This design comes from an exercise in tuning for small area on the open sky130 flow, not from production work.
Only simulation tests tie the RTL to the original design; equivalence was not proved.
Some runs may be left out. An edit can pass the tests and still lose a function that they never use.

<file path="design/flow/run.sh">
#!/bin/bash
# synth_recipe.tcl (not shown) runs the flow's synth.tcl, then flattens the netlist and writes it again
# the make line also repeats each setting of config.mk as NAME=value (left out here)
make -C /OpenROAD-flow-scripts/flow DESIGN_CONFIG=/design/flow/config.mk WORK_HOME=/design/flow/orfs CLKGATE_MAP_FILE= SYNTH_SCRIPT=/design/flow/synth_recipe.tcl finish
</file>
<file path="design/flow/config.mk">
export PLATFORM = sky130hd
export DESIGN_NAME = Top_Module_Controller_and_FIR
export DESIGN_NICKNAME = Top_Module_Controller_and_FIR
export VERILOG_FILES = /design/flow/design.v
export SDC_FILE = /design/flow/constraint.sdc
export NUM_CORES = 4
export LEC_CHECK = 0
export CAP_MARGIN = 20
export CORE_MARGIN = 2
export CORE_UTILIZATION = 60
export CTS_BUF_LIST = sky130_fd_sc_hd__clkbuf_8
export CTS_CLUSTER_DIAMETER = 60
export CTS_CLUSTER_SIZE = 16
export SLEW_MARGIN = 20
export SYNTH_HIERARCHICAL = 1
</file>
<file path="design/flow/constraint.sdc">
create_clock -name core_clock -period 10.0 [get_ports {clk}]
set_input_delay 2.0000 -clock core_clock [delete_from_list [all_inputs] [get_ports {clk}]]
set_output_delay 2.0000 -clock core_clock [all_outputs]
set_load 0.01 [all_outputs]
</file>
<file path="design/flow/design.v">
module FIR_Filter_Optimized(
  input clk,
  input CLK_Filter,
  input rst_n,
  input wire [7:0] RED_ADC_Value,
  input wire [7:0] IR_ADC_Next,
  output wire [19:0] Out_RED_Filtered,
  output wire [19:0] Out_IR_Filtered);
reg [8*46-1:0] sr;    
reg [4:0] h;          
reg [18:0] ir_hold;
reg [18:0] out_red, out_ir;
assign Out_RED_Filtered = {1'b0, out_red};
assign Out_IR_Filtered = {1'b0, out_ir};
wire [7:0] mn0 = ~(sr[31:24] & {8{h >= 5'd2}});
wire [7:0] mn1 = ~(sr[47:40] & {8{h >= 5'd3}});
wire [7:0] mn2 = ~(sr[63:56] & {8{h >= 5'd4}});
wire [7:0] mn3 = ~(sr[79:72] & {8{h >= 5'd5}});
wire [7:0] mn4 = ~(sr[95:88] & {8{h >= 5'd6}});
wire [7:0] mn5 = ~(sr[111:104] & {8{h >= 5'd7}});
wire [7:0] mn6 = ~(sr[127:120] & {8{h >= 5'd8}});
wire [7:0] mn7 = ~(sr[143:136] & {8{h >= 5'd9}});
wire [7:0] mn8 = ~(sr[159:152] & {8{h >= 5'd10}});
wire [7:0] mn9 = ~(sr[175:168] & {8{h >= 5'd11}});
wire [7:0] mn10 = ~(sr[191:184] & {8{h >= 5'd12}});
wire [7:0] mn11 = ~(sr[207:200] & {8{h >= 5'd13}});
wire [7:0] mn12 = ~(sr[223:216] & {8{h >= 5'd14}});
wire [7:0] mn13 = ~(sr[239:232] & {8{h >= 5'd15}});
wire [7:0] mn14 = ~(sr[255:248] & {8{h >= 5'd16}});
wire [7:0] mn15 = ~(sr[271:264] & {8{h >= 5'd17}});
wire [7:0] mn16 = ~(sr[287:280] & {8{h >= 5'd18}});
wire [7:0] mn17 = ~(sr[303:296] & {8{h >= 5'd19}});
wire [7:0] mn18 = ~(sr[319:312] & {8{h >= 5'd20}});
wire [7:0] mn19 = ~(sr[335:328] & {8{h >= 5'd21}});
wire [7:0] mn20 = ~(sr[351:344] & {8{h >= 5'd22}});
wire [7:0] mn21 = ~(sr[367:360] & {8{h >= 5'd23}});
wire hs1, hc2, fs3, fc4, fs5, fc6, fs7, fc8, fs9, fc10, fs11, fc12, fs13, fc14, fs15, fc16, hs17, hc18, fs19, fc20, fs21, fc22, fs23, fc24, fs25, fc26, fs27, fc28, fs29, fc30, fs31, fc32, hs33, hc34, fs35, fc36, fs37, fc38, fs39, fc40, fs41, fc42, fs43, fc44, fs45, fc46, fs47, fc48, hs49, hc50, fs51, fc52, fs53, fc54, fs55, fc56, fs57, fc58, fs59, fc60, fs61, fc62, fs63, fc64, hs65, hc66, fs67, fc68, fs69, fc70, fs71, fc72, fs73, fc74, fs75, fc76, fs77, fc78, fs79, fc80, hs81, hc82, fs83, fc84, fs85, fc86, fs87, fc88, fs89, fc90, fs91, fc92, fs93, fc94, fs95, fc96, hs97, hc98, fs99, fc100, fs101, fc102, fs103, fc104, fs105, fc106, fs107, fc108, fs109, fc110, fs111, fc112, hs113, hc114, fs115, fc116, fs117, fc118, fs119, fc120, fs121, fc122, fs123, fc124, fs125, fc126, fs127, fc128, nv129, nv130, nv131, nv132, nv133, nv134, nv135, nv136, nv137, nv138, nv139, nv140, nv141, nv142, nv143, nv144, nv145, nv146, nv147, nv148, nv149, nv150, nv151, nv152, nv153, nv154, nv155, nv156, nv157, nv158, nv159, nv160, nv161, nv162, nv163, nv164, nv165, nv166, nv167, nv168, nv169, nv170, nv171, nv172, nv173, nv174, nv175, nv176, nv177, nv178, nv179, nv180, nv181, nv182, fs183, fc184, hs185, hc186, fs187, fc188, fs189, fc190, fs191, fc192, fs193, fc194, fs195, fc196, fs197, fc198, fs199, fc200, fs201, fc202, fs203, fc204, fs205, fc206, fs207, fc208, fs209, fc210, fs211, fc212, fs213, fc214, fs215, fc216, fs217, fc218, fs219, fc220, fs221, fc222, fs223, fc224, fs225, fc226, fs227, fc228, fs229, fc230, fs231, fc232, fs233, fc234, fs235, fc236, fs237, fc238, fs239, fc240, fs241, fc242, fs243, fc244, fs245, fc246, fs247, fc248, fs249, fc250, fs251, fc252, fs253, fc254, fs255, fc256, fs257, fc258, fs259, fc260, fs261, fc262, fs263, fc264, fs265, fc266, fs267, fc268, fs269, fc270, fs271, fc272, fs273, fc274, fs275, fc276, fs277, fc278, fs279, fc280, fs281, fc282, fs283, fc284, fs285, fc286, fs287, fc288, fs289, fc290, fs291, fc292, fs293, fc294, fs295, fc296, hs297, hc298, fs299, fc300, fs301, fc302, fs303, fc304, fs305, fc306, fs307, fc308, fs309, fc310, fs311, fc312, fs313, fc314, fs315, fc316, fs317, fc318, fs319, fc320, fs321, fc322, fs323, fc324, fs325, fc326, fs327, fc328, fs329, fc330, fs331, fc332, fs333, fc334, fs335, fc336, fs337, fc338, fs339, fc340, fs341, fc342, fs343, fc344, fs345, fc346, fs347, fc348, fs349, fc350, fs351, fc352, fs353, fc354, fs355, fc356, fs357, fc358, fs359, fc360, fs361, fc362, fs363, fc364, fs365, fc366, fs367, fc368, fs369, fc370, fs371, fc372, fs373, fc374, fs375, fc376, fs377, fc378, fs379, fc380, fs381, fc382, fs383, fc384, fs385, fc386, fs387, fc388, fs389, fc390, fs391, fc392, fs393, fc394, fs395, fc396, fs397, fc398, fs399, fc400, fs401, fc402, fs403, fc404, fs405, fc406, fs407, fc408, fs409, fc410, fs411, fc412, fs413, fc414, fs415, fc416, fs417, fc418, fs419, fc420, fs421, fc422, fs423, fc424, fs425, fc426, fs427, fc428, fs429, fc430, fs431, fc432, fs433, fc434, fs435, fc436, fs437, fc438, fs439, fc440, fs441, fc442, fs443, fc444, fs445, fc446, fs447, fc448, fs449, fc450, fs451, fc452, fs453, fc454, fs455, fc456, fs457, fc458, fs459, fc460, fs461, fc462, fs463, fc464, fs465, fc466, fs467, fc468, fs469, fc470, fs471, fc472, fs473, fc474, fs475, fc476, fs477, fc478, fs479, fc480, fs481, fc482, fs483, fc484, fs485, fc486, hs487, hc488, fs489, fc490, fs491, fc492, fs493, fc494, fs495, fc496, fs497, fc498, fs499, fc500, fs501, fc502, fs503, fc504, fs505, fc506, fs507, fc508, fs509, fc510, fs511, fc512, fs513, fc514, fs515, fc516, fs517, fc518, fs519, fc520, fs521, fc522, fs523, fc524, fs525, fc526, fs527, fc528, fs529, fc530, hs531, hc532, fs533, fc534, fs535, fc536, fs537, fc538, fs539, fc540, fs541, fc542, fs543, fc544, fs545, fc546, fs547, fc548, fs549, fc550, fs551, fc552, fs553, fc554, fs555, fc556, fs557, fc558, fs559, fc560, fs561, fc562, fs563, fc564, fs565, fc566, fs567, fc568, fs569, fc570, fs571, fc572, fs573, fc574, fs575, fc576, fs577, fc578, fs579, fc580, fs581, fc582, fs583, fc584, fs585, fc586, fs587, fc588, fs589, fc590, fs591, fc592, fs593, fc594, fs595, fc596, fs597, fc598, fs599, fc600, hs601, hc602, fs603, fc604, fs605, fc606, fs607, fc608, fs609, fc610, fs611, fc612, fs613, fc614, fs615, fc616, fs617, fc618, fs619, fc620, fs621, fc622, fs623, fc624, fs625, fc626, hs627, hc628, fs629, fc630, fs631, fc632, fs633, fc634, fs635, fc636, fs637, fc638, fs639, fc640, fs641, fc642, fs643, fc644, fs645, fc646, hs647, hc648, fs649, fc650, fs651, fc652, fs653, fc654, fs655, fc656, fs657, fc658, fs659, fc660, fs661, fc662, fs663, fc664, hs665, hc666, fs667, fc668, hs669, hc670, hs671, hc672;
HA uhs1(.a(mn1[0]), .b(mn20[0]), .s(hs1), .co(hc2));
FA ufs3(.a(mn1[1]), .b(mn20[1]), .c(hc2), .s(fs3), .co(fc4));
FA ufs5(.a(mn1[2]), .b(mn20[2]), .c(fc4), .s(fs5), .co(fc6));
FA ufs7(.a(mn1[3]), .b(mn20[3]), .c(fc6), .s(fs7), .co(fc8));
FA ufs9(.a(mn1[4]), .b(mn20[4]), .c(fc8), .s(fs9), .co(fc10));
FA ufs11(.a(mn1[5]), .b(mn20[5]), .c(fc10), .s(fs11), .co(fc12));
FA ufs13(.a(mn1[6]), .b(mn20[6]), .c(fc12), .s(fs13), .co(fc14));
FA ufs15(.a(mn1[7]), .b(mn20[7]), .c(fc14), .s(fs15), .co(fc16));
HA uhs17(.a(mn3[0]), .b(mn18[0]), .s(hs17), .co(hc18));
FA ufs19(.a(mn3[1]), .b(mn18[1]), .c(hc18), .s(fs19), .co(fc20));
FA ufs21(.a(mn3[2]), .b(mn18[2]), .c(fc20), .s(fs21), .co(fc22));
FA ufs23(.a(mn3[3]), .b(mn18[3]), .c(fc22), .s(fs23), .co(fc24));
FA ufs25(.a(mn3[4]), .b(mn18[4]), .c(fc24), .s(fs25), .co(fc26));
FA ufs27(.a(mn3[5]), .b(mn18[5]), .c(fc26), .s(fs27), .co(fc28));
FA ufs29(.a(mn3[6]), .b(mn18[6]), .c(fc28), .s(fs29), .co(fc30));
FA ufs31(.a(mn3[7]), .b(mn18[7]), .c(fc30), .s(fs31), .co(fc32));
HA uhs33(.a(mn4[0]), .b(mn17[0]), .s(hs33), .co(hc34));
FA ufs35(.a(mn4[1]), .b(mn17[1]), .c(hc34), .s(fs35), .co(fc36));
FA ufs37(.a(mn4[2]), .b(mn17[2]), .c(fc36), .s(fs37), .co(fc38));
FA ufs39(.a(mn4[3]), .b(mn17[3]), .c(fc38), .s(fs39), .co(fc40));
FA ufs41(.a(mn4[4]), .b(mn17[4]), .c(fc40), .s(fs41), .co(fc42));
FA ufs43(.a(mn4[5]), .b(mn17[5]), .c(fc42), .s(fs43), .co(fc44));
FA ufs45(.a(mn4[6]), .b(mn17[6]), .c(fc44), .s(fs45), .co(fc46));
FA ufs47(.a(mn4[7]), .b(mn17[7]), .c(fc46), .s(fs47), .co(fc48));
HA uhs49(.a(mn5[0]), .b(mn16[0]), .s(hs49), .co(hc50));
FA ufs51(.a(mn5[1]), .b(mn16[1]), .c(hc50), .s(fs51), .co(fc52));
FA ufs53(.a(mn5[2]), .b(mn16[2]), .c(fc52), .s(fs53), .co(fc54));
FA ufs55(.a(mn5[3]), .b(mn16[3]), .c(fc54), .s(fs55), .co(fc56));
FA ufs57(.a(mn5[4]), .b(mn16[4]), .c(fc56), .s(fs57), .co(fc58));
FA ufs59(.a(mn5[5]), .b(mn16[5]), .c(fc58), .s(fs59), .co(fc60));
FA ufs61(.a(mn5[6]), .b(mn16[6]), .c(fc60), .s(fs61), .co(fc62));
FA ufs63(.a(mn5[7]), .b(mn16[7]), .c(fc62), .s(fs63), .co(fc64));
HA uhs65(.a(mn6[0]), .b(mn15[0]), .s(hs65), .co(hc66));
FA ufs67(.a(mn6[1]), .b(mn15[1]), .c(hc66), .s(fs67), .co(fc68));
FA ufs69(.a(mn6[2]), .b(mn15[2]), .c(fc68), .s(fs69), .co(fc70));
FA ufs71(.a(mn6[3]), .b(mn15[3]), .c(fc70), .s(fs71), .co(fc72));
FA ufs73(.a(mn6[4]), .b(mn15[4]), .c(fc72), .s(fs73), .co(fc74));
FA ufs75(.a(mn6[5]), .b(mn15[5]), .c(fc74), .s(fs75), .co(fc76));
FA ufs77(.a(mn6[6]), .b(mn15[6]), .c(fc76), .s(fs77), .co(fc78));
FA ufs79(.a(mn6[7]), .b(mn15[7]), .c(fc78), .s(fs79), .co(fc80));
HA uhs81(.a(mn7[0]), .b(mn14[0]), .s(hs81), .co(hc82));
FA ufs83(.a(mn7[1]), .b(mn14[1]), .c(hc82), .s(fs83), .co(fc84));
FA ufs85(.a(mn7[2]), .b(mn14[2]), .c(fc84), .s(fs85), .co(fc86));
FA ufs87(.a(mn7[3]), .b(mn14[3]), .c(fc86), .s(fs87), .co(fc88));
FA ufs89(.a(mn7[4]), .b(mn14[4]), .c(fc88), .s(fs89), .co(fc90));
FA ufs91(.a(mn7[5]), .b(mn14[5]), .c(fc90), .s(fs91), .co(fc92));
FA ufs93(.a(mn7[6]), .b(mn14[6]), .c(fc92), .s(fs93), .co(fc94));
FA ufs95(.a(mn7[7]), .b(mn14[7]), .c(fc94), .s(fs95), .co(fc96));
HA uhs97(.a(mn8[0]), .b(mn13[0]), .s(hs97), .co(hc98));
FA ufs99(.a(mn8[1]), .b(mn13[1]), .c(hc98), .s(fs99), .co(fc100));
FA ufs101(.a(mn8[2]), .b(mn13[2]), .c(fc100), .s(fs101), .co(fc102));
FA ufs103(.a(mn8[3]), .b(mn13[3]), .c(fc102), .s(fs103), .co(fc104));
FA ufs105(.a(mn8[4]), .b(mn13[4]), .c(fc104), .s(fs105), .co(fc106));
FA ufs107(.a(mn8[5]), .b(mn13[5]), .c(fc106), .s(fs107), .co(fc108));
FA ufs109(.a(mn8[6]), .b(mn13[6]), .c(fc108), .s(fs109), .co(fc110));
FA ufs111(.a(mn8[7]), .b(mn13[7]), .c(fc110), .s(fs111), .co(fc112));
HA uhs113(.a(mn9[0]), .b(mn12[0]), .s(hs113), .co(hc114));
FA ufs115(.a(mn9[1]), .b(mn12[1]), .c(hc114), .s(fs115), .co(fc116));
FA ufs117(.a(mn9[2]), .b(mn12[2]), .c(fc116), .s(fs117), .co(fc118));
FA ufs119(.a(mn9[3]), .b(mn12[3]), .c(fc118), .s(fs119), .co(fc120));
FA ufs121(.a(mn9[4]), .b(mn12[4]), .c(fc120), .s(fs121), .co(fc122));
FA ufs123(.a(mn9[5]), .b(mn12[5]), .c(fc122), .s(fs123), .co(fc124));
FA ufs125(.a(mn9[6]), .b(mn12[6]), .c(fc124), .s(fs125), .co(fc126));
FA ufs127(.a(mn9[7]), .b(mn12[7]), .c(fc126), .s(fs127), .co(fc128));
assign nv129 = ~hs17;
assign nv130 = ~fs19;
assign nv131 = ~fs21;
assign nv132 = ~fs23;
assign nv133 = ~fs25;
assign nv134 = ~fs27;
assign nv135 = ~fs29;
assign nv136 = ~fs31;
assign nv137 = ~fc32;
assign nv138 = ~hs49;
assign nv139 = ~fs51;
assign nv140 = ~fs53;
assign nv141 = ~fs55;
assign nv142 = ~fs57;
assign nv143 = ~fs59;
assign nv144 = ~fs61;
assign nv145 = ~fs63;
assign nv146 = ~fc64;
assign nv147 = ~hs65;
assign nv148 = ~fs67;
assign nv149 = ~fs69;
assign nv150 = ~fs71;
assign nv151 = ~fs73;
assign nv152 = ~fs75;
assign nv153 = ~fs77;
assign nv154 = ~fs79;
assign nv155 = ~fc80;
assign nv156 = ~hs81;
assign nv157 = ~fs83;
assign nv158 = ~fs85;
assign nv159 = ~fs87;
assign nv160 = ~fs89;
assign nv161 = ~fs91;
assign nv162 = ~fs93;
assign nv163 = ~fs95;
assign nv164 = ~fc96;
assign nv165 = ~hs97;
assign nv166 = ~fs99;
assign nv167 = ~fs101;
assign nv168 = ~fs103;
assign nv169 = ~fs105;
assign nv170 = ~fs107;
assign nv171 = ~fs109;
assign nv172 = ~fs111;
assign nv173 = ~fc112;
assign nv174 = ~hs113;
assign nv175 = ~fs115;
assign nv176 = ~fs117;
assign nv177 = ~fs119;
assign nv178 = ~fs121;
assign nv179 = ~fs123;
assign nv180 = ~fs125;
assign nv181 = ~fs127;
assign nv182 = ~fc128;
FA ufs183(.a(1'b1), .b(hs33), .c(nv156), .s(fs183), .co(fc184));
HA uhs185(.a(nv165), .b(fs183), .s(hs185), .co(hc186));
FA ufs187(.a(mn0[0]), .b(mn21[0]), .c(hs1), .s(fs187), .co(fc188));
FA ufs189(.a(hs33), .b(hs113), .c(nv147), .s(fs189), .co(fc190));
FA ufs191(.a(fs35), .b(fc184), .c(fs187), .s(fs191), .co(fc192));
FA ufs193(.a(nv157), .b(nv166), .c(fs189), .s(fs193), .co(fc194));
FA ufs195(.a(hc186), .b(fs191), .c(fs193), .s(fs195), .co(fc196));
FA ufs197(.a(1'b1), .b(mn0[1]), .c(mn21[1]), .s(fs197), .co(fc198));
FA ufs199(.a(nv129), .b(nv138), .c(fs197), .s(fs199), .co(fc200));
FA ufs201(.a(fs3), .b(fs35), .c(fs115), .s(fs201), .co(fc202));
FA ufs203(.a(fc188), .b(fc190), .c(nv148), .s(fs203), .co(fc204));
FA ufs205(.a(fs199), .b(fs37), .c(fc192), .s(fs205), .co(fc206));
FA ufs207(.a(nv158), .b(nv167), .c(fs201), .s(fs207), .co(fc208));
FA ufs209(.a(fc194), .b(fs203), .c(fs205), .s(fs209), .co(fc210));
FA ufs211(.a(fs207), .b(fc196), .c(fs209), .s(fs211), .co(fc212));
FA ufs213(.a(1'b1), .b(mn0[2]), .c(mn21[2]), .s(fs213), .co(fc214));
FA ufs215(.a(hs1), .b(hs33), .c(nv174), .s(fs215), .co(fc216));
FA ufs217(.a(fc198), .b(fs213), .c(nv130), .s(fs217), .co(fc218));
FA ufs219(.a(nv139), .b(fs215), .c(fc200), .s(fs219), .co(fc220));
FA ufs221(.a(fs5), .b(fs37), .c(fs117), .s(fs221), .co(fc222));
FA ufs223(.a(fc202), .b(nv149), .c(fc204), .s(fs223), .co(fc224));
FA ufs225(.a(fs217), .b(fs219), .c(fs39), .s(fs225), .co(fc226));
FA ufs227(.a(fc206), .b(fs221), .c(nv159), .s(fs227), .co(fc228));
FA ufs229(.a(nv168), .b(fc208), .c(fs223), .s(fs229), .co(fc230));
FA ufs231(.a(fs225), .b(fc210), .c(fs227), .s(fs231), .co(fc232));
FA ufs233(.a(fs229), .b(fc212), .c(fs231), .s(fs233), .co(fc234));
FA ufs235(.a(mn0[3]), .b(mn21[3]), .c(mn2[0]), .s(fs235), .co(fc236));
FA ufs237(.a(mn19[0]), .b(hs65), .c(nv165), .s(fs237), .co(fc238));
FA ufs239(.a(fc214), .b(fs235), .c(fs3), .s(fs239), .co(fc240));
FA ufs241(.a(fs35), .b(fc216), .c(nv175), .s(fs241), .co(fc242));
FA ufs243(.a(fs237), .b(nv131), .c(nv140), .s(fs243), .co(fc244));
FA ufs245(.a(fs239), .b(fc218), .c(fs241), .s(fs245), .co(fc246));
FA ufs247(.a(fc220), .b(fc222), .c(fs7), .s(fs247), .co(fc248));
FA ufs249(.a(fs39), .b(fs119), .c(nv150), .s(fs249), .co(fc250));
FA ufs251(.a(fc224), .b(fs243), .c(fs245), .s(fs251), .co(fc252));
FA ufs253(.a(fs41), .b(fc226), .c(nv160), .s(fs253), .co(fc254));
FA ufs255(.a(nv169), .b(fc228), .c(fs247), .s(fs255), .co(fc256));
FA ufs257(.a(fc230), .b(fs249), .c(fs251), .s(fs257), .co(fc258));
FA ufs259(.a(fc232), .b(fs253), .c(fs255), .s(fs259), .co(fc260));
FA ufs261(.a(fs257), .b(fc234), .c(fs259), .s(fs261), .co(fc262));
FA ufs263(.a(1'b1), .b(mn0[4]), .c(mn21[4]), .s(fs263), .co(fc264));
FA ufs265(.a(mn2[1]), .b(mn19[1]), .c(hs17), .s(fs265), .co(fc266));
FA ufs267(.a(hs33), .b(nv156), .c(fc236), .s(fs267), .co(fc268));
FA ufs269(.a(fs263), .b(fs67), .c(fc238), .s(fs269), .co(fc270));
FA ufs271(.a(fs265), .b(nv166), .c(fs267), .s(fs271), .co(fc272));
FA ufs273(.a(fs5), .b(fs37), .c(fc240), .s(fs273), .co(fc274));
FA ufs275(.a(nv176), .b(fc242), .c(fs269), .s(fs275), .co(fc276));
FA ufs277(.a(fs271), .b(fs273), .c(nv132), .s(fs277), .co(fc278));
FA ufs279(.a(nv141), .b(fc244), .c(fc246), .s(fs279), .co(fc280));
FA ufs281(.a(fs275), .b(fs9), .c(fs41), .s(fs281), .co(fc282));
FA ufs283(.a(fs121), .b(fc248), .c(nv151), .s(fs283), .co(fc284));
FA ufs285(.a(fc250), .b(fs277), .c(fc252), .s(fs285), .co(fc286));
FA ufs287(.a(fs279), .b(fs43), .c(nv161), .s(fs287), .co(fc288));
FA ufs289(.a(nv170), .b(fc254), .c(fc256), .s(fs289), .co(fc290));
FA ufs291(.a(fs281), .b(fs283), .c(fc258), .s(fs291), .co(fc292));
FA ufs293(.a(fs285), .b(fc260), .c(fs287), .s(fs293), .co(fc294));
FA ufs295(.a(fs289), .b(fs291), .c(fc262), .s(fs295), .co(fc296));
HA uhs297(.a(fs293), .b(fs295), .s(hs297), .co(hc298));
FA ufs299(.a(mn0[5]), .b(mn21[5]), .c(mn2[2]), .s(fs299), .co(fc300));
FA ufs301(.a(mn19[2]), .b(hs49), .c(hs65), .s(fs301), .co(fc302));
FA ufs303(.a(fc264), .b(fs299), .c(fs19), .s(fs303), .co(fc304));
FA ufs305(.a(fs35), .b(fc266), .c(fs301), .s(fs305), .co(fc306));
FA ufs307(.a(nv157), .b(fc268), .c(fs69), .s(fs307), .co(fc308));
FA ufs309(.a(fc270), .b(nv167), .c(fs303), .s(fs309), .co(fc310));
FA ufs311(.a(fs305), .b(fc272), .c(fc274), .s(fs311), .co(fc312));
FA ufs313(.a(fs7), .b(fs39), .c(fs307), .s(fs313), .co(fc314));
FA ufs315(.a(nv177), .b(fc276), .c(fs309), .s(fs315), .co(fc316));
FA ufs317(.a(nv133), .b(nv142), .c(fc278), .s(fs317), .co(fc318));
FA ufs319(.a(fs311), .b(fc280), .c(fs313), .s(fs319), .co(fc320));
FA ufs321(.a(fs315), .b(fs11), .c(fs43), .s(fs321), .co(fc322));
FA ufs323(.a(fs123), .b(fc282), .c(nv152), .s(fs323), .co(fc324));
FA ufs325(.a(fc284), .b(fs317), .c(fc286), .s(fs325), .co(fc326));
FA ufs327(.a(fs319), .b(fs45), .c(nv162), .s(fs327), .co(fc328));
FA ufs329(.a(nv171), .b(fc288), .c(fc290), .s(fs329), .co(fc330));
FA ufs331(.a(fs321), .b(fs323), .c(fc292), .s(fs331), .co(fc332));
FA ufs333(.a(fs325), .b(fc294), .c(fs327), .s(fs333), .co(fc334));
FA ufs335(.a(fs329), .b(fs331), .c(fs333), .s(fs335), .co(fc336));
FA ufs337(.a(fc296), .b(hc298), .c(fs335), .s(fs337), .co(fc338));
FA ufs339(.a(1'b1), .b(mn0[6]), .c(mn21[6]), .s(fs339), .co(fc340));
FA ufs341(.a(mn2[3]), .b(mn19[3]), .c(mn10[0]), .s(fs341), .co(fc342));
FA ufs343(.a(mn11[0]), .b(hs81), .c(hs97), .s(fs343), .co(fc344));
FA ufs345(.a(hs113), .b(fc300), .c(fs339), .s(fs345), .co(fc346));
FA ufs347(.a(fs341), .b(fs51), .c(fs67), .s(fs347), .co(fc348));
FA ufs349(.a(fc302), .b(fs343), .c(fs345), .s(fs349), .co(fc350));
FA ufs351(.a(fs21), .b(fs37), .c(fc304), .s(fs351), .co(fc352));
FA ufs353(.a(fc306), .b(nv158), .c(fs347), .s(fs353), .co(fc354));
FA ufs355(.a(fs349), .b(fc308), .c(fs71), .s(fs355), .co(fc356));
FA ufs357(.a(fs351), .b(nv168), .c(fc310), .s(fs357), .co(fc358));
FA ufs359(.a(fs353), .b(fc312), .c(fs9), .s(fs359), .co(fc360));
FA ufs361(.a(fs41), .b(nv178), .c(fc314), .s(fs361), .co(fc362));
FA ufs363(.a(fs355), .b(fc316), .c(fs357), .s(fs363), .co(fc364));
FA ufs365(.a(nv134), .b(nv143), .c(fc318), .s(fs365), .co(fc366));
FA ufs367(.a(fs359), .b(fc320), .c(fs361), .s(fs367), .co(fc368));
FA ufs369(.a(fs363), .b(fs13), .c(fs45), .s(fs369), .co(fc370));
FA ufs371(.a(fs125), .b(fc322), .c(nv153), .s(fs371), .co(fc372));
FA ufs373(.a(fc324), .b(fs365), .c(fc326), .s(fs373), .co(fc374));
FA ufs375(.a(fs367), .b(fs47), .c(nv163), .s(fs375), .co(fc376));
FA ufs377(.a(nv172), .b(fc328), .c(fc330), .s(fs377), .co(fc378));
FA ufs379(.a(fs369), .b(fs371), .c(fc332), .s(fs379), .co(fc380));
FA ufs381(.a(fs373), .b(fc334), .c(fs375), .s(fs381), .co(fc382));
FA ufs383(.a(fs377), .b(fs379), .c(fc336), .s(fs383), .co(fc384));
FA ufs385(.a(fs381), .b(fc338), .c(fs383), .s(fs385), .co(fc386));
FA ufs387(.a(1'b1), .b(mn0[7]), .c(mn21[7]), .s(fs387), .co(fc388));
FA ufs389(.a(mn2[4]), .b(mn19[4]), .c(mn10[1]), .s(fs389), .co(fc390));
FA ufs391(.a(mn11[1]), .b(fc340), .c(fc342), .s(fs391), .co(fc392));
FA ufs393(.a(fs387), .b(fs389), .c(fs83), .s(fs393), .co(fc394));
FA ufs395(.a(fs99), .b(fs115), .c(fc344), .s(fs395), .co(fc396));
FA ufs397(.a(fc346), .b(fs391), .c(fs53), .s(fs397), .co(fc398));
FA ufs399(.a(fs69), .b(fc348), .c(fs393), .s(fs399), .co(fc400));
FA ufs401(.a(fs395), .b(fc350), .c(fc352), .s(fs401), .co(fc402));
FA ufs403(.a(fs23), .b(fs39), .c(fs397), .s(fs403), .co(fc404));
FA ufs405(.a(nv159), .b(fc354), .c(fs399), .s(fs405), .co(fc406));
FA ufs407(.a(fs73), .b(fc356), .c(nv169), .s(fs407), .co(fc408));
FA ufs409(.a(fc358), .b(fs401), .c(fs403), .s(fs409), .co(fc410));
FA ufs411(.a(fs405), .b(fs11), .c(fs43), .s(fs411), .co(fc412));
FA ufs413(.a(fc360), .b(nv179), .c(fc362), .s(fs413), .co(fc414));
FA ufs415(.a(fc364), .b(fs407), .c(fs409), .s(fs415), .co(fc416));
FA ufs417(.a(nv135), .b(nv144), .c(fc366), .s(fs417), .co(fc418));
FA ufs419(.a(fs411), .b(fc368), .c(fs413), .s(fs419), .co(fc420));
FA ufs421(.a(fs415), .b(fc48), .c(nv164), .s(fs421), .co(fc422));
FA ufs423(.a(nv173), .b(fs15), .c(fs47), .s(fs423), .co(fc424));
FA ufs425(.a(fs127), .b(fc370), .c(nv154), .s(fs425), .co(fc426));
FA ufs427(.a(fc372), .b(fs417), .c(fc374), .s(fs427), .co(fc428));
FA ufs429(.a(fs419), .b(fc376), .c(fc378), .s(fs429), .co(fc430));
FA ufs431(.a(fs421), .b(fs423), .c(fs425), .s(fs431), .co(fc432));
FA ufs433(.a(fs427), .b(fc380), .c(fs429), .s(fs433), .co(fc434));
FA ufs435(.a(fc382), .b(fs431), .c(fs433), .s(fs435), .co(fc436));
FA ufs437(.a(fc384), .b(fs435), .c(fc386), .s(fs437), .co(fc438));
FA ufs439(.a(1'b1), .b(mn2[5]), .c(mn19[5]), .s(fs439), .co(fc440));
FA ufs441(.a(mn10[2]), .b(mn11[2]), .c(fc388), .s(fs441), .co(fc442));
FA ufs443(.a(fc390), .b(fs439), .c(fc392), .s(fs443), .co(fc444));
FA ufs445(.a(fs441), .b(fs85), .c(fs101), .s(fs445), .co(fc446));
FA ufs447(.a(fs117), .b(fc394), .c(fc396), .s(fs447), .co(fc448));
FA ufs449(.a(fs443), .b(fc398), .c(fs55), .s(fs449), .co(fc450));
FA ufs451(.a(fs71), .b(fs445), .c(fs447), .s(fs451), .co(fc452));
FA ufs453(.a(fc400), .b(fc402), .c(fs25), .s(fs453), .co(fc454));
FA ufs455(.a(fs41), .b(nv160), .c(fc404), .s(fs455), .co(fc456));
FA ufs457(.a(fs449), .b(fc406), .c(fs451), .s(fs457), .co(fc458));
FA ufs459(.a(fs75), .b(nv170), .c(fc408), .s(fs459), .co(fc460));
FA ufs461(.a(fs453), .b(fc410), .c(fs455), .s(fs461), .co(fc462));
FA ufs463(.a(fs457), .b(fs13), .c(fs45), .s(fs463), .co(fc464));
FA ufs465(.a(fc412), .b(nv180), .c(fc414), .s(fs465), .co(fc466));
FA ufs467(.a(fs459), .b(fc416), .c(fs461), .s(fs467), .co(fc468));
FA ufs469(.a(fc16), .b(fc48), .c(fc128), .s(fs469), .co(fc470));
FA ufs471(.a(nv155), .b(nv136), .c(nv145), .s(fs471), .co(fc472));
FA ufs473(.a(fc418), .b(fs463), .c(fc420), .s(fs473), .co(fc474));
FA ufs475(.a(fs465), .b(fs467), .c(fc422), .s(fs475), .co(fc476));
FA ufs477(.a(fc424), .b(fs469), .c(fc426), .s(fs477), .co(fc478));
FA ufs479(.a(fs471), .b(fc428), .c(fs473), .s(fs479), .co(fc480));
FA ufs481(.a(fc430), .b(fs475), .c(fs477), .s(fs481), .co(fc482));
FA ufs483(.a(fc432), .b(fs479), .c(fc434), .s(fs483), .co(fc484));
FA ufs485(.a(fs481), .b(fc436), .c(fs483), .s(fs485), .co(fc486));
HA uhs487(.a(fc438), .b(fs485), .s(hs487), .co(hc488));
FA ufs489(.a(mn2[6]), .b(mn19[6]), .c(mn10[3]), .s(fs489), .co(fc490));
FA ufs491(.a(mn11[3]), .b(fc440), .c(fs489), .s(fs491), .co(fc492));
FA ufs493(.a(fc442), .b(fs491), .c(fc444), .s(fs493), .co(fc494));
FA ufs495(.a(fc446), .b(fc448), .c(fs87), .s(fs495), .co(fc496));
FA ufs497(.a(fs103), .b(fs119), .c(fs493), .s(fs497), .co(fc498));
FA ufs499(.a(fs57), .b(fs73), .c(fc450), .s(fs499), .co(fc500));
FA ufs501(.a(fc452), .b(fs495), .c(fs497), .s(fs501), .co(fc502));
FA ufs503(.a(fs27), .b(fs43), .c(fc454), .s(fs503), .co(fc504));
FA ufs505(.a(nv161), .b(fc456), .c(fs499), .s(fs505), .co(fc506));
FA ufs507(.a(fc458), .b(fs501), .c(fs77), .s(fs507), .co(fc508));
FA ufs509(.a(nv171), .b(fc460), .c(fs503), .s(fs509), .co(fc510));
FA ufs511(.a(fc462), .b(fs505), .c(nv137), .s(fs511), .co(fc512));
FA ufs513(.a(nv146), .b(fs15), .c(fs47), .s(fs513), .co(fc514));
FA ufs515(.a(fc464), .b(nv181), .c(fc466), .s(fs515), .co(fc516));
FA ufs517(.a(fs507), .b(fs509), .c(fc468), .s(fs517), .co(fc518));
FA ufs519(.a(fc470), .b(fc472), .c(fs511), .s(fs519), .co(fc520));
FA ufs521(.a(fs513), .b(fc474), .c(fs515), .s(fs521), .co(fc522));
FA ufs523(.a(fs517), .b(fc476), .c(fc478), .s(fs523), .co(fc524));
FA ufs525(.a(fs519), .b(fc480), .c(fs521), .s(fs525), .co(fc526));
FA ufs527(.a(fc482), .b(fs523), .c(fs525), .s(fs527), .co(fc528));
FA ufs529(.a(fc484), .b(fs527), .c(fc486), .s(fs529), .co(fc530));
HA uhs531(.a(hc488), .b(fs529), .s(hs531), .co(hc532));
FA ufs533(.a(mn2[7]), .b(mn19[7]), .c(mn10[4]), .s(fs533), .co(fc534));
FA ufs535(.a(mn11[4]), .b(fc490), .c(fs533), .s(fs535), .co(fc536));
FA ufs537(.a(fc492), .b(fs535), .c(fc494), .s(fs537), .co(fc538));
FA ufs539(.a(fs89), .b(fs105), .c(fs121), .s(fs539), .co(fc540));
FA ufs541(.a(fc496), .b(fc498), .c(fs537), .s(fs541), .co(fc542));
FA ufs543(.a(fs59), .b(fs75), .c(fc500), .s(fs543), .co(fc544));
FA ufs545(.a(fs539), .b(fc502), .c(fs541), .s(fs545), .co(fc546));
FA ufs547(.a(fs29), .b(fs45), .c(fc504), .s(fs547), .co(fc548));
FA ufs549(.a(nv162), .b(fc506), .c(fs543), .s(fs549), .co(fc550));
FA ufs551(.a(fs545), .b(fc16), .c(fc48), .s(fs551), .co(fc552));
FA ufs553(.a(nv182), .b(fs79), .c(fc508), .s(fs553), .co(fc554));
FA ufs555(.a(nv172), .b(fc510), .c(fs547), .s(fs555), .co(fc556));
FA ufs557(.a(fs549), .b(fc512), .c(fc514), .s(fs557), .co(fc558));
FA ufs559(.a(fs551), .b(fc516), .c(fs553), .s(fs559), .co(fc560));
FA ufs561(.a(fs555), .b(fc518), .c(fc520), .s(fs561), .co(fc562));
FA ufs563(.a(fs557), .b(fc522), .c(fs559), .s(fs563), .co(fc564));
FA ufs565(.a(fc524), .b(fs561), .c(fc526), .s(fs565), .co(fc566));
FA ufs567(.a(fs563), .b(fc528), .c(fs565), .s(fs567), .co(fc568));
FA ufs569(.a(fs567), .b(fc530), .c(hc532), .s(fs569), .co(fc570));
FA ufs571(.a(1'b1), .b(mn10[5]), .c(mn11[5]), .s(fs571), .co(fc572));
FA ufs573(.a(fc534), .b(fs571), .c(fc536), .s(fs573), .co(fc574));
FA ufs575(.a(fs573), .b(fc538), .c(fs91), .s(fs575), .co(fc576));
FA ufs577(.a(fs107), .b(fs123), .c(fc540), .s(fs577), .co(fc578));
FA ufs579(.a(fc542), .b(fs61), .c(fs77), .s(fs579), .co(fc580));
FA ufs581(.a(fc544), .b(fs575), .c(fs577), .s(fs581), .co(fc582));
FA ufs583(.a(fc546), .b(fc80), .c(nv173), .s(fs583), .co(fc584));
FA ufs585(.a(fs31), .b(fs47), .c(fc548), .s(fs585), .co(fc586));
FA ufs587(.a(nv163), .b(fc550), .c(fs579), .s(fs587), .co(fc588));
FA ufs589(.a(fs581), .b(fc552), .c(fc554), .s(fs589), .co(fc590));
FA ufs591(.a(fs583), .b(fc556), .c(fs585), .s(fs591), .co(fc592));
FA ufs593(.a(fs587), .b(fc558), .c(fs589), .s(fs593), .co(fc594));
FA ufs595(.a(fc560), .b(fs591), .c(fc562), .s(fs595), .co(fc596));
FA ufs597(.a(fs593), .b(fc564), .c(fs595), .s(fs597), .co(fc598));
FA ufs599(.a(fc566), .b(fs597), .c(fc568), .s(fs599), .co(fc600));
HA uhs601(.a(fc570), .b(fs599), .s(hs601), .co(hc602));
FA ufs603(.a(mn10[6]), .b(mn11[6]), .c(fc572), .s(fs603), .co(fc604));
FA ufs605(.a(fs603), .b(fc574), .c(fs93), .s(fs605), .co(fc606));
FA ufs607(.a(fs109), .b(fs125), .c(fc576), .s(fs607), .co(fc608));
FA ufs609(.a(fc578), .b(fc32), .c(fc48), .s(fs609), .co(fc610));
FA ufs611(.a(nv164), .b(fs63), .c(fs79), .s(fs611), .co(fc612));
FA ufs613(.a(fc580), .b(fc582), .c(fs605), .s(fs613), .co(fc614));
FA ufs615(.a(fs607), .b(fc584), .c(fc586), .s(fs615), .co(fc616));
FA ufs617(.a(fs609), .b(fc588), .c(fs611), .s(fs617), .co(fc618));
FA ufs619(.a(fs613), .b(fc590), .c(fs615), .s(fs619), .co(fc620));
FA ufs621(.a(fc592), .b(fs617), .c(fc594), .s(fs621), .co(fc622));
FA ufs623(.a(fs619), .b(fc596), .c(fs621), .s(fs623), .co(fc624));
FA ufs625(.a(fc598), .b(fs623), .c(fc600), .s(fs625), .co(fc626));
HA uhs627(.a(hc602), .b(fs625), .s(hs627), .co(hc628));
FA ufs629(.a(mn10[7]), .b(mn11[7]), .c(fc604), .s(fs629), .co(fc630));
FA ufs631(.a(fs629), .b(fc64), .c(fc80), .s(fs631), .co(fc632));
FA ufs633(.a(fs95), .b(fs111), .c(fs127), .s(fs633), .co(fc634));
FA ufs635(.a(fc606), .b(fc608), .c(fc610), .s(fs635), .co(fc636));
FA ufs637(.a(fc612), .b(fs631), .c(fc614), .s(fs637), .co(fc638));
FA ufs639(.a(fs633), .b(fc616), .c(fs635), .s(fs639), .co(fc640));
FA ufs641(.a(fc618), .b(fs637), .c(fc620), .s(fs641), .co(fc642));
FA ufs643(.a(fs639), .b(fc622), .c(fs641), .s(fs643), .co(fc644));
FA ufs645(.a(fc624), .b(fs643), .c(fc626), .s(fs645), .co(fc646));
HA uhs647(.a(hc628), .b(fs645), .s(hs647), .co(hc648));
FA ufs649(.a(fc630), .b(fc96), .c(fc112), .s(fs649), .co(fc650));
FA ufs651(.a(fc128), .b(fc632), .c(fc634), .s(fs651), .co(fc652));
FA ufs653(.a(fs649), .b(fc636), .c(fs651), .s(fs653), .co(fc654));
FA ufs655(.a(fc638), .b(fc640), .c(fs653), .s(fs655), .co(fc656));
FA ufs657(.a(fc642), .b(fs655), .c(fc644), .s(fs657), .co(fc658));
FA ufs659(.a(fs657), .b(fc646), .c(hc648), .s(fs659), .co(fc660));
FA ufs661(.a(fc650), .b(fc652), .c(fc654), .s(fs661), .co(fc662));
FA ufs663(.a(fc656), .b(fs661), .c(fc658), .s(fs663), .co(fc664));
HA uhs665(.a(fc660), .b(fs663), .s(hs665), .co(hc666));
FA ufs667(.a(1'b1), .b(fc662), .c(fc664), .s(fs667), .co(fc668));
HA uhs669(.a(hc666), .b(fs667), .s(hs669), .co(hc670));
HA uhs671(.a(fc668), .b(hc670), .s(hs671), .co(hc672));
wire [18:0] sum_n = {hs671, hs669, hs665, fs659, hs647, hs627, hs601, fs569, hs531, hs487, fs437, fs385, fs337, hs297, fs261, fs233, fs211, fs195, hs185};
always @(posedge clk) begin
  sr <= {sr[8*45-1:0], CLK_Filter ? RED_ADC_Value : IR_ADC_Next};
  ir_hold <= ~sum_n;
  if (rst_n) begin
    h <= 5'd0;
    out_red <= 19'd0;
    out_ir <= 19'd0;
  end else if (CLK_Filter) begin
    if (h != 5'd23) h <= h + 5'd1;
    out_red <= ~sum_n;
    out_ir <= ir_hold;
  end
end
endmodule
module FA(input a, input b, input c, output s, output co);
assign s = a ^ b ^ c;
assign co = (a & b) | (c & (a ^ b));
endmodule
module HA(input a, input b, output s, output co);
assign s = a ^ b;
assign co = a & b;
endmodule
module Controller_StateMachine(ADC, clk, Find_Setting, rst_n, LED_Drive, DC_Comp, LED_IR, LED_RED, PGA_Gain,
                               RED_ADC_Value, IR_ADC_Next, CLK_Filter);
	input  wire [7:0] ADC;
	input  wire clk;
	input  wire rst_n;           
	input  wire Find_Setting;
	output wire [3:0] LED_Drive;
	output reg  [6:0] DC_Comp;
	output wire LED_IR;
	output wire LED_RED;
	output reg  [3:0] PGA_Gain;
	output reg  [7:0] RED_ADC_Value;  
	output wire [7:0] IR_ADC_Next;    
	output reg  CLK_Filter;
	localparam [3:0] S_IDLE  = 4'd0,   
	                 S_RST4  = 4'd1,   
	                 S_ROP   = 4'd2,
	                 S_RGAIN = 4'd3,
	                 S_IOP   = 4'd4,
	                 S_IGAIN = 4'd5,
	                 S_AR    = 4'd6,
	                 S_AI    = 4'd7,
	                 S_ALT   = 4'd8;
	reg [3:0]  st;
	reg [1:0]  prev;         
	reg [15:0] gw;           
	reg [3:0]  aw;           
	reg [4:0]  cnt;          
	reg [7:0]  vmin, vmax;
	reg [6:0]  oth_op;
	reg [3:0]  oth_g;
	reg        led_ir;
	reg [7:0]  IR_ADC_Value;
	assign LED_Drive = 4'd10;
	assign LED_IR  = led_ir;
	assign LED_RED = ~led_ir;
	wire in_reset = (st == S_IDLE) | (st == S_RST4);
	wire is_op    = (st == S_ROP) | (st == S_IOP);
	wire is_gain  = (st == S_RGAIN) | (st == S_IGAIN);
	wire win_done = (cnt >= 5'd20);
	wire [7:0] diff = vmax - vmin;
	wire [7:0] mid  = {2'b00, diff[7:2]} + vmin;
	wire accept = (mid >= 8'd117) & (mid <= 8'd137);
	wire in_rng = (ADC < 8'd240) & (ADC > 8'd5);
	wire clip   = (ADC > 8'd240) | (ADC < 8'd5);
	wire gw_ok  = (gw >= 16'd545);
	wire aw_ok  = (aw >= 4'd10);
	assign IR_ADC_Next = rst_n ? 8'd0 :
	                     Find_Setting ? IR_ADC_Value :
	                     in_reset ? 8'd0 :
	                     ((st == S_ALT) & (prev == 2'd2)) ? ADC : IR_ADC_Value;
	always @(posedge clk) begin
		IR_ADC_Value <= IR_ADC_Next;
		if (rst_n) CLK_Filter <= 1'b0;
		else CLK_Filter <= ~CLK_Filter;
	end
	always @(posedge clk) begin
		if (rst_n) begin
			st <= S_IDLE;
			prev <= 2'd0;
			led_ir <= 1'b0;
			DC_Comp <= 7'd0;
			PGA_Gain <= 4'd0;
			gw <= 16'd545;
			cnt <= 5'd0;
			vmin <= 8'd255;
			vmax <= 8'd0;
			aw <= 4'd10;
			RED_ADC_Value <= 8'd0;
		end else if (Find_Setting) begin
			st <= S_ROP;
		end else begin
			case (st)
			S_IDLE, S_RST4: begin
				led_ir <= 1'b0;
				DC_Comp <= 7'd0;
				PGA_Gain <= 4'd0;
				gw <= 16'd545;
				cnt <= 5'd0;
				vmin <= 8'd255;
				vmax <= 8'd0;
				aw <= 4'd10;
				RED_ADC_Value <= 8'd0;
				st <= (st == S_RST4) ? S_IOP : S_IDLE;
			end
			S_ROP, S_IOP: begin
				if (st == S_IOP) led_ir <= 1'b1;
				if (!win_done) begin
					if (ADC < vmin) vmin <= ADC;
					if (ADC > vmax) vmax <= ADC;
					cnt <= cnt + 5'd1;
				end else begin
					vmin <= 8'd255;
					vmax <= 8'd0;
					cnt <= 5'd1;
					if (accept) begin
						if (st == S_ROP) begin oth_op <= DC_Comp; st <= S_RGAIN; end
						else st <= S_IGAIN;
					end else
						DC_Comp <= DC_Comp + 7'd10;
				end
			end
			S_RGAIN, S_IGAIN: begin
				if (in_rng & gw_ok) PGA_Gain <= PGA_Gain + 4'd1;
				if ((in_rng & gw_ok) | clip) gw <= 16'd1;
				else gw <= gw + 16'd1;
				if (clip) begin
					if (st == S_RGAIN) begin oth_g <= PGA_Gain; st <= S_RST4; end
					else st <= S_ALT;
				end
			end
			S_ALT: begin
				if (aw_ok) begin
					aw <= 4'd1;
					st <= (prev == 2'd1) ? S_AI : S_AR;
				end else
					aw <= aw + 4'd1;
				if (prev == 2'd1) RED_ADC_Value <= ADC;
			end
			S_AR, S_AI: begin
				if (led_ir != (st == S_AI)) begin
					DC_Comp <= oth_op;
					oth_op <= DC_Comp;
					PGA_Gain <= oth_g;
					oth_g <= PGA_Gain;
				end
				led_ir <= (st == S_AI);
				st <= S_ALT;
				prev <= (st == S_AI) ? 2'd2 : 2'd1;
			end
			default: ;
			endcase
		end
	end
endmodule
module Top_Module_Controller_and_FIR(ADC,clk,Find_Setting, rst_n, LED_Drive,DC_Comp,LED_IR,LED_RED,PGA_Gain,Out_IR_Filtered,Out_RED_Filtered);
	output wire [3:0] LED_Drive;
	output wire [6:0] DC_Comp;
	output wire LED_IR;
	output wire LED_RED;
	output wire [3:0] PGA_Gain;
	input wire [7:0] ADC;
	input wire clk;
	input wire rst_n;
	input wire Find_Setting;
	output wire [19:0] Out_IR_Filtered;
	output wire [19:0] Out_RED_Filtered;
	wire [7:0] RED_ADC_Value;
	wire [7:0] IR_ADC_Next;
	wire CLK_Filter;
	Controller_StateMachine Controller(
	.ADC(ADC), .clk(clk), .Find_Setting(Find_Setting), .rst_n(rst_n),
	.LED_Drive(LED_Drive), .DC_Comp(DC_Comp), .LED_IR(LED_IR), .LED_RED(LED_RED), .PGA_Gain(PGA_Gain),
	.RED_ADC_Value(RED_ADC_Value), .IR_ADC_Next(IR_ADC_Next), .CLK_Filter(CLK_Filter));
	FIR_Filter_Optimized Filters(
	.clk(clk), .CLK_Filter(CLK_Filter), .rst_n(rst_n),
	.RED_ADC_Value(RED_ADC_Value), .IR_ADC_Next(IR_ADC_Next),
	.Out_RED_Filtered(Out_RED_Filtered), .Out_IR_Filtered(Out_IR_Filtered));
endmodule
</file>
==> metrics.yaml, run 1 <==
run_status: "finished clean"
synth-seq-cells: 517
timing.final.crit_period_ps: 9710
syn_to_final_growth_pct: 9.60
clock_tree.buffer_depth: 3
worst_setup_path_start_kind: "flop"
cts_made_buffers: 41
worst_skew_pair.late_latency_ps: 630
synth_cells: 1745
wl_mm: 46.5
via_count_of_the_first_global_routing_pass: 13400
drtIter0Drc: 643
num_vias: 12600
synth_compound_gate_area_share_pct: 6.91
max-slew-margin-rel_pct: 36.1
multi_input_area_mm2: 0.0108
worstMarginPinSlew_ps: 959
placement_rows: 69
critical_path_sink_type: "flop"
non_clock_inverter_count: 114
nonClkBufAreaFrac_pct: 3.69
synth.area.mux_share_pct: 1.70
multiInputCombCellCount: 1074
sh_seq_area_pct: 43.8
number_of_setup_violations_in_the_final_report: 0
rd_place_congestion: 0.924
dpl.hpwl_mm: 37.3
initial_core_util_pct: 61.2
drt_pass_1_iters: 5
share_of_the_cycle_needed_by_the_critical_path_after_routing_pct: 97.1
ys_dominant_reg_cell: "sky130_fd_sc_hd__dfxtp_1"
clock_buffers: 43
ctsHtreeMaxLevel: 2
cp_common_cell: "sky130_fd_sc_hd__fa_1"
critical_path.n_buffers_inverters: 4
cts_tree: "yes"
top_level_ports: 68
overflow: 0
nNonClkBuffers: 97
drive_above_1_share_pct: 7.58
synth.distinct_cells: 80
n_tap_cell: 461
design.seq.count: 517
synth-seq-area-share_pct: 48.0
cap_violations: 0
ctsRootBufferMaster: "sky130_fd_sc_hd__clkbuf_8"
post_synthesis_share_of_cell_area_spent_on_full_adders_half_adders_and_majority_gates_pct: 30.2
grt_start_max_net_pins: 74
cts_sinks: 517
final.setup_skew_ps: 32.1
cp_max_fanout: 11
num-fill-cells: 2707
diodes: 0
antenna_found_initial: 0
yosys.area_share.simple_pct: 8.76
min_path_type: "reg -> reg"
combinational_family_with_the_most_area_after_synthesis: "adder cells"
critical_path_class: "reg -> reg"
critical_path.top_delay_family: "adder cells"
synth_edf_count: 11
final-clk-cell-share_pct: 3.24
holdBufCountCts: 0
seqCellArea_mm2: 0.0105
max_freq_ghz: 0.103
synth_async_sr_flop_share_pct: 0
avgSynthCellArea_um2: 12.5
drt-wirelength-per-cell_um: 20.0
mappedNetlistArea_mm2: 0.0218
synth-xor-area-share_pct: 1.20
synth.yosys.warnings: 8
whs_ps: 324
setup-tns-final_ps: 0
clk_pin_slew_worst_paths_ps: 100
drt.antenna.violating_nets: 0
grt_util_all_layers_pct: 25.6
grt_pass1_wl_mm: 73.2
critical_path_required_ps: 10540
core-area_mm2: 0.0357
critical-path-max-stage-delay_ps: 590
multi_input_area_share_pct: 45.0
finalNetCount: 2207
critical-path-slowest-cell: "sky130_fd_sc_hd__fa_1"
worst_endpoint_data_arrival_time_ps: 10250
vias_per_cell: 5.41
timing_hold_violations_final: 0
detail_route.drc_violations: 0
timing.final.max_slew_violations: 0
top_area_cell_class: "multi-input combinational cells"
[run 1: worst paths after layout]
check | depth (start not counted) | slack (ps) | endpoint | from
hold / removal | 0 | 320 | Filters.sr[27]$_DFF_P_ | Filters.sr[19]$_DFF_P_
setup reg to reg | 30 | 290 | Filters.out_red[18]$_SDFFE_PP0P_ | Filters.h[1]$_SDFFE_PP0P_
setup / recovery | 30 | 290 | Filters.out_red[18]$_SDFFE_PP0P_ | Filters.h[1]$_SDFFE_PP0P_
hold reg to reg | 0 | 320 | Filters.sr[27]$_DFF_P_ | Filters.sr[19]$_DFF_P_
[run 1: per-stage QoR]
stage                     cells  setup slack (ps)  instance area [um^2]  util, %
after global placement     2259               235                 23000     64.5
after floorplan            1756               490                 21800        -
final                      2321               292                 23900     67.0
after CTS                  2317              61.6                 23800     66.7
after global routing       2321             -54.6                 23900     67.0
after detailed placement   2259               112                 23000     64.5
[run 1: Yosys stat by module, one instance, submodules excluded, a selection]
module | cell area [um^2] | cells | times used
FA | 20.0 | 1 | 291
HA | 12.5 | 1 | 18
Controller_StateMachine | 5140 | 587 | 1
FIR_Filter_Optimized | 10600 | 849 | 1
[run 1: cells in the final DEF (no fill, tap or decap), types with 5 or more instances in the layout]
cell type / instances
sky130_fd_sc_hd__a211o_1: 7
sky130_fd_sc_hd__a211oi_1: 40
sky130_fd_sc_hd__a21o_1: 6
sky130_fd_sc_hd__a21oi_1: 45
sky130_fd_sc_hd__a22o_1: 7
sky130_fd_sc_hd__a22oi_1: 9
sky130_fd_sc_hd__and2_1: 6
sky130_fd_sc_hd__buf_4: 36
sky130_fd_sc_hd__clkbuf_8: 43
sky130_fd_sc_hd__clkdlybuf4s50_1: 60
sky130_fd_sc_hd__conb_1: 15
sky130_fd_sc_hd__dfxtp_1: 501
sky130_fd_sc_hd__edfxtp_1: 11
sky130_fd_sc_hd__fa_1: 289
sky130_fd_sc_hd__ha_1: 56
sky130_fd_sc_hd__inv_1: 115
sky130_fd_sc_hd__mux2_2: 8
sky130_fd_sc_hd__mux2i_1: 28
sky130_fd_sc_hd__nand2_1: 223
sky130_fd_sc_hd__nand2b_1: 12
sky130_fd_sc_hd__nand3_1: 25
sky130_fd_sc_hd__nand4_1: 10
sky130_fd_sc_hd__nor2_1: 103
sky130_fd_sc_hd__nor2b_1: 6
sky130_fd_sc_hd__nor3_1: 13
sky130_fd_sc_hd__nor4_1: 7
sky130_fd_sc_hd__o21a_1: 9
sky130_fd_sc_hd__o21ai_0: 23
sky130_fd_sc_hd__o21ai_1: 5
sky130_fd_sc_hd__o22a_1: 9
sky130_fd_sc_hd__xnor2_1: 14
sky130_fd_sc_hd__xor2_1: 16
[run 1: layer usage]
| layer | up-vias | part of all wire (%) | GRT usage (%) |
|---|---|---|---|
| met5 | - | 0 | 0 |
| met4 | 0 | 3.1 | 8.97 |
| met3 | 82 | 5.0 | 4.49 |
| met2 | 300 | 50 | 44.0 |
| met1 | 6314 | 42 | 32.9 |
| li1 | 5869 | - | - |
[run 1: sequential cells by signal, indices dropped and copies added (netlist names), 5 cells and up]
| name | flops |
|---|---|
| Filters.h | 5 |
| Controller.vmax | 8 |
| Controller.vmin | 8 |
| Controller.DC_Comp | 7 |
| Filters.sr | 368 |
| Filters.ir_hold | 19 |
| Filters.out_red | 19 |
| Filters.out_ir | 19 |
| Controller.IR_ADC_Value | 8 |
| Controller.oth_op | 7 |
| Controller.RED_ADC_Value | 8 |
| Controller.cnt | 5 |
| Controller.gw | 16 |
[run 1: cell usage after synthesis, drive strengths merged, types with 5 or more instances]
master	n	area, um^2
dfxtp	506	10100
fa	292	5850
nand2	223	837
inv	114	428
nor2	103	387
ha	59	738
a21oi	46	234
a211oi	40	300
buf	29	184
mux2i	28	280
o21ai	28	140
nand3	26	135
clkbuf	22	85.1
xor2	16	140
nor3	15	91.3
xnor2	14	123
nand2b	12	75.1
edfxtp	11	330
nand4	10	62.6
a22oi	9	67.6
o21a	9	67.6
o22a	9	78.8
mux2	8	90.1
nor4	8	50.1
a211o	7	61.3
a21o	7	53.8
a22o	7	61.3
and2	6	37.5
nor2b	6	37.5
o211ai	5	42.5
o31a	5	45.0
o31ai	5	65.1
[run 1: timing repair]
item                                    4_1_cts  5_1_grt
endpoints found under the setup margin        0        3
setup buffers                                 0        4
resized for setup                             0       20
==> run_1/by_instance.png <==
Scale: 2 px per um.
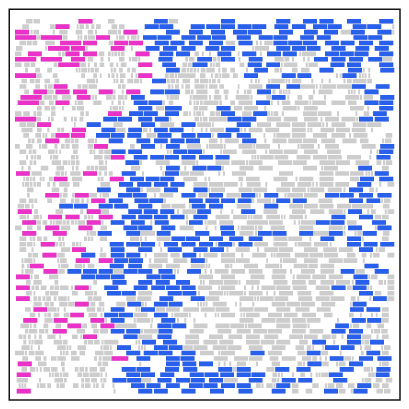
[magenta] Controller | sequential cells: 87 | where: a column on the left
[blue] Filters | sequential cells: 430 | where: widely spread
post-route insts no fill: 2321
utilization of the core after routing: 67.0%
die area: 0.0379 mm^2

==> run_1/io_placement.png <==
Scale: 2 px per um. Pins as bars across the die edge, other pins in gray.
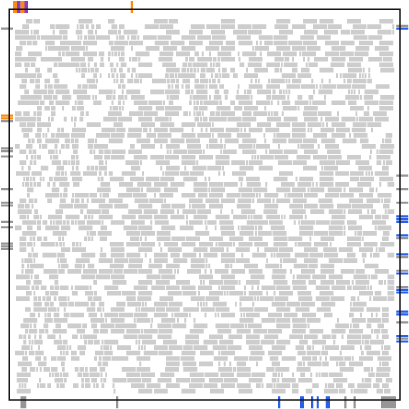
[orange] DC_Comp | pins: 7 | direction: output | edge: 5 north, 2 west
[blue] Out_RED_Filtered | pins: 20 | direction: output | edge: 13 east, 7 south
[purple] PGA_Gain | pins: 4 | direction: output | edge: north
all pins by edge: 23 east, 21 south, 15 west, 9 north
x dimension of the die: 195 um
quantity of I/O buffers inserted on ports: 61
Die Y: 195 um

==> run_1/logic_types.png <==
Scale: 3 px per um.
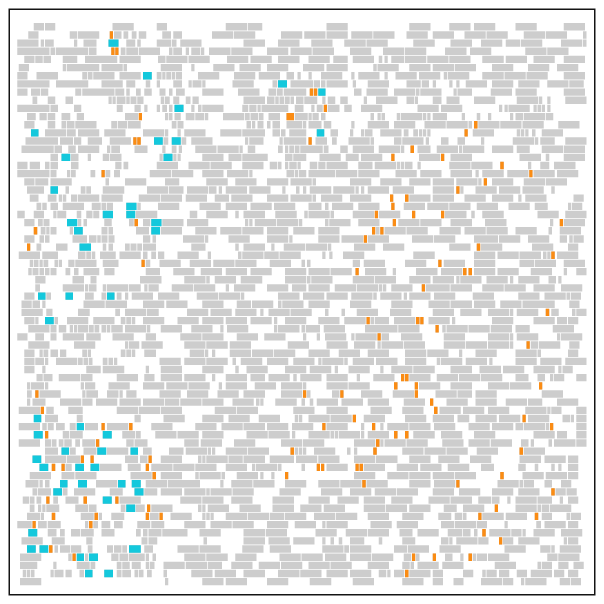
[orange] inv cells | cells: 114 | most used: inv_1 | where: widely spread
[cyan] non-inverting ao/oa cells | cells: 51 | where: a column on the left

==> run_1/sizes.png <==
Scale: 3 px per um.
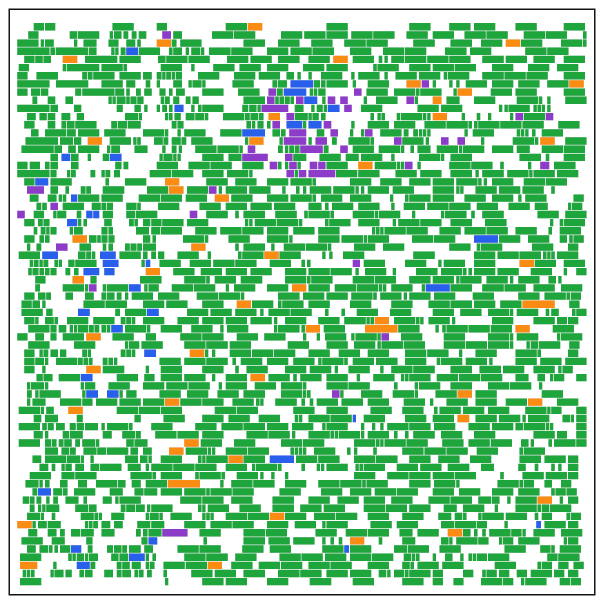

==> inputs of run 2 (changes only) <==
--- a/design/flow/design.v
+++ b/design/flow/design.v
@@ -460,12 +460,42 @@
 	wire in_reset = (st == S_IDLE) | (st == S_RST4);
-	wire is_op    = (st == S_ROP) | (st == S_IOP);
-	wire is_gain  = (st == S_RGAIN) | (st == S_IGAIN);
-	wire win_done = (cnt >= 5'd20);
-	wire [7:0] diff = vmax - vmin;
-	wire [7:0] mid  = {2'b00, diff[7:2]} + vmin;
-	wire accept = (mid >= 8'd117) & (mid <= 8'd137);
+	wire win_done = cnt[4] & cnt[2];
+	wire aw_ok    = aw[3] & aw[1];
 	wire in_rng = (ADC < 8'd240) & (ADC > 8'd5);
 	wire clip   = (ADC > 8'd240) | (ADC < 8'd5);
-	wire gw_ok  = (gw >= 16'd545);
-	wire aw_ok  = (aw >= 4'd10);
+	wire gw_ok  = (|gw[15:10]) | (gw[9] & ((|gw[8:6]) | (gw[5] & (|gw[4:0]))));
+	wire [8:0] cmin, cmax;
+	assign cmin[0] = 1'b1;    
+	assign cmax[0] = 1'b0;    
+	genvar gi;
+	generate for (gi = 0; gi < 8; gi = gi + 1) begin : cmp
+		assign cmin[gi+1] = (ADC[gi] & ~vmin[gi]) | (cmin[gi] & (ADC[gi] | ~vmin[gi]));
+		assign cmax[gi+1] = (ADC[gi] & ~vmax[gi]) | (cmax[gi] & (ADC[gi] | ~vmax[gi]));
+	end endgenerate
+	wire lt_min = ~cmin[8];
+	wire gt_max = cmax[8];
+	wire [7:0] dcy;           
+	wire [7:2] q;             
+	assign dcy[1] = vmax[0] | ~vmin[0];
+	assign dcy[2] = (vmax[1] & ~vmin[1]) | (dcy[1] & (vmax[1] | ~vmin[1]));
+	generate for (gi = 2; gi < 7; gi = gi + 1) begin : sub
+		FA u(.a(vmax[gi]), .b(~vmin[gi]), .c(dcy[gi]), .s(q[gi]), .co(dcy[gi+1]));
+	end endgenerate
+	assign q[7] = vmax[7] ^ ~vmin[7] ^ dcy[7];
+	wire [7:0] mid;
+	wire [7:0] mcy;
+	HA m0(.a(vmin[0]), .b(q[2]), .s(mid[0]), .co(mcy[1]));
+	generate for (gi = 1; gi < 6; gi = gi + 1) begin : add
+		FA u(.a(vmin[gi]), .b(q[gi+2]), .c(mcy[gi]), .s(mid[gi]), .co(mcy[gi+1]));
+	end endgenerate
+	HA m6(.a(vmin[6]), .b(mcy[6]), .s(mid[6]), .co(mcy[7]));
+	assign mid[7] = vmin[7] ^ mcy[7];
+	wire accept = (mid >= 8'd117) & (mid <= 8'd137);
+	wire [15:0] gw_inc;
+	wire [15:0] gcy;
+	assign gw_inc[0] = ~gw[0];
+	assign gcy[1] = gw[0];
+	generate for (gi = 1; gi < 15; gi = gi + 1) begin : ginc
+		HA u(.a(gw[gi]), .b(gcy[gi]), .s(gw_inc[gi]), .co(gcy[gi+1]));
+	end endgenerate
+	assign gw_inc[15] = gw[15] ^ gcy[15];
 	assign IR_ADC_Next = rst_n ? 8'd0 :
@@ -511,4 +541,4 @@
 				if (!win_done) begin
-					if (ADC < vmin) vmin <= ADC;
-					if (ADC > vmax) vmax <= ADC;
+					if (lt_min) vmin <= ADC;
+					if (gt_max) vmax <= ADC;
 					cnt <= cnt + 5'd1;
@@ -528,3 +558,3 @@
 				if ((in_rng & gw_ok) | clip) gw <= 16'd1;
-				else gw <= gw + 16'd1;
+				else gw <= gw_inc;
 				if (clip) begin
==> design/flow/flow/run.sh (new file) <==
#!/bin/bash
# Layout flow: the standard ORFS flow (standard.sh: the standard synthesis,
# floorplan, power grid, tap cells, placement, CTS, routing), with two settings
# passed to it through the environment:
#  - every port still gets its own buffer, but the smallest one (buf_1);
#  - the clock tree uses clkbuf_8 sink clusters and no dummy loads.
# The whole make output goes to flow_make.log in this folder; ORFS also writes
# each step's log under orfs/logs/.
set -euo pipefail
export BUFFER_PORTS_ARGS="-buffer_cell sky130_fd_sc_hd__buf_1"
export CTS_ARGS="-sink_clustering_enable -repair_clock_nets -dont_use_dummy_load -buf_list sky130_fd_sc_hd__clkbuf_8 -sink_clustering_size 18 -sink_clustering_max_diameter 60"
bash standard.sh finish > flow_make.log 2>&1
==> design/flow/standard.sh (new file) <==
#!/bin/bash
# synth_recipe.tcl (not shown) runs the flow's synth.tcl, then flattens the netlist and writes it again
# the make line also repeats each setting of config.mk as NAME=value (left out here)
make -C /OpenROAD-flow-scripts/flow DESIGN_CONFIG=/design/flow/config.mk WORK_HOME=/design/flow/orfs CLKGATE_MAP_FILE= SYNTH_SCRIPT=/design/flow/synth_recipe.tcl "${@:-finish}"
--- a/design/flow/config.mk
+++ b/design/flow/config.mk
@@ -10,5 +10,3 @@
 export CORE_UTILIZATION = 60
-export CTS_BUF_LIST = sky130_fd_sc_hd__clkbuf_8
-export CTS_CLUSTER_DIAMETER = 60
-export CTS_CLUSTER_SIZE = 16
+export GPL_TIMING_DRIVEN = 0
 export SLEW_MARGIN = 20
removed: design/flow/run.sh
==> run_2/sizes.png <==
Scale: 3 px per um.
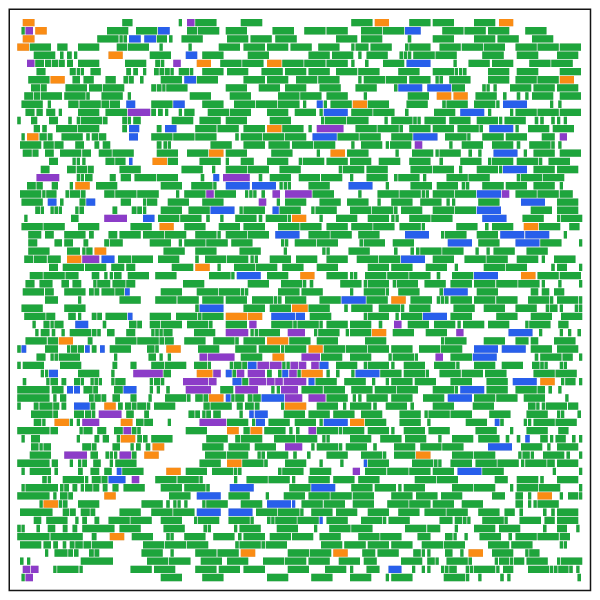
[orange] _6 and larger | cells: 62 | most used: clkbuf_8
[blue] _2 cells | cells: 100 | most used: fa_2
[purple] _3 and _4 cells | cells: 60 | most used: buf_4
[green] _0 and _1 cells | cells: 1568 | most used: dfxtp_1

==> run_2/congestion.png <==
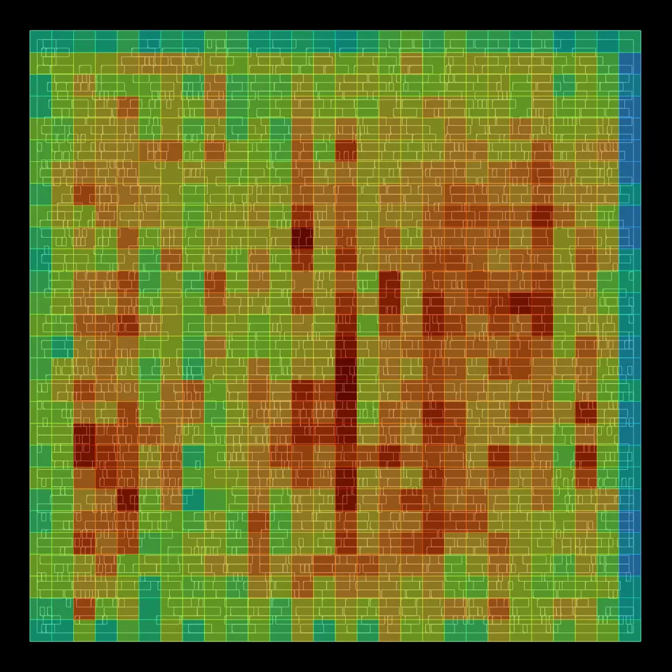
met3 layer usage reported by global route: 4.11%
utilization of the core after routing: 66.4%
Top Usage Layer GRT: met2

==> metrics.yaml, run 2 <==
drtIter0Drc: 470  # was 643
rd_place_congestion: 0.898  # was 0.924
number_of_setup_violations_in_the_final_report: 0  # unchanged
timing.final.max_slew_violations: 0  # unchanged
holdBufCountCts: 0  # unchanged
top_level_ports: 68  # unchanged
min_path_cells: 0  # unchanged
max-slew-margin-rel_pct: 36.5  # was 36.1%
crit-reg2reg-capture: "Filters.out_red[18]$_SDFFE_PP0P_"  # unchanged
num-fill-cells: 2727  # was 2707
hold_start: "Filters.sr[177]$_DFF_P_"  # was Filters.sr[19]$_DFF_P_
drt.antenna.violating_nets: 0  # unchanged
worst_endpoint_data_arrival_time_ps: 10260  # was 10250 ps
core-area_mm2: 0.0354  # was 0.0357 mm^2
drive_above_1_share_pct: 12.4  # was 7.58%
grt_util_all_layers_pct: 25.7  # was 25.6%
synth_top_area_share_pct: 47.1  # was 46.5%
diodes: 0  # unchanged
worst_setup_path_start_kind: "flop"  # unchanged
critical_path_required_ps: 10500  # was 10540 ps
drt_pass_1_iters: 5  # unchanged
final.setup_skew_ps: 70.5  # was 32.1 ps
clock_tree.buffer_depth: 3  # unchanged
ctsHtreeMaxLevel: 2  # unchanged
registers.top_by_ff_count: "Filters.sr"  # unchanged
worst_skew_pair.late_latency_ps: 640  # was 630 ps
vias_per_cell: 5.37  # was 5.41
placement.io_buffers: 54  # was 61
cp_max_fanout: 10  # was 11
avgSynthCellArea_um2: 12.9  # was 12.5 um^2
grt_start_max_net_pins: 19  # was 74
critical_path_sink_type: "flop"  # unchanged
synth_top_cells_by_area: "sky130_fd_sc_hd__dfxtp_1, sky130_fd_sc_hd__fa_1, sky130_fd_sc_hd__nand2_1"  # unchanged
ctsRootBufferMaster: "sky130_fd_sc_hd__clkbuf_8"  # unchanged
finalNonFillerCells: 2251  # was 2321
synth.distinct_cells: 86  # was 80
synth.yosys.warnings: 8  # unchanged
clk_pin_slew_worst_paths_ps: 100  # about the same
min_path_type: "reg -> reg"  # unchanged
ys_dominant_reg_cell: "sky130_fd_sc_hd__dfxtp_1"  # unchanged
finalNetCount: 2146  # was 2207
grt_pass1_wl_mm: 72.8  # was 73.2 mm
synth-seq-area-share_pct: 48.7  # was 48.0%
origin_of_the_critical_flop_to_flop_path: "Filters.h[1]$_SDFFE_PP0P_"  # unchanged
antenna_found_initial: 0  # unchanged
cts_made_buffers: 41  # unchanged
critical-path-max-stage-delay_ps: 620  # was 590 ps
cp_common_cell: "sky130_fd_sc_hd__fa_1"  # unchanged
dp_cells: 2187  # was 2259
cts_sinks: 517  # unchanged
cap_violations: 0  # unchanged
setup_ws_ps: 234  # was 292 ps
placement_rows: 69  # unchanged
via_count_of_the_first_global_routing_pass: 13200  # was 13400
timing_hold_violations_final: 0  # unchanged
synth.largest_area_cell: "sky130_fd_sc_hd__dfxtp_1"  # unchanged
run_status: "finished clean"  # unchanged
synth_async_sr_flop_share_pct: 0  # unchanged
share_of_the_cycle_needed_by_the_critical_path_after_routing_pct: 97.7  # was 97.1%
fp.dieW_um: 193  # was 195 um
postLayoutCellArea_mm2: 0.0235  # was 0.0239 mm^2
timing.final.crit_period_ps: 9770  # was 9710 ps
reg2regPathDepth: 28  # was 30
mappedNetlistArea_mm2: 0.0215  # was 0.0218 mm^2
initial_core_util_pct: 60.7  # was 61.2%
die_area_mm2: 0.0373  # was 0.0379 mm^2
final_cell_mix: "sky130_fd_sc_hd__dfxtp_1, sky130_fd_sc_hd__fa_1, sky130_fd_sc_hd__nand2_1"  # unchanged
synth.top_cells.by_count: "sky130_fd_sc_hd__dfxtp_1, sky130_fd_sc_hd__fa_1, sky130_fd_sc_hd__nand2_1"  # unchanged
==> run 2: changes by cell type in the layout (fill, tap and decap cells not counted), moves of 11 or more <==
cell                              before  now
sky130_fd_sc_hd__fa_1                289  251
sky130_fd_sc_hd__fa_2                  3   50
sky130_fd_sc_hd__a21oi_1              45   34
sky130_fd_sc_hd__nand3_1              25   14
sky130_fd_sc_hd__xor2_1               16    3
sky130_fd_sc_hd__nor2_1              103   83
sky130_fd_sc_hd__clkdlybuf4s50_1      60    0
sky130_fd_sc_hd__clkbuf_1              0   19
sky130_fd_sc_hd__buf_6                 1   13
sky130_fd_sc_hd__a211oi_1             40   29
sky130_fd_sc_hd__buf_1                 0   54
sky130_fd_sc_hd__inv_1               115   89
sky130_fd_sc_hd__ha_1                 56   36
==> run 2: timing repair <==
action                     CTS  global route
gates cloned                 0             0
setup buffers                9            14
resized for setup           43            72
pin swaps                    7            21
setup endpoints to repair    6             3
==> run 2: metrics by stage <==
step	utilization [%]	hold WS, ps	TNS (ps)
2_1_floorplan	-	310	0
3_3_place_gp	63.0	310	-1420
3_5_place_dp	63.0	312	-1480
4_1_cts	65.4	278	0
5_1_grt	66.4	282	-39.1
6_report	66.4	281	0
==> run 2: modules after synthesis (local to each module, per instance), excerpt <==
module / copies in the design / cells inside / cell area, um^2
FIR_Filter_Optimized: 1 / 850 / 10600
Controller_StateMachine: 1 / 476 / 4440
FA: 301 / 1 / 20.0
HA: 34 / 1 / 12.5
==> run 2: area by class of cell <==
class / instances / area (um^2) / share of cell area [%]
Multi-Input combinational cell: 1004 / 10700 / 45.6
Sequential cell: 517 / 10500 / 44.5
Tap cell: 461 / 577 / 2.45
Clock buffer: 41 / 564 / 2.40
Timing Repair Buffer: 77 / 425 / 1.81
Buffer: 56 / 400 / 1.70
Inverter: 95 / 364 / 1.55
==> run 2: critical path, delay by kind of cell, from the launching register on <==
family                   cells  cell delay [ps]
adder cells (fa/ha/maj)     21             7980
AO/OA/AOI/OAI                2              580
buffers and inverters        4              550
flip-flops                   1              390
AND/OR/NAND/NOR              1              120
==> run 2: routing by layer <==
metal	track usage (%)	up-vias	part of all wire [%]
met5	0	-	0
met4	8.57	0	3.0
met3	4.11	73	3.8
met2	45.1	248	52
met1	32.6	6147	41
li1	-	5618	-
==> run 2: logic make-up (layout without fill, tap and decap cells) <==
group | Yosys count | in the layout | synth area share, %
DFF | 517 | 517 | 48.7
and+or+nand+nor | 407 | 407 | 8.58
adders and majority gates | 347 | 347 | 30.7
AOI/OAI and AO/OA | 187 | 187 | 6.36
buffers and inverters | 151 | 269 | 3.38
muxes | 37 | 37 | 1.77
xor gates and xnor gates | 11 | 11 | 0.483
other | 4 | 15 | 0.0699
==> run 2: how the worst max path moves through the flow <==
stage                                  endpoint
5_1_grt        Filters.out_red[18]$_SDFFE_PP0P_
3_3_place_gp   Filters.out_red[18]$_SDFFE_PP0P_
3_5_place_dp   Filters.out_red[18]$_SDFFE_PP0P_
2_1_floorplan  Filters.out_red[18]$_SDFFE_PP0P_
4_1_cts        Filters.out_red[18]$_SDFFE_PP0P_
6_report       Filters.out_red[18]$_SDFFE_PP0P_
==> run_2/io_placement.png <==
Scale: 2 px per um. Pins as bars across the die edge, other pins in gray.
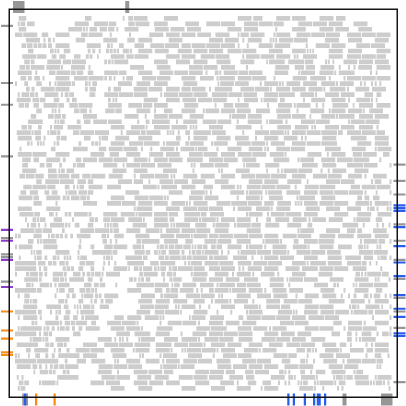

==> inputs of run 3 (changes only) <==
--- a/design/flow/config.mk
+++ b/design/flow/config.mk
@@ -10,3 +10,2 @@
 export CORE_UTILIZATION = 60
-export GPL_TIMING_DRIVEN = 0
 export SLEW_MARGIN = 20
==> run_3/io_placement.png <==
Scale: 2 px per um. Pins as bars across the die edge, other pins in gray.
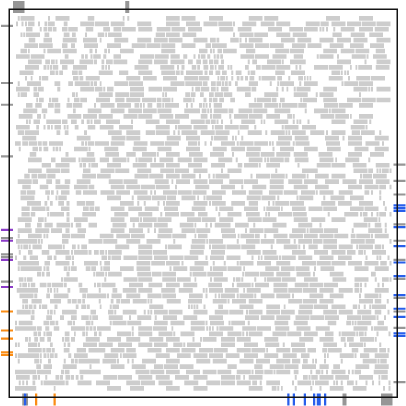
[orange] DC_Comp | pins: 7 | direction: output | edge: 5 west, 2 south
[blue] Out_RED_Filtered | pins: 20 | direction: output | edge: 12 east, 8 south
[purple] PGA_Gain | pins: 4 | direction: output | edge: west
all pins by edge: 23 east, 20 south, 17 west, 8 north

==> run_3/logic_types.png <==
Scale: 3 px per um.
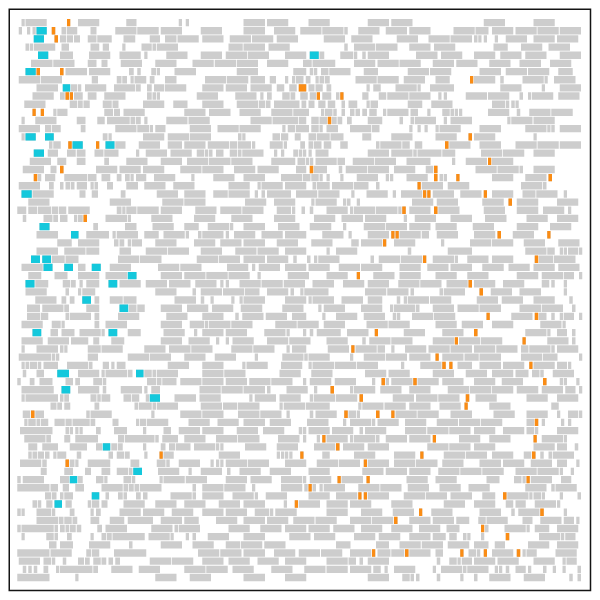
[orange] inv cells | cells: 95 | most used: inv_1 | where: widely spread
[cyan] non-inverting ao/oa cells | cells: 35 | most used: a22o_1 | where: a column on the left

==> metrics.yaml, run 3 <==
timing_hold_violations_final: 0  # unchanged
final_cell_mix: "sky130_fd_sc_hd__dfxtp_1, sky130_fd_sc_hd__fa_1, sky130_fd_sc_hd__nand2_1"  # unchanged
critical_path_required_ps: 10480  # was 10500 ps
whs_ps: 291  # was 281 ps
worst_setup_path_start_kind: "flop"  # unchanged
synth_top_area_share_pct: 47.1  # unchanged
hold_start: "Filters.sr[13]$_DFF_P_"  # was Filters.sr[177]$_DFF_P_
placement_rows: 69  # unchanged
max_freq_ghz: 0.103  # was 0.102 GHz
core-area_mm2: 0.0354  # unchanged
holdBufCountCts: 0  # unchanged
placed_cell_area_mm2: 0.0223  # about the same
origin_of_the_critical_flop_to_flop_path: "Filters.h[1]$_SDFFE_PP0P_"  # unchanged
cp_max_fanout: 6  # was 10
antenna_found_initial: 0  # unchanged
synth-seq-cells: 517  # unchanged
synth.largest_area_cell: "sky130_fd_sc_hd__dfxtp_1"  # unchanged
wl_mm: 45.5  # was 46.5 mm
die_area_mm2: 0.0373  # unchanged
drtIter0Drc: 594  # was 470
cts_tree: "yes"  # unchanged
dominant_cell_by_count_in_the_synthesized_netlist: "sky130_fd_sc_hd__dfxtp_1"  # unchanged
drive_above_1_share_pct: 7.95  # was 12.4%
drt.antenna.violating_nets: 0  # unchanged
grt_util_all_layers_pct: 25.1  # was 25.7%
grt_pass1_wl_mm: 70.8  # was 72.8 mm
dieHeight_um: 193  # unchanged
synth_edf_count: 11  # unchanged
final.setup_skew_ps: 80.5  # was 70.5 ps
mostFrequentLayoutCell: "sky130_fd_sc_hd__dfxtp_1"  # unchanged
cp_common_cell: "sky130_fd_sc_hd__fa_1"  # unchanged
share_of_the_cycle_needed_by_the_critical_path_after_routing_pct: 96.7  # was 97.7%
clk_pin_slew_worst_paths_ps: 100  # about the same
syn_to_final_growth_pct: 6.67  # was 9.43%
registers.top_by_ff_count: "Filters.sr"  # unchanged
min_path_cells: 0  # unchanged
placement.io_buffers: 61  # was 54
via_count_of_the_first_global_routing_pass: 12500  # was 13200
drt_pass_1_iters: 5  # unchanged
run_status: "finished clean"  # unchanged
synth-seq-area-share_pct: 48.7  # unchanged
detail_route.drc_violations: 0  # unchanged
-- run 3: cell counts after synthesis --
No cell type changed its count.
-- run 3: final cells by class --
type / count / area [um^2]
inverter: 95 / 360
tap: 461 / 577
timing repair buffer: 105 / 573
multi-input combinational: 1004 / 10400
sequential: 517 / 10500
fill: 2831 / 12500
clock buffer: 39 / 537
-- run 3: how the worst max path moves through the flow --
stage                     cells after the start                               end                      start  slack [ps]
final                                        28  Filters.out_red[18]$_SDFFE_PP0P_  Filters.h[1]$_SDFFE_PP0P_         330
after CTS                                    28  Filters.out_red[18]$_SDFFE_PP0P_  Filters.h[0]$_SDFFE_PP0P_          70
after floorplan                              29  Filters.out_red[18]$_SDFFE_PP0P_  Filters.h[0]$_SDFFE_PP0P_         520
after detailed placement                     28  Filters.out_red[18]$_SDFFE_PP0P_  Filters.h[0]$_SDFFE_PP0P_         180
after global routing                         31  Filters.out_red[18]$_SDFFE_PP0P_  Filters.h[1]$_SDFFE_PP0P_         -40
after global placement                       28  Filters.out_red[18]$_SDFFE_PP0P_  Filters.h[0]$_SDFFE_PP0P_         270
-- run 3: logic make-up after synthesis --
family | share of synthesized area [%]
compound gates | 6.36
xor+xnor | 0.483
fa+ha+maj | 30.7
buf+inv | 3.38
flops | 48.7
mux | 1.77
other cells | 0.0699
simple gates | 8.58
-- run 3: metal layers --
metal,global-route usage (%),wire [um]
met1,33.9,19900
met5,0,0
met3,3.85,1810
met4,7.07,1170
met2,42.4,22600
-- run 3: timing repair --
action / CTS / global route
setup buffers: 0 / 7
endpoints found under the setup margin: 0 / 3
gates resized for setup: 0 / 22
endpoints found under the hold margin: 0 / 0
-- run 3: per-module statistics from Yosys (local to each module, per instance), a selection --
module	flip-flops and latches	copies in the design	area (um^2)	cells
FA	0	301	20.0	1
FIR_Filter_Optimized	430	1	10600	850
HA	0	34	12.5	1
Controller_StateMachine	87	1	4440	476
-- run 3: worst max-delay path, delay by kind of cell (launching register included) --
family | cells | cell delay (ps)
AO/OA/AOI/OAI | 2 | 450
adder cells (fa/ha/maj) | 22 | 8290
buffers and inverters | 2 | 220
flip-flops | 1 | 380
AND/OR/NAND/NOR | 2 | 180
-- run 3: metrics by stage --
step,std cells,TNS (ps),setup WS (ps)
floorplan,1672,0,522
global placement,2175,0,271
detailed placement,2175,0,178
CTS,2214,0,71.2
global route,2221,-38.7,-38.7
finish,2221,0,329
==> run_3/sizes.png <==
Scale: 3 px per um.
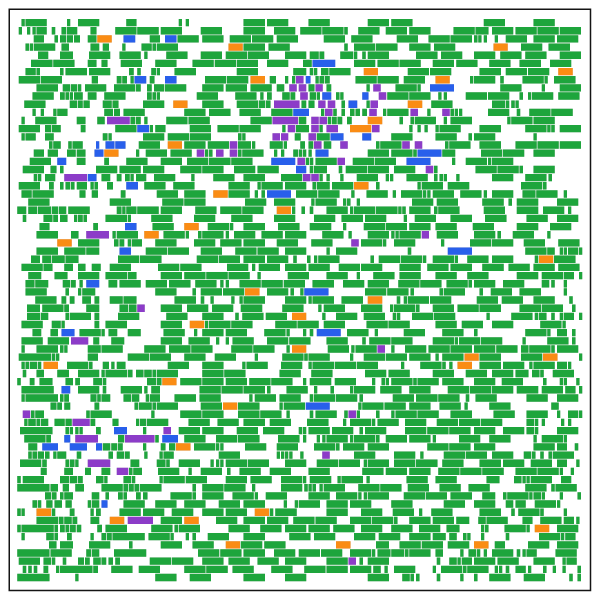

==> inputs of run 4 (changes only) <==
--- a/design/flow/flow/run.sh
+++ b/design/flow/flow/run.sh
@@ -10,3 +10,3 @@
 export BUFFER_PORTS_ARGS="-buffer_cell sky130_fd_sc_hd__buf_1"
-export CTS_ARGS="-sink_clustering_enable -repair_clock_nets -dont_use_dummy_load -buf_list sky130_fd_sc_hd__clkbuf_8 -sink_clustering_size 18 -sink_clustering_max_diameter 60"
+export CTS_ARGS="-sink_clustering_enable -repair_clock_nets -dont_use_dummy_load -buf_list sky130_fd_sc_hd__clkbuf_8 -sink_clustering_size 20 -sink_clustering_max_diameter 50"
 bash standard.sh finish > flow_make.log 2>&1
--- a/design/flow/config.mk
+++ b/design/flow/config.mk
@@ -9,3 +9,3 @@
 export CORE_MARGIN = 2
-export CORE_UTILIZATION = 60
+export CORE_UTILIZATION = 70
 export SLEW_MARGIN = 20
==> run_4/sizes.png <==
Scale: 3 px per um.
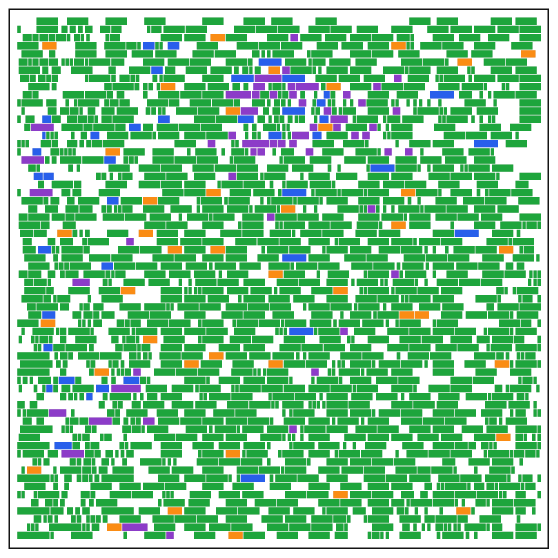
[green] _0 and _1 cells | cells: 1615 | most used: dfxtp_1
[purple] _3 and _4 cells | cells: 56 | most used: buf_4
[blue] _2 cells | cells: 41
[orange] _6 and larger | cells: 41 | most used: clkbuf_8
worst path setup slack after routing: 338 ps
non-clock buffer count in the final layout: 96
Finished Cell Area: 0.0228 mm^2

==> run_4/io_placement.png <==
Scale: 3 px per um. Pins as bars across the die edge, other pins in gray.
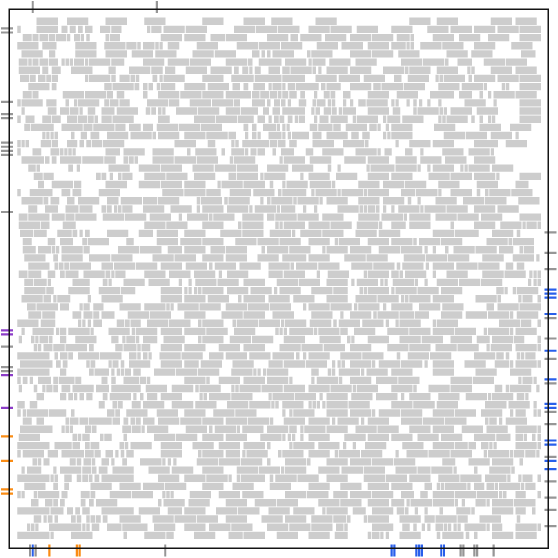
Die Y: 179 um
x dimension of the die: 179 um

==> metrics.yaml, run 4 <==
combinational_family_with_the_most_area_after_synthesis: "adder cells"  # unchanged
whs_ps: 229  # was 291 ps
synth_edf_count: 11  # unchanged
top_level_ports: 68  # unchanged
placement_rows: 64  # was 69
synth-seq-cells: 517  # unchanged
clock_tree.buffer_depth: 3  # unchanged
num_vias: 11900  # was 11800
synth-xor-area-share_pct: 0.483  # unchanged
placement.io_buffers: 61  # unchanged
cap_violations: 0  # unchanged
mostFrequentLayoutCell: "sky130_fd_sc_hd__dfxtp_1"  # unchanged
final_cell_mix: "sky130_fd_sc_hd__dfxtp_1, sky130_fd_sc_hd__fa_1, sky130_fd_sc_hd__nand2_1"  # unchanged
via_count_of_the_first_global_routing_pass: 12400  # was 12500
avgSynthCellArea_um2: 12.9  # unchanged
finalNetCount: 2109  # was 2116
origin_of_the_critical_flop_to_flop_path: "Filters.h[0]$_SDFFE_PP0P_"  # was Filters.h[1]$_SDFFE_PP0P_
min_path_type: "reg -> reg"  # unchanged
critical-path-slowest-cell: "sky130_fd_sc_hd__fa_1"  # was sky130_fd_sc_hd__fa_2
wl_mm: 43.0  # was 45.5 mm
max-slew-margin-rel_pct: 31.7  # was 36.8%
critical_path_class: "reg -> reg"  # unchanged
largest_register_ffs: 368  # unchanged
holdBufCountCts: 0  # unchanged
drive_above_1_share_pct: 7.87  # was 7.95%
synth.distinct_cells: 86  # unchanged
antenna_found_initial: 1  # was 0
grt.busiest_layer: "met2"  # unchanged
final.setup_skew_ps: 120  # was 80.5 ps
drt_pass_1_iters: 5  # unchanged
share_of_the_cycle_needed_by_the_critical_path_after_routing_pct: 96.6  # was 96.7%
mappedNetlistArea_mm2: 0.0215  # unchanged
synth.largest_area_cell: "sky130_fd_sc_hd__dfxtp_1"  # unchanged
timing.critical_path.from: "Filters.h[0]$_SDFFE_PP0P_"  # was Filters.h[1]$_SDFFE_PP0P_
registers.top_by_ff_count: "Filters.sr"  # unchanged
hold_start: "Filters.sr[311]$_DFF_P_"  # was Filters.sr[13]$_DFF_P_
grt_util_all_layers_pct: 28.0  # was 25.1%
die_area_mm2: 0.0321  # was 0.0373 mm^2
drt-wirelength-per-cell_um: 20.0  # was 20.5 um
synth.top_cells.by_count: "sky130_fd_sc_hd__dfxtp_1, sky130_fd_sc_hd__fa_1, sky130_fd_sc_hd__nand2_1"  # unchanged
placed_cell_area_mm2: 0.0221  # was 0.0223 mm^2
cts_tree: "yes"  # unchanged
grt_util_met2_pct: 48.2  # was 42.4%
grt.met3_usage_pct: 4.45  # was 3.85%
worst_endpoint_data_arrival_time_ps: 10080  # was 10150 ps
grt_start_max_net_pins: 74  # was 58
core-area_mm2: 0.0304  # was 0.0354 mm^2
run_status: "finished clean"  # unchanged
[run 4: critical path: cells and delay by family (launching register included)]
| kind | cells | cell delay, ps |
|---|---|---|
| AND/OR/NAND/NOR | 2 | 600 |
| flip-flops | 1 | 360 |
| adder cells (fa/ha/maj) | 23 | 8080 |
| AO/OA/AOI/OAI | 1 | 230 |
| buffers and inverters | 2 | 230 |
[run 4: path summary, 6_finish.rpt]
| check | cells after the start | end | slack [ps] |
|---|---|---|---|
| worst max-delay path | 28 | Filters.out_red[18]$_SDFFE_PP0P_ | 340 |
| worst min-delay path | 0 | Filters.sr[319]$_DFF_P_ | 230 |
| worst max register to register | 28 | Filters.out_red[18]$_SDFFE_PP0P_ | 340 |
| worst min register to register | 0 | Filters.sr[319]$_DFF_P_ | 230 |
[run 4: layout make-up]
class / instances / area, um^2 / area share (%)
sequential: 517 / 10500 / 45.8
multi-input combinational: 1004 / 10500 / 45.8
clock buffer: 40 / 551 / 2.41
timing repair buffer: 96 / 499 / 2.19
tap: 396 / 495 / 2.17
inverter: 95 / 363 / 1.59
timing repair inverter: 1 / 7.51 / 0.0329
[run 4: metal layers]
| metal | part of all wire, % | wire (um) |
|---|---|---|
| met3 | 4.6 | 1980 |
| met1 | 42 | 18100 |
| met5 | 0.037 | 16 |
| met2 | 50 | 21600 |
| met4 | 3.0 | 1310 |
[run 4: timing repair]
item,in CTS,in global routing
gates resized for setup,0,36
setup buffers,0,3
endpoints found under the setup margin,0,4
[run 4: through the flow]
stage	setup TNS [ps]	util, %	setup slack, ps	std cells
after floorplan	0	-	522	1672
after detailed placement	0	72.8	135	2105
after CTS	0	74.6	30.9	2145
after global routing	-18.3	75.1	-18.3	2149
final	0	75.1	338	2149
after global placement	0	72.8	277	2105
[run 4: cells by family (layout without fill, tap and decap cells)]
logic type / Yosys count / after routing
xor gates and xnor gates: 11 / 11
other: 4 / 15
AOI/OAI and AO/OA: 187 / 187
buffers and inverters: 151 / 232
and+or+nand+nor: 407 / 407
DFF: 517 / 517
muxes: 37 / 37
adders and majority gates: 347 / 347
[run 4: modules after synthesis, one instance, submodules excluded, excerpt]
module	area, um^2	flops+latches	copies in the design	cells
HA	12.5	0	34	1
Controller_StateMachine	4440	87	1	476
FIR_Filter_Optimized	10600	430	1	850
FA	20.0	0	301	1
==> run_4/clock_tree.png <==
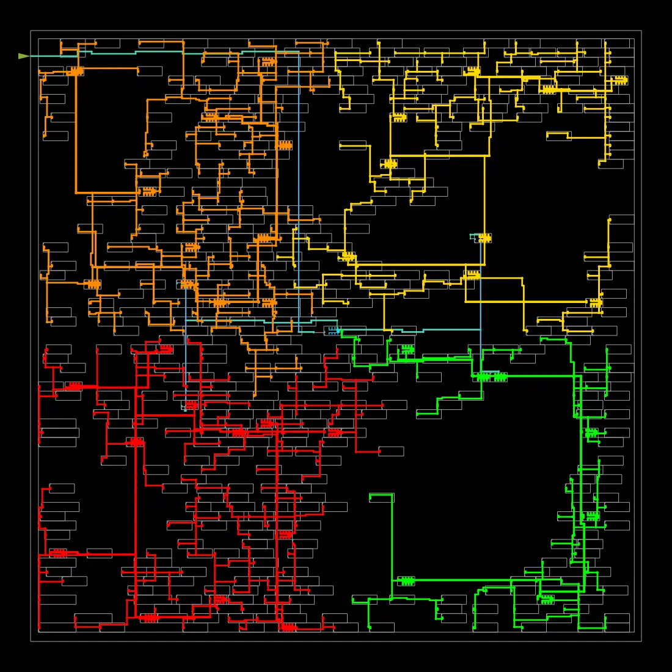

==> inputs of run 5 (changes only) <==
--- a/design/flow/design.v
+++ b/design/flow/design.v
@@ -449,4 +449,3 @@
 	reg [15:0] gw;           
-	reg [3:0]  aw;           
-	reg [4:0]  cnt;          
+	reg [4:0]  cnt;
 	reg [7:0]  vmin, vmax;
@@ -461,3 +460,4 @@
 	wire win_done = cnt[4] & cnt[2];
-	wire aw_ok    = aw[3] & aw[1];
+	wire aw_ok    = cnt[3] & cnt[1];
+	wire in_alt   = (st == S_ALT) | (st == S_AR) | (st == S_AI);
 	wire in_rng = (ADC < 8'd240) & (ADC > 8'd5);
@@ -520,3 +520,2 @@
 			vmax <= 8'd0;
-			aw <= 4'd10;
 			RED_ADC_Value <= 8'd0;
@@ -524,2 +523,3 @@
 			st <= S_ROP;
+			if (in_alt) cnt <= 5'd1;
 		end else begin
@@ -534,3 +534,2 @@
 				vmax <= 8'd0;
-				aw <= 4'd10;
 				RED_ADC_Value <= 8'd0;
@@ -561,3 +560,3 @@
 					if (st == S_RGAIN) begin oth_g <= PGA_Gain; st <= S_RST4; end
-					else st <= S_ALT;
+					else begin st <= S_ALT; cnt <= 5'd10; end
 				end
@@ -566,6 +565,6 @@
 				if (aw_ok) begin
-					aw <= 4'd1;
+					cnt <= 5'd1;
 					st <= (prev == 2'd1) ? S_AI : S_AR;
 				end else
-					aw <= aw + 4'd1;
+					cnt <= cnt + 5'd1;
 				if (prev == 2'd1) RED_ADC_Value <= ADC;
--- a/design/flow/flow/run.sh
+++ b/design/flow/flow/run.sh
@@ -10,3 +10,3 @@
 export BUFFER_PORTS_ARGS="-buffer_cell sky130_fd_sc_hd__buf_1"
-export CTS_ARGS="-sink_clustering_enable -repair_clock_nets -dont_use_dummy_load -buf_list sky130_fd_sc_hd__clkbuf_8 -sink_clustering_size 20 -sink_clustering_max_diameter 50"
+export CTS_ARGS="-sink_clustering_enable -repair_clock_nets -dont_use_dummy_load -buf_list sky130_fd_sc_hd__clkbuf_8 -sink_clustering_size 18 -sink_clustering_max_diameter 60"
 bash standard.sh finish > flow_make.log 2>&1
--- a/design/flow/config.mk
+++ b/design/flow/config.mk
@@ -7,6 +7,6 @@
 export LEC_CHECK = 0
-export CAP_MARGIN = 20
+export CAP_MARGIN = 0
 export CORE_MARGIN = 2
-export CORE_UTILIZATION = 70
-export SLEW_MARGIN = 20
+export CORE_UTILIZATION = 60
+export SLEW_MARGIN = 0
 export SYNTH_HIERARCHICAL = 1
==> run_5/clock_tree.png <==
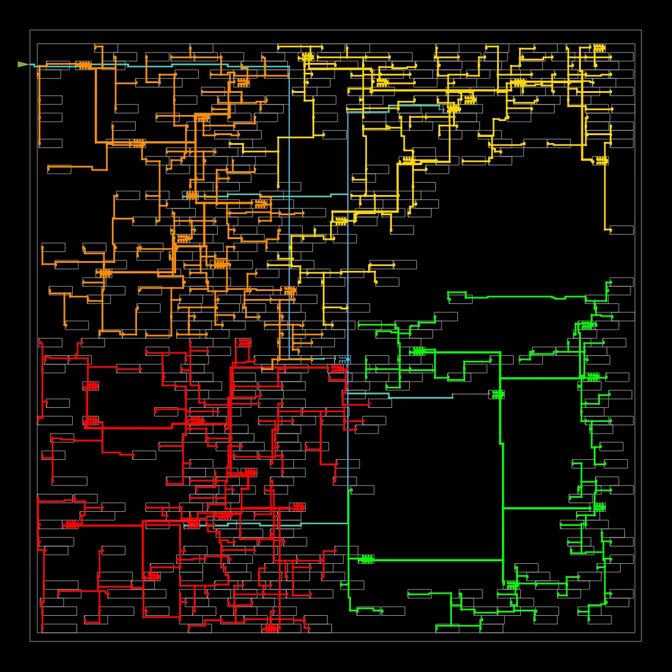
Seq Cell Count: 513
Num CTS Buffers: 39
# H-tree levels: 2

==> run_5/congestion.png <==
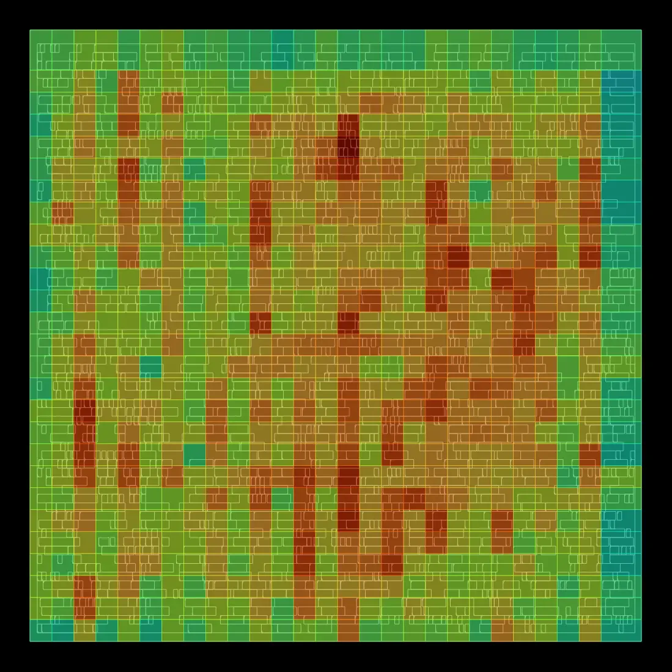
met3 layer usage reported by global route: 3.98%
overall fraction of global-route tracks in use: 24.9%
met1 Usage GRT: 33.9%
WL/cell: 19.8 um

==> metrics.yaml, run 5 <==
run_status: "finished clean"  # unchanged
worst_setup_path_start_kind: "flop"  # unchanged
clock_tree.buffer_depth: 3  # unchanged
synth_top_cells_by_area: "sky130_fd_sc_hd__dfxtp_1, sky130_fd_sc_hd__fa_1, sky130_fd_sc_hd__nand2_1"  # unchanged
placement.io_buffers: 61  # unchanged
synth_cells: 1652  # was 1661
synth-seq-cells: 513  # was 517
synth-seq-area-share_pct: 48.9  # was 48.7%
synth.largest_area_cell: "sky130_fd_sc_hd__dfxtp_1"  # unchanged
ctsRootBufferMaster: "sky130_fd_sc_hd__clkbuf_8"  # unchanged
synth.yosys.warnings: 8  # unchanged
critical-path-slowest-cell: "sky130_fd_sc_hd__or4_4"  # was sky130_fd_sc_hd__fa_1
via_count_of_the_first_global_routing_pass: 12200  # was 12400
min_path_type: "reg -> reg"  # unchanged
drt.antenna.violating_nets: 0  # unchanged
multi_input_area_mm2: 0.0102  # was 0.0105 mm^2
timing.final.max_slew_violations: 0  # unchanged
worst_skew_pair.late_latency_ps: 650  # was 620 ps
final.setup_skew_ps: 111  # was 120 ps
worst_endpoint_data_arrival_time_ps: 10250  # was 10080 ps
timing.critical_path.from: "Filters.h[0]$_SDFFE_PP0P_"  # unchanged
top_level_ports: 68  # unchanged
dieHeight_um: 192  # was 179 um
cp_max_fanout: 9  # unchanged
placed_cell_area_mm2: 0.0220  # was 0.0221 mm^2
finalNetCount: 2097  # was 2109
min_path_cells: 0  # unchanged
reg2regPathDepth: 28  # unchanged
cap_violations: 0  # unchanged
synth_edf_count: 11  # unchanged
dp_worst_setup_slack_ps: 100  # was 135 ps
num_vias: 11700  # was 11900
postLayoutCellArea_mm2: 0.0226  # was 0.0228 mm^2
origin_of_the_critical_flop_to_flop_path: "Filters.h[0]$_SDFFE_PP0P_"  # unchanged
synth.distinct_cells: 81  # was 86
placement_rows: 68  # was 64
hold_start: "Filters.sr[303]$_DFF_P_"  # was Filters.sr[311]$_DFF_P_
clk_pin_slew_worst_paths_ps: 100  # was 110 ps
drive_above_1_share_pct: 7.18  # was 7.87%
timing_hold_violations_final: 0  # unchanged
fp.dieW_um: 192  # was 179 um
detail_route.drc_violations: 0  # unchanged
largest_register_ffs: 368  # unchanged
wl_mm: 43.6  # was 43.0 mm
antenna_found_initial: 0  # was 1
crit-reg2reg-capture: "Filters.out_red[18]$_SDFFE_PP0P_"  # unchanged
==> run 5: worst max path at each step <==
stage | end | cells past startpoint | slack (ps)
2_1_floorplan | Filters.out_red[18]$_SDFFE_PP0P_ | 29 | 520
3_3_place_gp | Filters.out_red[18]$_SDFFE_PP0P_ | 27 | 280
3_5_place_dp | Filters.out_red[18]$_SDFFE_PP0P_ | 27 | 100
4_1_cts | Filters.out_red[18]$_SDFFE_PP0P_ | 27 | 60
5_1_grt | Filters.out_red[18]$_SDFFE_PP0P_ | 31 | -60
6_report | Filters.out_red[18]$_SDFFE_PP0P_ | 28 | 260
==> run 5: repair_timing <==
item                                    4_1_cts  5_1_grt
setup buffers                                 0        1
gates resized for setup                       0       20
endpoints found under the setup margin        0        3
hold buffers                                  0        0
==> run 5: metal layers <==
metal | wire [um] | track usage, % | vias up
met5 | 0 | 0 | -
met4 | 773 | 6.37 | 0
met3 | 1680 | 3.98 | 52
met2 | 21900 | 42.1 | 223
met1 | 19200 | 33.9 | 5882
li1 | - | - | 5498
==> run 5: kinds of logic (layout without fill, tap and decap cells) <==
kind of cell / Yosys count / after routing / synth area share, %
and+or+nand+nor: 390 / 390 / 7.99
DFF: 513 / 513 / 48.9
other: 4 / 16 / 0.0708
xor gates and xnor gates: 8 / 8 / 0.330
buffers and inverters: 158 / 237 / 3.24
adders and majority gates: 346 / 346 / 31.0
muxes: 36 / 36 / 1.75
AOI/OAI and AO/OA: 197 / 197 / 6.66
==> run 5: area by class of cell <==
cell class                      instances  area share, %
Sequential cell                       513           45.9
Tap cell                              455           2.52
Inverter                              101           1.68
Timing Repair Buffer                   97           2.22
Antenna cell                            1         0.0111
Clock buffer                           39           2.37
Multi-Input combinational cell        992           45.3
==> run 5: critical path, delay by kind of cell (launching register included) <==
kind	cells	cell delay [ps]
AND/OR/NAND/NOR	2	690
buffers and inverters	2	260
AO/OA/AOI/OAI	1	230
adder cells (fa/ha/maj)	23	8120
flip-flops	1	350
==> run 5: Yosys stat by module (local to each module, per instance), excerpt <==
module | area, um^2 | flops+latches | cells inside
HA | 12.5 | 0 | 1
FIR_Filter_Optimized | 10600 | 430 | 850
FA | 20.0 | 0 | 1
Controller_StateMachine | 4160 | 83 | 467
==> run 5: metrics by stage <==
step                      util (%)  TNS [ps]  std cells
after floorplan                  -         0       1663
after global routing          65.2     -59.4       2197
after global placement        63.4         0       2157
after detailed placement      63.4         0       2157
after CTS                     65.0         0       2196
final                         65.2         0       2198
==> run_5/by_instance.png <==
Scale: 2 px per um.
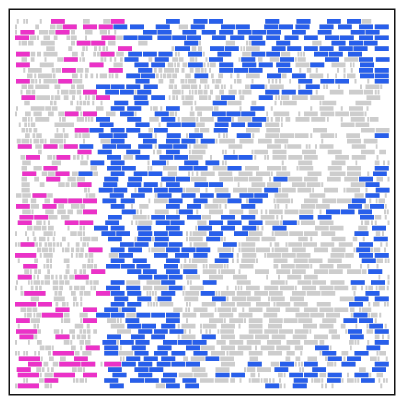

==> inputs of run 6 (changes only) <==
--- a/design/flow/config.mk
+++ b/design/flow/config.mk
@@ -7,6 +7,6 @@
 export LEC_CHECK = 0
-export CAP_MARGIN = 0
+export CAP_MARGIN = 20
 export CORE_MARGIN = 2
-export CORE_UTILIZATION = 60
-export SLEW_MARGIN = 0
+export CORE_UTILIZATION = 50
+export SLEW_MARGIN = 20
 export SYNTH_HIERARCHICAL = 1
==> run_6/by_instance.png <==
Scale: 2 px per um.
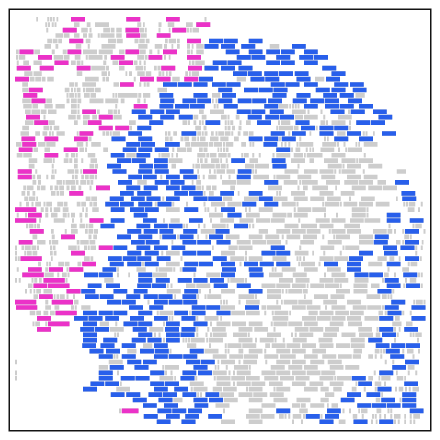
post-route insts no fill: 2279
die area: 0.0441 mm^2
utilization of the core after routing: 54.2%

==> metrics.yaml, run 6 <==
crit-reg2reg-capture: "Filters.out_red[18]$_SDFFE_PP0P_"  # unchanged
clock_tree.buffer_depth: 3  # unchanged
drt-wirelength-per-cell_um: 20.0  # was 19.8 um
initial_core_util_pct: 50.6  # was 61.1%
synth.area.mux_share_pct: 1.75  # unchanged
clk_pin_slew_worst_paths_ps: 100  # about the same
core-area_mm2: 0.0419  # was 0.0347 mm^2
run_status: "finished clean"  # unchanged
wl_mm: 45.7  # was 43.6 mm
synth.distinct_cells: 81  # unchanged
hold_start: "Filters.sr[338]$_DFF_P_"  # was Filters.sr[303]$_DFF_P_
routedLengthMet1_mm: 21.1  # was 19.2 mm
max-slew-margin-rel_pct: 34.0  # was 23.0%
fp.dieW_um: 210  # was 192 um
worst_skew_pair.late_latency_ps: 620  # was 650 ps
synth_edf_count: 11  # unchanged
critical_path_sink_type: "flop"  # unchanged
worst_endpoint_data_arrival_time_ps: 10170  # was 10250 ps
dpl.hpwl_mm: 36.8  # was 35.3 mm
origin_of_the_critical_flop_to_flop_path: "Filters.h[4]$_SDFFE_PP0P_"  # was Filters.h[0]$_SDFFE_PP0P_
rd_place_congestion: 0.908  # was 0.886
synth-xor-area-share_pct: 0.330  # unchanged
grt_util_all_layers_pct: 21.4  # was 24.9%
num_vias: 11900  # was 11700
worstMarginPinSlew_ps: 989  # was 1150 ps
timing.final.crit_period_ps: 9670  # was 9740 ps
synth-seq-area-share_pct: 48.9  # unchanged
worst_setup_path_start_kind: "flop"  # unchanged
post_synthesis_share_of_cell_area_spent_on_full_adders_half_adders_and_majority_gates_pct: 31.0  # unchanged
critical-path-slowest-cell: "sky130_fd_sc_hd__fa_1"  # was sky130_fd_sc_hd__or4_4
syn_to_final_growth_pct: 7.24  # was 6.64%
antenna_found_initial: 0  # unchanged
cap_violations: 0  # unchanged
ys_dominant_reg_cell: "sky130_fd_sc_hd__dfxtp_1"  # unchanged
drive_above_1_share_pct: 7.53  # was 7.18%
synth.top_cells.by_count: "sky130_fd_sc_hd__dfxtp_1, sky130_fd_sc_hd__fa_1, sky130_fd_sc_hd__nand2_1"  # unchanged
synth.largest_area_cell: "sky130_fd_sc_hd__dfxtp_1"  # unchanged
mappedNetlistArea_mm2: 0.0212  # unchanged
detail_route.drc_violations: 0  # unchanged
min_path_cells: 0  # unchanged
yosys.area_share.simple_pct: 7.99  # unchanged
ctsHtreeMaxLevel: 2  # unchanged
grt_pass1_wl_mm: 70.9  # was 67.8 mm
timing_hold_violations_final: 0  # unchanged
synth_top_area_share_pct: 47.4  # unchanged
avgSynthCellArea_um2: 12.8  # unchanged
largest_register_ffs: 368  # unchanged
placement_rows: 75  # was 68
final.setup_skew_ps: 62.9  # was 111 ps
worstHoldEndpoint: "Filters.sr[346]$_DFF_P_"  # was Filters.sr[311]$_DFF_P_
whs_ps: 276  # was 271 ps
final_cell_mix: "sky130_fd_sc_hd__dfxtp_1, sky130_fd_sc_hd__fa_1, sky130_fd_sc_hd__nand2_1"  # unchanged
combinational_family_with_the_most_area_after_synthesis: "adder cells"  # unchanged
dp_cells: 2236  # was 2157
synth.yosys.warnings: 8  # unchanged
critical_path.n_buffers_inverters: 2  # unchanged
cp_max_fanout: 17  # was 9
synth_cells: 1652  # unchanged
synth_async_sr_flop_share_pct: 0  # unchanged
number_of_setup_violations_in_the_final_report: 0  # unchanged
min_path_type: "reg -> reg"  # unchanged
critical_path_class: "reg -> reg"  # unchanged
overflow: 0  # unchanged
finalNetCount: 2095  # was 2097
critical-path-max-stage-delay_ps: 580  # was 560 ps
dp_worst_setup_slack_ps: 107  # was 100 ps
placement.io_buffers: 61  # unchanged
grt_start_max_net_pins: 74  # was 66
share_of_the_cycle_needed_by_the_critical_path_after_routing_pct: 96.7  # was 97.4%
registers.top_by_ff_count: "Filters.sr"  # unchanged
mostFrequentLayoutCell: "sky130_fd_sc_hd__dfxtp_1"  # unchanged
highest_layer: "met4"  # unchanged
timing.final.max_slew_violations: 0  # unchanged
routed-wl-met2_mm: 21.8  # was 21.9 mm
reg2regPathDepth: 25  # was 28
setup_ws_ps: 326  # was 259 ps
drtIter0Drc: 731  # was 539
dieHeight_um: 210  # was 192 um
diodes: 0  # was 1
top_level_ports: 68  # unchanged
drt.antenna.violating_nets: 0  # unchanged
via_count_of_the_first_global_routing_pass: 12300  # was 12200
critical_path.top_delay_family: "adder cells"  # unchanged
critical_path_required_ps: 10500  # about the same
holdBufCountCts: 0  # unchanged
reg2reg_setup_slack_ps: 330  # was 260 ps
wl_met3_mm: 1.80  # was 1.68 mm
max_freq_ghz: 0.103  # about the same
drt_pass_1_iters: 5  # unchanged
dominant_cell_by_count_in_the_synthesized_netlist: "sky130_fd_sc_hd__dfxtp_1"  # unchanged
cp_common_cell: "sky130_fd_sc_hd__fa_1"  # unchanged
==> run_6/clock_tree.png <==
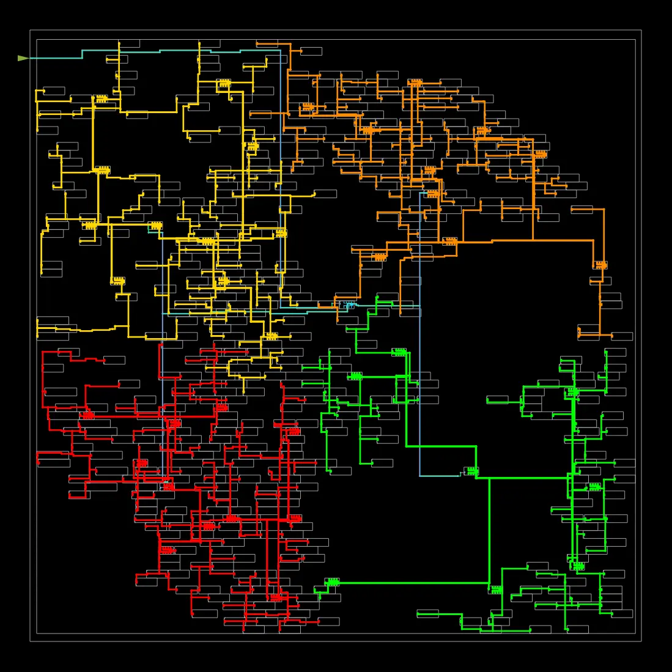
number of clock sinks seen by CTS: 513
Root Buffer Master: sky130_fd_sc_hd__clkbuf_8
Num CTS Buffers: 41

==> run 6: cell counts after synthesis <==
Identical to the previous run, type by type.
==> run 6: logic make-up (layout without fill, tap and decap cells) <==
logic type / count (synthesis) / in the layout
AOI/OAI and AO/OA: 197 / 197
xor gates and xnor gates: 8 / 8
adders and majority gates: 346 / 346
buffers and inverters: 158 / 235
DFF: 513 / 513
muxes: 36 / 36
other: 4 / 15
and+or+nand+nor: 390 / 390
==> run 6: cell type report <==
class                   count  area, um^2
fillers                  3553       19200
inverters                 101         383
clock buffers              41         564
repair buffers             93         473
flip-flops and latches    513       10400
well taps                 539         674
multi-input cells         992       10300
==> run 6: repair_timing <==
| item | CTS | global route |
|---|---|---|
| gates resized for setup | 0 | 25 |
| hold endpoints to repair | 0 | 0 |
| setup buffers | 0 | 2 |
| endpoints found under the setup margin | 0 | 3 |
==> run 6: how the worst max path moves through the flow <==
stage | slack [ps] | depth (start not counted) | startpoint | end
2_1_floorplan | 520 | 29 | Filters.h[0]$_SDFFE_PP0P_ | Filters.out_red[18]$_SDFFE_PP0P_
3_3_place_gp | 340 | 28 | Filters.h[0]$_SDFFE_PP0P_ | Filters.out_red[18]$_SDFFE_PP0P_
3_5_place_dp | 110 | 27 | Filters.h[2]$_SDFFE_PP0P_ | Filters.out_red[18]$_SDFFE_PP0P_
4_1_cts | 50 | 27 | Filters.h[2]$_SDFFE_PP0P_ | Filters.out_red[18]$_SDFFE_PP0P_
5_1_grt | -10 | 27 | Filters.h[4]$_SDFFE_PP0P_ | Filters.out_red[18]$_SDFFE_PP0P_
6_report | 330 | 25 | Filters.h[4]$_SDFFE_PP0P_ | Filters.out_red[18]$_SDFFE_PP0P_
==> run 6: routing by layer <==
metal / GRT usage, % / vias to the layer above
li1: - / 5497
met1: 30.2 / 6079
met2: 35.2 / 266
met3: 3.14 / 60
met4: 5.67 / 0
met5: 0 / -
==> run 6: metrics by stage <==
step | cell area [um^2] | TNS [ps] | utilization, %
3_3_place_gp | 22100 | 0 | 52.6
4_1_cts | 22700 | 0 | 54.0
2_1_floorplan | 21300 | 0 | -
6_report | 22700 | 0 | 54.2
5_1_grt | 22700 | -13.6 | 54.2
3_5_place_dp | 22100 | 0 | 52.7
==> run 6: modules after synthesis (local to each module, per instance), excerpt <==
module | flops+latches | cells inside | times used | cell area [um^2]
FIR_Filter_Optimized | 430 | 850 | 1 | 10600
Controller_StateMachine | 83 | 467 | 1 | 4160
FA | 0 | 1 | 301 | 20.0
HA | 0 | 1 | 34 | 12.5
==> run_6/sizes.png <==
Scale: 3 px per um.
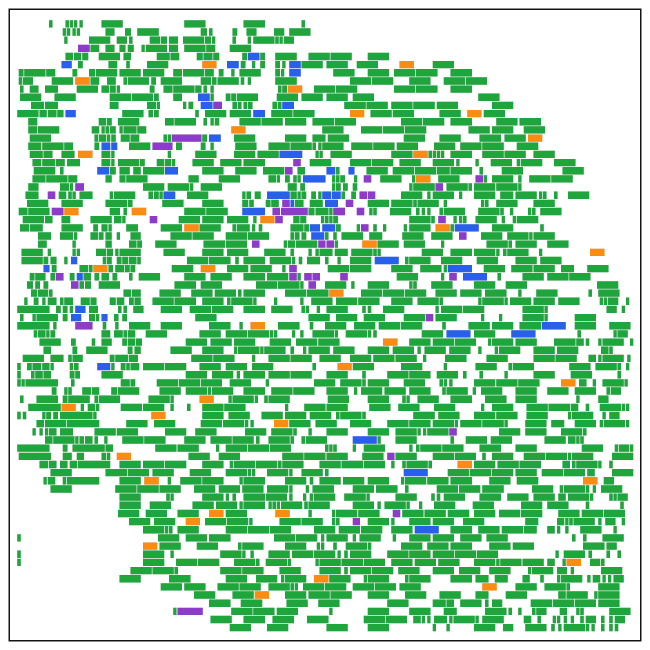

==> inputs of run 7 (changes only) <==
--- a/design/flow/config.mk
+++ b/design/flow/config.mk
@@ -9,3 +9,3 @@
 export CORE_MARGIN = 2
-export CORE_UTILIZATION = 50
+export CORE_UTILIZATION = 75
 export SLEW_MARGIN = 20
==> run_7/sizes.png <==
Scale: 3 px per um.
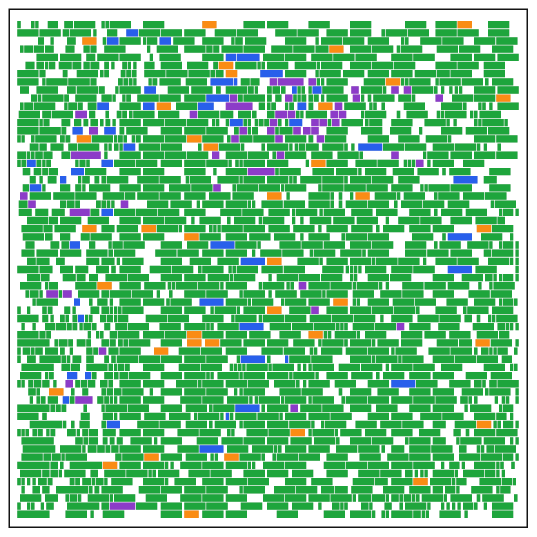
[blue] _2 cells | cells: 48 | most used: fa_2
[purple] _3 and _4 cells | cells: 52 | most used: buf_4
[green] _0 and _1 cells | cells: 1606 | most used: dfxtp_1
[orange] _6 and larger | cells: 38 | most used: clkbuf_8

==> metrics.yaml, run 7 <==
critical_path_required_ps: 10450  # was 10500 ps
clk_pin_slew_worst_paths_ps: 100  # about the same
largest_register_ffs: 368  # unchanged
synth-seq-cells: 513  # unchanged
dieHeight_um: 172  # was 210 um
critical-path-max-stage-delay_ps: 590  # was 580 ps
max-slew-margin-rel_pct: 33.3  # was 34.0%
antenna_found_initial: 0  # unchanged
worst_setup_path_start_kind: "flop"  # unchanged
placement_rows: 61  # was 75
synth_top_cells_by_area: "sky130_fd_sc_hd__dfxtp_1, sky130_fd_sc_hd__fa_1, sky130_fd_sc_hd__nand2_1"  # unchanged
critical-path-slowest-cell: "sky130_fd_sc_hd__fa_2"  # was sky130_fd_sc_hd__fa_1
worst_endpoint_data_arrival_time_ps: 10170  # about the same
ys_dominant_reg_cell: "sky130_fd_sc_hd__dfxtp_1"  # unchanged
cts_tree: "yes"  # unchanged
clock_tree.buffer_depth: 3  # unchanged
critical_path.n_buffers_inverters: 2  # unchanged
drive_above_1_share_pct: 7.91  # was 7.53%
cp_common_cell: "sky130_fd_sc_hd__fa_1"  # unchanged
drt.antenna.violating_nets: 0  # unchanged
mappedNetlistArea_mm2: 0.0212  # unchanged
grt_start_max_net_pins: 87  # was 74
die_area_mm2: 0.0296  # was 0.0441 mm^2
dp_cells: 2076  # was 2236
registers.top_by_ff_count: "Filters.sr"  # unchanged
fp.dieW_um: 172  # was 210 um
max_freq_ghz: 0.103  # about the same
synth.distinct_cells: 81  # unchanged
timing_hold_violations_final: 0  # unchanged
num_vias: 12100  # was 11900
synth.top_cells.by_count: "sky130_fd_sc_hd__dfxtp_1, sky130_fd_sc_hd__fa_1, sky130_fd_sc_hd__nand2_1"  # unchanged
worstMarginPinSlew_ps: 1000  # was 989 ps
run_status: "finished clean"  # unchanged
placement.io_buffers: 61  # unchanged
synth.largest_area_cell: "sky130_fd_sc_hd__dfxtp_1"  # unchanged
diodes: 0  # unchanged
ctsRootBufferMaster: "sky130_fd_sc_hd__clkbuf_8"  # unchanged
avgSynthCellArea_um2: 12.8  # unchanged
synth-seq-area-share_pct: 48.9  # unchanged
via_count_of_the_first_global_routing_pass: 12300  # about the same
rd_place_congestion: 0.904  # was 0.908
finalNetCount: 2099  # was 2095
vias_per_cell: 5.69  # was 5.22
critical_path.top_delay_family: "adder cells"  # unchanged
synth_top_area_share_pct: 47.4  # unchanged
num-fill-cells: 1567  # was 3553
critical_path_class: "reg -> reg"  # unchanged
min_path_cells: 0  # unchanged
timing.critical_path.depth: 30  # was 25
synth_edf_count: 11  # unchanged
synth_async_sr_flop_share_pct: 0  # unchanged
drtIter0Drc: 818  # was 731
cap_violations: 0  # unchanged
detail_route.drc_violations: 0  # unchanged
number_of_setup_violations_in_the_final_report: 0  # unchanged
cp_max_fanout: 9  # was 17
core-area_mm2: 0.0278  # was 0.0419 mm^2
initial_core_util_pct: 76.4  # was 50.6%
overflow: 0  # unchanged
synth.yosys.warnings: 8  # unchanged
timing.final.max_slew_violations: 0  # unchanged
synth_cells: 1652  # unchanged
finalNonFillerCells: 2122  # was 2279
wl_mm: 43.2  # was 45.7 mm
reg2regPathDepth: 30  # was 25
ctsHtreeMaxLevel: 2  # unchanged
==> run_7/congestion.png <==
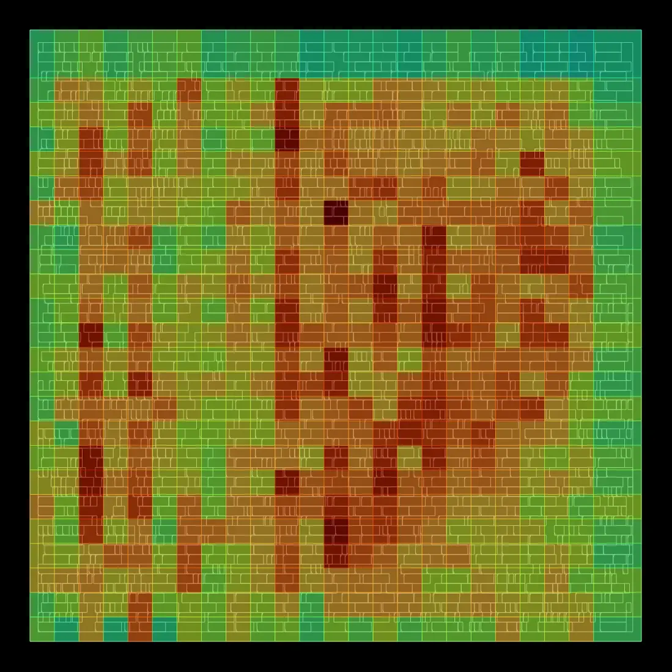
met1 Usage GRT: 41.0%
WL/cell: 20.4 um
utilization of the core after routing: 81.2%

run 7: cell counts after synthesis:
Identical to the previous run, type by type.
run 7: through the flow:
step	hold WS (ps)	instance area [um^2]	setup TNS, ps	util (%)	worst slack, ps
after floorplan	310	21300	0	-	522
after global placement	309	21900	0	78.8	331
after detailed placement	312	21900	0	78.8	173
after CTS	300	22400	0	80.6	103
after global routing	289	22600	-2.87	81.2	-2.87
final	295	22600	0	81.2	281
run 7: cell families (layout without fill, tap and decap cells):
family | Yosys count | after routing | share of synthesized area (%)
flops | 513 | 513 | 48.9
xor+xnor | 8 | 8 | 0.330
fa+ha+maj | 346 | 346 | 31.0
other cells | 4 | 15 | 0.0708
buf+inv | 158 | 239 | 3.24
mux | 36 | 36 | 1.75
simple gates | 390 | 390 | 7.99
compound gates | 197 | 197 | 6.66
run 7: layout make-up:
type | count | area [um^2] | share of cell area (%)
sequential | 513 | 10400 | 46.1
multi-input combinational | 992 | 10300 | 45.5
timing repair buffer | 100 | 529 | 2.35
clock buffer | 37 | 509 | 2.26
tap | 378 | 473 | 2.10
inverter | 101 | 383 | 1.70
timing repair inverter | 1 | 5.00 | 0.0222
run 7: modules after synthesis, one instance, submodules excluded, a selection:
module / flops+latches / cell area [um^2]
FIR_Filter_Optimized: 430 / 10600
Controller_StateMachine: 83 / 4160
FA: 0 / 20.0
HA: 0 / 12.5
run 7: worst paths after layout:
kind                                  start                               end  slack, ps
hold / removal      Filters.sr[324]$_DFF_P_           Filters.sr[332]$_DFF_P_        300
setup reg to reg  Filters.h[0]$_SDFFE_PP0P_  Filters.out_red[18]$_SDFFE_PP0P_        280
hold reg to reg     Filters.sr[324]$_DFF_P_           Filters.sr[332]$_DFF_P_        300
setup / recovery  Filters.h[0]$_SDFFE_PP0P_  Filters.out_red[18]$_SDFFE_PP0P_        280
run 7: worst reg2reg max path: cells and delay by family, from the launching register on:
| family | cells | cell delay (ps) |
|---|---|---|
| adders and majority gates | 24 | 8270 |
| DFF | 1 | 380 |
| and+or+nand+nor | 2 | 230 |
| buffers and inverters | 2 | 260 |
| AOI/OAI and AO/OA | 2 | 470 |
run 7: per-layer routing:
layer / up-vias / global-route usage, % / part of all wire (%)
li1: 5509 / - / -
met1: 6112 / 41.0 / 41
met2: 358 / 52.5 / 51
met3: 95 / 3.50 / 4.7
met4: 0 / 10.1 / 3.4
met5: - / 0 / 0
run 7: timing repair:
| action | in CTS | in global routing |
|---|---|---|
| setup buffers | 0 | 8 |
| endpoints found under the setup margin | 0 | 3 |
| gates resized for setup | 0 | 32 |
| hold buffers | 0 | 0 |
==> run_7/logic_types.png <==
Scale: 3 px per um.
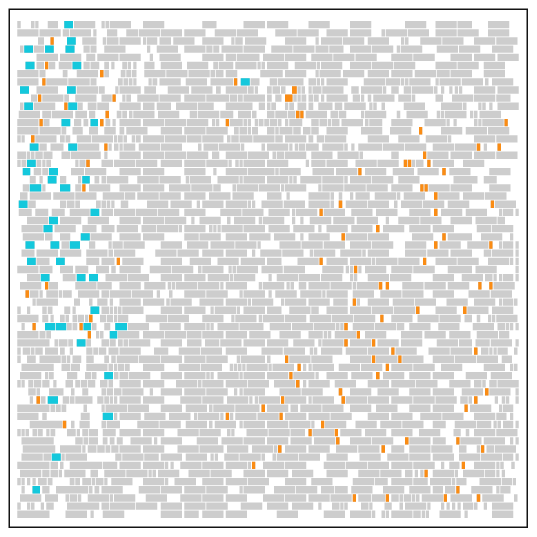

==> inputs of run 8 (changes only) <==
--- a/design/flow/config.mk
+++ b/design/flow/config.mk
@@ -9,3 +9,3 @@
 export CORE_MARGIN = 2
-export CORE_UTILIZATION = 75
+export CORE_UTILIZATION = 65
 export SLEW_MARGIN = 20
==> run_8/logic_types.png <==
Scale: 3 px per um.
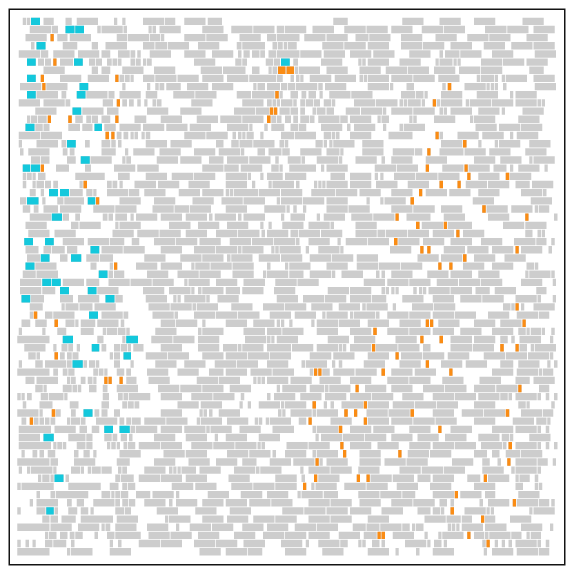
[orange] inv cells | cells: 102 | most used: inv_1 | where: widely spread
[cyan] non-inverting ao/oa cells | cells: 48 | most used: a22o_1 | where: a column on the left
multi-input gate share of total cell area: 45.4%
post-route insts no fill: 2183
commonest non-fill, non-tap cell in the layout: sky130_fd_sc_hd__dfxtp_1

==> run_8/by_instance.png <==
Scale: 2 px per um.
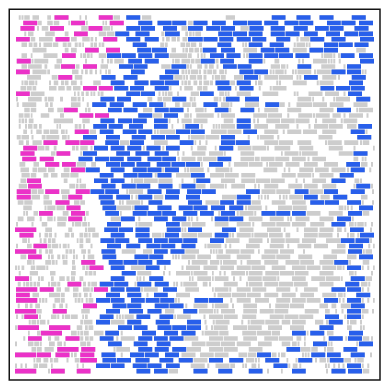
die area: 0.0341 mm^2
utilization of the core after routing: 69.9%

==> metrics.yaml, run 8 <==
vias_per_cell: 5.43  # was 5.69
timing.final.max_slew_violations: 0  # unchanged
synth.distinct_cells: 81  # unchanged
synth_async_sr_flop_share_pct: 0  # unchanged
placement_rows: 66  # was 61
synth.yosys.warnings: 8  # unchanged
largest_register_ffs: 368  # unchanged
ctsHtreeMaxLevel: 2  # unchanged
clock_tree.buffer_depth: 3  # unchanged
share_of_the_cycle_needed_by_the_critical_path_after_routing_pct: 97.0  # was 97.2%
cts_sinks: 513  # unchanged
critical_path_sink_type: "flop"  # unchanged
syn_to_final_growth_pct: 6.64  # was 6.35%
max_freq_ghz: 0.103  # about the same
worstMarginPinSlew_ps: 959  # was 1000 ps
dpl.hpwl_mm: 34.9  # was 34.5 mm
ctsRootBufferMaster: "sky130_fd_sc_hd__clkbuf_8"  # unchanged
finalNetCount: 2096  # was 2099
critical_path_required_ps: 10490  # was 10450 ps
initial_core_util_pct: 65.5  # was 76.4%
critical-path-max-stage-delay_ps: 550  # was 590 ps
rd_place_congestion: 0.886  # was 0.904
mappedNetlistArea_mm2: 0.0212  # unchanged
drt-wirelength-per-cell_um: 19.8  # was 20.4 um
post_synthesis_share_of_cell_area_spent_on_full_adders_half_adders_and_majority_gates_pct: 31.0  # unchanged
final_cell_mix: "sky130_fd_sc_hd__dfxtp_1, sky130_fd_sc_hd__fa_1, sky130_fd_sc_hd__nand2_1"  # unchanged
detail_route.drc_violations: 0  # unchanged
max-slew-margin-rel_pct: 36.1  # was 33.3%
min_path_type: "reg -> reg"  # unchanged
top_level_ports: 68  # unchanged
dominant_cell_by_count_in_the_synthesized_netlist: "sky130_fd_sc_hd__dfxtp_1"  # unchanged
drt.antenna.violating_nets: 0  # unchanged
cp_max_fanout: 9  # unchanged
num_vias: 11800  # was 12100
cts_made_buffers: 39  # was 37
synth-seq-area-share_pct: 48.9  # unchanged
worst_skew_pair.late_latency_ps: 590  # was 570 ps
critical-path-slowest-cell: "sky130_fd_sc_hd__fa_1"  # was sky130_fd_sc_hd__fa_2
timing_hold_violations_final: 0  # unchanged
grt_util_all_layers_pct: 26.5  # was 30.5%
critical_path.top_delay_family: "adder cells"  # unchanged
wl_mm: 43.3  # was 43.2 mm
via_count_of_the_first_global_routing_pass: 12300  # about the same
placement.io_buffers: 61  # unchanged
core-area_mm2: 0.0324  # was 0.0278 mm^2
final.setup_skew_ps: 52.7  # was 72.7 ps
synth_compound_gate_area_share_pct: 6.66  # unchanged
ys_dominant_reg_cell: "sky130_fd_sc_hd__dfxtp_1"  # unchanged
clk_pin_slew_worst_paths_ps: 110  # was 100 ps
avgSynthCellArea_um2: 12.8  # unchanged
worst_setup_path_start_kind: "flop"  # unchanged
combinational_family_with_the_most_area_after_synthesis: "adder cells"  # unchanged
synth_edf_count: 11  # unchanged
diodes: 0  # unchanged
cap_violations: 0  # unchanged
synth_top_area_share_pct: 47.4  # unchanged
cts_tree: "yes"  # unchanged
drive_above_1_share_pct: 7.58  # was 7.91%
worst_endpoint_data_arrival_time_ps: 10180  # was 10170 ps
grt_start_max_net_pins: 74  # was 87
grt_pass1_wl_mm: 67.2  # was 66.8 mm
timing.final.crit_period_ps: 9700  # was 9720 ps
num-fill-cells: 2428  # was 1567
multi_input_area_mm2: 0.0103  # about the same
overflow: 0  # unchanged
registers.top_by_ff_count: "Filters.sr"  # unchanged
drt_pass_1_iters: 5  # unchanged
whs_ps: 294  # was 295 ps
critical_path.n_buffers_inverters: 2  # unchanged
synth_cells: 1652  # unchanged
dp_cells: 2139  # was 2076
cp_common_cell: "sky130_fd_sc_hd__fa_1"  # unchanged
number_of_setup_violations_in_the_final_report: 0  # unchanged
antenna_found_initial: 0  # unchanged
drtIter0Drc: 555  # was 818
critical_path_class: "reg -> reg"  # unchanged
synth-seq-cells: 513  # unchanged
fp.dieW_um: 185  # was 172 um
dieHeight_um: 185  # was 172 um
synth.largest_area_cell: "sky130_fd_sc_hd__dfxtp_1"  # unchanged
seqCellArea_mm2: 0.0104  # about the same
run_status: "finished clean"  # unchanged
synth_top_cells_by_area: "sky130_fd_sc_hd__dfxtp_1, sky130_fd_sc_hd__fa_1, sky130_fd_sc_hd__nand2_1"  # unchanged
synth.area.mux_share_pct: 1.75  # unchanged
synth-xor-area-share_pct: 0.330  # unchanged
holdBufCountCts: 0  # unchanged
yosys.area_share.simple_pct: 7.99  # unchanged
synth.top_cells.by_count: "sky130_fd_sc_hd__dfxtp_1, sky130_fd_sc_hd__fa_1, sky130_fd_sc_hd__nand2_1"  # unchanged
[run 8: cell counts after synthesis]
Identical to the previous run, type by type.
[run 8: path summary, 6_finish.rpt]
kind | from | end | slack [ps] | depth (start not counted)
worst max-delay path | Filters.h[0]$_SDFFE_PP0P_ | Filters.out_red[18]$_SDFFE_PP0P_ | 300 | 28
worst min-delay path | Filters.sr[5]$_DFF_P_ | Filters.sr[13]$_DFF_P_ | 290 | 0
worst max register to register | Filters.h[0]$_SDFFE_PP0P_ | Filters.out_red[18]$_SDFFE_PP0P_ | 300 | 28
worst min register to register | Filters.sr[5]$_DFF_P_ | Filters.sr[13]$_DFF_P_ | 290 | 0
[run 8: timing repair]
item	in CTS	in global routing
gates resized for setup	0	28
setup endpoints to repair	0	3
setup buffers	0	3
[run 8: per-layer routing]
layer	GRT usage, %	part of all wire (%)
met1	35.9	43
met2	44.5	49
met3	4.33	4.7
met4	7.94	3.1
met5	0	0
[run 8: cells by family (layout without fill, tap and decap cells)]
family                   Yosys count  after routing
adder cells (fa/ha/maj)          346            346
AND/OR/NAND/NOR                  390            390
buffers and inverters            158            236
XOR/XNOR                           8              8
flip-flops                       513            513
multiplexers                      36             36
AO/OA/AOI/OAI                    197            197
other                              4             15
[run 8: final cells by class]
type                    count  share of cell area [%]
clock buffers              39                    2.37
inverters                 101                    1.69
multi-input cells         992                    45.4
flip-flops and latches    513                    45.9
well taps                 442                    2.44
repair buffers             95                    2.15
repair inverters            1                  0.0332
[run 8: metrics by stage]
stage	setup WS [ps]	cell area (um^2)	util [%]	TNS [ps]
2_1_floorplan	522	21300	-	0
3_3_place_gp	280	22000	67.8	0
3_5_place_dp	160	22000	67.8	0
4_1_cts	92.5	22500	69.5	0
5_1_grt	-0.924	22600	69.9	-0.924
6_report	303	22600	69.9	0
[run 8: modules after synthesis (local to each module, per instance), a selection]
module | flops+latches | cells inside
FIR_Filter_Optimized | 430 | 850
FA | 0 | 1
Controller_StateMachine | 83 | 467
HA | 0 | 1
==> run_8/congestion.png <==
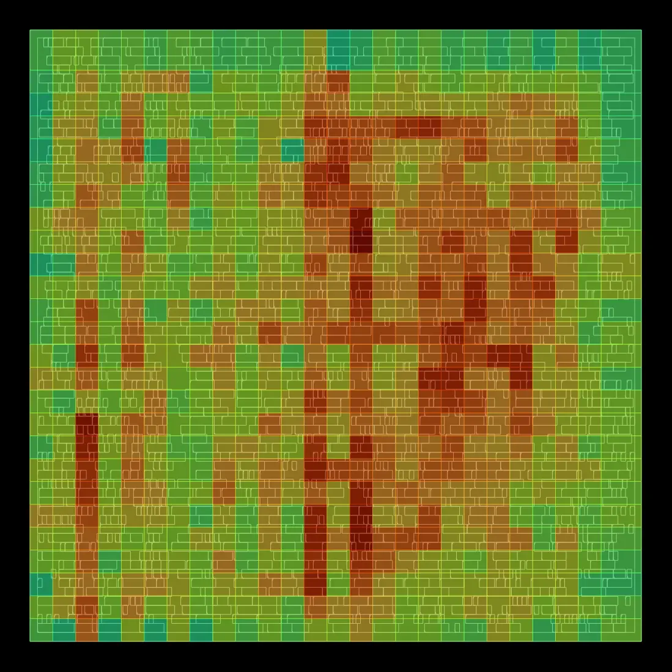

==> inputs of run 9 (changes only) <==
--- a/design/flow/config.mk
+++ b/design/flow/config.mk
@@ -9,3 +9,3 @@
 export CORE_MARGIN = 2
-export CORE_UTILIZATION = 65
+export CORE_UTILIZATION = 60
 export SLEW_MARGIN = 20
==> run_9/congestion.png <==
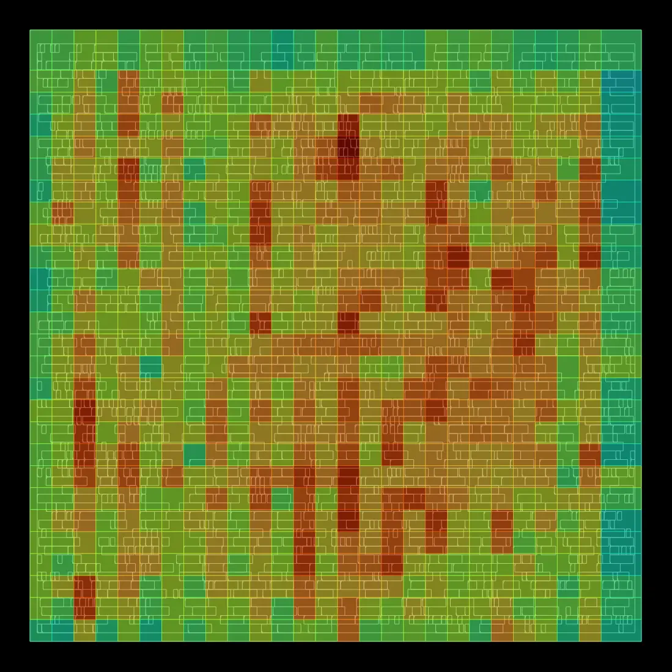
WL/cell: 19.8 um
met1 Usage GRT: 33.9%

==> run_9/clock_tree.png <==
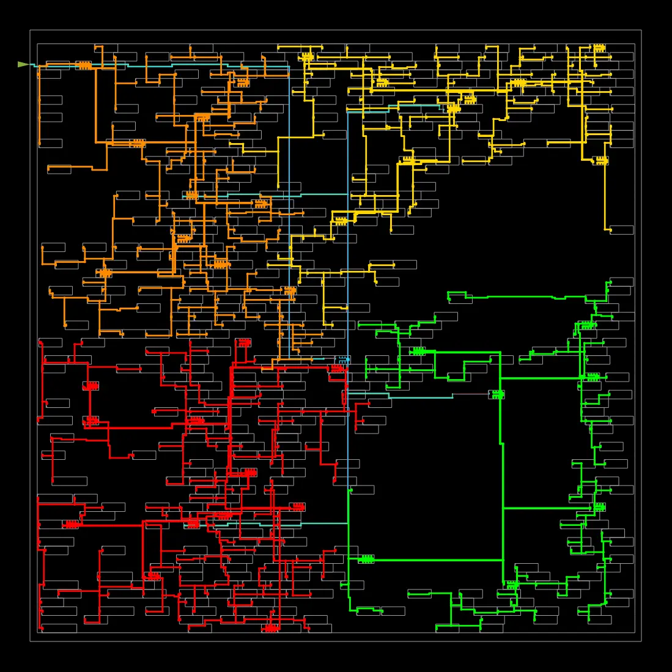
Num CTS Buffers: 39

==> metrics.yaml, run 9 <==
rd_place_congestion: 0.886  # about the same
synth.yosys.warnings: 8  # unchanged
worst_setup_path_start_kind: "flop"  # unchanged
die_area_mm2: 0.0369  # was 0.0341 mm^2
worst_skew_pair.late_latency_ps: 650  # was 590 ps
synth_async_sr_flop_share_pct: 0  # unchanged
clk_pin_slew_worst_paths_ps: 100  # was 110 ps
dieHeight_um: 192  # was 185 um
setup-tns-final_ps: 0  # unchanged
mostFrequentLayoutCell: "sky130_fd_sc_hd__dfxtp_1"  # unchanged
antenna_found_initial: 0  # unchanged
cts_tree: "yes"  # unchanged
cp_max_fanout: 9  # unchanged
finalNetCount: 2097  # was 2096
postLayoutCellArea_mm2: 0.0226  # about the same
synth_top_area_share_pct: 47.4  # unchanged
ctsRootBufferMaster: "sky130_fd_sc_hd__clkbuf_8"  # unchanged
dp_worst_setup_slack_ps: 100  # was 160 ps
grt_pass1_wl_mm: 67.8  # was 67.2 mm
syn_to_final_growth_pct: 6.70  # was 6.64%
avgSynthCellArea_um2: 12.8  # unchanged
synth.largest_area_cell: "sky130_fd_sc_hd__dfxtp_1"  # unchanged
finalNonFillerCells: 2198  # was 2183
overflow: 0  # unchanged
ys_dominant_reg_cell: "sky130_fd_sc_hd__dfxtp_1"  # unchanged
drive_above_1_share_pct: 7.35  # was 7.58%
worst_endpoint_data_arrival_time_ps: 10250  # was 10180 ps
min_path_type: "reg -> reg"  # unchanged
cts_sinks: 513  # unchanged
fp.dieW_um: 192  # was 185 um
synth.top_cells.by_count: "sky130_fd_sc_hd__dfxtp_1, sky130_fd_sc_hd__fa_1, sky130_fd_sc_hd__nand2_1"  # unchanged
critical-path-max-stage-delay_ps: 560  # was 550 ps
max-slew-margin-rel_pct: 49.1  # was 36.1%
mappedNetlistArea_mm2: 0.0212  # unchanged
largest_register_ffs: 368  # unchanged
placed_cell_area_mm2: 0.0220  # about the same
core-area_mm2: 0.0347  # was 0.0324 mm^2
final_cell_mix: "sky130_fd_sc_hd__dfxtp_1, sky130_fd_sc_hd__fa_1, sky130_fd_sc_hd__nand2_1"  # unchanged
drt_pass_1_iters: 5  # unchanged
drtIter0Drc: 558  # was 555
setup_ws_ps: 255  # was 303 ps
synth-seq-cells: 513  # unchanged
dominant_cell_by_count_in_the_synthesized_netlist: "sky130_fd_sc_hd__dfxtp_1"  # unchanged
worstMarginPinSlew_ps: 764  # was 959 ps
max_freq_ghz: 0.103  # about the same
synth_cells: 1652  # unchanged
critical_path_sink_type: "flop"  # unchanged
timing_hold_violations_final: 0  # unchanged
cp_common_cell: "sky130_fd_sc_hd__fa_1"  # unchanged
dp_cells: 2157  # was 2139
number_of_setup_violations_in_the_final_report: 0  # unchanged
timing.final.crit_period_ps: 9750  # was 9700 ps
timing.final.max_slew_violations: 0  # unchanged
holdBufCountCts: 0  # unchanged
critical_path_class: "reg -> reg"  # unchanged
detail_route.drc_violations: 0  # unchanged
share_of_the_cycle_needed_by_the_critical_path_after_routing_pct: 97.5  # was 97.0%
clock_tree.buffer_depth: 3  # unchanged
top_level_ports: 68  # unchanged
via_count_of_the_first_global_routing_pass: 12200  # was 12300
synth_top_cells_by_area: "sky130_fd_sc_hd__dfxtp_1, sky130_fd_sc_hd__fa_1, sky130_fd_sc_hd__nand2_1"  # unchanged
grt_start_max_net_pins: 66  # was 74
critical-path-slowest-cell: "sky130_fd_sc_hd__or4_4"  # was sky130_fd_sc_hd__fa_1
grt_util_all_layers_pct: 24.9  # was 26.5%
synth-seq-area-share_pct: 48.9  # unchanged
ctsHtreeMaxLevel: 2  # unchanged
cap_violations: 0  # unchanged
num_vias: 11700  # was 11800
drt.antenna.violating_nets: 0  # unchanged
placement.io_buffers: 61  # unchanged
placement_rows: 68  # was 66
run_status: "finished clean"  # unchanged
vias_per_cell: 5.33  # was 5.43
dpl.hpwl_mm: 35.3  # was 34.9 mm
critical_path_required_ps: 10510  # was 10490 ps
-- run 9: cell counts after synthesis --
No cell type changed its count.
-- run 9: metrics by stage --
| stage | util [%] | hold WS, ps |
|---|---|---|
| 3_3_place_gp | 63.4 | 310 |
| 4_1_cts | 65.0 | 283 |
| 6_report | 65.2 | 272 |
| 3_5_place_dp | 63.4 | 312 |
| 5_1_grt | 65.2 | 274 |
| 2_1_floorplan | - | 310 |
-- run 9: kinds of logic (layout without fill, tap and decap cells) --
family	Yosys count	count (layout)	share of synthesized area, %
compound gates	197	197	6.66
flops	513	513	48.9
mux	36	36	1.75
xor+xnor	8	8	0.330
simple gates	390	390	7.99
fa+ha+maj	346	346	31.0
other cells	4	16	0.0708
buf+inv	158	237	3.24
-- run 9: path summary, 6_finish.rpt --
kind / from / end / slack, ps / depth (start not counted)
worst max register to register: Filters.h[0]$_SDFFE_PP0P_ / Filters.out_red[18]$_SDFFE_PP0P_ / 250 / 28
worst min-delay path: Filters.sr[303]$_DFF_P_ / Filters.sr[311]$_DFF_P_ / 270 / 0
worst max-delay path: Filters.h[0]$_SDFFE_PP0P_ / Filters.out_red[18]$_SDFFE_PP0P_ / 250 / 28
worst min register to register: Filters.sr[303]$_DFF_P_ / Filters.sr[311]$_DFF_P_ / 270 / 0
-- run 9: routing by layer --
layer	up-vias	global-route usage (%)	share of wire (%)	wire, um
li1	5507	-	-	-
met1	5925	33.9	44	19200
met2	244	42.1	50	21900
met3	50	3.98	4.0	1740
met4	0	6.37	1.7	751
met5	-	0	0	0
-- run 9: final cells by class --
class,count,area [um^2]
Timing Repair Buffer,97,503
Clock buffer,39,537
Inverter,101,379
Sequential cell,513,10400
Tap cell,455,569
Antenna cell,1,2.50
Fill cell,2721,12100
Multi-Input combinational cell,992,10300
-- run 9: per-module statistics from Yosys, one instance, submodules excluded, excerpt --
module / times used / area, um^2
FIR_Filter_Optimized: 1 / 10600
HA: 34 / 12.5
FA: 301 / 20.0
Controller_StateMachine: 1 / 4160
-- run 9: repair_timing --
action	4_1_cts	5_1_grt
resized for setup	0	20
endpoints found under the setup margin	0	3
buffers inserted	0	1
-- run 9: worst max-delay path, delay by kind of cell (launching register included) --
| family | cells | cell delay, ps |
|---|---|---|
| compound gates | 1 | 230 |
| fa+ha+maj | 23 | 8120 |
| buf+inv | 2 | 260 |
| flops | 1 | 350 |
| simple gates | 2 | 690 |
==> run_9/io_placement.png <==
Scale: 2 px per um. Pins as bars across the die edge, other pins in gray.
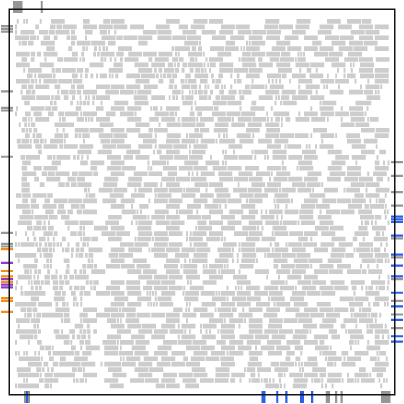

==> inputs of run 10 (changes only) <==
--- a/design/flow/config.mk
+++ b/design/flow/config.mk
@@ -7,5 +7,6 @@
 export LEC_CHECK = 0
+export ABC_AREA = 1
 export CAP_MARGIN = 20
 export CORE_MARGIN = 2
-export CORE_UTILIZATION = 60
+export CORE_UTILIZATION = 68
 export SLEW_MARGIN = 20
==> run_10/io_placement.png <==
Scale: 2 px per um. Pins as bars across the die edge, other pins in gray.
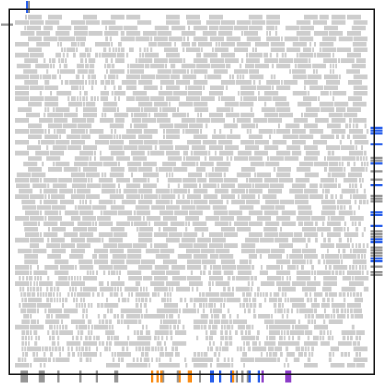
[blue] Out_RED_Filtered | pins: 20 | direction: output | edge: 13 east, 6 south, 1 north
[orange] DC_Comp | pins: 7 | direction: output | edge: south
[purple] PGA_Gain | pins: 4 | direction: output | edge: south
all pins by edge: 35 south, 30 east, 2 north, 1 west
x dimension of the die: 182 um
Die Y: 182 um

==> metrics.yaml, run 10 <==
run_status: "finished clean"  # unchanged
diodes: 0  # was 1
vias_per_cell: 5.43  # was 5.33
finalNetCount: 2287  # was 2097
critical-path-slowest-cell: "sky130_fd_sc_hd__fa_2"  # was sky130_fd_sc_hd__or4_4
ctsHtreeMaxLevel: 2  # unchanged
ctsRootBufferMaster: "sky130_fd_sc_hd__clkbuf_8"  # unchanged
cp_max_fanout: 8  # was 9
overflow: 0  # unchanged
largest_register_ffs: 368  # unchanged
num-fill-cells: 2253  # was 2721
grt_start_max_net_pins: 70  # was 66
synth_top_area_share_pct: 46.8  # was 47.4%
drt_pass_1_iters: 5  # unchanged
critical_path_required_ps: 10440  # was 10510 ps
synth-seq-area-share_pct: 48.3  # was 48.9%
worstMarginPinSlew_ps: 698  # was 764 ps
finalNonFillerCells: 2334  # was 2198
min_path_type: "reg -> reg"  # unchanged
rd_place_congestion: 0.917  # was 0.886
cts_made_buffers: 38  # was 39
die_area_mm2: 0.0330  # was 0.0369 mm^2
dp_cells: 2295  # was 2157
min_path_cells: 0  # unchanged
grt_util_met2_pct: 43.8  # was 42.1%
critical_path.n_buffers_inverters: 1  # was 2
synth.yosys.warnings: 8  # unchanged
detail_route.drc_violations: 0  # unchanged
drtIter0Drc: 1087  # was 558
registers.top_by_ff_count: "Filters.sr"  # unchanged
synth_async_sr_flop_share_pct: 0  # unchanged
placement_rows: 65  # was 68
whs_ps: 280  # was 272 ps
worst_endpoint_data_arrival_time_ps: 10060  # was 10250 ps
clock_tree.buffer_depth: 3  # unchanged
synth_top_cells_by_area: "sky130_fd_sc_hd__dfxtp_1, sky130_fd_sc_hd__fa_1, sky130_fd_sc_hd__nand2_1"  # unchanged
grt.busiest_layer: "met1"  # was met2
num_vias: 12700  # was 11700
synth.top_cells.by_count: "sky130_fd_sc_hd__dfxtp_1, sky130_fd_sc_hd__nand2_1, sky130_fd_sc_hd__fa_1"  # was sky130_fd_sc_hd__dfxtp_1, sky130_fd_sc_hd__fa_1, sky130_fd_sc_hd__nand2_1
number_of_setup_violations_in_the_final_report: 0  # unchanged
ys_dominant_reg_cell: "sky130_fd_sc_hd__dfxtp_1"  # unchanged
final_cell_mix: "sky130_fd_sc_hd__dfxtp_1, sky130_fd_sc_hd__nand2_1, sky130_fd_sc_hd__fa_1"  # was sky130_fd_sc_hd__dfxtp_1, sky130_fd_sc_hd__fa_1, sky130_fd_sc_hd__nand2_1
mostFrequentLayoutCell: "sky130_fd_sc_hd__dfxtp_1"  # unchanged
critical_path.top_delay_family: "adder cells"  # unchanged
max_freq_ghz: 0.104  # was 0.103 GHz
reg2regPathDepth: 32  # was 28
crit-reg2reg-capture: "Filters.out_red[18]$_SDFFE_PP0P_"  # unchanged
timing.final.max_slew_violations: 0  # unchanged
max-slew-margin-rel_pct: 53.2  # was 49.1%
synth.distinct_cells: 53  # was 81
synth-seq-cells: 513  # unchanged
syn_to_final_growth_pct: 5.95  # was 6.70%
worst_setup_path_start_kind: "flop"  # unchanged
critical-path-max-stage-delay_ps: 590  # was 560 ps
cp_common_cell: "sky130_fd_sc_hd__fa_1"  # unchanged
dominant_cell_by_count_in_the_synthesized_netlist: "sky130_fd_sc_hd__dfxtp_1"  # unchanged
hold_start: "Filters.sr[53]$_DFF_P_"  # was Filters.sr[303]$_DFF_P_
drt.antenna.violating_nets: 0  # unchanged
grt.met3_usage_pct: 5.66  # was 3.98%
final.setup_skew_ps: 66.3  # was 112 ps
initial_core_util_pct: 68.6  # was 61.1%
cap_violations: 0  # unchanged
drive_above_1_share_pct: 7.30  # was 7.35%
grt_pass1_wl_mm: 71.9  # was 67.8 mm
wl_mm: 46.6  # was 43.6 mm
critical_path_sink_type: "flop"  # unchanged
critical_path_class: "reg -> reg"  # unchanged
synth_cells: 1843  # was 1652
top_level_ports: 68  # unchanged
synth.largest_area_cell: "sky130_fd_sc_hd__dfxtp_1"  # unchanged
antenna_found_initial: 0  # unchanged
synth_edf_count: 11  # unchanged
share_of_the_cycle_needed_by_the_critical_path_after_routing_pct: 96.2  # was 97.5%
placement.io_buffers: 61  # unchanged
core-area_mm2: 0.0313  # was 0.0347 mm^2
grt_util_all_layers_pct: 29.2  # was 24.9%
clk_pin_slew_worst_paths_ps: 110  # was 100 ps
drt-wirelength-per-cell_um: 20.0  # was 19.8 um
timing_hold_violations_final: 0  # unchanged
avgSynthCellArea_um2: 11.7  # was 12.8 um^2
mappedNetlistArea_mm2: 0.0215  # was 0.0212 mm^2
origin_of_the_critical_flop_to_flop_path: "Filters.h[1]$_SDFFE_PP0P_"  # was Filters.h[0]$_SDFFE_PP0P_
rsz0062_at_grt: "false"
grt.met1_usage_pct: 44.6  # was 33.9%
worst_skew_pair.late_latency_ps: 600  # was 650 ps
timing.final.crit_period_ps: 9620  # was 9750 ps
cts_sinks: 513  # unchanged
reg2reg_setup_slack_ps: 380  # was 250 ps
worstHoldEndpoint: "Filters.sr[61]$_DFF_P_"  # was Filters.sr[311]$_DFF_P_
dpl.hpwl_mm: 37.2  # was 35.3 mm
via_count_of_the_first_global_routing_pass: 12900  # was 12200
setup-tns-final_ps: 0  # unchanged
cts_tree: "yes"  # unchanged
==> run_10/logic_types.png <==
Scale: 3 px per um.
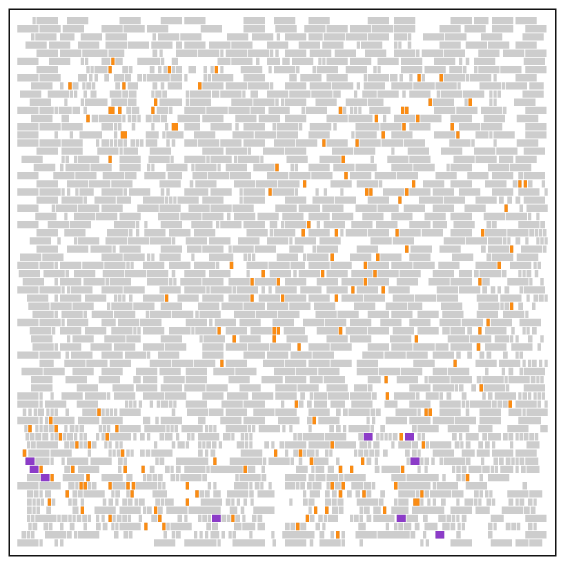
[orange] inv cells | cells: 151 | most used: inv_1 | where: widely spread
[purple] xor and xnor cells | cells: 9 | most used: xor2_1

run 10: changes by cell type in the layout (fill, tap and decap cells not counted), moves of 11 or more:
cell	change
sky130_fd_sc_hd__nand2_1	+136
sky130_fd_sc_hd__buf_4	-15
sky130_fd_sc_hd__nand2b_1	-11
sky130_fd_sc_hd__nand3_1	+38
sky130_fd_sc_hd__nor2_1	+32
sky130_fd_sc_hd__a21oi_1	+21
sky130_fd_sc_hd__a22o_1	-19
sky130_fd_sc_hd__a211oi_1	-25
sky130_fd_sc_hd__mux2i_1	-28
sky130_fd_sc_hd__inv_1	+37
sky130_fd_sc_hd__o21ai_0	+57
run 10: worst max-delay path by stage:
stage                                                  end                 startpoint  depth (start not counted)
after global placement    Filters.out_red[18]$_SDFFE_PP0P_  Filters.h[1]$_SDFFE_PP0P_                         32
final                     Filters.out_red[18]$_SDFFE_PP0P_  Filters.h[1]$_SDFFE_PP0P_                         32
after detailed placement  Filters.out_red[18]$_SDFFE_PP0P_  Filters.h[1]$_SDFFE_PP0P_                         32
after CTS                 Filters.out_red[18]$_SDFFE_PP0P_  Filters.h[1]$_SDFFE_PP0P_                         32
after global routing      Filters.out_red[18]$_SDFFE_PP0P_  Filters.h[1]$_SDFFE_PP0P_                         32
after floorplan           Filters.out_red[18]$_SDFFE_PP0P_  Filters.h[0]$_SDFFE_PP0P_                         32
run 10: metrics by stage:
step	util [%]	worst slack (ps)	area, um^2
3_3_place_gp	70.8	282	22200
4_1_cts	72.4	97.0	22700
2_1_floorplan	-	786	21500
3_5_place_dp	70.8	105	22200
5_1_grt	72.7	10.1	22800
6_report	72.7	384	22800
run 10: Yosys stat by module (local to each module, per instance), excerpt:
module	flops+latches	cell area (um^2)	cells inside	times used
FA	0	20.0	1	301
FIR_Filter_Optimized	430	10700	913	1
Controller_StateMachine	83	4280	595	1
HA	0	12.5	1	34
run 10: repair_timing:
item,in CTS,in global routing
setup buffers,0,1
hold buffers,0,0
setup endpoints to repair,0,4
resized for setup,0,20
run 10: logic make-up after synthesis:
family          share of synthesized area [%]
compound gates                           5.01
xor+xnor                                0.367
fa+ha+maj                                30.5
buf+inv                                  3.85
flops                                    48.3
other cells                            0.0699
simple gates                             11.9
run 10: routing by layer:
metal  routed length (um)  part of all wire [%]  vias to the layer above
met5                    0                     0                        -
met4                 1020                   2.2                        0
met3                 3090                   6.6                       65
met2                20800                    45                      372
met1                21600                    46                     6327
li1                     -                     -                     5903
run 10: final cells by class:
class                           instances  area (um^2)  share of cell area, %
Clock buffer                           38          523                   2.30
Inverter                              151          577                   2.54
Multi-Input combinational cell       1146        10300                   45.5
Sequential cell                       513        10400                   45.7
Tap cell                              402          503                   2.21
Timing Repair Buffer                   84          409                   1.80
==> run_10/clock_tree.png <==
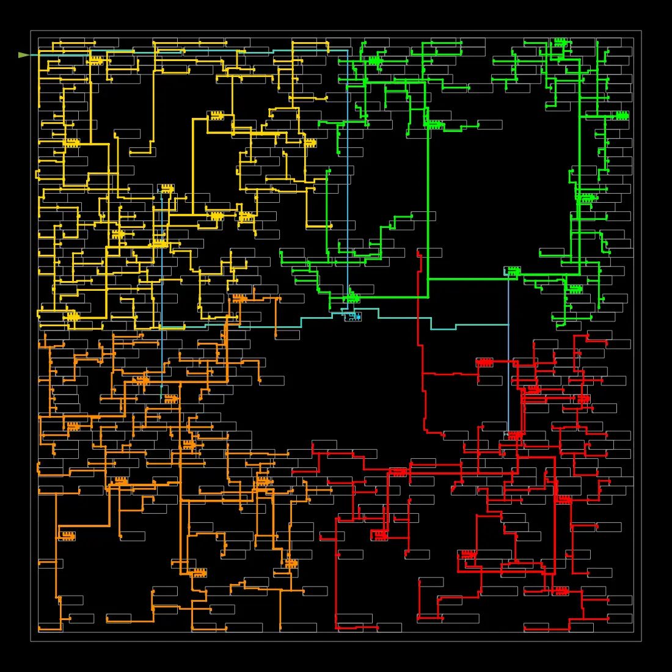

==> inputs of run 11 (changes only) <==
--- a/design/flow/config.mk
+++ b/design/flow/config.mk
@@ -7,3 +7,2 @@
 export LEC_CHECK = 0
-export ABC_AREA = 1
 export CAP_MARGIN = 20
==> run_11/clock_tree.png <==
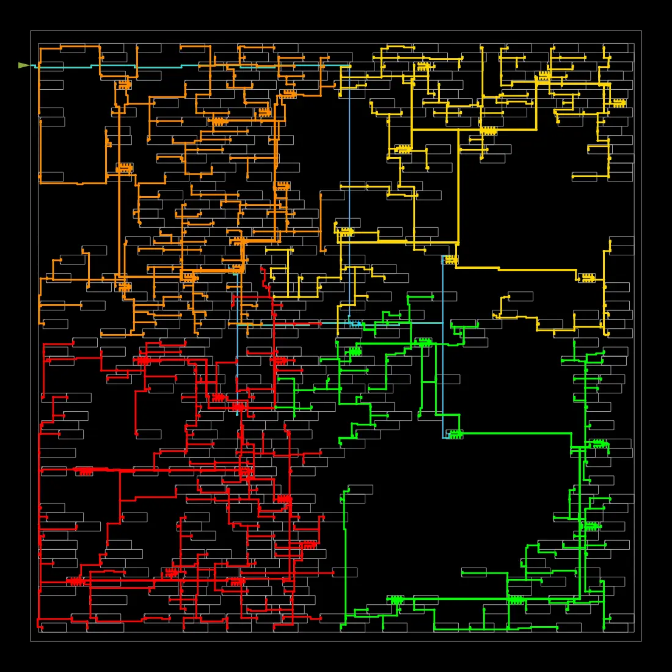
Num CTS Buffers: 37

==> metrics.yaml, run 11 <==
synth-seq-cells: 513  # unchanged
drive_above_1_share_pct: 6.56  # was 7.30%
largest_register_ffs: 368  # unchanged
registers.top_by_ff_count: "Filters.sr"  # unchanged
syn_to_final_growth_pct: 5.97  # was 5.95%
fp.dieW_um: 181  # was 182 um
dp_cells: 2096  # was 2295
drt_pass_1_iters: 5  # unchanged
grt_start_max_net_pins: 88  # was 70
crit-reg2reg-capture: "Filters.out_red[18]$_SDFFE_PP0P_"  # unchanged
holdBufCountCts: 0  # unchanged
synth_edf_count: 11  # unchanged
worst_setup_path_start_kind: "flop"  # unchanged
clock_tree.buffer_depth: 3  # unchanged
critical_path.n_buffers_inverters: 1  # unchanged
synth_top_area_share_pct: 47.4  # was 46.8%
timing.final.crit_period_ps: 9630  # was 9620 ps
placement_rows: 64  # was 65
clk_pin_slew_worst_paths_ps: 100  # was 110 ps
die_area_mm2: 0.0326  # was 0.0330 mm^2
worst_skew_pair.late_latency_ps: 590  # was 600 ps
drt-wirelength-per-cell_um: 19.9  # was 20.0 um
run_status: "finished clean"  # unchanged
dp_worst_setup_slack_ps: 217  # was 105 ps
mappedNetlistArea_mm2: 0.0212  # was 0.0215 mm^2
critical_path_sink_type: "flop"  # unchanged
grt_pass1_wl_mm: 68.4  # was 71.9 mm
setup-tns-final_ps: 0  # unchanged
cp_common_cell: "sky130_fd_sc_hd__fa_1"  # unchanged
dpl.hpwl_mm: 34.5  # was 37.2 mm
reg2reg_setup_slack_ps: 370  # was 380 ps
reg2regPathDepth: 27  # was 32
dieHeight_um: 181  # was 182 um
dominant_cell_by_count_in_the_synthesized_netlist: "sky130_fd_sc_hd__dfxtp_1"  # unchanged
origin_of_the_critical_flop_to_flop_path: "Filters.h[4]$_SDFFE_PP0P_"  # was Filters.h[1]$_SDFFE_PP0P_
synth_cells: 1652  # was 1843
finalNonFillerCells: 2134  # was 2334
final_cell_mix: "sky130_fd_sc_hd__dfxtp_1, sky130_fd_sc_hd__fa_1, sky130_fd_sc_hd__nand2_1"  # was sky130_fd_sc_hd__dfxtp_1, sky130_fd_sc_hd__nand2_1, sky130_fd_sc_hd__fa_1
placement.io_buffers: 61  # unchanged
worstHoldEndpoint: "Filters.sr[264]$_DFF_P_"  # was Filters.sr[61]$_DFF_P_
synth.largest_area_cell: "sky130_fd_sc_hd__dfxtp_1"  # unchanged
critical_path_required_ps: 10460  # was 10440 ps
synth_async_sr_flop_share_pct: 0  # unchanged
share_of_the_cycle_needed_by_the_critical_path_after_routing_pct: 96.3  # was 96.2%
mostFrequentLayoutCell: "sky130_fd_sc_hd__dfxtp_1"  # unchanged
hold_start: "Filters.sr[256]$_DFF_P_"  # was Filters.sr[53]$_DFF_P_
ctsRootBufferMaster: "sky130_fd_sc_hd__clkbuf_8"  # unchanged
diodes: 0  # unchanged
==> run_11/congestion.png <==
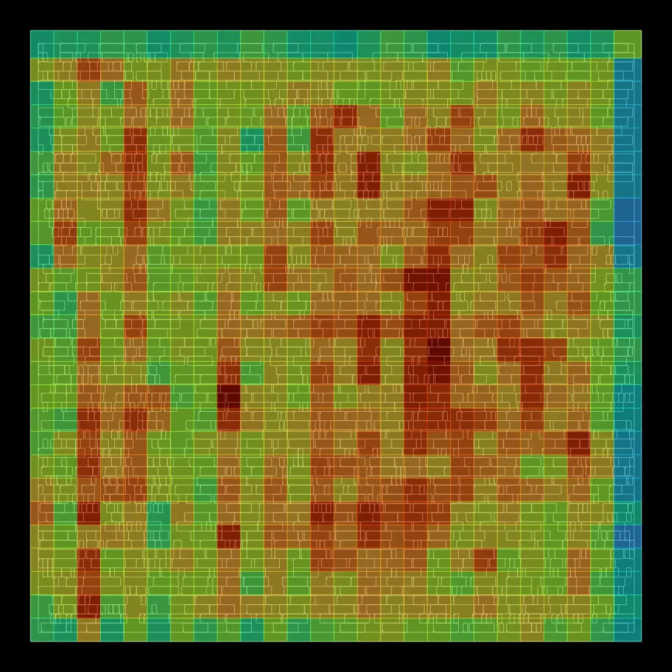
met1 Usage GRT: 37.5%
overall fraction of global-route tracks in use: 27.4%

## run 11: changes by cell type in the layout (fill, tap and decap cells not counted), sizes merged, moves of 9 or more
cell,previous run,this run
nand2,357,214
o21ai,84,25
a211oi,9,36
a22o,0,19
nand3,64,22
nand4,10,1
inv,150,100
mux2i,0,28
nand2b,0,11
nor2b,0,9
a21oi,69,46
nor2,142,94
buf,84,94
## run 11: area by class of cell
class                   count  area [um^2]  area share (%)
inverters                 101          379            1.69
well taps                 396          495            2.20
clock buffers              37          509            2.27
multi-input cells         992        10200            45.5
flip-flops and latches    513        10400            46.2
repair buffers             95          488            2.17
## run 11: worst max-delay path by stage
stage | from | end | slack, ps | depth (start not counted)
global placement | Filters.h[1]$_SDFFE_PP0P_ | Filters.out_red[18]$_SDFFE_PP0P_ | 320 | 29
floorplan | Filters.h[0]$_SDFFE_PP0P_ | Filters.out_red[18]$_SDFFE_PP0P_ | 520 | 29
detailed placement | Filters.h[1]$_SDFFE_PP0P_ | Filters.out_red[18]$_SDFFE_PP0P_ | 220 | 29
global route | Filters.h[1]$_SDFFE_PP0P_ | Filters.out_red[18]$_SDFFE_PP0P_ | -5 | 31
CTS | Filters.h[3]$_SDFFE_PP0P_ | Filters.out_red[18]$_SDFFE_PP0P_ | 190 | 27
finish | Filters.h[4]$_SDFFE_PP0P_ | Filters.out_red[18]$_SDFFE_PP0P_ | 370 | 27
## run 11: kinds of logic after synthesis
family | after synthesis | share of synthesized area (%)
muxes | 36 | 1.75
AOI/OAI and AO/OA | 197 | 6.66
DFF | 513 | 48.9
other | 4 | 0.0708
adders and majority gates | 346 | 31.0
xor gates and xnor gates | 8 | 0.330
buffers and inverters | 158 | 3.24
and+or+nand+nor | 390 | 7.99
## run 11: per-module statistics from Yosys (local to each module, per instance), a selection
module	flops+latches	cells	copies in the design	cell area (um^2)
Controller_StateMachine	83	467	1	4160
FA	0	1	301	20.0
FIR_Filter_Optimized	430	850	1	10600
HA	0	1	34	12.5
## run 11: routing by layer
layer / GRT usage (%) / up-vias / share of wire (%)
met1: 37.5 / 5880 / 43
met4: 7.94 / 0 / 2.7
met2: 46.9 / 279 / 50
met3: 2.95 / 68 / 4.0
li1: - / 5498 / -
met5: 0 / - / 0
## run 11: repair_timing
| item | in CTS | in global routing |
|---|---|---|
| buffers inserted | 0 | 1 |
| setup endpoints to repair | 0 | 3 |
| resized for setup | 0 | 10 |
## run 11: stage by stage
stage / hold slack (ps) / area, um^2
final: 300 / 22500
after global routing: 297 / 22500
after CTS: 302 / 22400
after detailed placement: 312 / 21900
after global placement: 309 / 21900
after floorplan: 310 / 21300
==> run_11/io_placement.png <==
Scale: 2 px per um. Pins as bars across the die edge, other pins in gray.
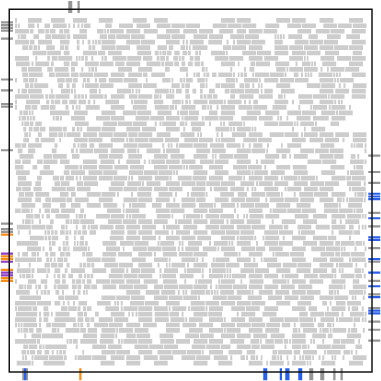

==> inputs of run 12 (changes only) <==
--- a/design/flow/config.mk
+++ b/design/flow/config.mk
@@ -10,2 +10,3 @@
 export CORE_UTILIZATION = 68
+export GPL_ROUTABILITY_DRIVEN = 0
 export SLEW_MARGIN = 20
==> run_12/io_placement.png <==
Scale: 2 px per um. Pins as bars across the die edge, other pins in gray.
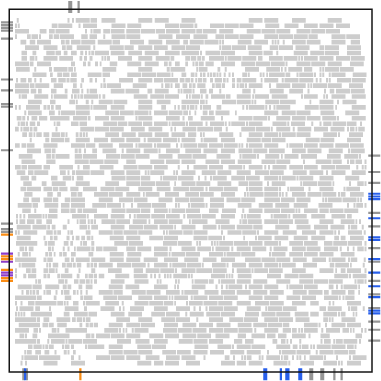
[purple] PGA_Gain | pins: 4 | direction: output | edge: west
[blue] Out_RED_Filtered | pins: 20 | direction: output | edge: 12 east, 8 south
[orange] DC_Comp | pins: 7 | direction: output | edge: 6 west, 1 south
all pins by edge: 25 east, 23 west, 17 south, 3 north

==> metrics.yaml, run 12 <==
dieHeight_um: 181  # unchanged
cp_common_cell: "sky130_fd_sc_hd__fa_1"  # unchanged
initial_core_util_pct: 69.2  # unchanged
clk_pin_slew_worst_paths_ps: 100  # about the same
grt_pass1_wl_mm: 67.5  # was 68.4 mm
min_path_type: "reg -> reg"  # unchanged
number_of_setup_violations_in_the_final_report: 0  # unchanged
critical_path_class: "reg -> reg"  # unchanged
max-slew-margin-rel_pct: 27.8  # was 29.8%
whs_ps: 295  # was 300 ps
grt_util_all_layers_pct: 27.0  # was 27.4%
largest_register_ffs: 368  # unchanged
placement_rows: 64  # unchanged
synth.yosys.warnings: 8  # unchanged
dominant_cell_by_count_in_the_synthesized_netlist: "sky130_fd_sc_hd__dfxtp_1"  # unchanged
setup_ws_ps: 314  # was 369 ps
worst_setup_path_start_kind: "flop"  # unchanged
share_of_the_cycle_needed_by_the_critical_path_after_routing_pct: 96.9  # was 96.3%
grt_start_max_net_pins: 88  # unchanged
mostFrequentLayoutCell: "sky130_fd_sc_hd__dfxtp_1"  # unchanged
critical-path-slowest-cell: "sky130_fd_sc_hd__fa_2"  # was sky130_fd_sc_hd__or4_4
placement.io_buffers: 61  # unchanged
ctsRootBufferMaster: "sky130_fd_sc_hd__clkbuf_8"  # unchanged
timing.critical_path.depth: 28  # was 27
synth_edf_count: 11  # unchanged
synth.distinct_cells: 81  # unchanged
max_freq_ghz: 0.103  # was 0.104 GHz
synth.largest_area_cell: "sky130_fd_sc_hd__dfxtp_1"  # unchanged
holdBufCountCts: 0  # unchanged
synth_compound_gate_area_share_pct: 6.66  # unchanged
yosys.area_share.simple_pct: 7.99  # unchanged
worst_endpoint_data_arrival_time_ps: 10130  # was 10100 ps
worstMarginPinSlew_ps: 1070  # was 1050 ps
antenna_found_initial: 0  # unchanged
drt.antenna.violating_nets: 0  # unchanged
timing.final.crit_period_ps: 9690  # was 9630 ps
core-area_mm2: 0.0307  # unchanged
critical_path_sink_type: "flop"  # unchanged
critical_path.n_buffers_inverters: 3  # was 1
timing.final.max_slew_violations: 0  # unchanged
final.setup_skew_ps: 58.7  # was 78.1 ps
critical-path-max-stage-delay_ps: 610  # was 550 ps
cap_violations: 0  # unchanged
dp_cells: 2091  # was 2096
postLayoutCellArea_mm2: 0.0225  # about the same
top_level_ports: 68  # unchanged
syn_to_final_growth_pct: 6.04  # was 5.97%
placed_cell_area_mm2: 0.0219  # about the same
avgSynthCellArea_um2: 12.8  # unchanged
mappedNetlistArea_mm2: 0.0212  # unchanged
drtIter0Drc: 753  # was 607
final_cell_mix: "sky130_fd_sc_hd__dfxtp_1, sky130_fd_sc_hd__fa_1, sky130_fd_sc_hd__nand2_1"  # unchanged
clock_tree.buffer_depth: 3  # unchanged
min_path_cells: 0  # unchanged
reg2regPathDepth: 28  # was 27
synth_async_sr_flop_share_pct: 0  # unchanged
vias_per_cell: 5.55  # was 5.49
cts_tree: "yes"  # unchanged
dpl.hpwl_mm: 34.3  # was 34.5 mm
registers.top_by_ff_count: "Filters.sr"  # unchanged
synth-seq-cells: 513  # unchanged
cts_made_buffers: 37  # unchanged
cts_sinks: 513  # unchanged
fp.dieW_um: 181  # unchanged
setup-tns-final_ps: 0  # unchanged
drive_above_1_share_pct: 7.21  # was 6.56%
critical_path_required_ps: 10450  # was 10460 ps
synth_cells: 1652  # unchanged
drt_pass_1_iters: 5  # unchanged
via_count_of_the_first_global_routing_pass: 12500  # was 12600
timing_hold_violations_final: 0  # unchanged
run_status: "finished clean"  # unchanged
synth.top_cells.by_count: "sky130_fd_sc_hd__dfxtp_1, sky130_fd_sc_hd__fa_1, sky130_fd_sc_hd__nand2_1"  # unchanged
cp_max_fanout: 11  # was 15
ctsHtreeMaxLevel: 2  # unchanged
synth-xor-area-share_pct: 0.330  # unchanged
synth_top_area_share_pct: 47.4  # unchanged
critical_path.top_delay_family: "adder cells"  # unchanged
detail_route.drc_violations: 0  # unchanged
num_vias: 11800  # was 11700
synth.area.mux_share_pct: 1.75  # unchanged
drt-wirelength-per-cell_um: 20.0  # was 19.9 um
synth-seq-area-share_pct: 48.9  # unchanged
worst_skew_pair.late_latency_ps: 570  # was 590 ps
wl_mm: 42.5  # about the same
finalNetCount: 2088  # was 2093
die_area_mm2: 0.0326  # unchanged
synth_top_cells_by_area: "sky130_fd_sc_hd__dfxtp_1, sky130_fd_sc_hd__fa_1, sky130_fd_sc_hd__nand2_1"  # unchanged
overflow: 0  # unchanged
combinational_family_with_the_most_area_after_synthesis: "adder cells"  # unchanged
post_synthesis_share_of_cell_area_spent_on_full_adders_half_adders_and_majority_gates_pct: 31.0  # unchanged
finalNonFillerCells: 2129  # was 2134
ys_dominant_reg_cell: "sky130_fd_sc_hd__dfxtp_1"  # unchanged
dp_worst_setup_slack_ps: 117  # was 217 ps
diodes: 0  # unchanged
==> run_12/logic_types.png <==
Scale: 3 px per um.
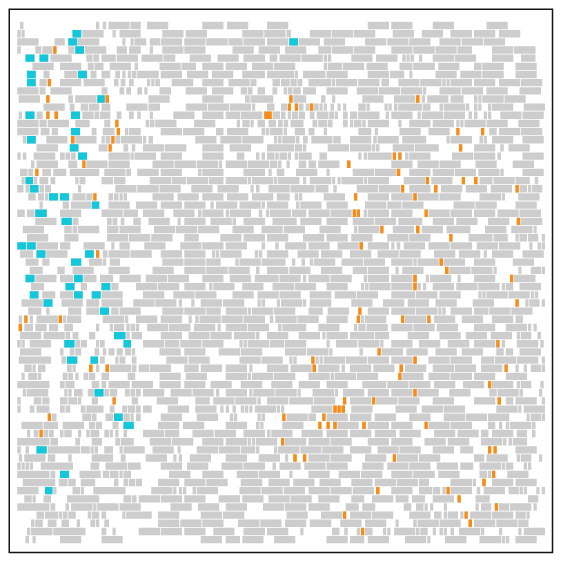
[cyan] non-inverting ao/oa cells | cells: 48 | most used: a22o_1 | where: a column on the left
[orange] inv cells | cells: 101 | most used: inv_1 | where: widely spread

-- run 12: changes by cell type in the layout (fill, tap and decap cells not counted), sizes merged --
cell / before / now
clkinvlp: 0 / 1
inv: 100 / 99
buf: 94 / 89
-- run 12: stage by stage --
stage               utilization, %
global placement              71.4
global route                  73.3
floorplan                        -
CTS                           73.0
finish                        73.3
detailed placement            71.4
-- run 12: routing by layer --
| layer | track usage, % | routed length [um] |
|---|---|---|
| met1 | 36.9 | 18200 |
| met2 | 44.9 | 20700 |
| met3 | 4.53 | 2230 |
| met4 | 8.19 | 1340 |
| met5 | 0 | 0 |
-- run 12: worst register-to-register path: cells and delay by family, from the launching register on --
kind,cells,cell delay (ps)
compound gates,2,420
fa+ha+maj,21,8110
buf+inv,3,510
flops,1,350
simple gates,2,170
-- run 12: Yosys stat by module (local to each module, per instance), excerpt --
| module | cells | flip-flops and latches | cell area [um^2] | copies in the design |
|---|---|---|---|---|
| FA | 1 | 0 | 20.0 | 301 |
| FIR_Filter_Optimized | 850 | 430 | 10600 | 1 |
| HA | 1 | 0 | 12.5 | 34 |
| Controller_StateMachine | 467 | 83 | 4160 | 1 |
-- run 12: final cells by class --
type / instances / area [um^2]
inverters: 101 / 383
flip-flops and latches: 513 / 10400
multi-input cells: 992 / 10300
repair buffers: 90 / 450
fillers: 2083 / 8180
clock buffers: 37 / 509
well taps: 396 / 495
-- run 12: kinds of logic (layout without fill, tap and decap cells) --
group | count (synthesis) | in the layout
other | 4 | 15
adder cells (fa/ha/maj) | 346 | 346
flip-flops | 513 | 513
AND/OR/NAND/NOR | 390 | 390
multiplexers | 36 | 36
buffers and inverters | 158 | 228
AO/OA/AOI/OAI | 197 | 197
XOR/XNOR | 8 | 8
-- run 12: what timing repair did --
| action | in CTS | in global routing |
|---|---|---|
| endpoints found under the setup margin | 0 | 4 |
| resized for setup | 0 | 29 |
| buffers inserted | 0 | 1 |
-- run 12: worst paths after layout --
check,startpoint,to,slack [ps]
worst min register to register,Filters.sr[13]$_DFF_P_,Filters.sr[21]$_DFF_P_,300
worst min-delay path,Filters.sr[13]$_DFF_P_,Filters.sr[21]$_DFF_P_,300
worst max register to register,Filters.h[1]$_SDFFE_PP0P_,Filters.out_red[18]$_SDFFE_PP0P_,310
worst max-delay path,Filters.h[1]$_SDFFE_PP0P_,Filters.out_red[18]$_SDFFE_PP0P_,310
==> run_12/by_instance.png <==
Scale: 2 px per um.
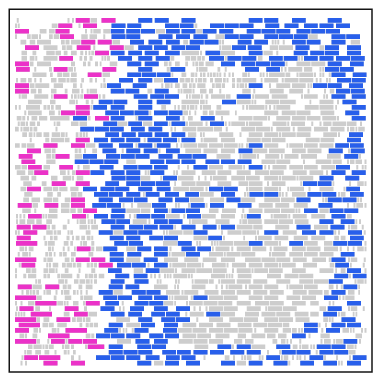

==> inputs of run 13 (changes only) <==
--- a/design/flow/flow/run.sh
+++ b/design/flow/flow/run.sh
@@ -5,3 +5,4 @@
 #  - every port still gets its own buffer, but the smallest one (buf_1);
-#  - the clock tree uses clkbuf_8 sink clusters and no dummy loads.
+#  - the clock tree uses clkbuf_8 sink clusters and no dummy loads;
+#  - timing-driven placement does not keep the buffers of its trial repairs.
 # The whole make output goes to flow_make.log in this folder; ORFS also writes
@@ -11,2 +12,3 @@
 export CTS_ARGS="-sink_clustering_enable -repair_clock_nets -dont_use_dummy_load -buf_list sky130_fd_sc_hd__clkbuf_8 -sink_clustering_size 18 -sink_clustering_max_diameter 60"
+export GPL_KEEP_OVERFLOW=0
 bash standard.sh finish > flow_make.log 2>&1
--- a/design/flow/config.mk
+++ b/design/flow/config.mk
@@ -9,4 +9,3 @@
 export CORE_MARGIN = 2
-export CORE_UTILIZATION = 68
-export GPL_ROUTABILITY_DRIVEN = 0
+export CORE_UTILIZATION = 60
 export SLEW_MARGIN = 20
==> run_13/by_instance.png <==
Scale: 2 px per um.
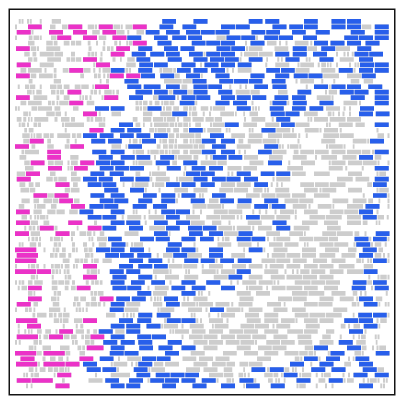
[blue] Filters | sequential cells: 430 | where: widely spread
[magenta] Controller | sequential cells: 83 | where: a column on the left
die area: 0.0369 mm^2
post-route insts no fill: 2191
utilization of the core after routing: 65.8%

==> metrics.yaml, run 13 <==
postLayoutCellArea_mm2: 0.0228  # was 0.0225 mm^2
synth_cells: 1652  # unchanged
holdBufCountCts: 0  # unchanged
timing_hold_violations_final: 0  # unchanged
worst_endpoint_data_arrival_time_ps: 10200  # was 10130 ps
overflow: 0  # unchanged
finalNetCount: 2091  # was 2088
run_status: "finished clean"  # unchanged
synth.yosys.warnings: 8  # unchanged
grt_pass1_wl_mm: 68.4  # was 67.5 mm
rd_place_congestion: 0.891
initial_core_util_pct: 61.1  # was 69.2%
critical_path_required_ps: 10490  # was 10450 ps
mostFrequentLayoutCell: "sky130_fd_sc_hd__dfxtp_1"  # unchanged
grt.met3_usage_pct: 4.20  # was 4.53%
setup-tns-final_ps: 0  # unchanged
via_count_of_the_first_global_routing_pass: 12400  # was 12500
dominant_cell_by_count_in_the_synthesized_netlist: "sky130_fd_sc_hd__dfxtp_1"  # unchanged
worst_setup_path_start_kind: "flop"  # unchanged
synth_top_area_share_pct: 47.4  # unchanged
synth.distinct_cells: 81  # unchanged
max-slew-margin-rel_pct: 30.1  # was 27.8%
critical-path-slowest-cell: "sky130_fd_sc_hd__or4_4"  # was sky130_fd_sc_hd__fa_2
avgSynthCellArea_um2: 12.8  # unchanged
worstMarginPinSlew_ps: 1040  # was 1070 ps
synth_top_cells_by_area: "sky130_fd_sc_hd__dfxtp_1, sky130_fd_sc_hd__fa_1, sky130_fd_sc_hd__nand2_1"  # unchanged
mappedNetlistArea_mm2: 0.0212  # unchanged
critical_path_class: "reg -> reg"  # unchanged
min_path_type: "reg -> reg"  # unchanged
final_cell_mix: "sky130_fd_sc_hd__dfxtp_1, sky130_fd_sc_hd__fa_1, sky130_fd_sc_hd__nand2_1"  # unchanged
cap_violations: 0  # unchanged
synth.top_cells.by_count: "sky130_fd_sc_hd__dfxtp_1, sky130_fd_sc_hd__fa_1, sky130_fd_sc_hd__nand2_1"  # unchanged
fp.dieW_um: 192  # was 181 um
drt.antenna.violating_nets: 0  # unchanged
grt.busiest_layer: "met2"  # unchanged
ys_dominant_reg_cell: "sky130_fd_sc_hd__dfxtp_1"  # unchanged
timing.final.crit_period_ps: 9710  # was 9690 ps
detail_route.drc_violations: 0  # unchanged
placement.io_buffers: 61  # unchanged
cp_max_fanout: 7  # was 11
num_vias: 11700  # was 11800
grt_util_met2_pct: 43.1  # was 44.9%
synth_edf_count: 11  # unchanged
dieHeight_um: 192  # was 181 um
synth.largest_area_cell: "sky130_fd_sc_hd__dfxtp_1"  # unchanged
core-area_mm2: 0.0347  # was 0.0307 mm^2
dpl.hpwl_mm: 35.0  # was 34.3 mm
clk_pin_slew_worst_paths_ps: 110  # was 100 ps
wl_mm: 44.2  # was 42.5 mm
placement_rows: 68  # was 64
top_level_ports: 68  # unchanged
reg2reg_setup_slack_ps: 290  # was 310 ps
timing.final.max_slew_violations: 0  # unchanged
clock_tree.buffer_depth: 3  # unchanged
share_of_the_cycle_needed_by_the_critical_path_after_routing_pct: 97.1  # was 96.9%
final.setup_skew_ps: 56.2  # was 58.7 ps
cts_made_buffers: 39  # was 37
number_of_setup_violations_in_the_final_report: 0  # unchanged
largest_register_ffs: 368  # unchanged
drive_above_1_share_pct: 9.56  # was 7.21%
placed_cell_area_mm2: 0.0218  # was 0.0219 mm^2
cp_common_cell: "sky130_fd_sc_hd__fa_1"  # unchanged
antenna_found_initial: 1  # was 0
ctsHtreeMaxLevel: 2  # unchanged
synth_async_sr_flop_share_pct: 0  # unchanged
cts_tree: "yes"  # unchanged
grt_start_max_net_pins: 58  # was 88
vias_per_cell: 5.33  # was 5.55
drt_pass_1_iters: 5  # unchanged
grt_util_all_layers_pct: 25.2  # was 27.0%
synth-seq-area-share_pct: 48.9  # unchanged
grt.met1_usage_pct: 32.2  # was 36.9%
worst_skew_pair.late_latency_ps: 610  # was 570 ps
syn_to_final_growth_pct: 7.67  # was 6.04%
drt-wirelength-per-cell_um: 20.2  # was 20.0 um
registers.top_by_ff_count: "Filters.sr"  # unchanged
cts_sinks: 513  # unchanged
synth-seq-cells: 513  # unchanged
drtIter0Drc: 661  # was 753
max_freq_ghz: 0.103  # about the same
ctsRootBufferMaster: "sky130_fd_sc_hd__clkbuf_8"  # unchanged
diodes: 0  # unchanged
==> run_13/logic_types.png <==
Scale: 3 px per um.
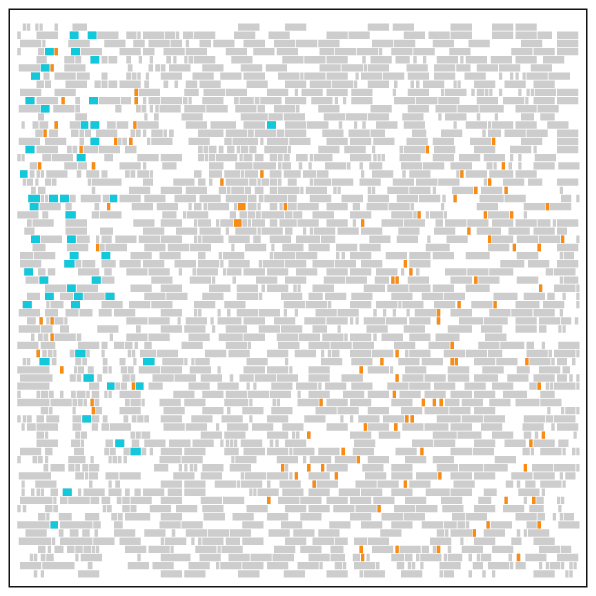
[cyan] non-inverting ao/oa cells | cells: 48 | most used: a22o_1
[orange] inv cells | cells: 101 | most used: inv_1 | where: widely spread

run 13: cell types whose count changed in the layout (fill, tap and decap cells not counted), moves of 3 or more:
cell,delta
sky130_fd_sc_hd__dfxtp_4,+3
sky130_fd_sc_hd__o21ai_1,-7
sky130_fd_sc_hd__buf_4,-3
sky130_fd_sc_hd__nor2_1,-4
sky130_fd_sc_hd__fa_2,+14
sky130_fd_sc_hd__a21oi_1,-3
sky130_fd_sc_hd__o21ai_2,+6
sky130_fd_sc_hd__fa_1,-14
run 13: logic make-up after synthesis:
logic type | share of synthesized area, %
DFF | 48.9
and+or+nand+nor | 7.99
adders and majority gates | 31.0
AOI/OAI and AO/OA | 6.66
buffers and inverters | 3.24
muxes | 1.75
xor gates and xnor gates | 0.330
other | 0.0708
run 13: timing repair:
item / in CTS / in global routing
gates resized for setup: 29 / 46
setup buffers: 9 / 16
pin swaps: 4 / 11
endpoints found under the setup margin: 8 / 3
run 13: per-layer routing:
layer | wire length, um | up-vias
met5 | 0 | -
met4 | 1680 | 0
met3 | 1850 | 76
met2 | 22100 | 219
met1 | 18600 | 5897
li1 | - | 5484
run 13: critical path, delay by kind of cell, from the launching register on:
family	cells	cell delay [ps]
AOI/OAI and AO/OA	1	220
adders and majority gates	21	7790
buffers and inverters	3	490
DFF	1	380
and+or+nand+nor	2	720
run 13: Yosys stat by module (local to each module, per instance), a selection:
module / cells / flip-flops and latches / cell area, um^2 / copies in the design
FIR_Filter_Optimized: 850 / 430 / 10600 / 1
FA: 1 / 0 / 20.0 / 301
Controller_StateMachine: 467 / 83 / 4160 / 1
HA: 1 / 0 / 12.5 / 34
run 13: cell type report:
type	count	area [um^2]	share of cell area (%)
multi-input combinational	992	10500	45.8
sequential	513	10400	45.5
clock buffer	39	537	2.35
tap	455	569	2.49
inverter	101	387	1.69
timing repair buffer	91	498	2.18
run 13: per-stage QoR:
stage | hold WS, ps | instances | setup WS, ps | util, %
6_report | 277 | 2191 | 292 | 65.8
5_1_grt | 288 | 2191 | -50.0 | 65.8
4_1_cts | 286 | 2175 | 5.96 | 65.0
3_5_place_dp | 312 | 2127 | -737 | 62.9
3_3_place_gp | 310 | 2122 | -715 | 62.6
2_1_floorplan | 310 | 1663 | 522 | -
run 13: final timing paths:
kind                                                start                          endpoint  depth (start not counted)
worst max-delay path            Filters.h[1]$_SDFFE_PP0P_  Filters.out_red[18]$_SDFFE_PP0P_                         27
worst min-delay path              Filters.sr[295]$_DFF_P_           Filters.sr[303]$_DFF_P_                          0
worst max register to register  Filters.h[1]$_SDFFE_PP0P_  Filters.out_red[18]$_SDFFE_PP0P_                         27
worst min register to register    Filters.sr[295]$_DFF_P_           Filters.sr[303]$_DFF_P_                          0
==> run_13/clock_tree.png <==
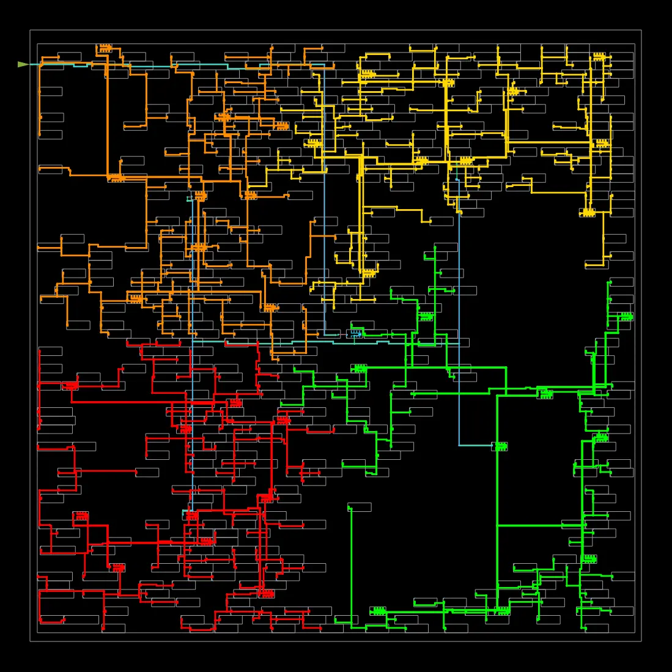

==> inputs of run 14 (changes only) <==
==> design/flow/flow/run.sh (replaced) <==
#!/bin/bash
# Layout flow: the standard ORFS flow (standard.sh: the standard synthesis,
# floorplan, power grid, tap cells, placement, CTS, routing), with two settings
# passed to it through the environment:
#  - every port still gets its own buffer, but the smallest one (buf_1);
#  - the clock tree uses clkbuf_8 sink clusters and no dummy loads.
# The whole make output goes to flow_make.log in this folder; ORFS also writes
# each step's log under orfs/logs/.
set -euo pipefail
export BUFFER_PORTS_ARGS="-buffer_cell sky130_fd_sc_hd__buf_1"
export CTS_ARGS="-sink_clustering_enable -repair_clock_nets -dont_use_dummy_load -buf_list sky130_fd_sc_hd__clkbuf_4 -root_buf sky130_fd_sc_hd__clkbuf_8 -tree_buf sky130_fd_sc_hd__clkbuf_8 -sink_clustering_size 12 -sink_clustering_max_diameter 40"
bash standard.sh finish > flow_make.log 2>&1
==> run_14/clock_tree.png <==
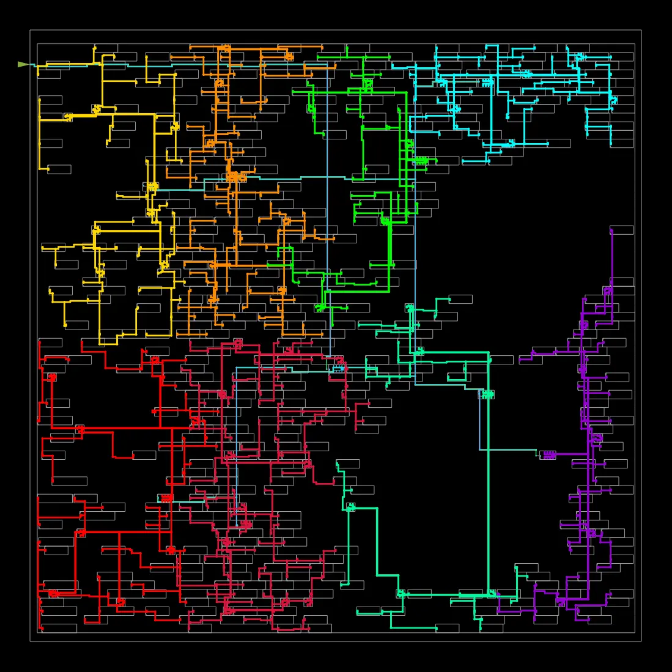
# H-tree levels: 3
Num CTS Buffers: 66

==> metrics.yaml, run 14 <==
run_status: "finished clean"  # unchanged
dp_worst_setup_slack_ps: 100  # was -737 ps
wl_mm: 43.9  # was 44.2 mm
synth.yosys.warnings: 8  # unchanged
critical_path_required_ps: 10490  # about the same
setup_ws_ps: 259  # was 292 ps
synth.distinct_cells: 81  # unchanged
ys_dominant_reg_cell: "sky130_fd_sc_hd__dfxtp_1"  # unchanged
grt_start_max_net_pins: 66  # was 58
share_of_the_cycle_needed_by_the_critical_path_after_routing_pct: 97.4  # was 97.1%
rd_place_congestion: 0.886  # was 0.891
die_area_mm2: 0.0369  # unchanged
placement_rows: 68  # unchanged
worst_setup_path_start_kind: "flop"  # unchanged
largest_register_ffs: 368  # unchanged
overflow: 0  # unchanged
diodes: 0  # unchanged
dominant_cell_by_count_in_the_synthesized_netlist: "sky130_fd_sc_hd__dfxtp_1"  # unchanged
detail_route.drc_violations: 0  # unchanged
whs_ps: 260  # was 277 ps
drive_above_1_share_pct: 9.27  # was 9.56%
critical_path_sink_type: "flop"  # unchanged
rsz0062_at_grt: "false"
drtIter0Drc: 463  # was 661
clk_pin_slew_worst_paths_ps: 110  # about the same
mappedNetlistArea_mm2: 0.0212  # unchanged
synth.largest_area_cell: "sky130_fd_sc_hd__dfxtp_1"  # unchanged
synth_top_cells_by_area: "sky130_fd_sc_hd__dfxtp_1, sky130_fd_sc_hd__fa_1, sky130_fd_sc_hd__nand2_1"  # unchanged
registers.top_by_ff_count: "Filters.sr"  # unchanged
setup-tns-final_ps: 0  # unchanged
core-area_mm2: 0.0347  # unchanged
top_level_ports: 68  # unchanged
timing_hold_violations_final: 0  # unchanged
synth_top_area_share_pct: 47.4  # unchanged
cp_max_fanout: 9  # was 7
drt.antenna.violating_nets: 0  # unchanged
critical_path_class: "reg -> reg"  # unchanged
placement.io_buffers: 61  # unchanged
cts_sinks: 513  # unchanged
reg2regPathDepth: 28  # was 27
drt_pass_1_iters: 5  # unchanged
antenna_found_initial: 0  # was 1
max-slew-margin-rel_pct: 48.6  # was 30.1%
reg2reg_setup_slack_ps: 260  # was 290 ps
critical-path-slowest-cell: "sky130_fd_sc_hd__or4_4"  # unchanged
max_freq_ghz: 0.103  # about the same
synth-seq-cells: 513  # unchanged
vias_per_cell: 5.33  # about the same
via_count_of_the_first_global_routing_pass: 12500  # was 12400
holdBufCountCts: 0  # unchanged
timing.final.crit_period_ps: 9740  # was 9710 ps
clock_tree.buffer_depth: 3  # unchanged
syn_to_final_growth_pct: 7.05  # was 7.67%
drt-wirelength-per-cell_um: 19.7  # was 20.2 um
grt_util_all_layers_pct: 25.2  # about the same
initial_core_util_pct: 61.1  # unchanged
cp_common_cell: "sky130_fd_sc_hd__fa_1"  # unchanged
timing.final.max_slew_violations: 0  # unchanged
final.setup_skew_ps: 98.5  # was 56.2 ps
synth_async_sr_flop_share_pct: 0  # unchanged
dieHeight_um: 192  # unchanged
synth.top_cells.by_count: "sky130_fd_sc_hd__dfxtp_1, sky130_fd_sc_hd__fa_1, sky130_fd_sc_hd__nand2_1"  # unchanged
min_path_cells: 0  # unchanged
min_path_type: "reg -> reg"  # unchanged
finalNetCount: 2124  # was 2091
placed_cell_area_mm2: 0.0220  # was 0.0218 mm^2
mostFrequentLayoutCell: "sky130_fd_sc_hd__dfxtp_1"  # unchanged
grt_pass1_wl_mm: 68.4  # about the same
final_cell_mix: "sky130_fd_sc_hd__dfxtp_1, sky130_fd_sc_hd__fa_1, sky130_fd_sc_hd__nand2_1"  # unchanged
critical-path-max-stage-delay_ps: 570  # was 630 ps
ctsRootBufferMaster: "sky130_fd_sc_hd__clkbuf_8"  # unchanged
worst_skew_pair.late_latency_ps: 630  # was 610 ps
postLayoutCellArea_mm2: 0.0227  # was 0.0228 mm^2
worstMarginPinSlew_ps: 770  # was 1040 ps
synth-seq-area-share_pct: 48.9  # unchanged
number_of_setup_violations_in_the_final_report: 0  # unchanged
num_vias: 11800  # was 11700
cap_violations: 0  # unchanged
worst_endpoint_data_arrival_time_ps: 10230  # was 10200 ps
synth_edf_count: 11  # unchanged
fp.dieW_um: 192  # unchanged
cts_tree: "yes"  # unchanged
dpl.hpwl_mm: 35.3  # was 35.0 mm
avgSynthCellArea_um2: 12.8  # unchanged
synth_cells: 1652  # unchanged
==> run_14/by_instance.png <==
Scale: 2 px per um.
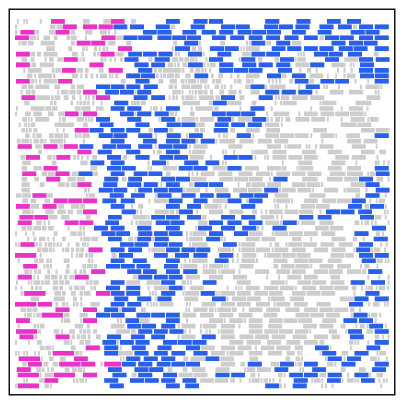
[blue] Filters | sequential cells: 430 | where: widely spread
[magenta] Controller | sequential cells: 83 | where: a column on the left
utilization of the core after routing: 65.4%
post-route insts no fill: 2224

## run 14: cell counts after synthesis
Identical to the previous run, type by type.
## run 14: cell families (layout without fill, tap and decap cells)
logic type | after synthesis | after routing | synth area share [%]
flip-flops | 513 | 513 | 48.9
XOR/XNOR | 8 | 8 | 0.330
multiplexers | 36 | 36 | 1.75
adder cells (fa/ha/maj) | 346 | 346 | 31.0
buffers and inverters | 158 | 264 | 3.24
AND/OR/NAND/NOR | 390 | 390 | 7.99
AO/OA/AOI/OAI | 197 | 197 | 6.66
other | 4 | 15 | 0.0708
## run 14: layout make-up
| class | instances | area, um^2 |
|---|---|---|
| inverter | 101 | 379 |
| multi-input combinational | 992 | 10300 |
| timing repair buffer | 97 | 510 |
| fill | 2717 | 12000 |
| clock buffer | 66 | 552 |
| tap | 455 | 569 |
| sequential | 513 | 10400 |
## run 14: stage by stage
step | instances | util, %
after global routing | 2224 | 65.4
after global placement | 2157 | 63.4
after CTS | 2223 | 65.0
final | 2224 | 65.4
after detailed placement | 2157 | 63.4
after floorplan | 1663 | -
## run 14: critical path: cells and delay by family, from the launching register on
family | cells | cell delay, ps
and+or+nand+nor | 2 | 700
buffers and inverters | 2 | 250
DFF | 1 | 380
AOI/OAI and AO/OA | 1 | 230
adders and majority gates | 23 | 8060
## run 14: path summary, 6_finish.rpt
check                            start                                to
min            Filters.sr[356]$_DFF_P_           Filters.sr[364]$_DFF_P_
max          Filters.h[0]$_SDFFE_PP0P_  Filters.out_red[18]$_SDFFE_PP0P_
min reg2reg    Filters.sr[356]$_DFF_P_           Filters.sr[364]$_DFF_P_
max reg2reg  Filters.h[0]$_SDFFE_PP0P_  Filters.out_red[18]$_SDFFE_PP0P_
## run 14: what timing repair did
action	in CTS	in global routing
setup endpoints to repair	0	3
setup buffers	0	1
gates resized for setup	0	35
## run 14: layer usage
metal  part of all wire [%]  GRT usage, %  up-vias
met5                      0             0        -
met4                    2.5          7.81        0
met3                    3.7          4.42       78
met2                     50          42.2      250
met1                     44          33.8     5936
li1                       -             -     5583
## run 14: Yosys stat by module (local to each module, per instance), excerpt
module / flip-flops and latches / times used
Controller_StateMachine: 83 / 1
FA: 0 / 301
FIR_Filter_Optimized: 430 / 1
HA: 0 / 34
==> run_14/logic_types.png <==
Scale: 3 px per um.
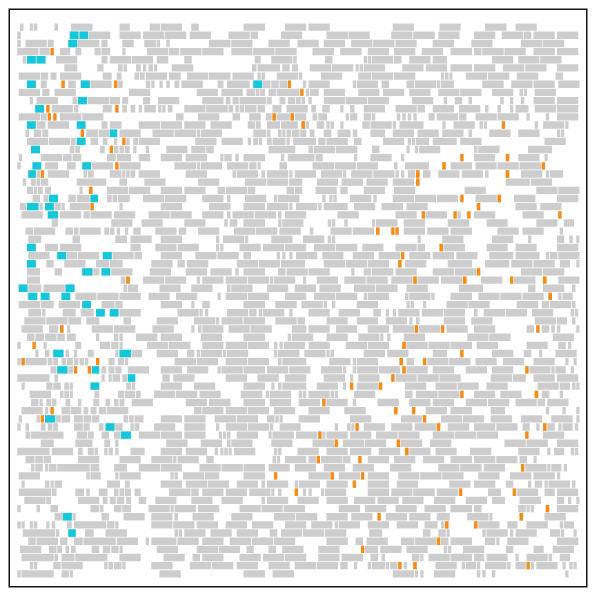

==> inputs of run 15 (changes only) <==
--- a/design/flow/flow/run.sh
+++ b/design/flow/flow/run.sh
@@ -10,3 +10,3 @@
 export BUFFER_PORTS_ARGS="-buffer_cell sky130_fd_sc_hd__buf_1"
-export CTS_ARGS="-sink_clustering_enable -repair_clock_nets -dont_use_dummy_load -buf_list sky130_fd_sc_hd__clkbuf_4 -root_buf sky130_fd_sc_hd__clkbuf_8 -tree_buf sky130_fd_sc_hd__clkbuf_8 -sink_clustering_size 12 -sink_clustering_max_diameter 40"
+export CTS_ARGS="-sink_clustering_enable -repair_clock_nets -dont_use_dummy_load -buf_list sky130_fd_sc_hd__clkbuf_16 -sink_clustering_size 30 -sink_clustering_max_diameter 45"
 bash standard.sh finish > flow_make.log 2>&1
==> run_15/logic_types.png <==
Scale: 3 px per um.
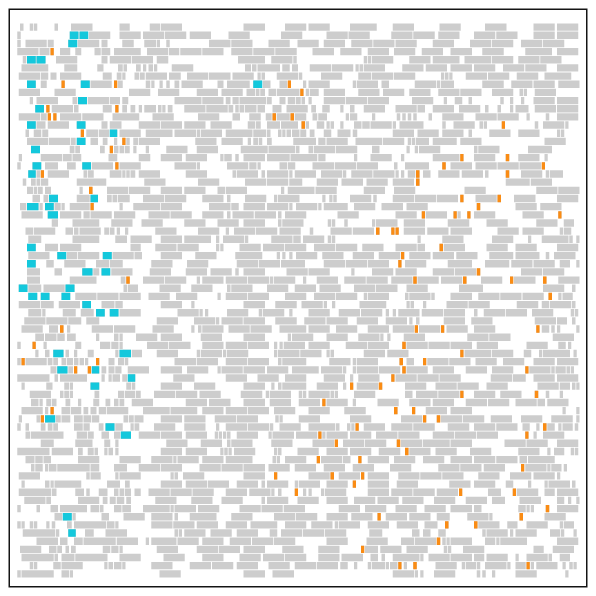
post-route insts no fill: 2200
multi-input gate share of total cell area: 44.4%

==> run_15/congestion.png <==
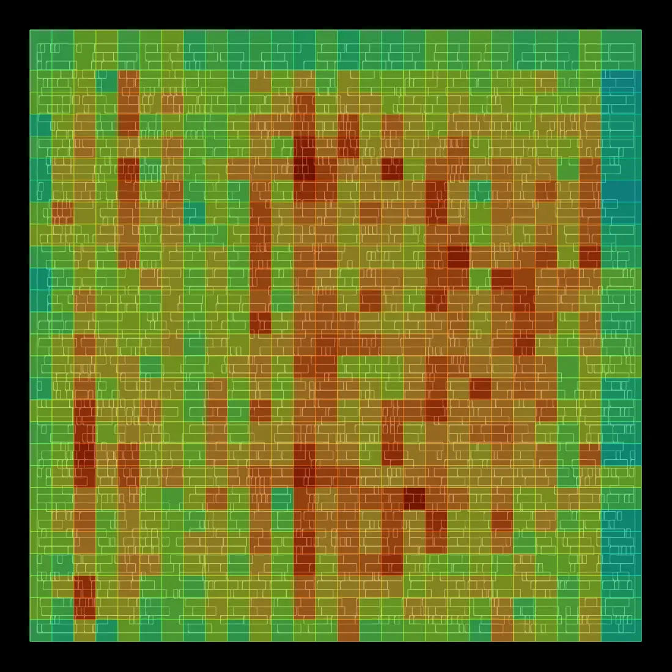
met2 global-route usage: 42.7%
WL/cell: 19.9 um
overall fraction of global-route tracks in use: 25.0%

==> metrics.yaml, run 15 <==
run_status: "finished clean"  # unchanged
setup-tns-final_ps: 0  # unchanged
dominant_cell_by_count_in_the_synthesized_netlist: "sky130_fd_sc_hd__dfxtp_1"  # unchanged
dieHeight_um: 192  # unchanged
placement_rows: 68  # unchanged
final.setup_skew_ps: 67.2  # was 98.5 ps
drt_pass_1_iters: 5  # unchanged
worst_skew_pair.late_latency_ps: 590  # was 630 ps
critical-path-max-stage-delay_ps: 560  # was 570 ps
max_freq_ghz: 0.103  # about the same
synth_edf_count: 11  # unchanged
drive_above_1_share_pct: 7.97  # was 9.27%
synth.distinct_cells: 81  # unchanged
via_count_of_the_first_global_routing_pass: 12300  # was 12500
die_area_mm2: 0.0369  # unchanged
grt_pass1_wl_mm: 68.1  # was 68.4 mm
whs_ps: 305  # was 260 ps
rsz0062_at_grt: "false"  # unchanged
syn_to_final_growth_pct: 9.43  # was 7.05%
overflow: 0  # unchanged
antenna_found_initial: 0  # unchanged
registers.top_by_ff_count: "Filters.sr"  # unchanged
final_cell_mix: "sky130_fd_sc_hd__dfxtp_1, sky130_fd_sc_hd__fa_1, sky130_fd_sc_hd__nand2_1"  # unchanged
worst_endpoint_data_arrival_time_ps: 10160  # was 10230 ps
min_path_type: "reg -> reg"  # unchanged
timing.final.crit_period_ps: 9720  # was 9740 ps
detail_route.drc_violations: 0  # unchanged
drtIter0Drc: 472  # was 463
synth_async_sr_flop_share_pct: 0  # unchanged
synth-seq-cells: 513  # unchanged
max-slew-margin-rel_pct: 49.3  # was 48.6%
mappedNetlistArea_mm2: 0.0212  # unchanged
core-area_mm2: 0.0347  # unchanged
fp.dieW_um: 192  # unchanged
finalNetCount: 2100  # was 2124
seqCellArea_mm2: 0.0104  # unchanged
cts_made_buffers: 42  # was 66
ys_dominant_reg_cell: "sky130_fd_sc_hd__dfxtp_1"  # unchanged
critical-path-slowest-cell: "sky130_fd_sc_hd__or4_4"  # unchanged
rd_place_congestion: 0.886  # unchanged
share_of_the_cycle_needed_by_the_critical_path_after_routing_pct: 97.2  # was 97.4%
timing.final.max_slew_violations: 0  # unchanged
cap_violations: 0  # unchanged
synth_top_area_share_pct: 47.4  # unchanged
critical_path_sink_type: "flop"  # unchanged
ctsRootBufferMaster: "sky130_fd_sc_hd__clkbuf_16"  # was sky130_fd_sc_hd__clkbuf_8
synth.yosys.warnings: 8  # unchanged
cts_tree: "yes"  # unchanged
dpl.hpwl_mm: 35.3  # unchanged
cts_sinks: 513  # unchanged
synth.top_cells.by_count: "sky130_fd_sc_hd__dfxtp_1, sky130_fd_sc_hd__fa_1, sky130_fd_sc_hd__nand2_1"  # unchanged
cp_max_fanout: 9  # unchanged
vias_per_cell: 5.35  # was 5.33
ctsHtreeMaxLevel: 2  # was 3
clock_tree.buffer_depth: 3  # unchanged
largest_register_ffs: 368  # unchanged
mostFrequentLayoutCell: "sky130_fd_sc_hd__dfxtp_1"  # unchanged
worstMarginPinSlew_ps: 761  # was 770 ps
cp_common_cell: "sky130_fd_sc_hd__fa_1"  # unchanged
timing_hold_violations_final: 0  # unchanged
critical_path_class: "reg -> reg"  # unchanged
synth_top_cells_by_area: "sky130_fd_sc_hd__dfxtp_1, sky130_fd_sc_hd__fa_1, sky130_fd_sc_hd__nand2_1"  # unchanged
top_level_ports: 68  # unchanged
number_of_setup_violations_in_the_final_report: 0  # unchanged
avgSynthCellArea_um2: 12.8  # unchanged
==> run 15: cell counts after synthesis <==
No cell type changed its count.
==> run 15: metal layers <==
layer	GRT usage [%]	routed length (um)	vias to the layer above
li1	-	-	5516
met3	4.04	1800	49
met1	33.8	19100	5975
met2	42.7	22200	235
met4	5.84	788	0
met5	0	0	-
==> run 15: layout make-up <==
cell class | instances | share of cell area, %
Clock buffer | 42 | 4.53
Inverter | 101 | 1.63
Multi-Input combinational cell | 992 | 44.4
Sequential cell | 513 | 44.7
Tap cell | 455 | 2.45
Timing Repair Buffer | 97 | 2.20
==> run 15: final timing paths <==
path	startpoint	end	cells past startpoint
setup / recovery	Filters.h[0]$_SDFFE_PP0P_	Filters.out_red[18]$_SDFFE_PP0P_	28
setup reg to reg	Filters.h[0]$_SDFFE_PP0P_	Filters.out_red[18]$_SDFFE_PP0P_	28
hold reg to reg	Filters.sr[13]$_DFF_P_	Filters.sr[21]$_DFF_P_	0
hold / removal	Filters.sr[13]$_DFF_P_	Filters.sr[21]$_DFF_P_	0
==> run 15: metrics by stage <==
step | instances | setup slack [ps] | instance area (um^2) | util [%]
6_report | 2200 | 285 | 23200 | 66.9
5_1_grt | 2200 | 23.9 | 23200 | 66.9
4_1_cts | 2199 | 40.7 | 23100 | 66.4
3_5_place_dp | 2157 | 100 | 22000 | 63.4
3_3_place_gp | 2157 | 278 | 22000 | 63.4
2_1_floorplan | 1663 | 522 | 21300 | -
==> run 15: kinds of logic (layout without fill, tap and decap cells) <==
family	count (synthesis)	after routing	share of synthesized area, %
flops	513	513	48.9
xor+xnor	8	8	0.330
compound gates	197	197	6.66
fa+ha+maj	346	346	31.0
buf+inv	158	240	3.24
mux	36	36	1.75
simple gates	390	390	7.99
other cells	4	15	0.0708
==> run 15: worst max-delay path: cells and delay by family, from the launching register on <==
kind	cells	cell delay, ps
buffers and inverters	2	260
adder cells (fa/ha/maj)	23	8070
AND/OR/NAND/NOR	2	690
flip-flops	1	360
AO/OA/AOI/OAI	1	230
==> run 15: modules after synthesis, one instance, submodules excluded, a selection <==
| module | copies in the design | cells inside | flops+latches |
|---|---|---|---|
| HA | 34 | 1 | 0 |
| Controller_StateMachine | 1 | 467 | 83 |
| FA | 301 | 1 | 0 |
| FIR_Filter_Optimized | 1 | 850 | 430 |
==> run 15: timing repair <==
action                     in CTS  in global routing
setup endpoints to repair       0                  3
hold buffers                    0                  0
resized for setup               0                 35
setup buffers                   0                  1
==> run_15/sizes.png <==
Scale: 3 px per um.
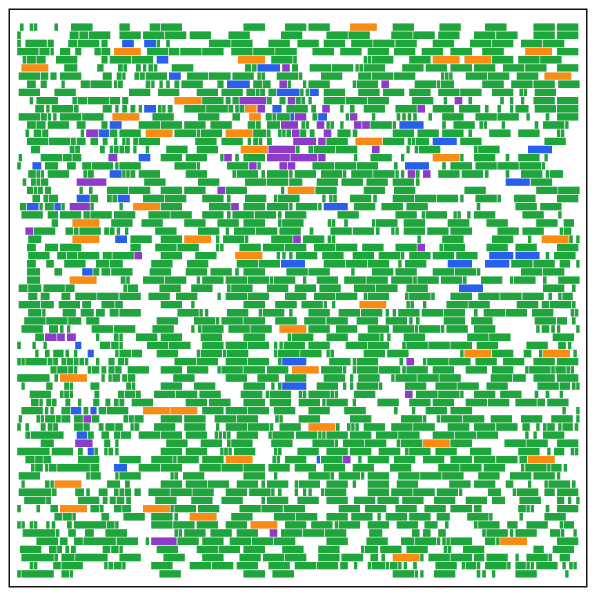

==> inputs of run 16 (changes only) <==
--- a/design/flow/flow/run.sh
+++ b/design/flow/flow/run.sh
@@ -10,3 +10,3 @@
 export BUFFER_PORTS_ARGS="-buffer_cell sky130_fd_sc_hd__buf_1"
-export CTS_ARGS="-sink_clustering_enable -repair_clock_nets -dont_use_dummy_load -buf_list sky130_fd_sc_hd__clkbuf_16 -sink_clustering_size 30 -sink_clustering_max_diameter 45"
+export CTS_ARGS="-sink_clustering_enable -repair_clock_nets -dont_use_dummy_load -buf_list sky130_fd_sc_hd__clkbuf_16 -sink_clustering_size 32 -sink_clustering_max_diameter 80"
 bash standard.sh finish > flow_make.log 2>&1
--- a/design/flow/config.mk
+++ b/design/flow/config.mk
@@ -9,3 +9,3 @@
 export CORE_MARGIN = 2
-export CORE_UTILIZATION = 60
+export CORE_UTILIZATION = 68
 export SLEW_MARGIN = 20
==> run_16/sizes.png <==
Scale: 3 px per um.
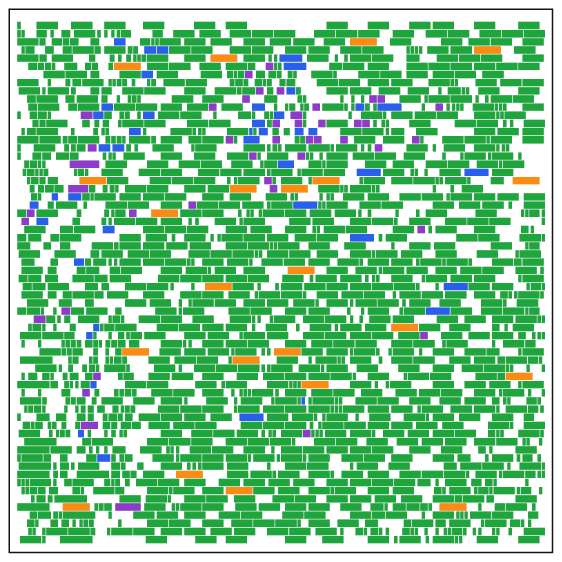
[green] _0 and _1 cells | cells: 1614 | most used: dfxtp_1
[purple] _3 and _4 cells | cells: 44 | most used: buf_4
[blue] _2 cells | cells: 43
[orange] _6 and larger | cells: 22 | most used: clkbuf_16
Finished Cell Area: 0.0225 mm^2
worst path setup slack after routing: 373 ps

==> metrics.yaml, run 16 <==
top_level_ports: 68  # unchanged
drive_above_1_share_pct: 6.33  # was 7.97%
cts_made_buffers: 22  # was 42
reg2regPathDepth: 27  # was 28
drt.antenna.violating_nets: 0  # unchanged
drt_pass_1_iters: 5  # unchanged
final.setup_skew_ps: 36.5  # was 67.2 ps
critical-path-max-stage-delay_ps: 570  # was 560 ps
grt_start_max_net_pins: 88  # was 66
critical_path_sink_type: "flop"  # unchanged
synth-seq-area-share_pct: 48.9  # unchanged
worst_endpoint_data_arrival_time_ps: 10090  # was 10160 ps
vias_per_cell: 5.55  # was 5.35
ctsHtreeMaxLevel: 1  # was 2
critical_path_required_ps: 10460  # was 10450 ps
synth-seq-cells: 513  # unchanged
grt_util_all_layers_pct: 27.3  # was 25.0%
timing.final.max_slew_violations: 0  # unchanged
detail_route.drc_violations: 0  # unchanged
placement_rows: 64  # was 68
mappedNetlistArea_mm2: 0.0212  # unchanged
critical_path_class: "reg -> reg"  # unchanged
avgSynthCellArea_um2: 12.8  # unchanged
highest_layer: "met4"  # unchanged
critical-path-slowest-cell: "sky130_fd_sc_hd__or4_4"  # unchanged
min_path_type: "reg -> reg"  # unchanged
placed_cell_area_mm2: 0.0219  # was 0.0220 mm^2
rd_place_congestion: 0.880  # was 0.886
holdBufCountCts: 0  # unchanged
routed-wl-met2_mm: 21.3  # was 22.2 mm
via_count_of_the_first_global_routing_pass: 12600  # was 12300
diodes: 0  # unchanged
synth_top_area_share_pct: 47.4  # unchanged
share_of_the_cycle_needed_by_the_critical_path_after_routing_pct: 96.3  # was 97.2%
ctsRootBufferMaster: "sky130_fd_sc_hd__clkbuf_16"  # unchanged
largest_register_ffs: 368  # unchanged
overflow: 0  # unchanged
dpl.hpwl_mm: 34.5  # was 35.3 mm
synth_edf_count: 11  # unchanged
synth.top_cells.by_count: "sky130_fd_sc_hd__dfxtp_1, sky130_fd_sc_hd__fa_1, sky130_fd_sc_hd__nand2_1"  # unchanged
timing_hold_violations_final: 0  # unchanged
origin_of_the_critical_flop_to_flop_path: "Filters.h[4]$_SDFFE_PP0P_"  # was Filters.h[0]$_SDFFE_PP0P_
drtIter0Drc: 642  # was 472
clock_tree.buffer_depth: 3  # unchanged
crit-reg2reg-capture: "Filters.out_red[18]$_SDFFE_PP0P_"  # unchanged
routedLengthMet1_mm: 18.2  # was 19.1 mm
dieHeight_um: 181  # was 192 um
fp.dieW_um: 181  # was 192 um
synth_cells: 1652  # unchanged
max_freq_ghz: 0.104  # was 0.103 GHz
wl_mm: 42.7  # was 43.9 mm
synth.distinct_cells: 81  # unchanged
num_vias: 11800  # about the same
grt_pass1_wl_mm: 68.2  # was 68.1 mm
cp_common_cell: "sky130_fd_sc_hd__fa_1"  # unchanged
worst_skew_pair.late_latency_ps: 560  # was 590 ps
cts_tree: "yes"  # unchanged
worstMarginPinSlew_ps: 1100  # was 761 ps
cts_sinks: 513  # unchanged
number_of_setup_violations_in_the_final_report: 0  # unchanged
wl_met3_mm: 1.75  # was 1.80 mm
synth.yosys.warnings: 8  # unchanged
dominant_cell_by_count_in_the_synthesized_netlist: "sky130_fd_sc_hd__dfxtp_1"  # unchanged
mostFrequentLayoutCell: "sky130_fd_sc_hd__dfxtp_1"  # unchanged
syn_to_final_growth_pct: 6.26  # was 9.43%
finalNonFillerCells: 2119  # was 2200
dp_cells: 2096  # was 2157
synth.largest_area_cell: "sky130_fd_sc_hd__dfxtp_1"  # unchanged
initial_core_util_pct: 69.2  # was 61.1%
max-slew-margin-rel_pct: 25.9  # was 49.3%
reg2reg_setup_slack_ps: 370  # was 280 ps
synth_async_sr_flop_share_pct: 0  # unchanged
worst_setup_path_start_kind: "flop"  # unchanged
core-area_mm2: 0.0307  # was 0.0347 mm^2
dp_worst_setup_slack_ps: 217  # was 100 ps
antenna_found_initial: 1  # was 0
registers.top_by_ff_count: "Filters.sr"  # unchanged
ys_dominant_reg_cell: "sky130_fd_sc_hd__dfxtp_1"  # unchanged
cap_violations: 0  # unchanged
timing.critical_path.to: "Filters.out_red[18]$_SDFFE_PP0P_"  # unchanged
timing.critical_path.from: "Filters.h[4]$_SDFFE_PP0P_"  # was Filters.h[0]$_SDFFE_PP0P_
final_cell_mix: "sky130_fd_sc_hd__dfxtp_1, sky130_fd_sc_hd__fa_1, sky130_fd_sc_hd__nand2_1"  # unchanged
clk_pin_slew_worst_paths_ps: 110  # was 70 ps
finalNetCount: 2078  # was 2100
die_area_mm2: 0.0326  # was 0.0369 mm^2
run_status: "finished clean"  # unchanged
timing.final.crit_period_ps: 9630  # was 9720 ps
synth_top_cells_by_area: "sky130_fd_sc_hd__dfxtp_1, sky130_fd_sc_hd__fa_1, sky130_fd_sc_hd__nand2_1"  # unchanged
setup-tns-final_ps: 0  # unchanged
==> run_16/congestion.png <==
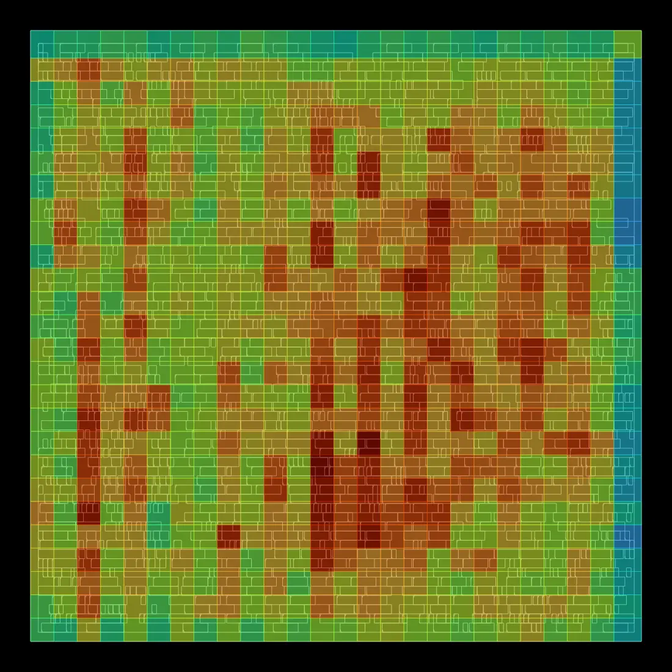
WL/cell: 20.1 um
met1 Usage GRT: 37.1%

run 16: worst min-delay path by stage:
stage / slack [ps] / cells after the start / endpoint / from
after floorplan: 310 / 0 / Filters.sr[104]$_DFF_P_ / Filters.sr[96]$_DFF_P_
after global placement: 310 / 0 / Filters.sr[264]$_DFF_P_ / Filters.sr[256]$_DFF_P_
after detailed placement: 310 / 0 / Filters.sr[136]$_DFF_P_ / Filters.sr[128]$_DFF_P_
after CTS: 300 / 0 / Filters.sr[300]$_DFF_P_ / Filters.sr[292]$_DFF_P_
after global routing: 300 / 0 / Filters.sr[300]$_DFF_P_ / Filters.sr[292]$_DFF_P_
final: 300 / 0 / Filters.sr[300]$_DFF_P_ / Filters.sr[292]$_DFF_P_
run 16: worst max-delay path: cells and delay by family, from the launching register on:
| kind | cells | cell delay (ps) |
|---|---|---|
| buf+inv | 1 | 200 |
| fa+ha+maj | 22 | 7840 |
| flops | 1 | 350 |
| compound gates | 1 | 220 |
| simple gates | 3 | 930 |
run 16: cell type report:
class	count	area (um^2)
sequential	513	10400
multi-input combinational	992	10200
fill	2093	8130
clock buffer	22	551
tap	396	495
timing repair buffer	95	488
inverter	101	379
run 16: cell families (layout without fill, tap and decap cells):
kind of cell               after synthesis  after routing  share of synthesized area, %
buffers and inverters                  158            218                          3.24
muxes                                   36             36                          1.75
DFF                                    513            513                          48.9
AOI/OAI and AO/OA                      197            197                          6.66
other                                    4             15                        0.0708
and+or+nand+nor                        390            390                          7.99
xor gates and xnor gates                 8              8                         0.330
adders and majority gates              346            346                          31.0
run 16: timing repair:
item                       in CTS  in global routing
buffers inserted                0                  1
setup endpoints to repair       0                  3
resized for setup               0                 21
run 16: layer usage:
metal	up-vias	global-route usage [%]
met5	-	0
met4	0	8.58
met3	77	3.07
met2	301	46.6
met1	5908	37.1
li1	5468	-
run 16: per-module statistics from Yosys, one instance, submodules excluded, excerpt:
module,cells,times used,area [um^2]
Controller_StateMachine,467,1,4160
FIR_Filter_Optimized,850,1,10600
HA,1,34,12.5
FA,1,301,20.0
run 16: per-stage QoR:
step	hold slack (ps)	util [%]
floorplan	310	-
global placement	309	71.5
detailed placement	312	71.5
CTS	299	73.3
global route	295	73.5
finish	295	73.5

==> gallery <==
Routing congestion map.
(a)
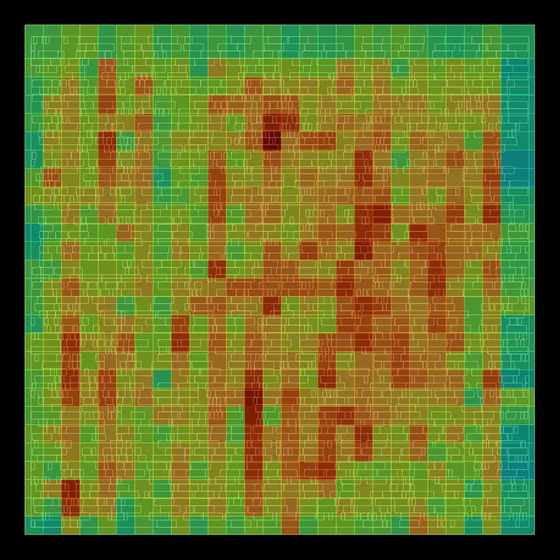
(b)
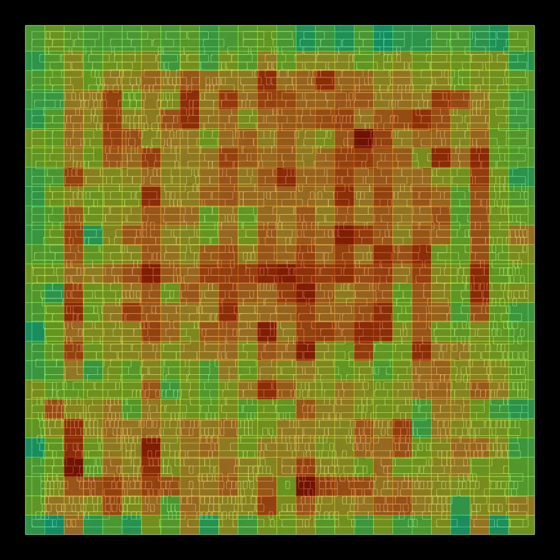
(c)
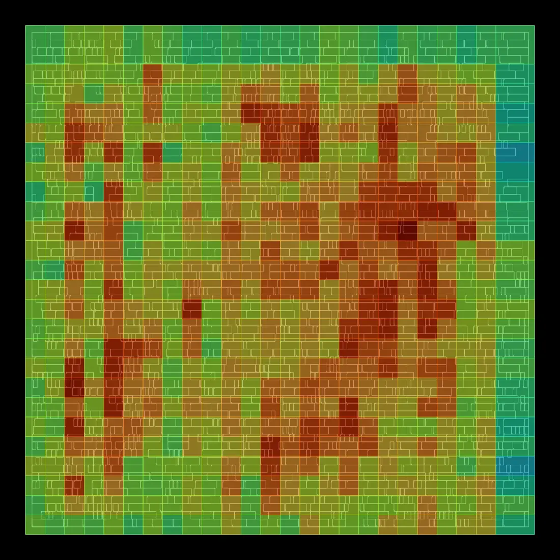
(d)
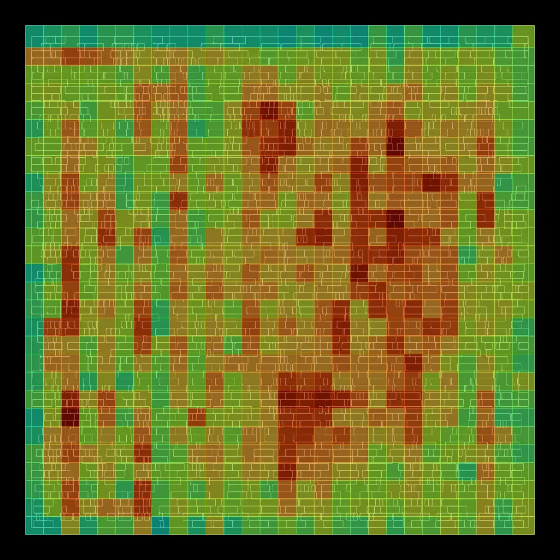
- (c) = run 4
- (d) = run 1
- (b) = run 10
- (a) = run 14


==> gallery <==
Pin map.
Scale: 2 px per um. Pins as bars across the die edge, other pins in gray.
panel A
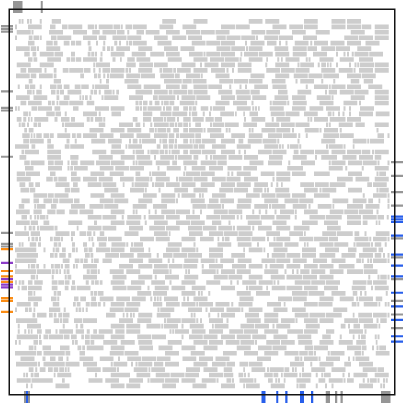
panel B
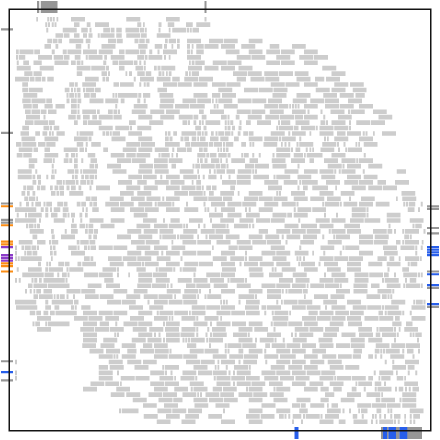
| from | picture |
|---|---|
| run 13 | panel A |
| run 6 | panel B |
- largest die: panel B

==> port drivers added, routing unchanged <==
No port has a modelled driver above. Below, the same layouts with a new extraction and two added sets of constraints.
Step 1: set_driving_cell puts a clkbuf_16 on clk and a buf_2 on each other input, an assumption about the parent block.
Step 2 moves the port delays by t, midway between the first and last clock arrival at a register: inputs arrive t later, outputs are due t later. That takes back most of the time a late clock gives input paths.
Three values: ideal ports, drivers, drivers and shift; two values: the first two.
run | shift t [ns] | setup slack, ns | worst slew at a driven data input, ns | cell pins on the clock port's net
run 1 | 0.666 | 0.292 / 0.292 / 0.292 | 0.03 | 1
run 2 | 0.659 | 0.234 / 0.234 / 0.234 | 0.08 | 1
run 3 | 0.633 | 0.329 / 0.329 / 0.329 | 0.03 | 1
run 4 | 0.607 | 0.338 / 0.338 / 0.338 | 0.03 | 1
run 5 | 0.642 | 0.259 / 0.259 / 0.259 | 0.04 | 1
run 6 | 0.641 | 0.326 / 0.326 / 0.326 | 0.03 | 1
run 7 | 0.589 | 0.281 / 0.281 / 0.281 | 0.04 | 1
run 8 | 0.611 | 0.303 / 0.303 / 0.303 | 0.04 | 1
run 9 | 0.643 | 0.255 / 0.255 / 0.255 | 0.04 | 1
run 10 | 0.617 | 0.384 / 0.384 / 0.384 | 0.03 | 1
run 11 | 0.599 | 0.369 / 0.369 / 0.369 | 0.03 | 1
run 12 | 0.597 | 0.314 / 0.314 / 0.314 | 0.03 | 1
run 13 | 0.639 | 0.292 / 0.292 / 0.292 | 0.04 | 1
run 14 | 0.640 | 0.259 / 0.259 / 0.259 | 0.04 | 1
run 15 | 0.613 | 0.285 / 0.285 / 0.285 | 0.04 | 1
run 16 | 0.589 | 0.373 / 0.373 / 0.373 | 0.03 | 1
After both steps setup and hold are still met in every run listed.
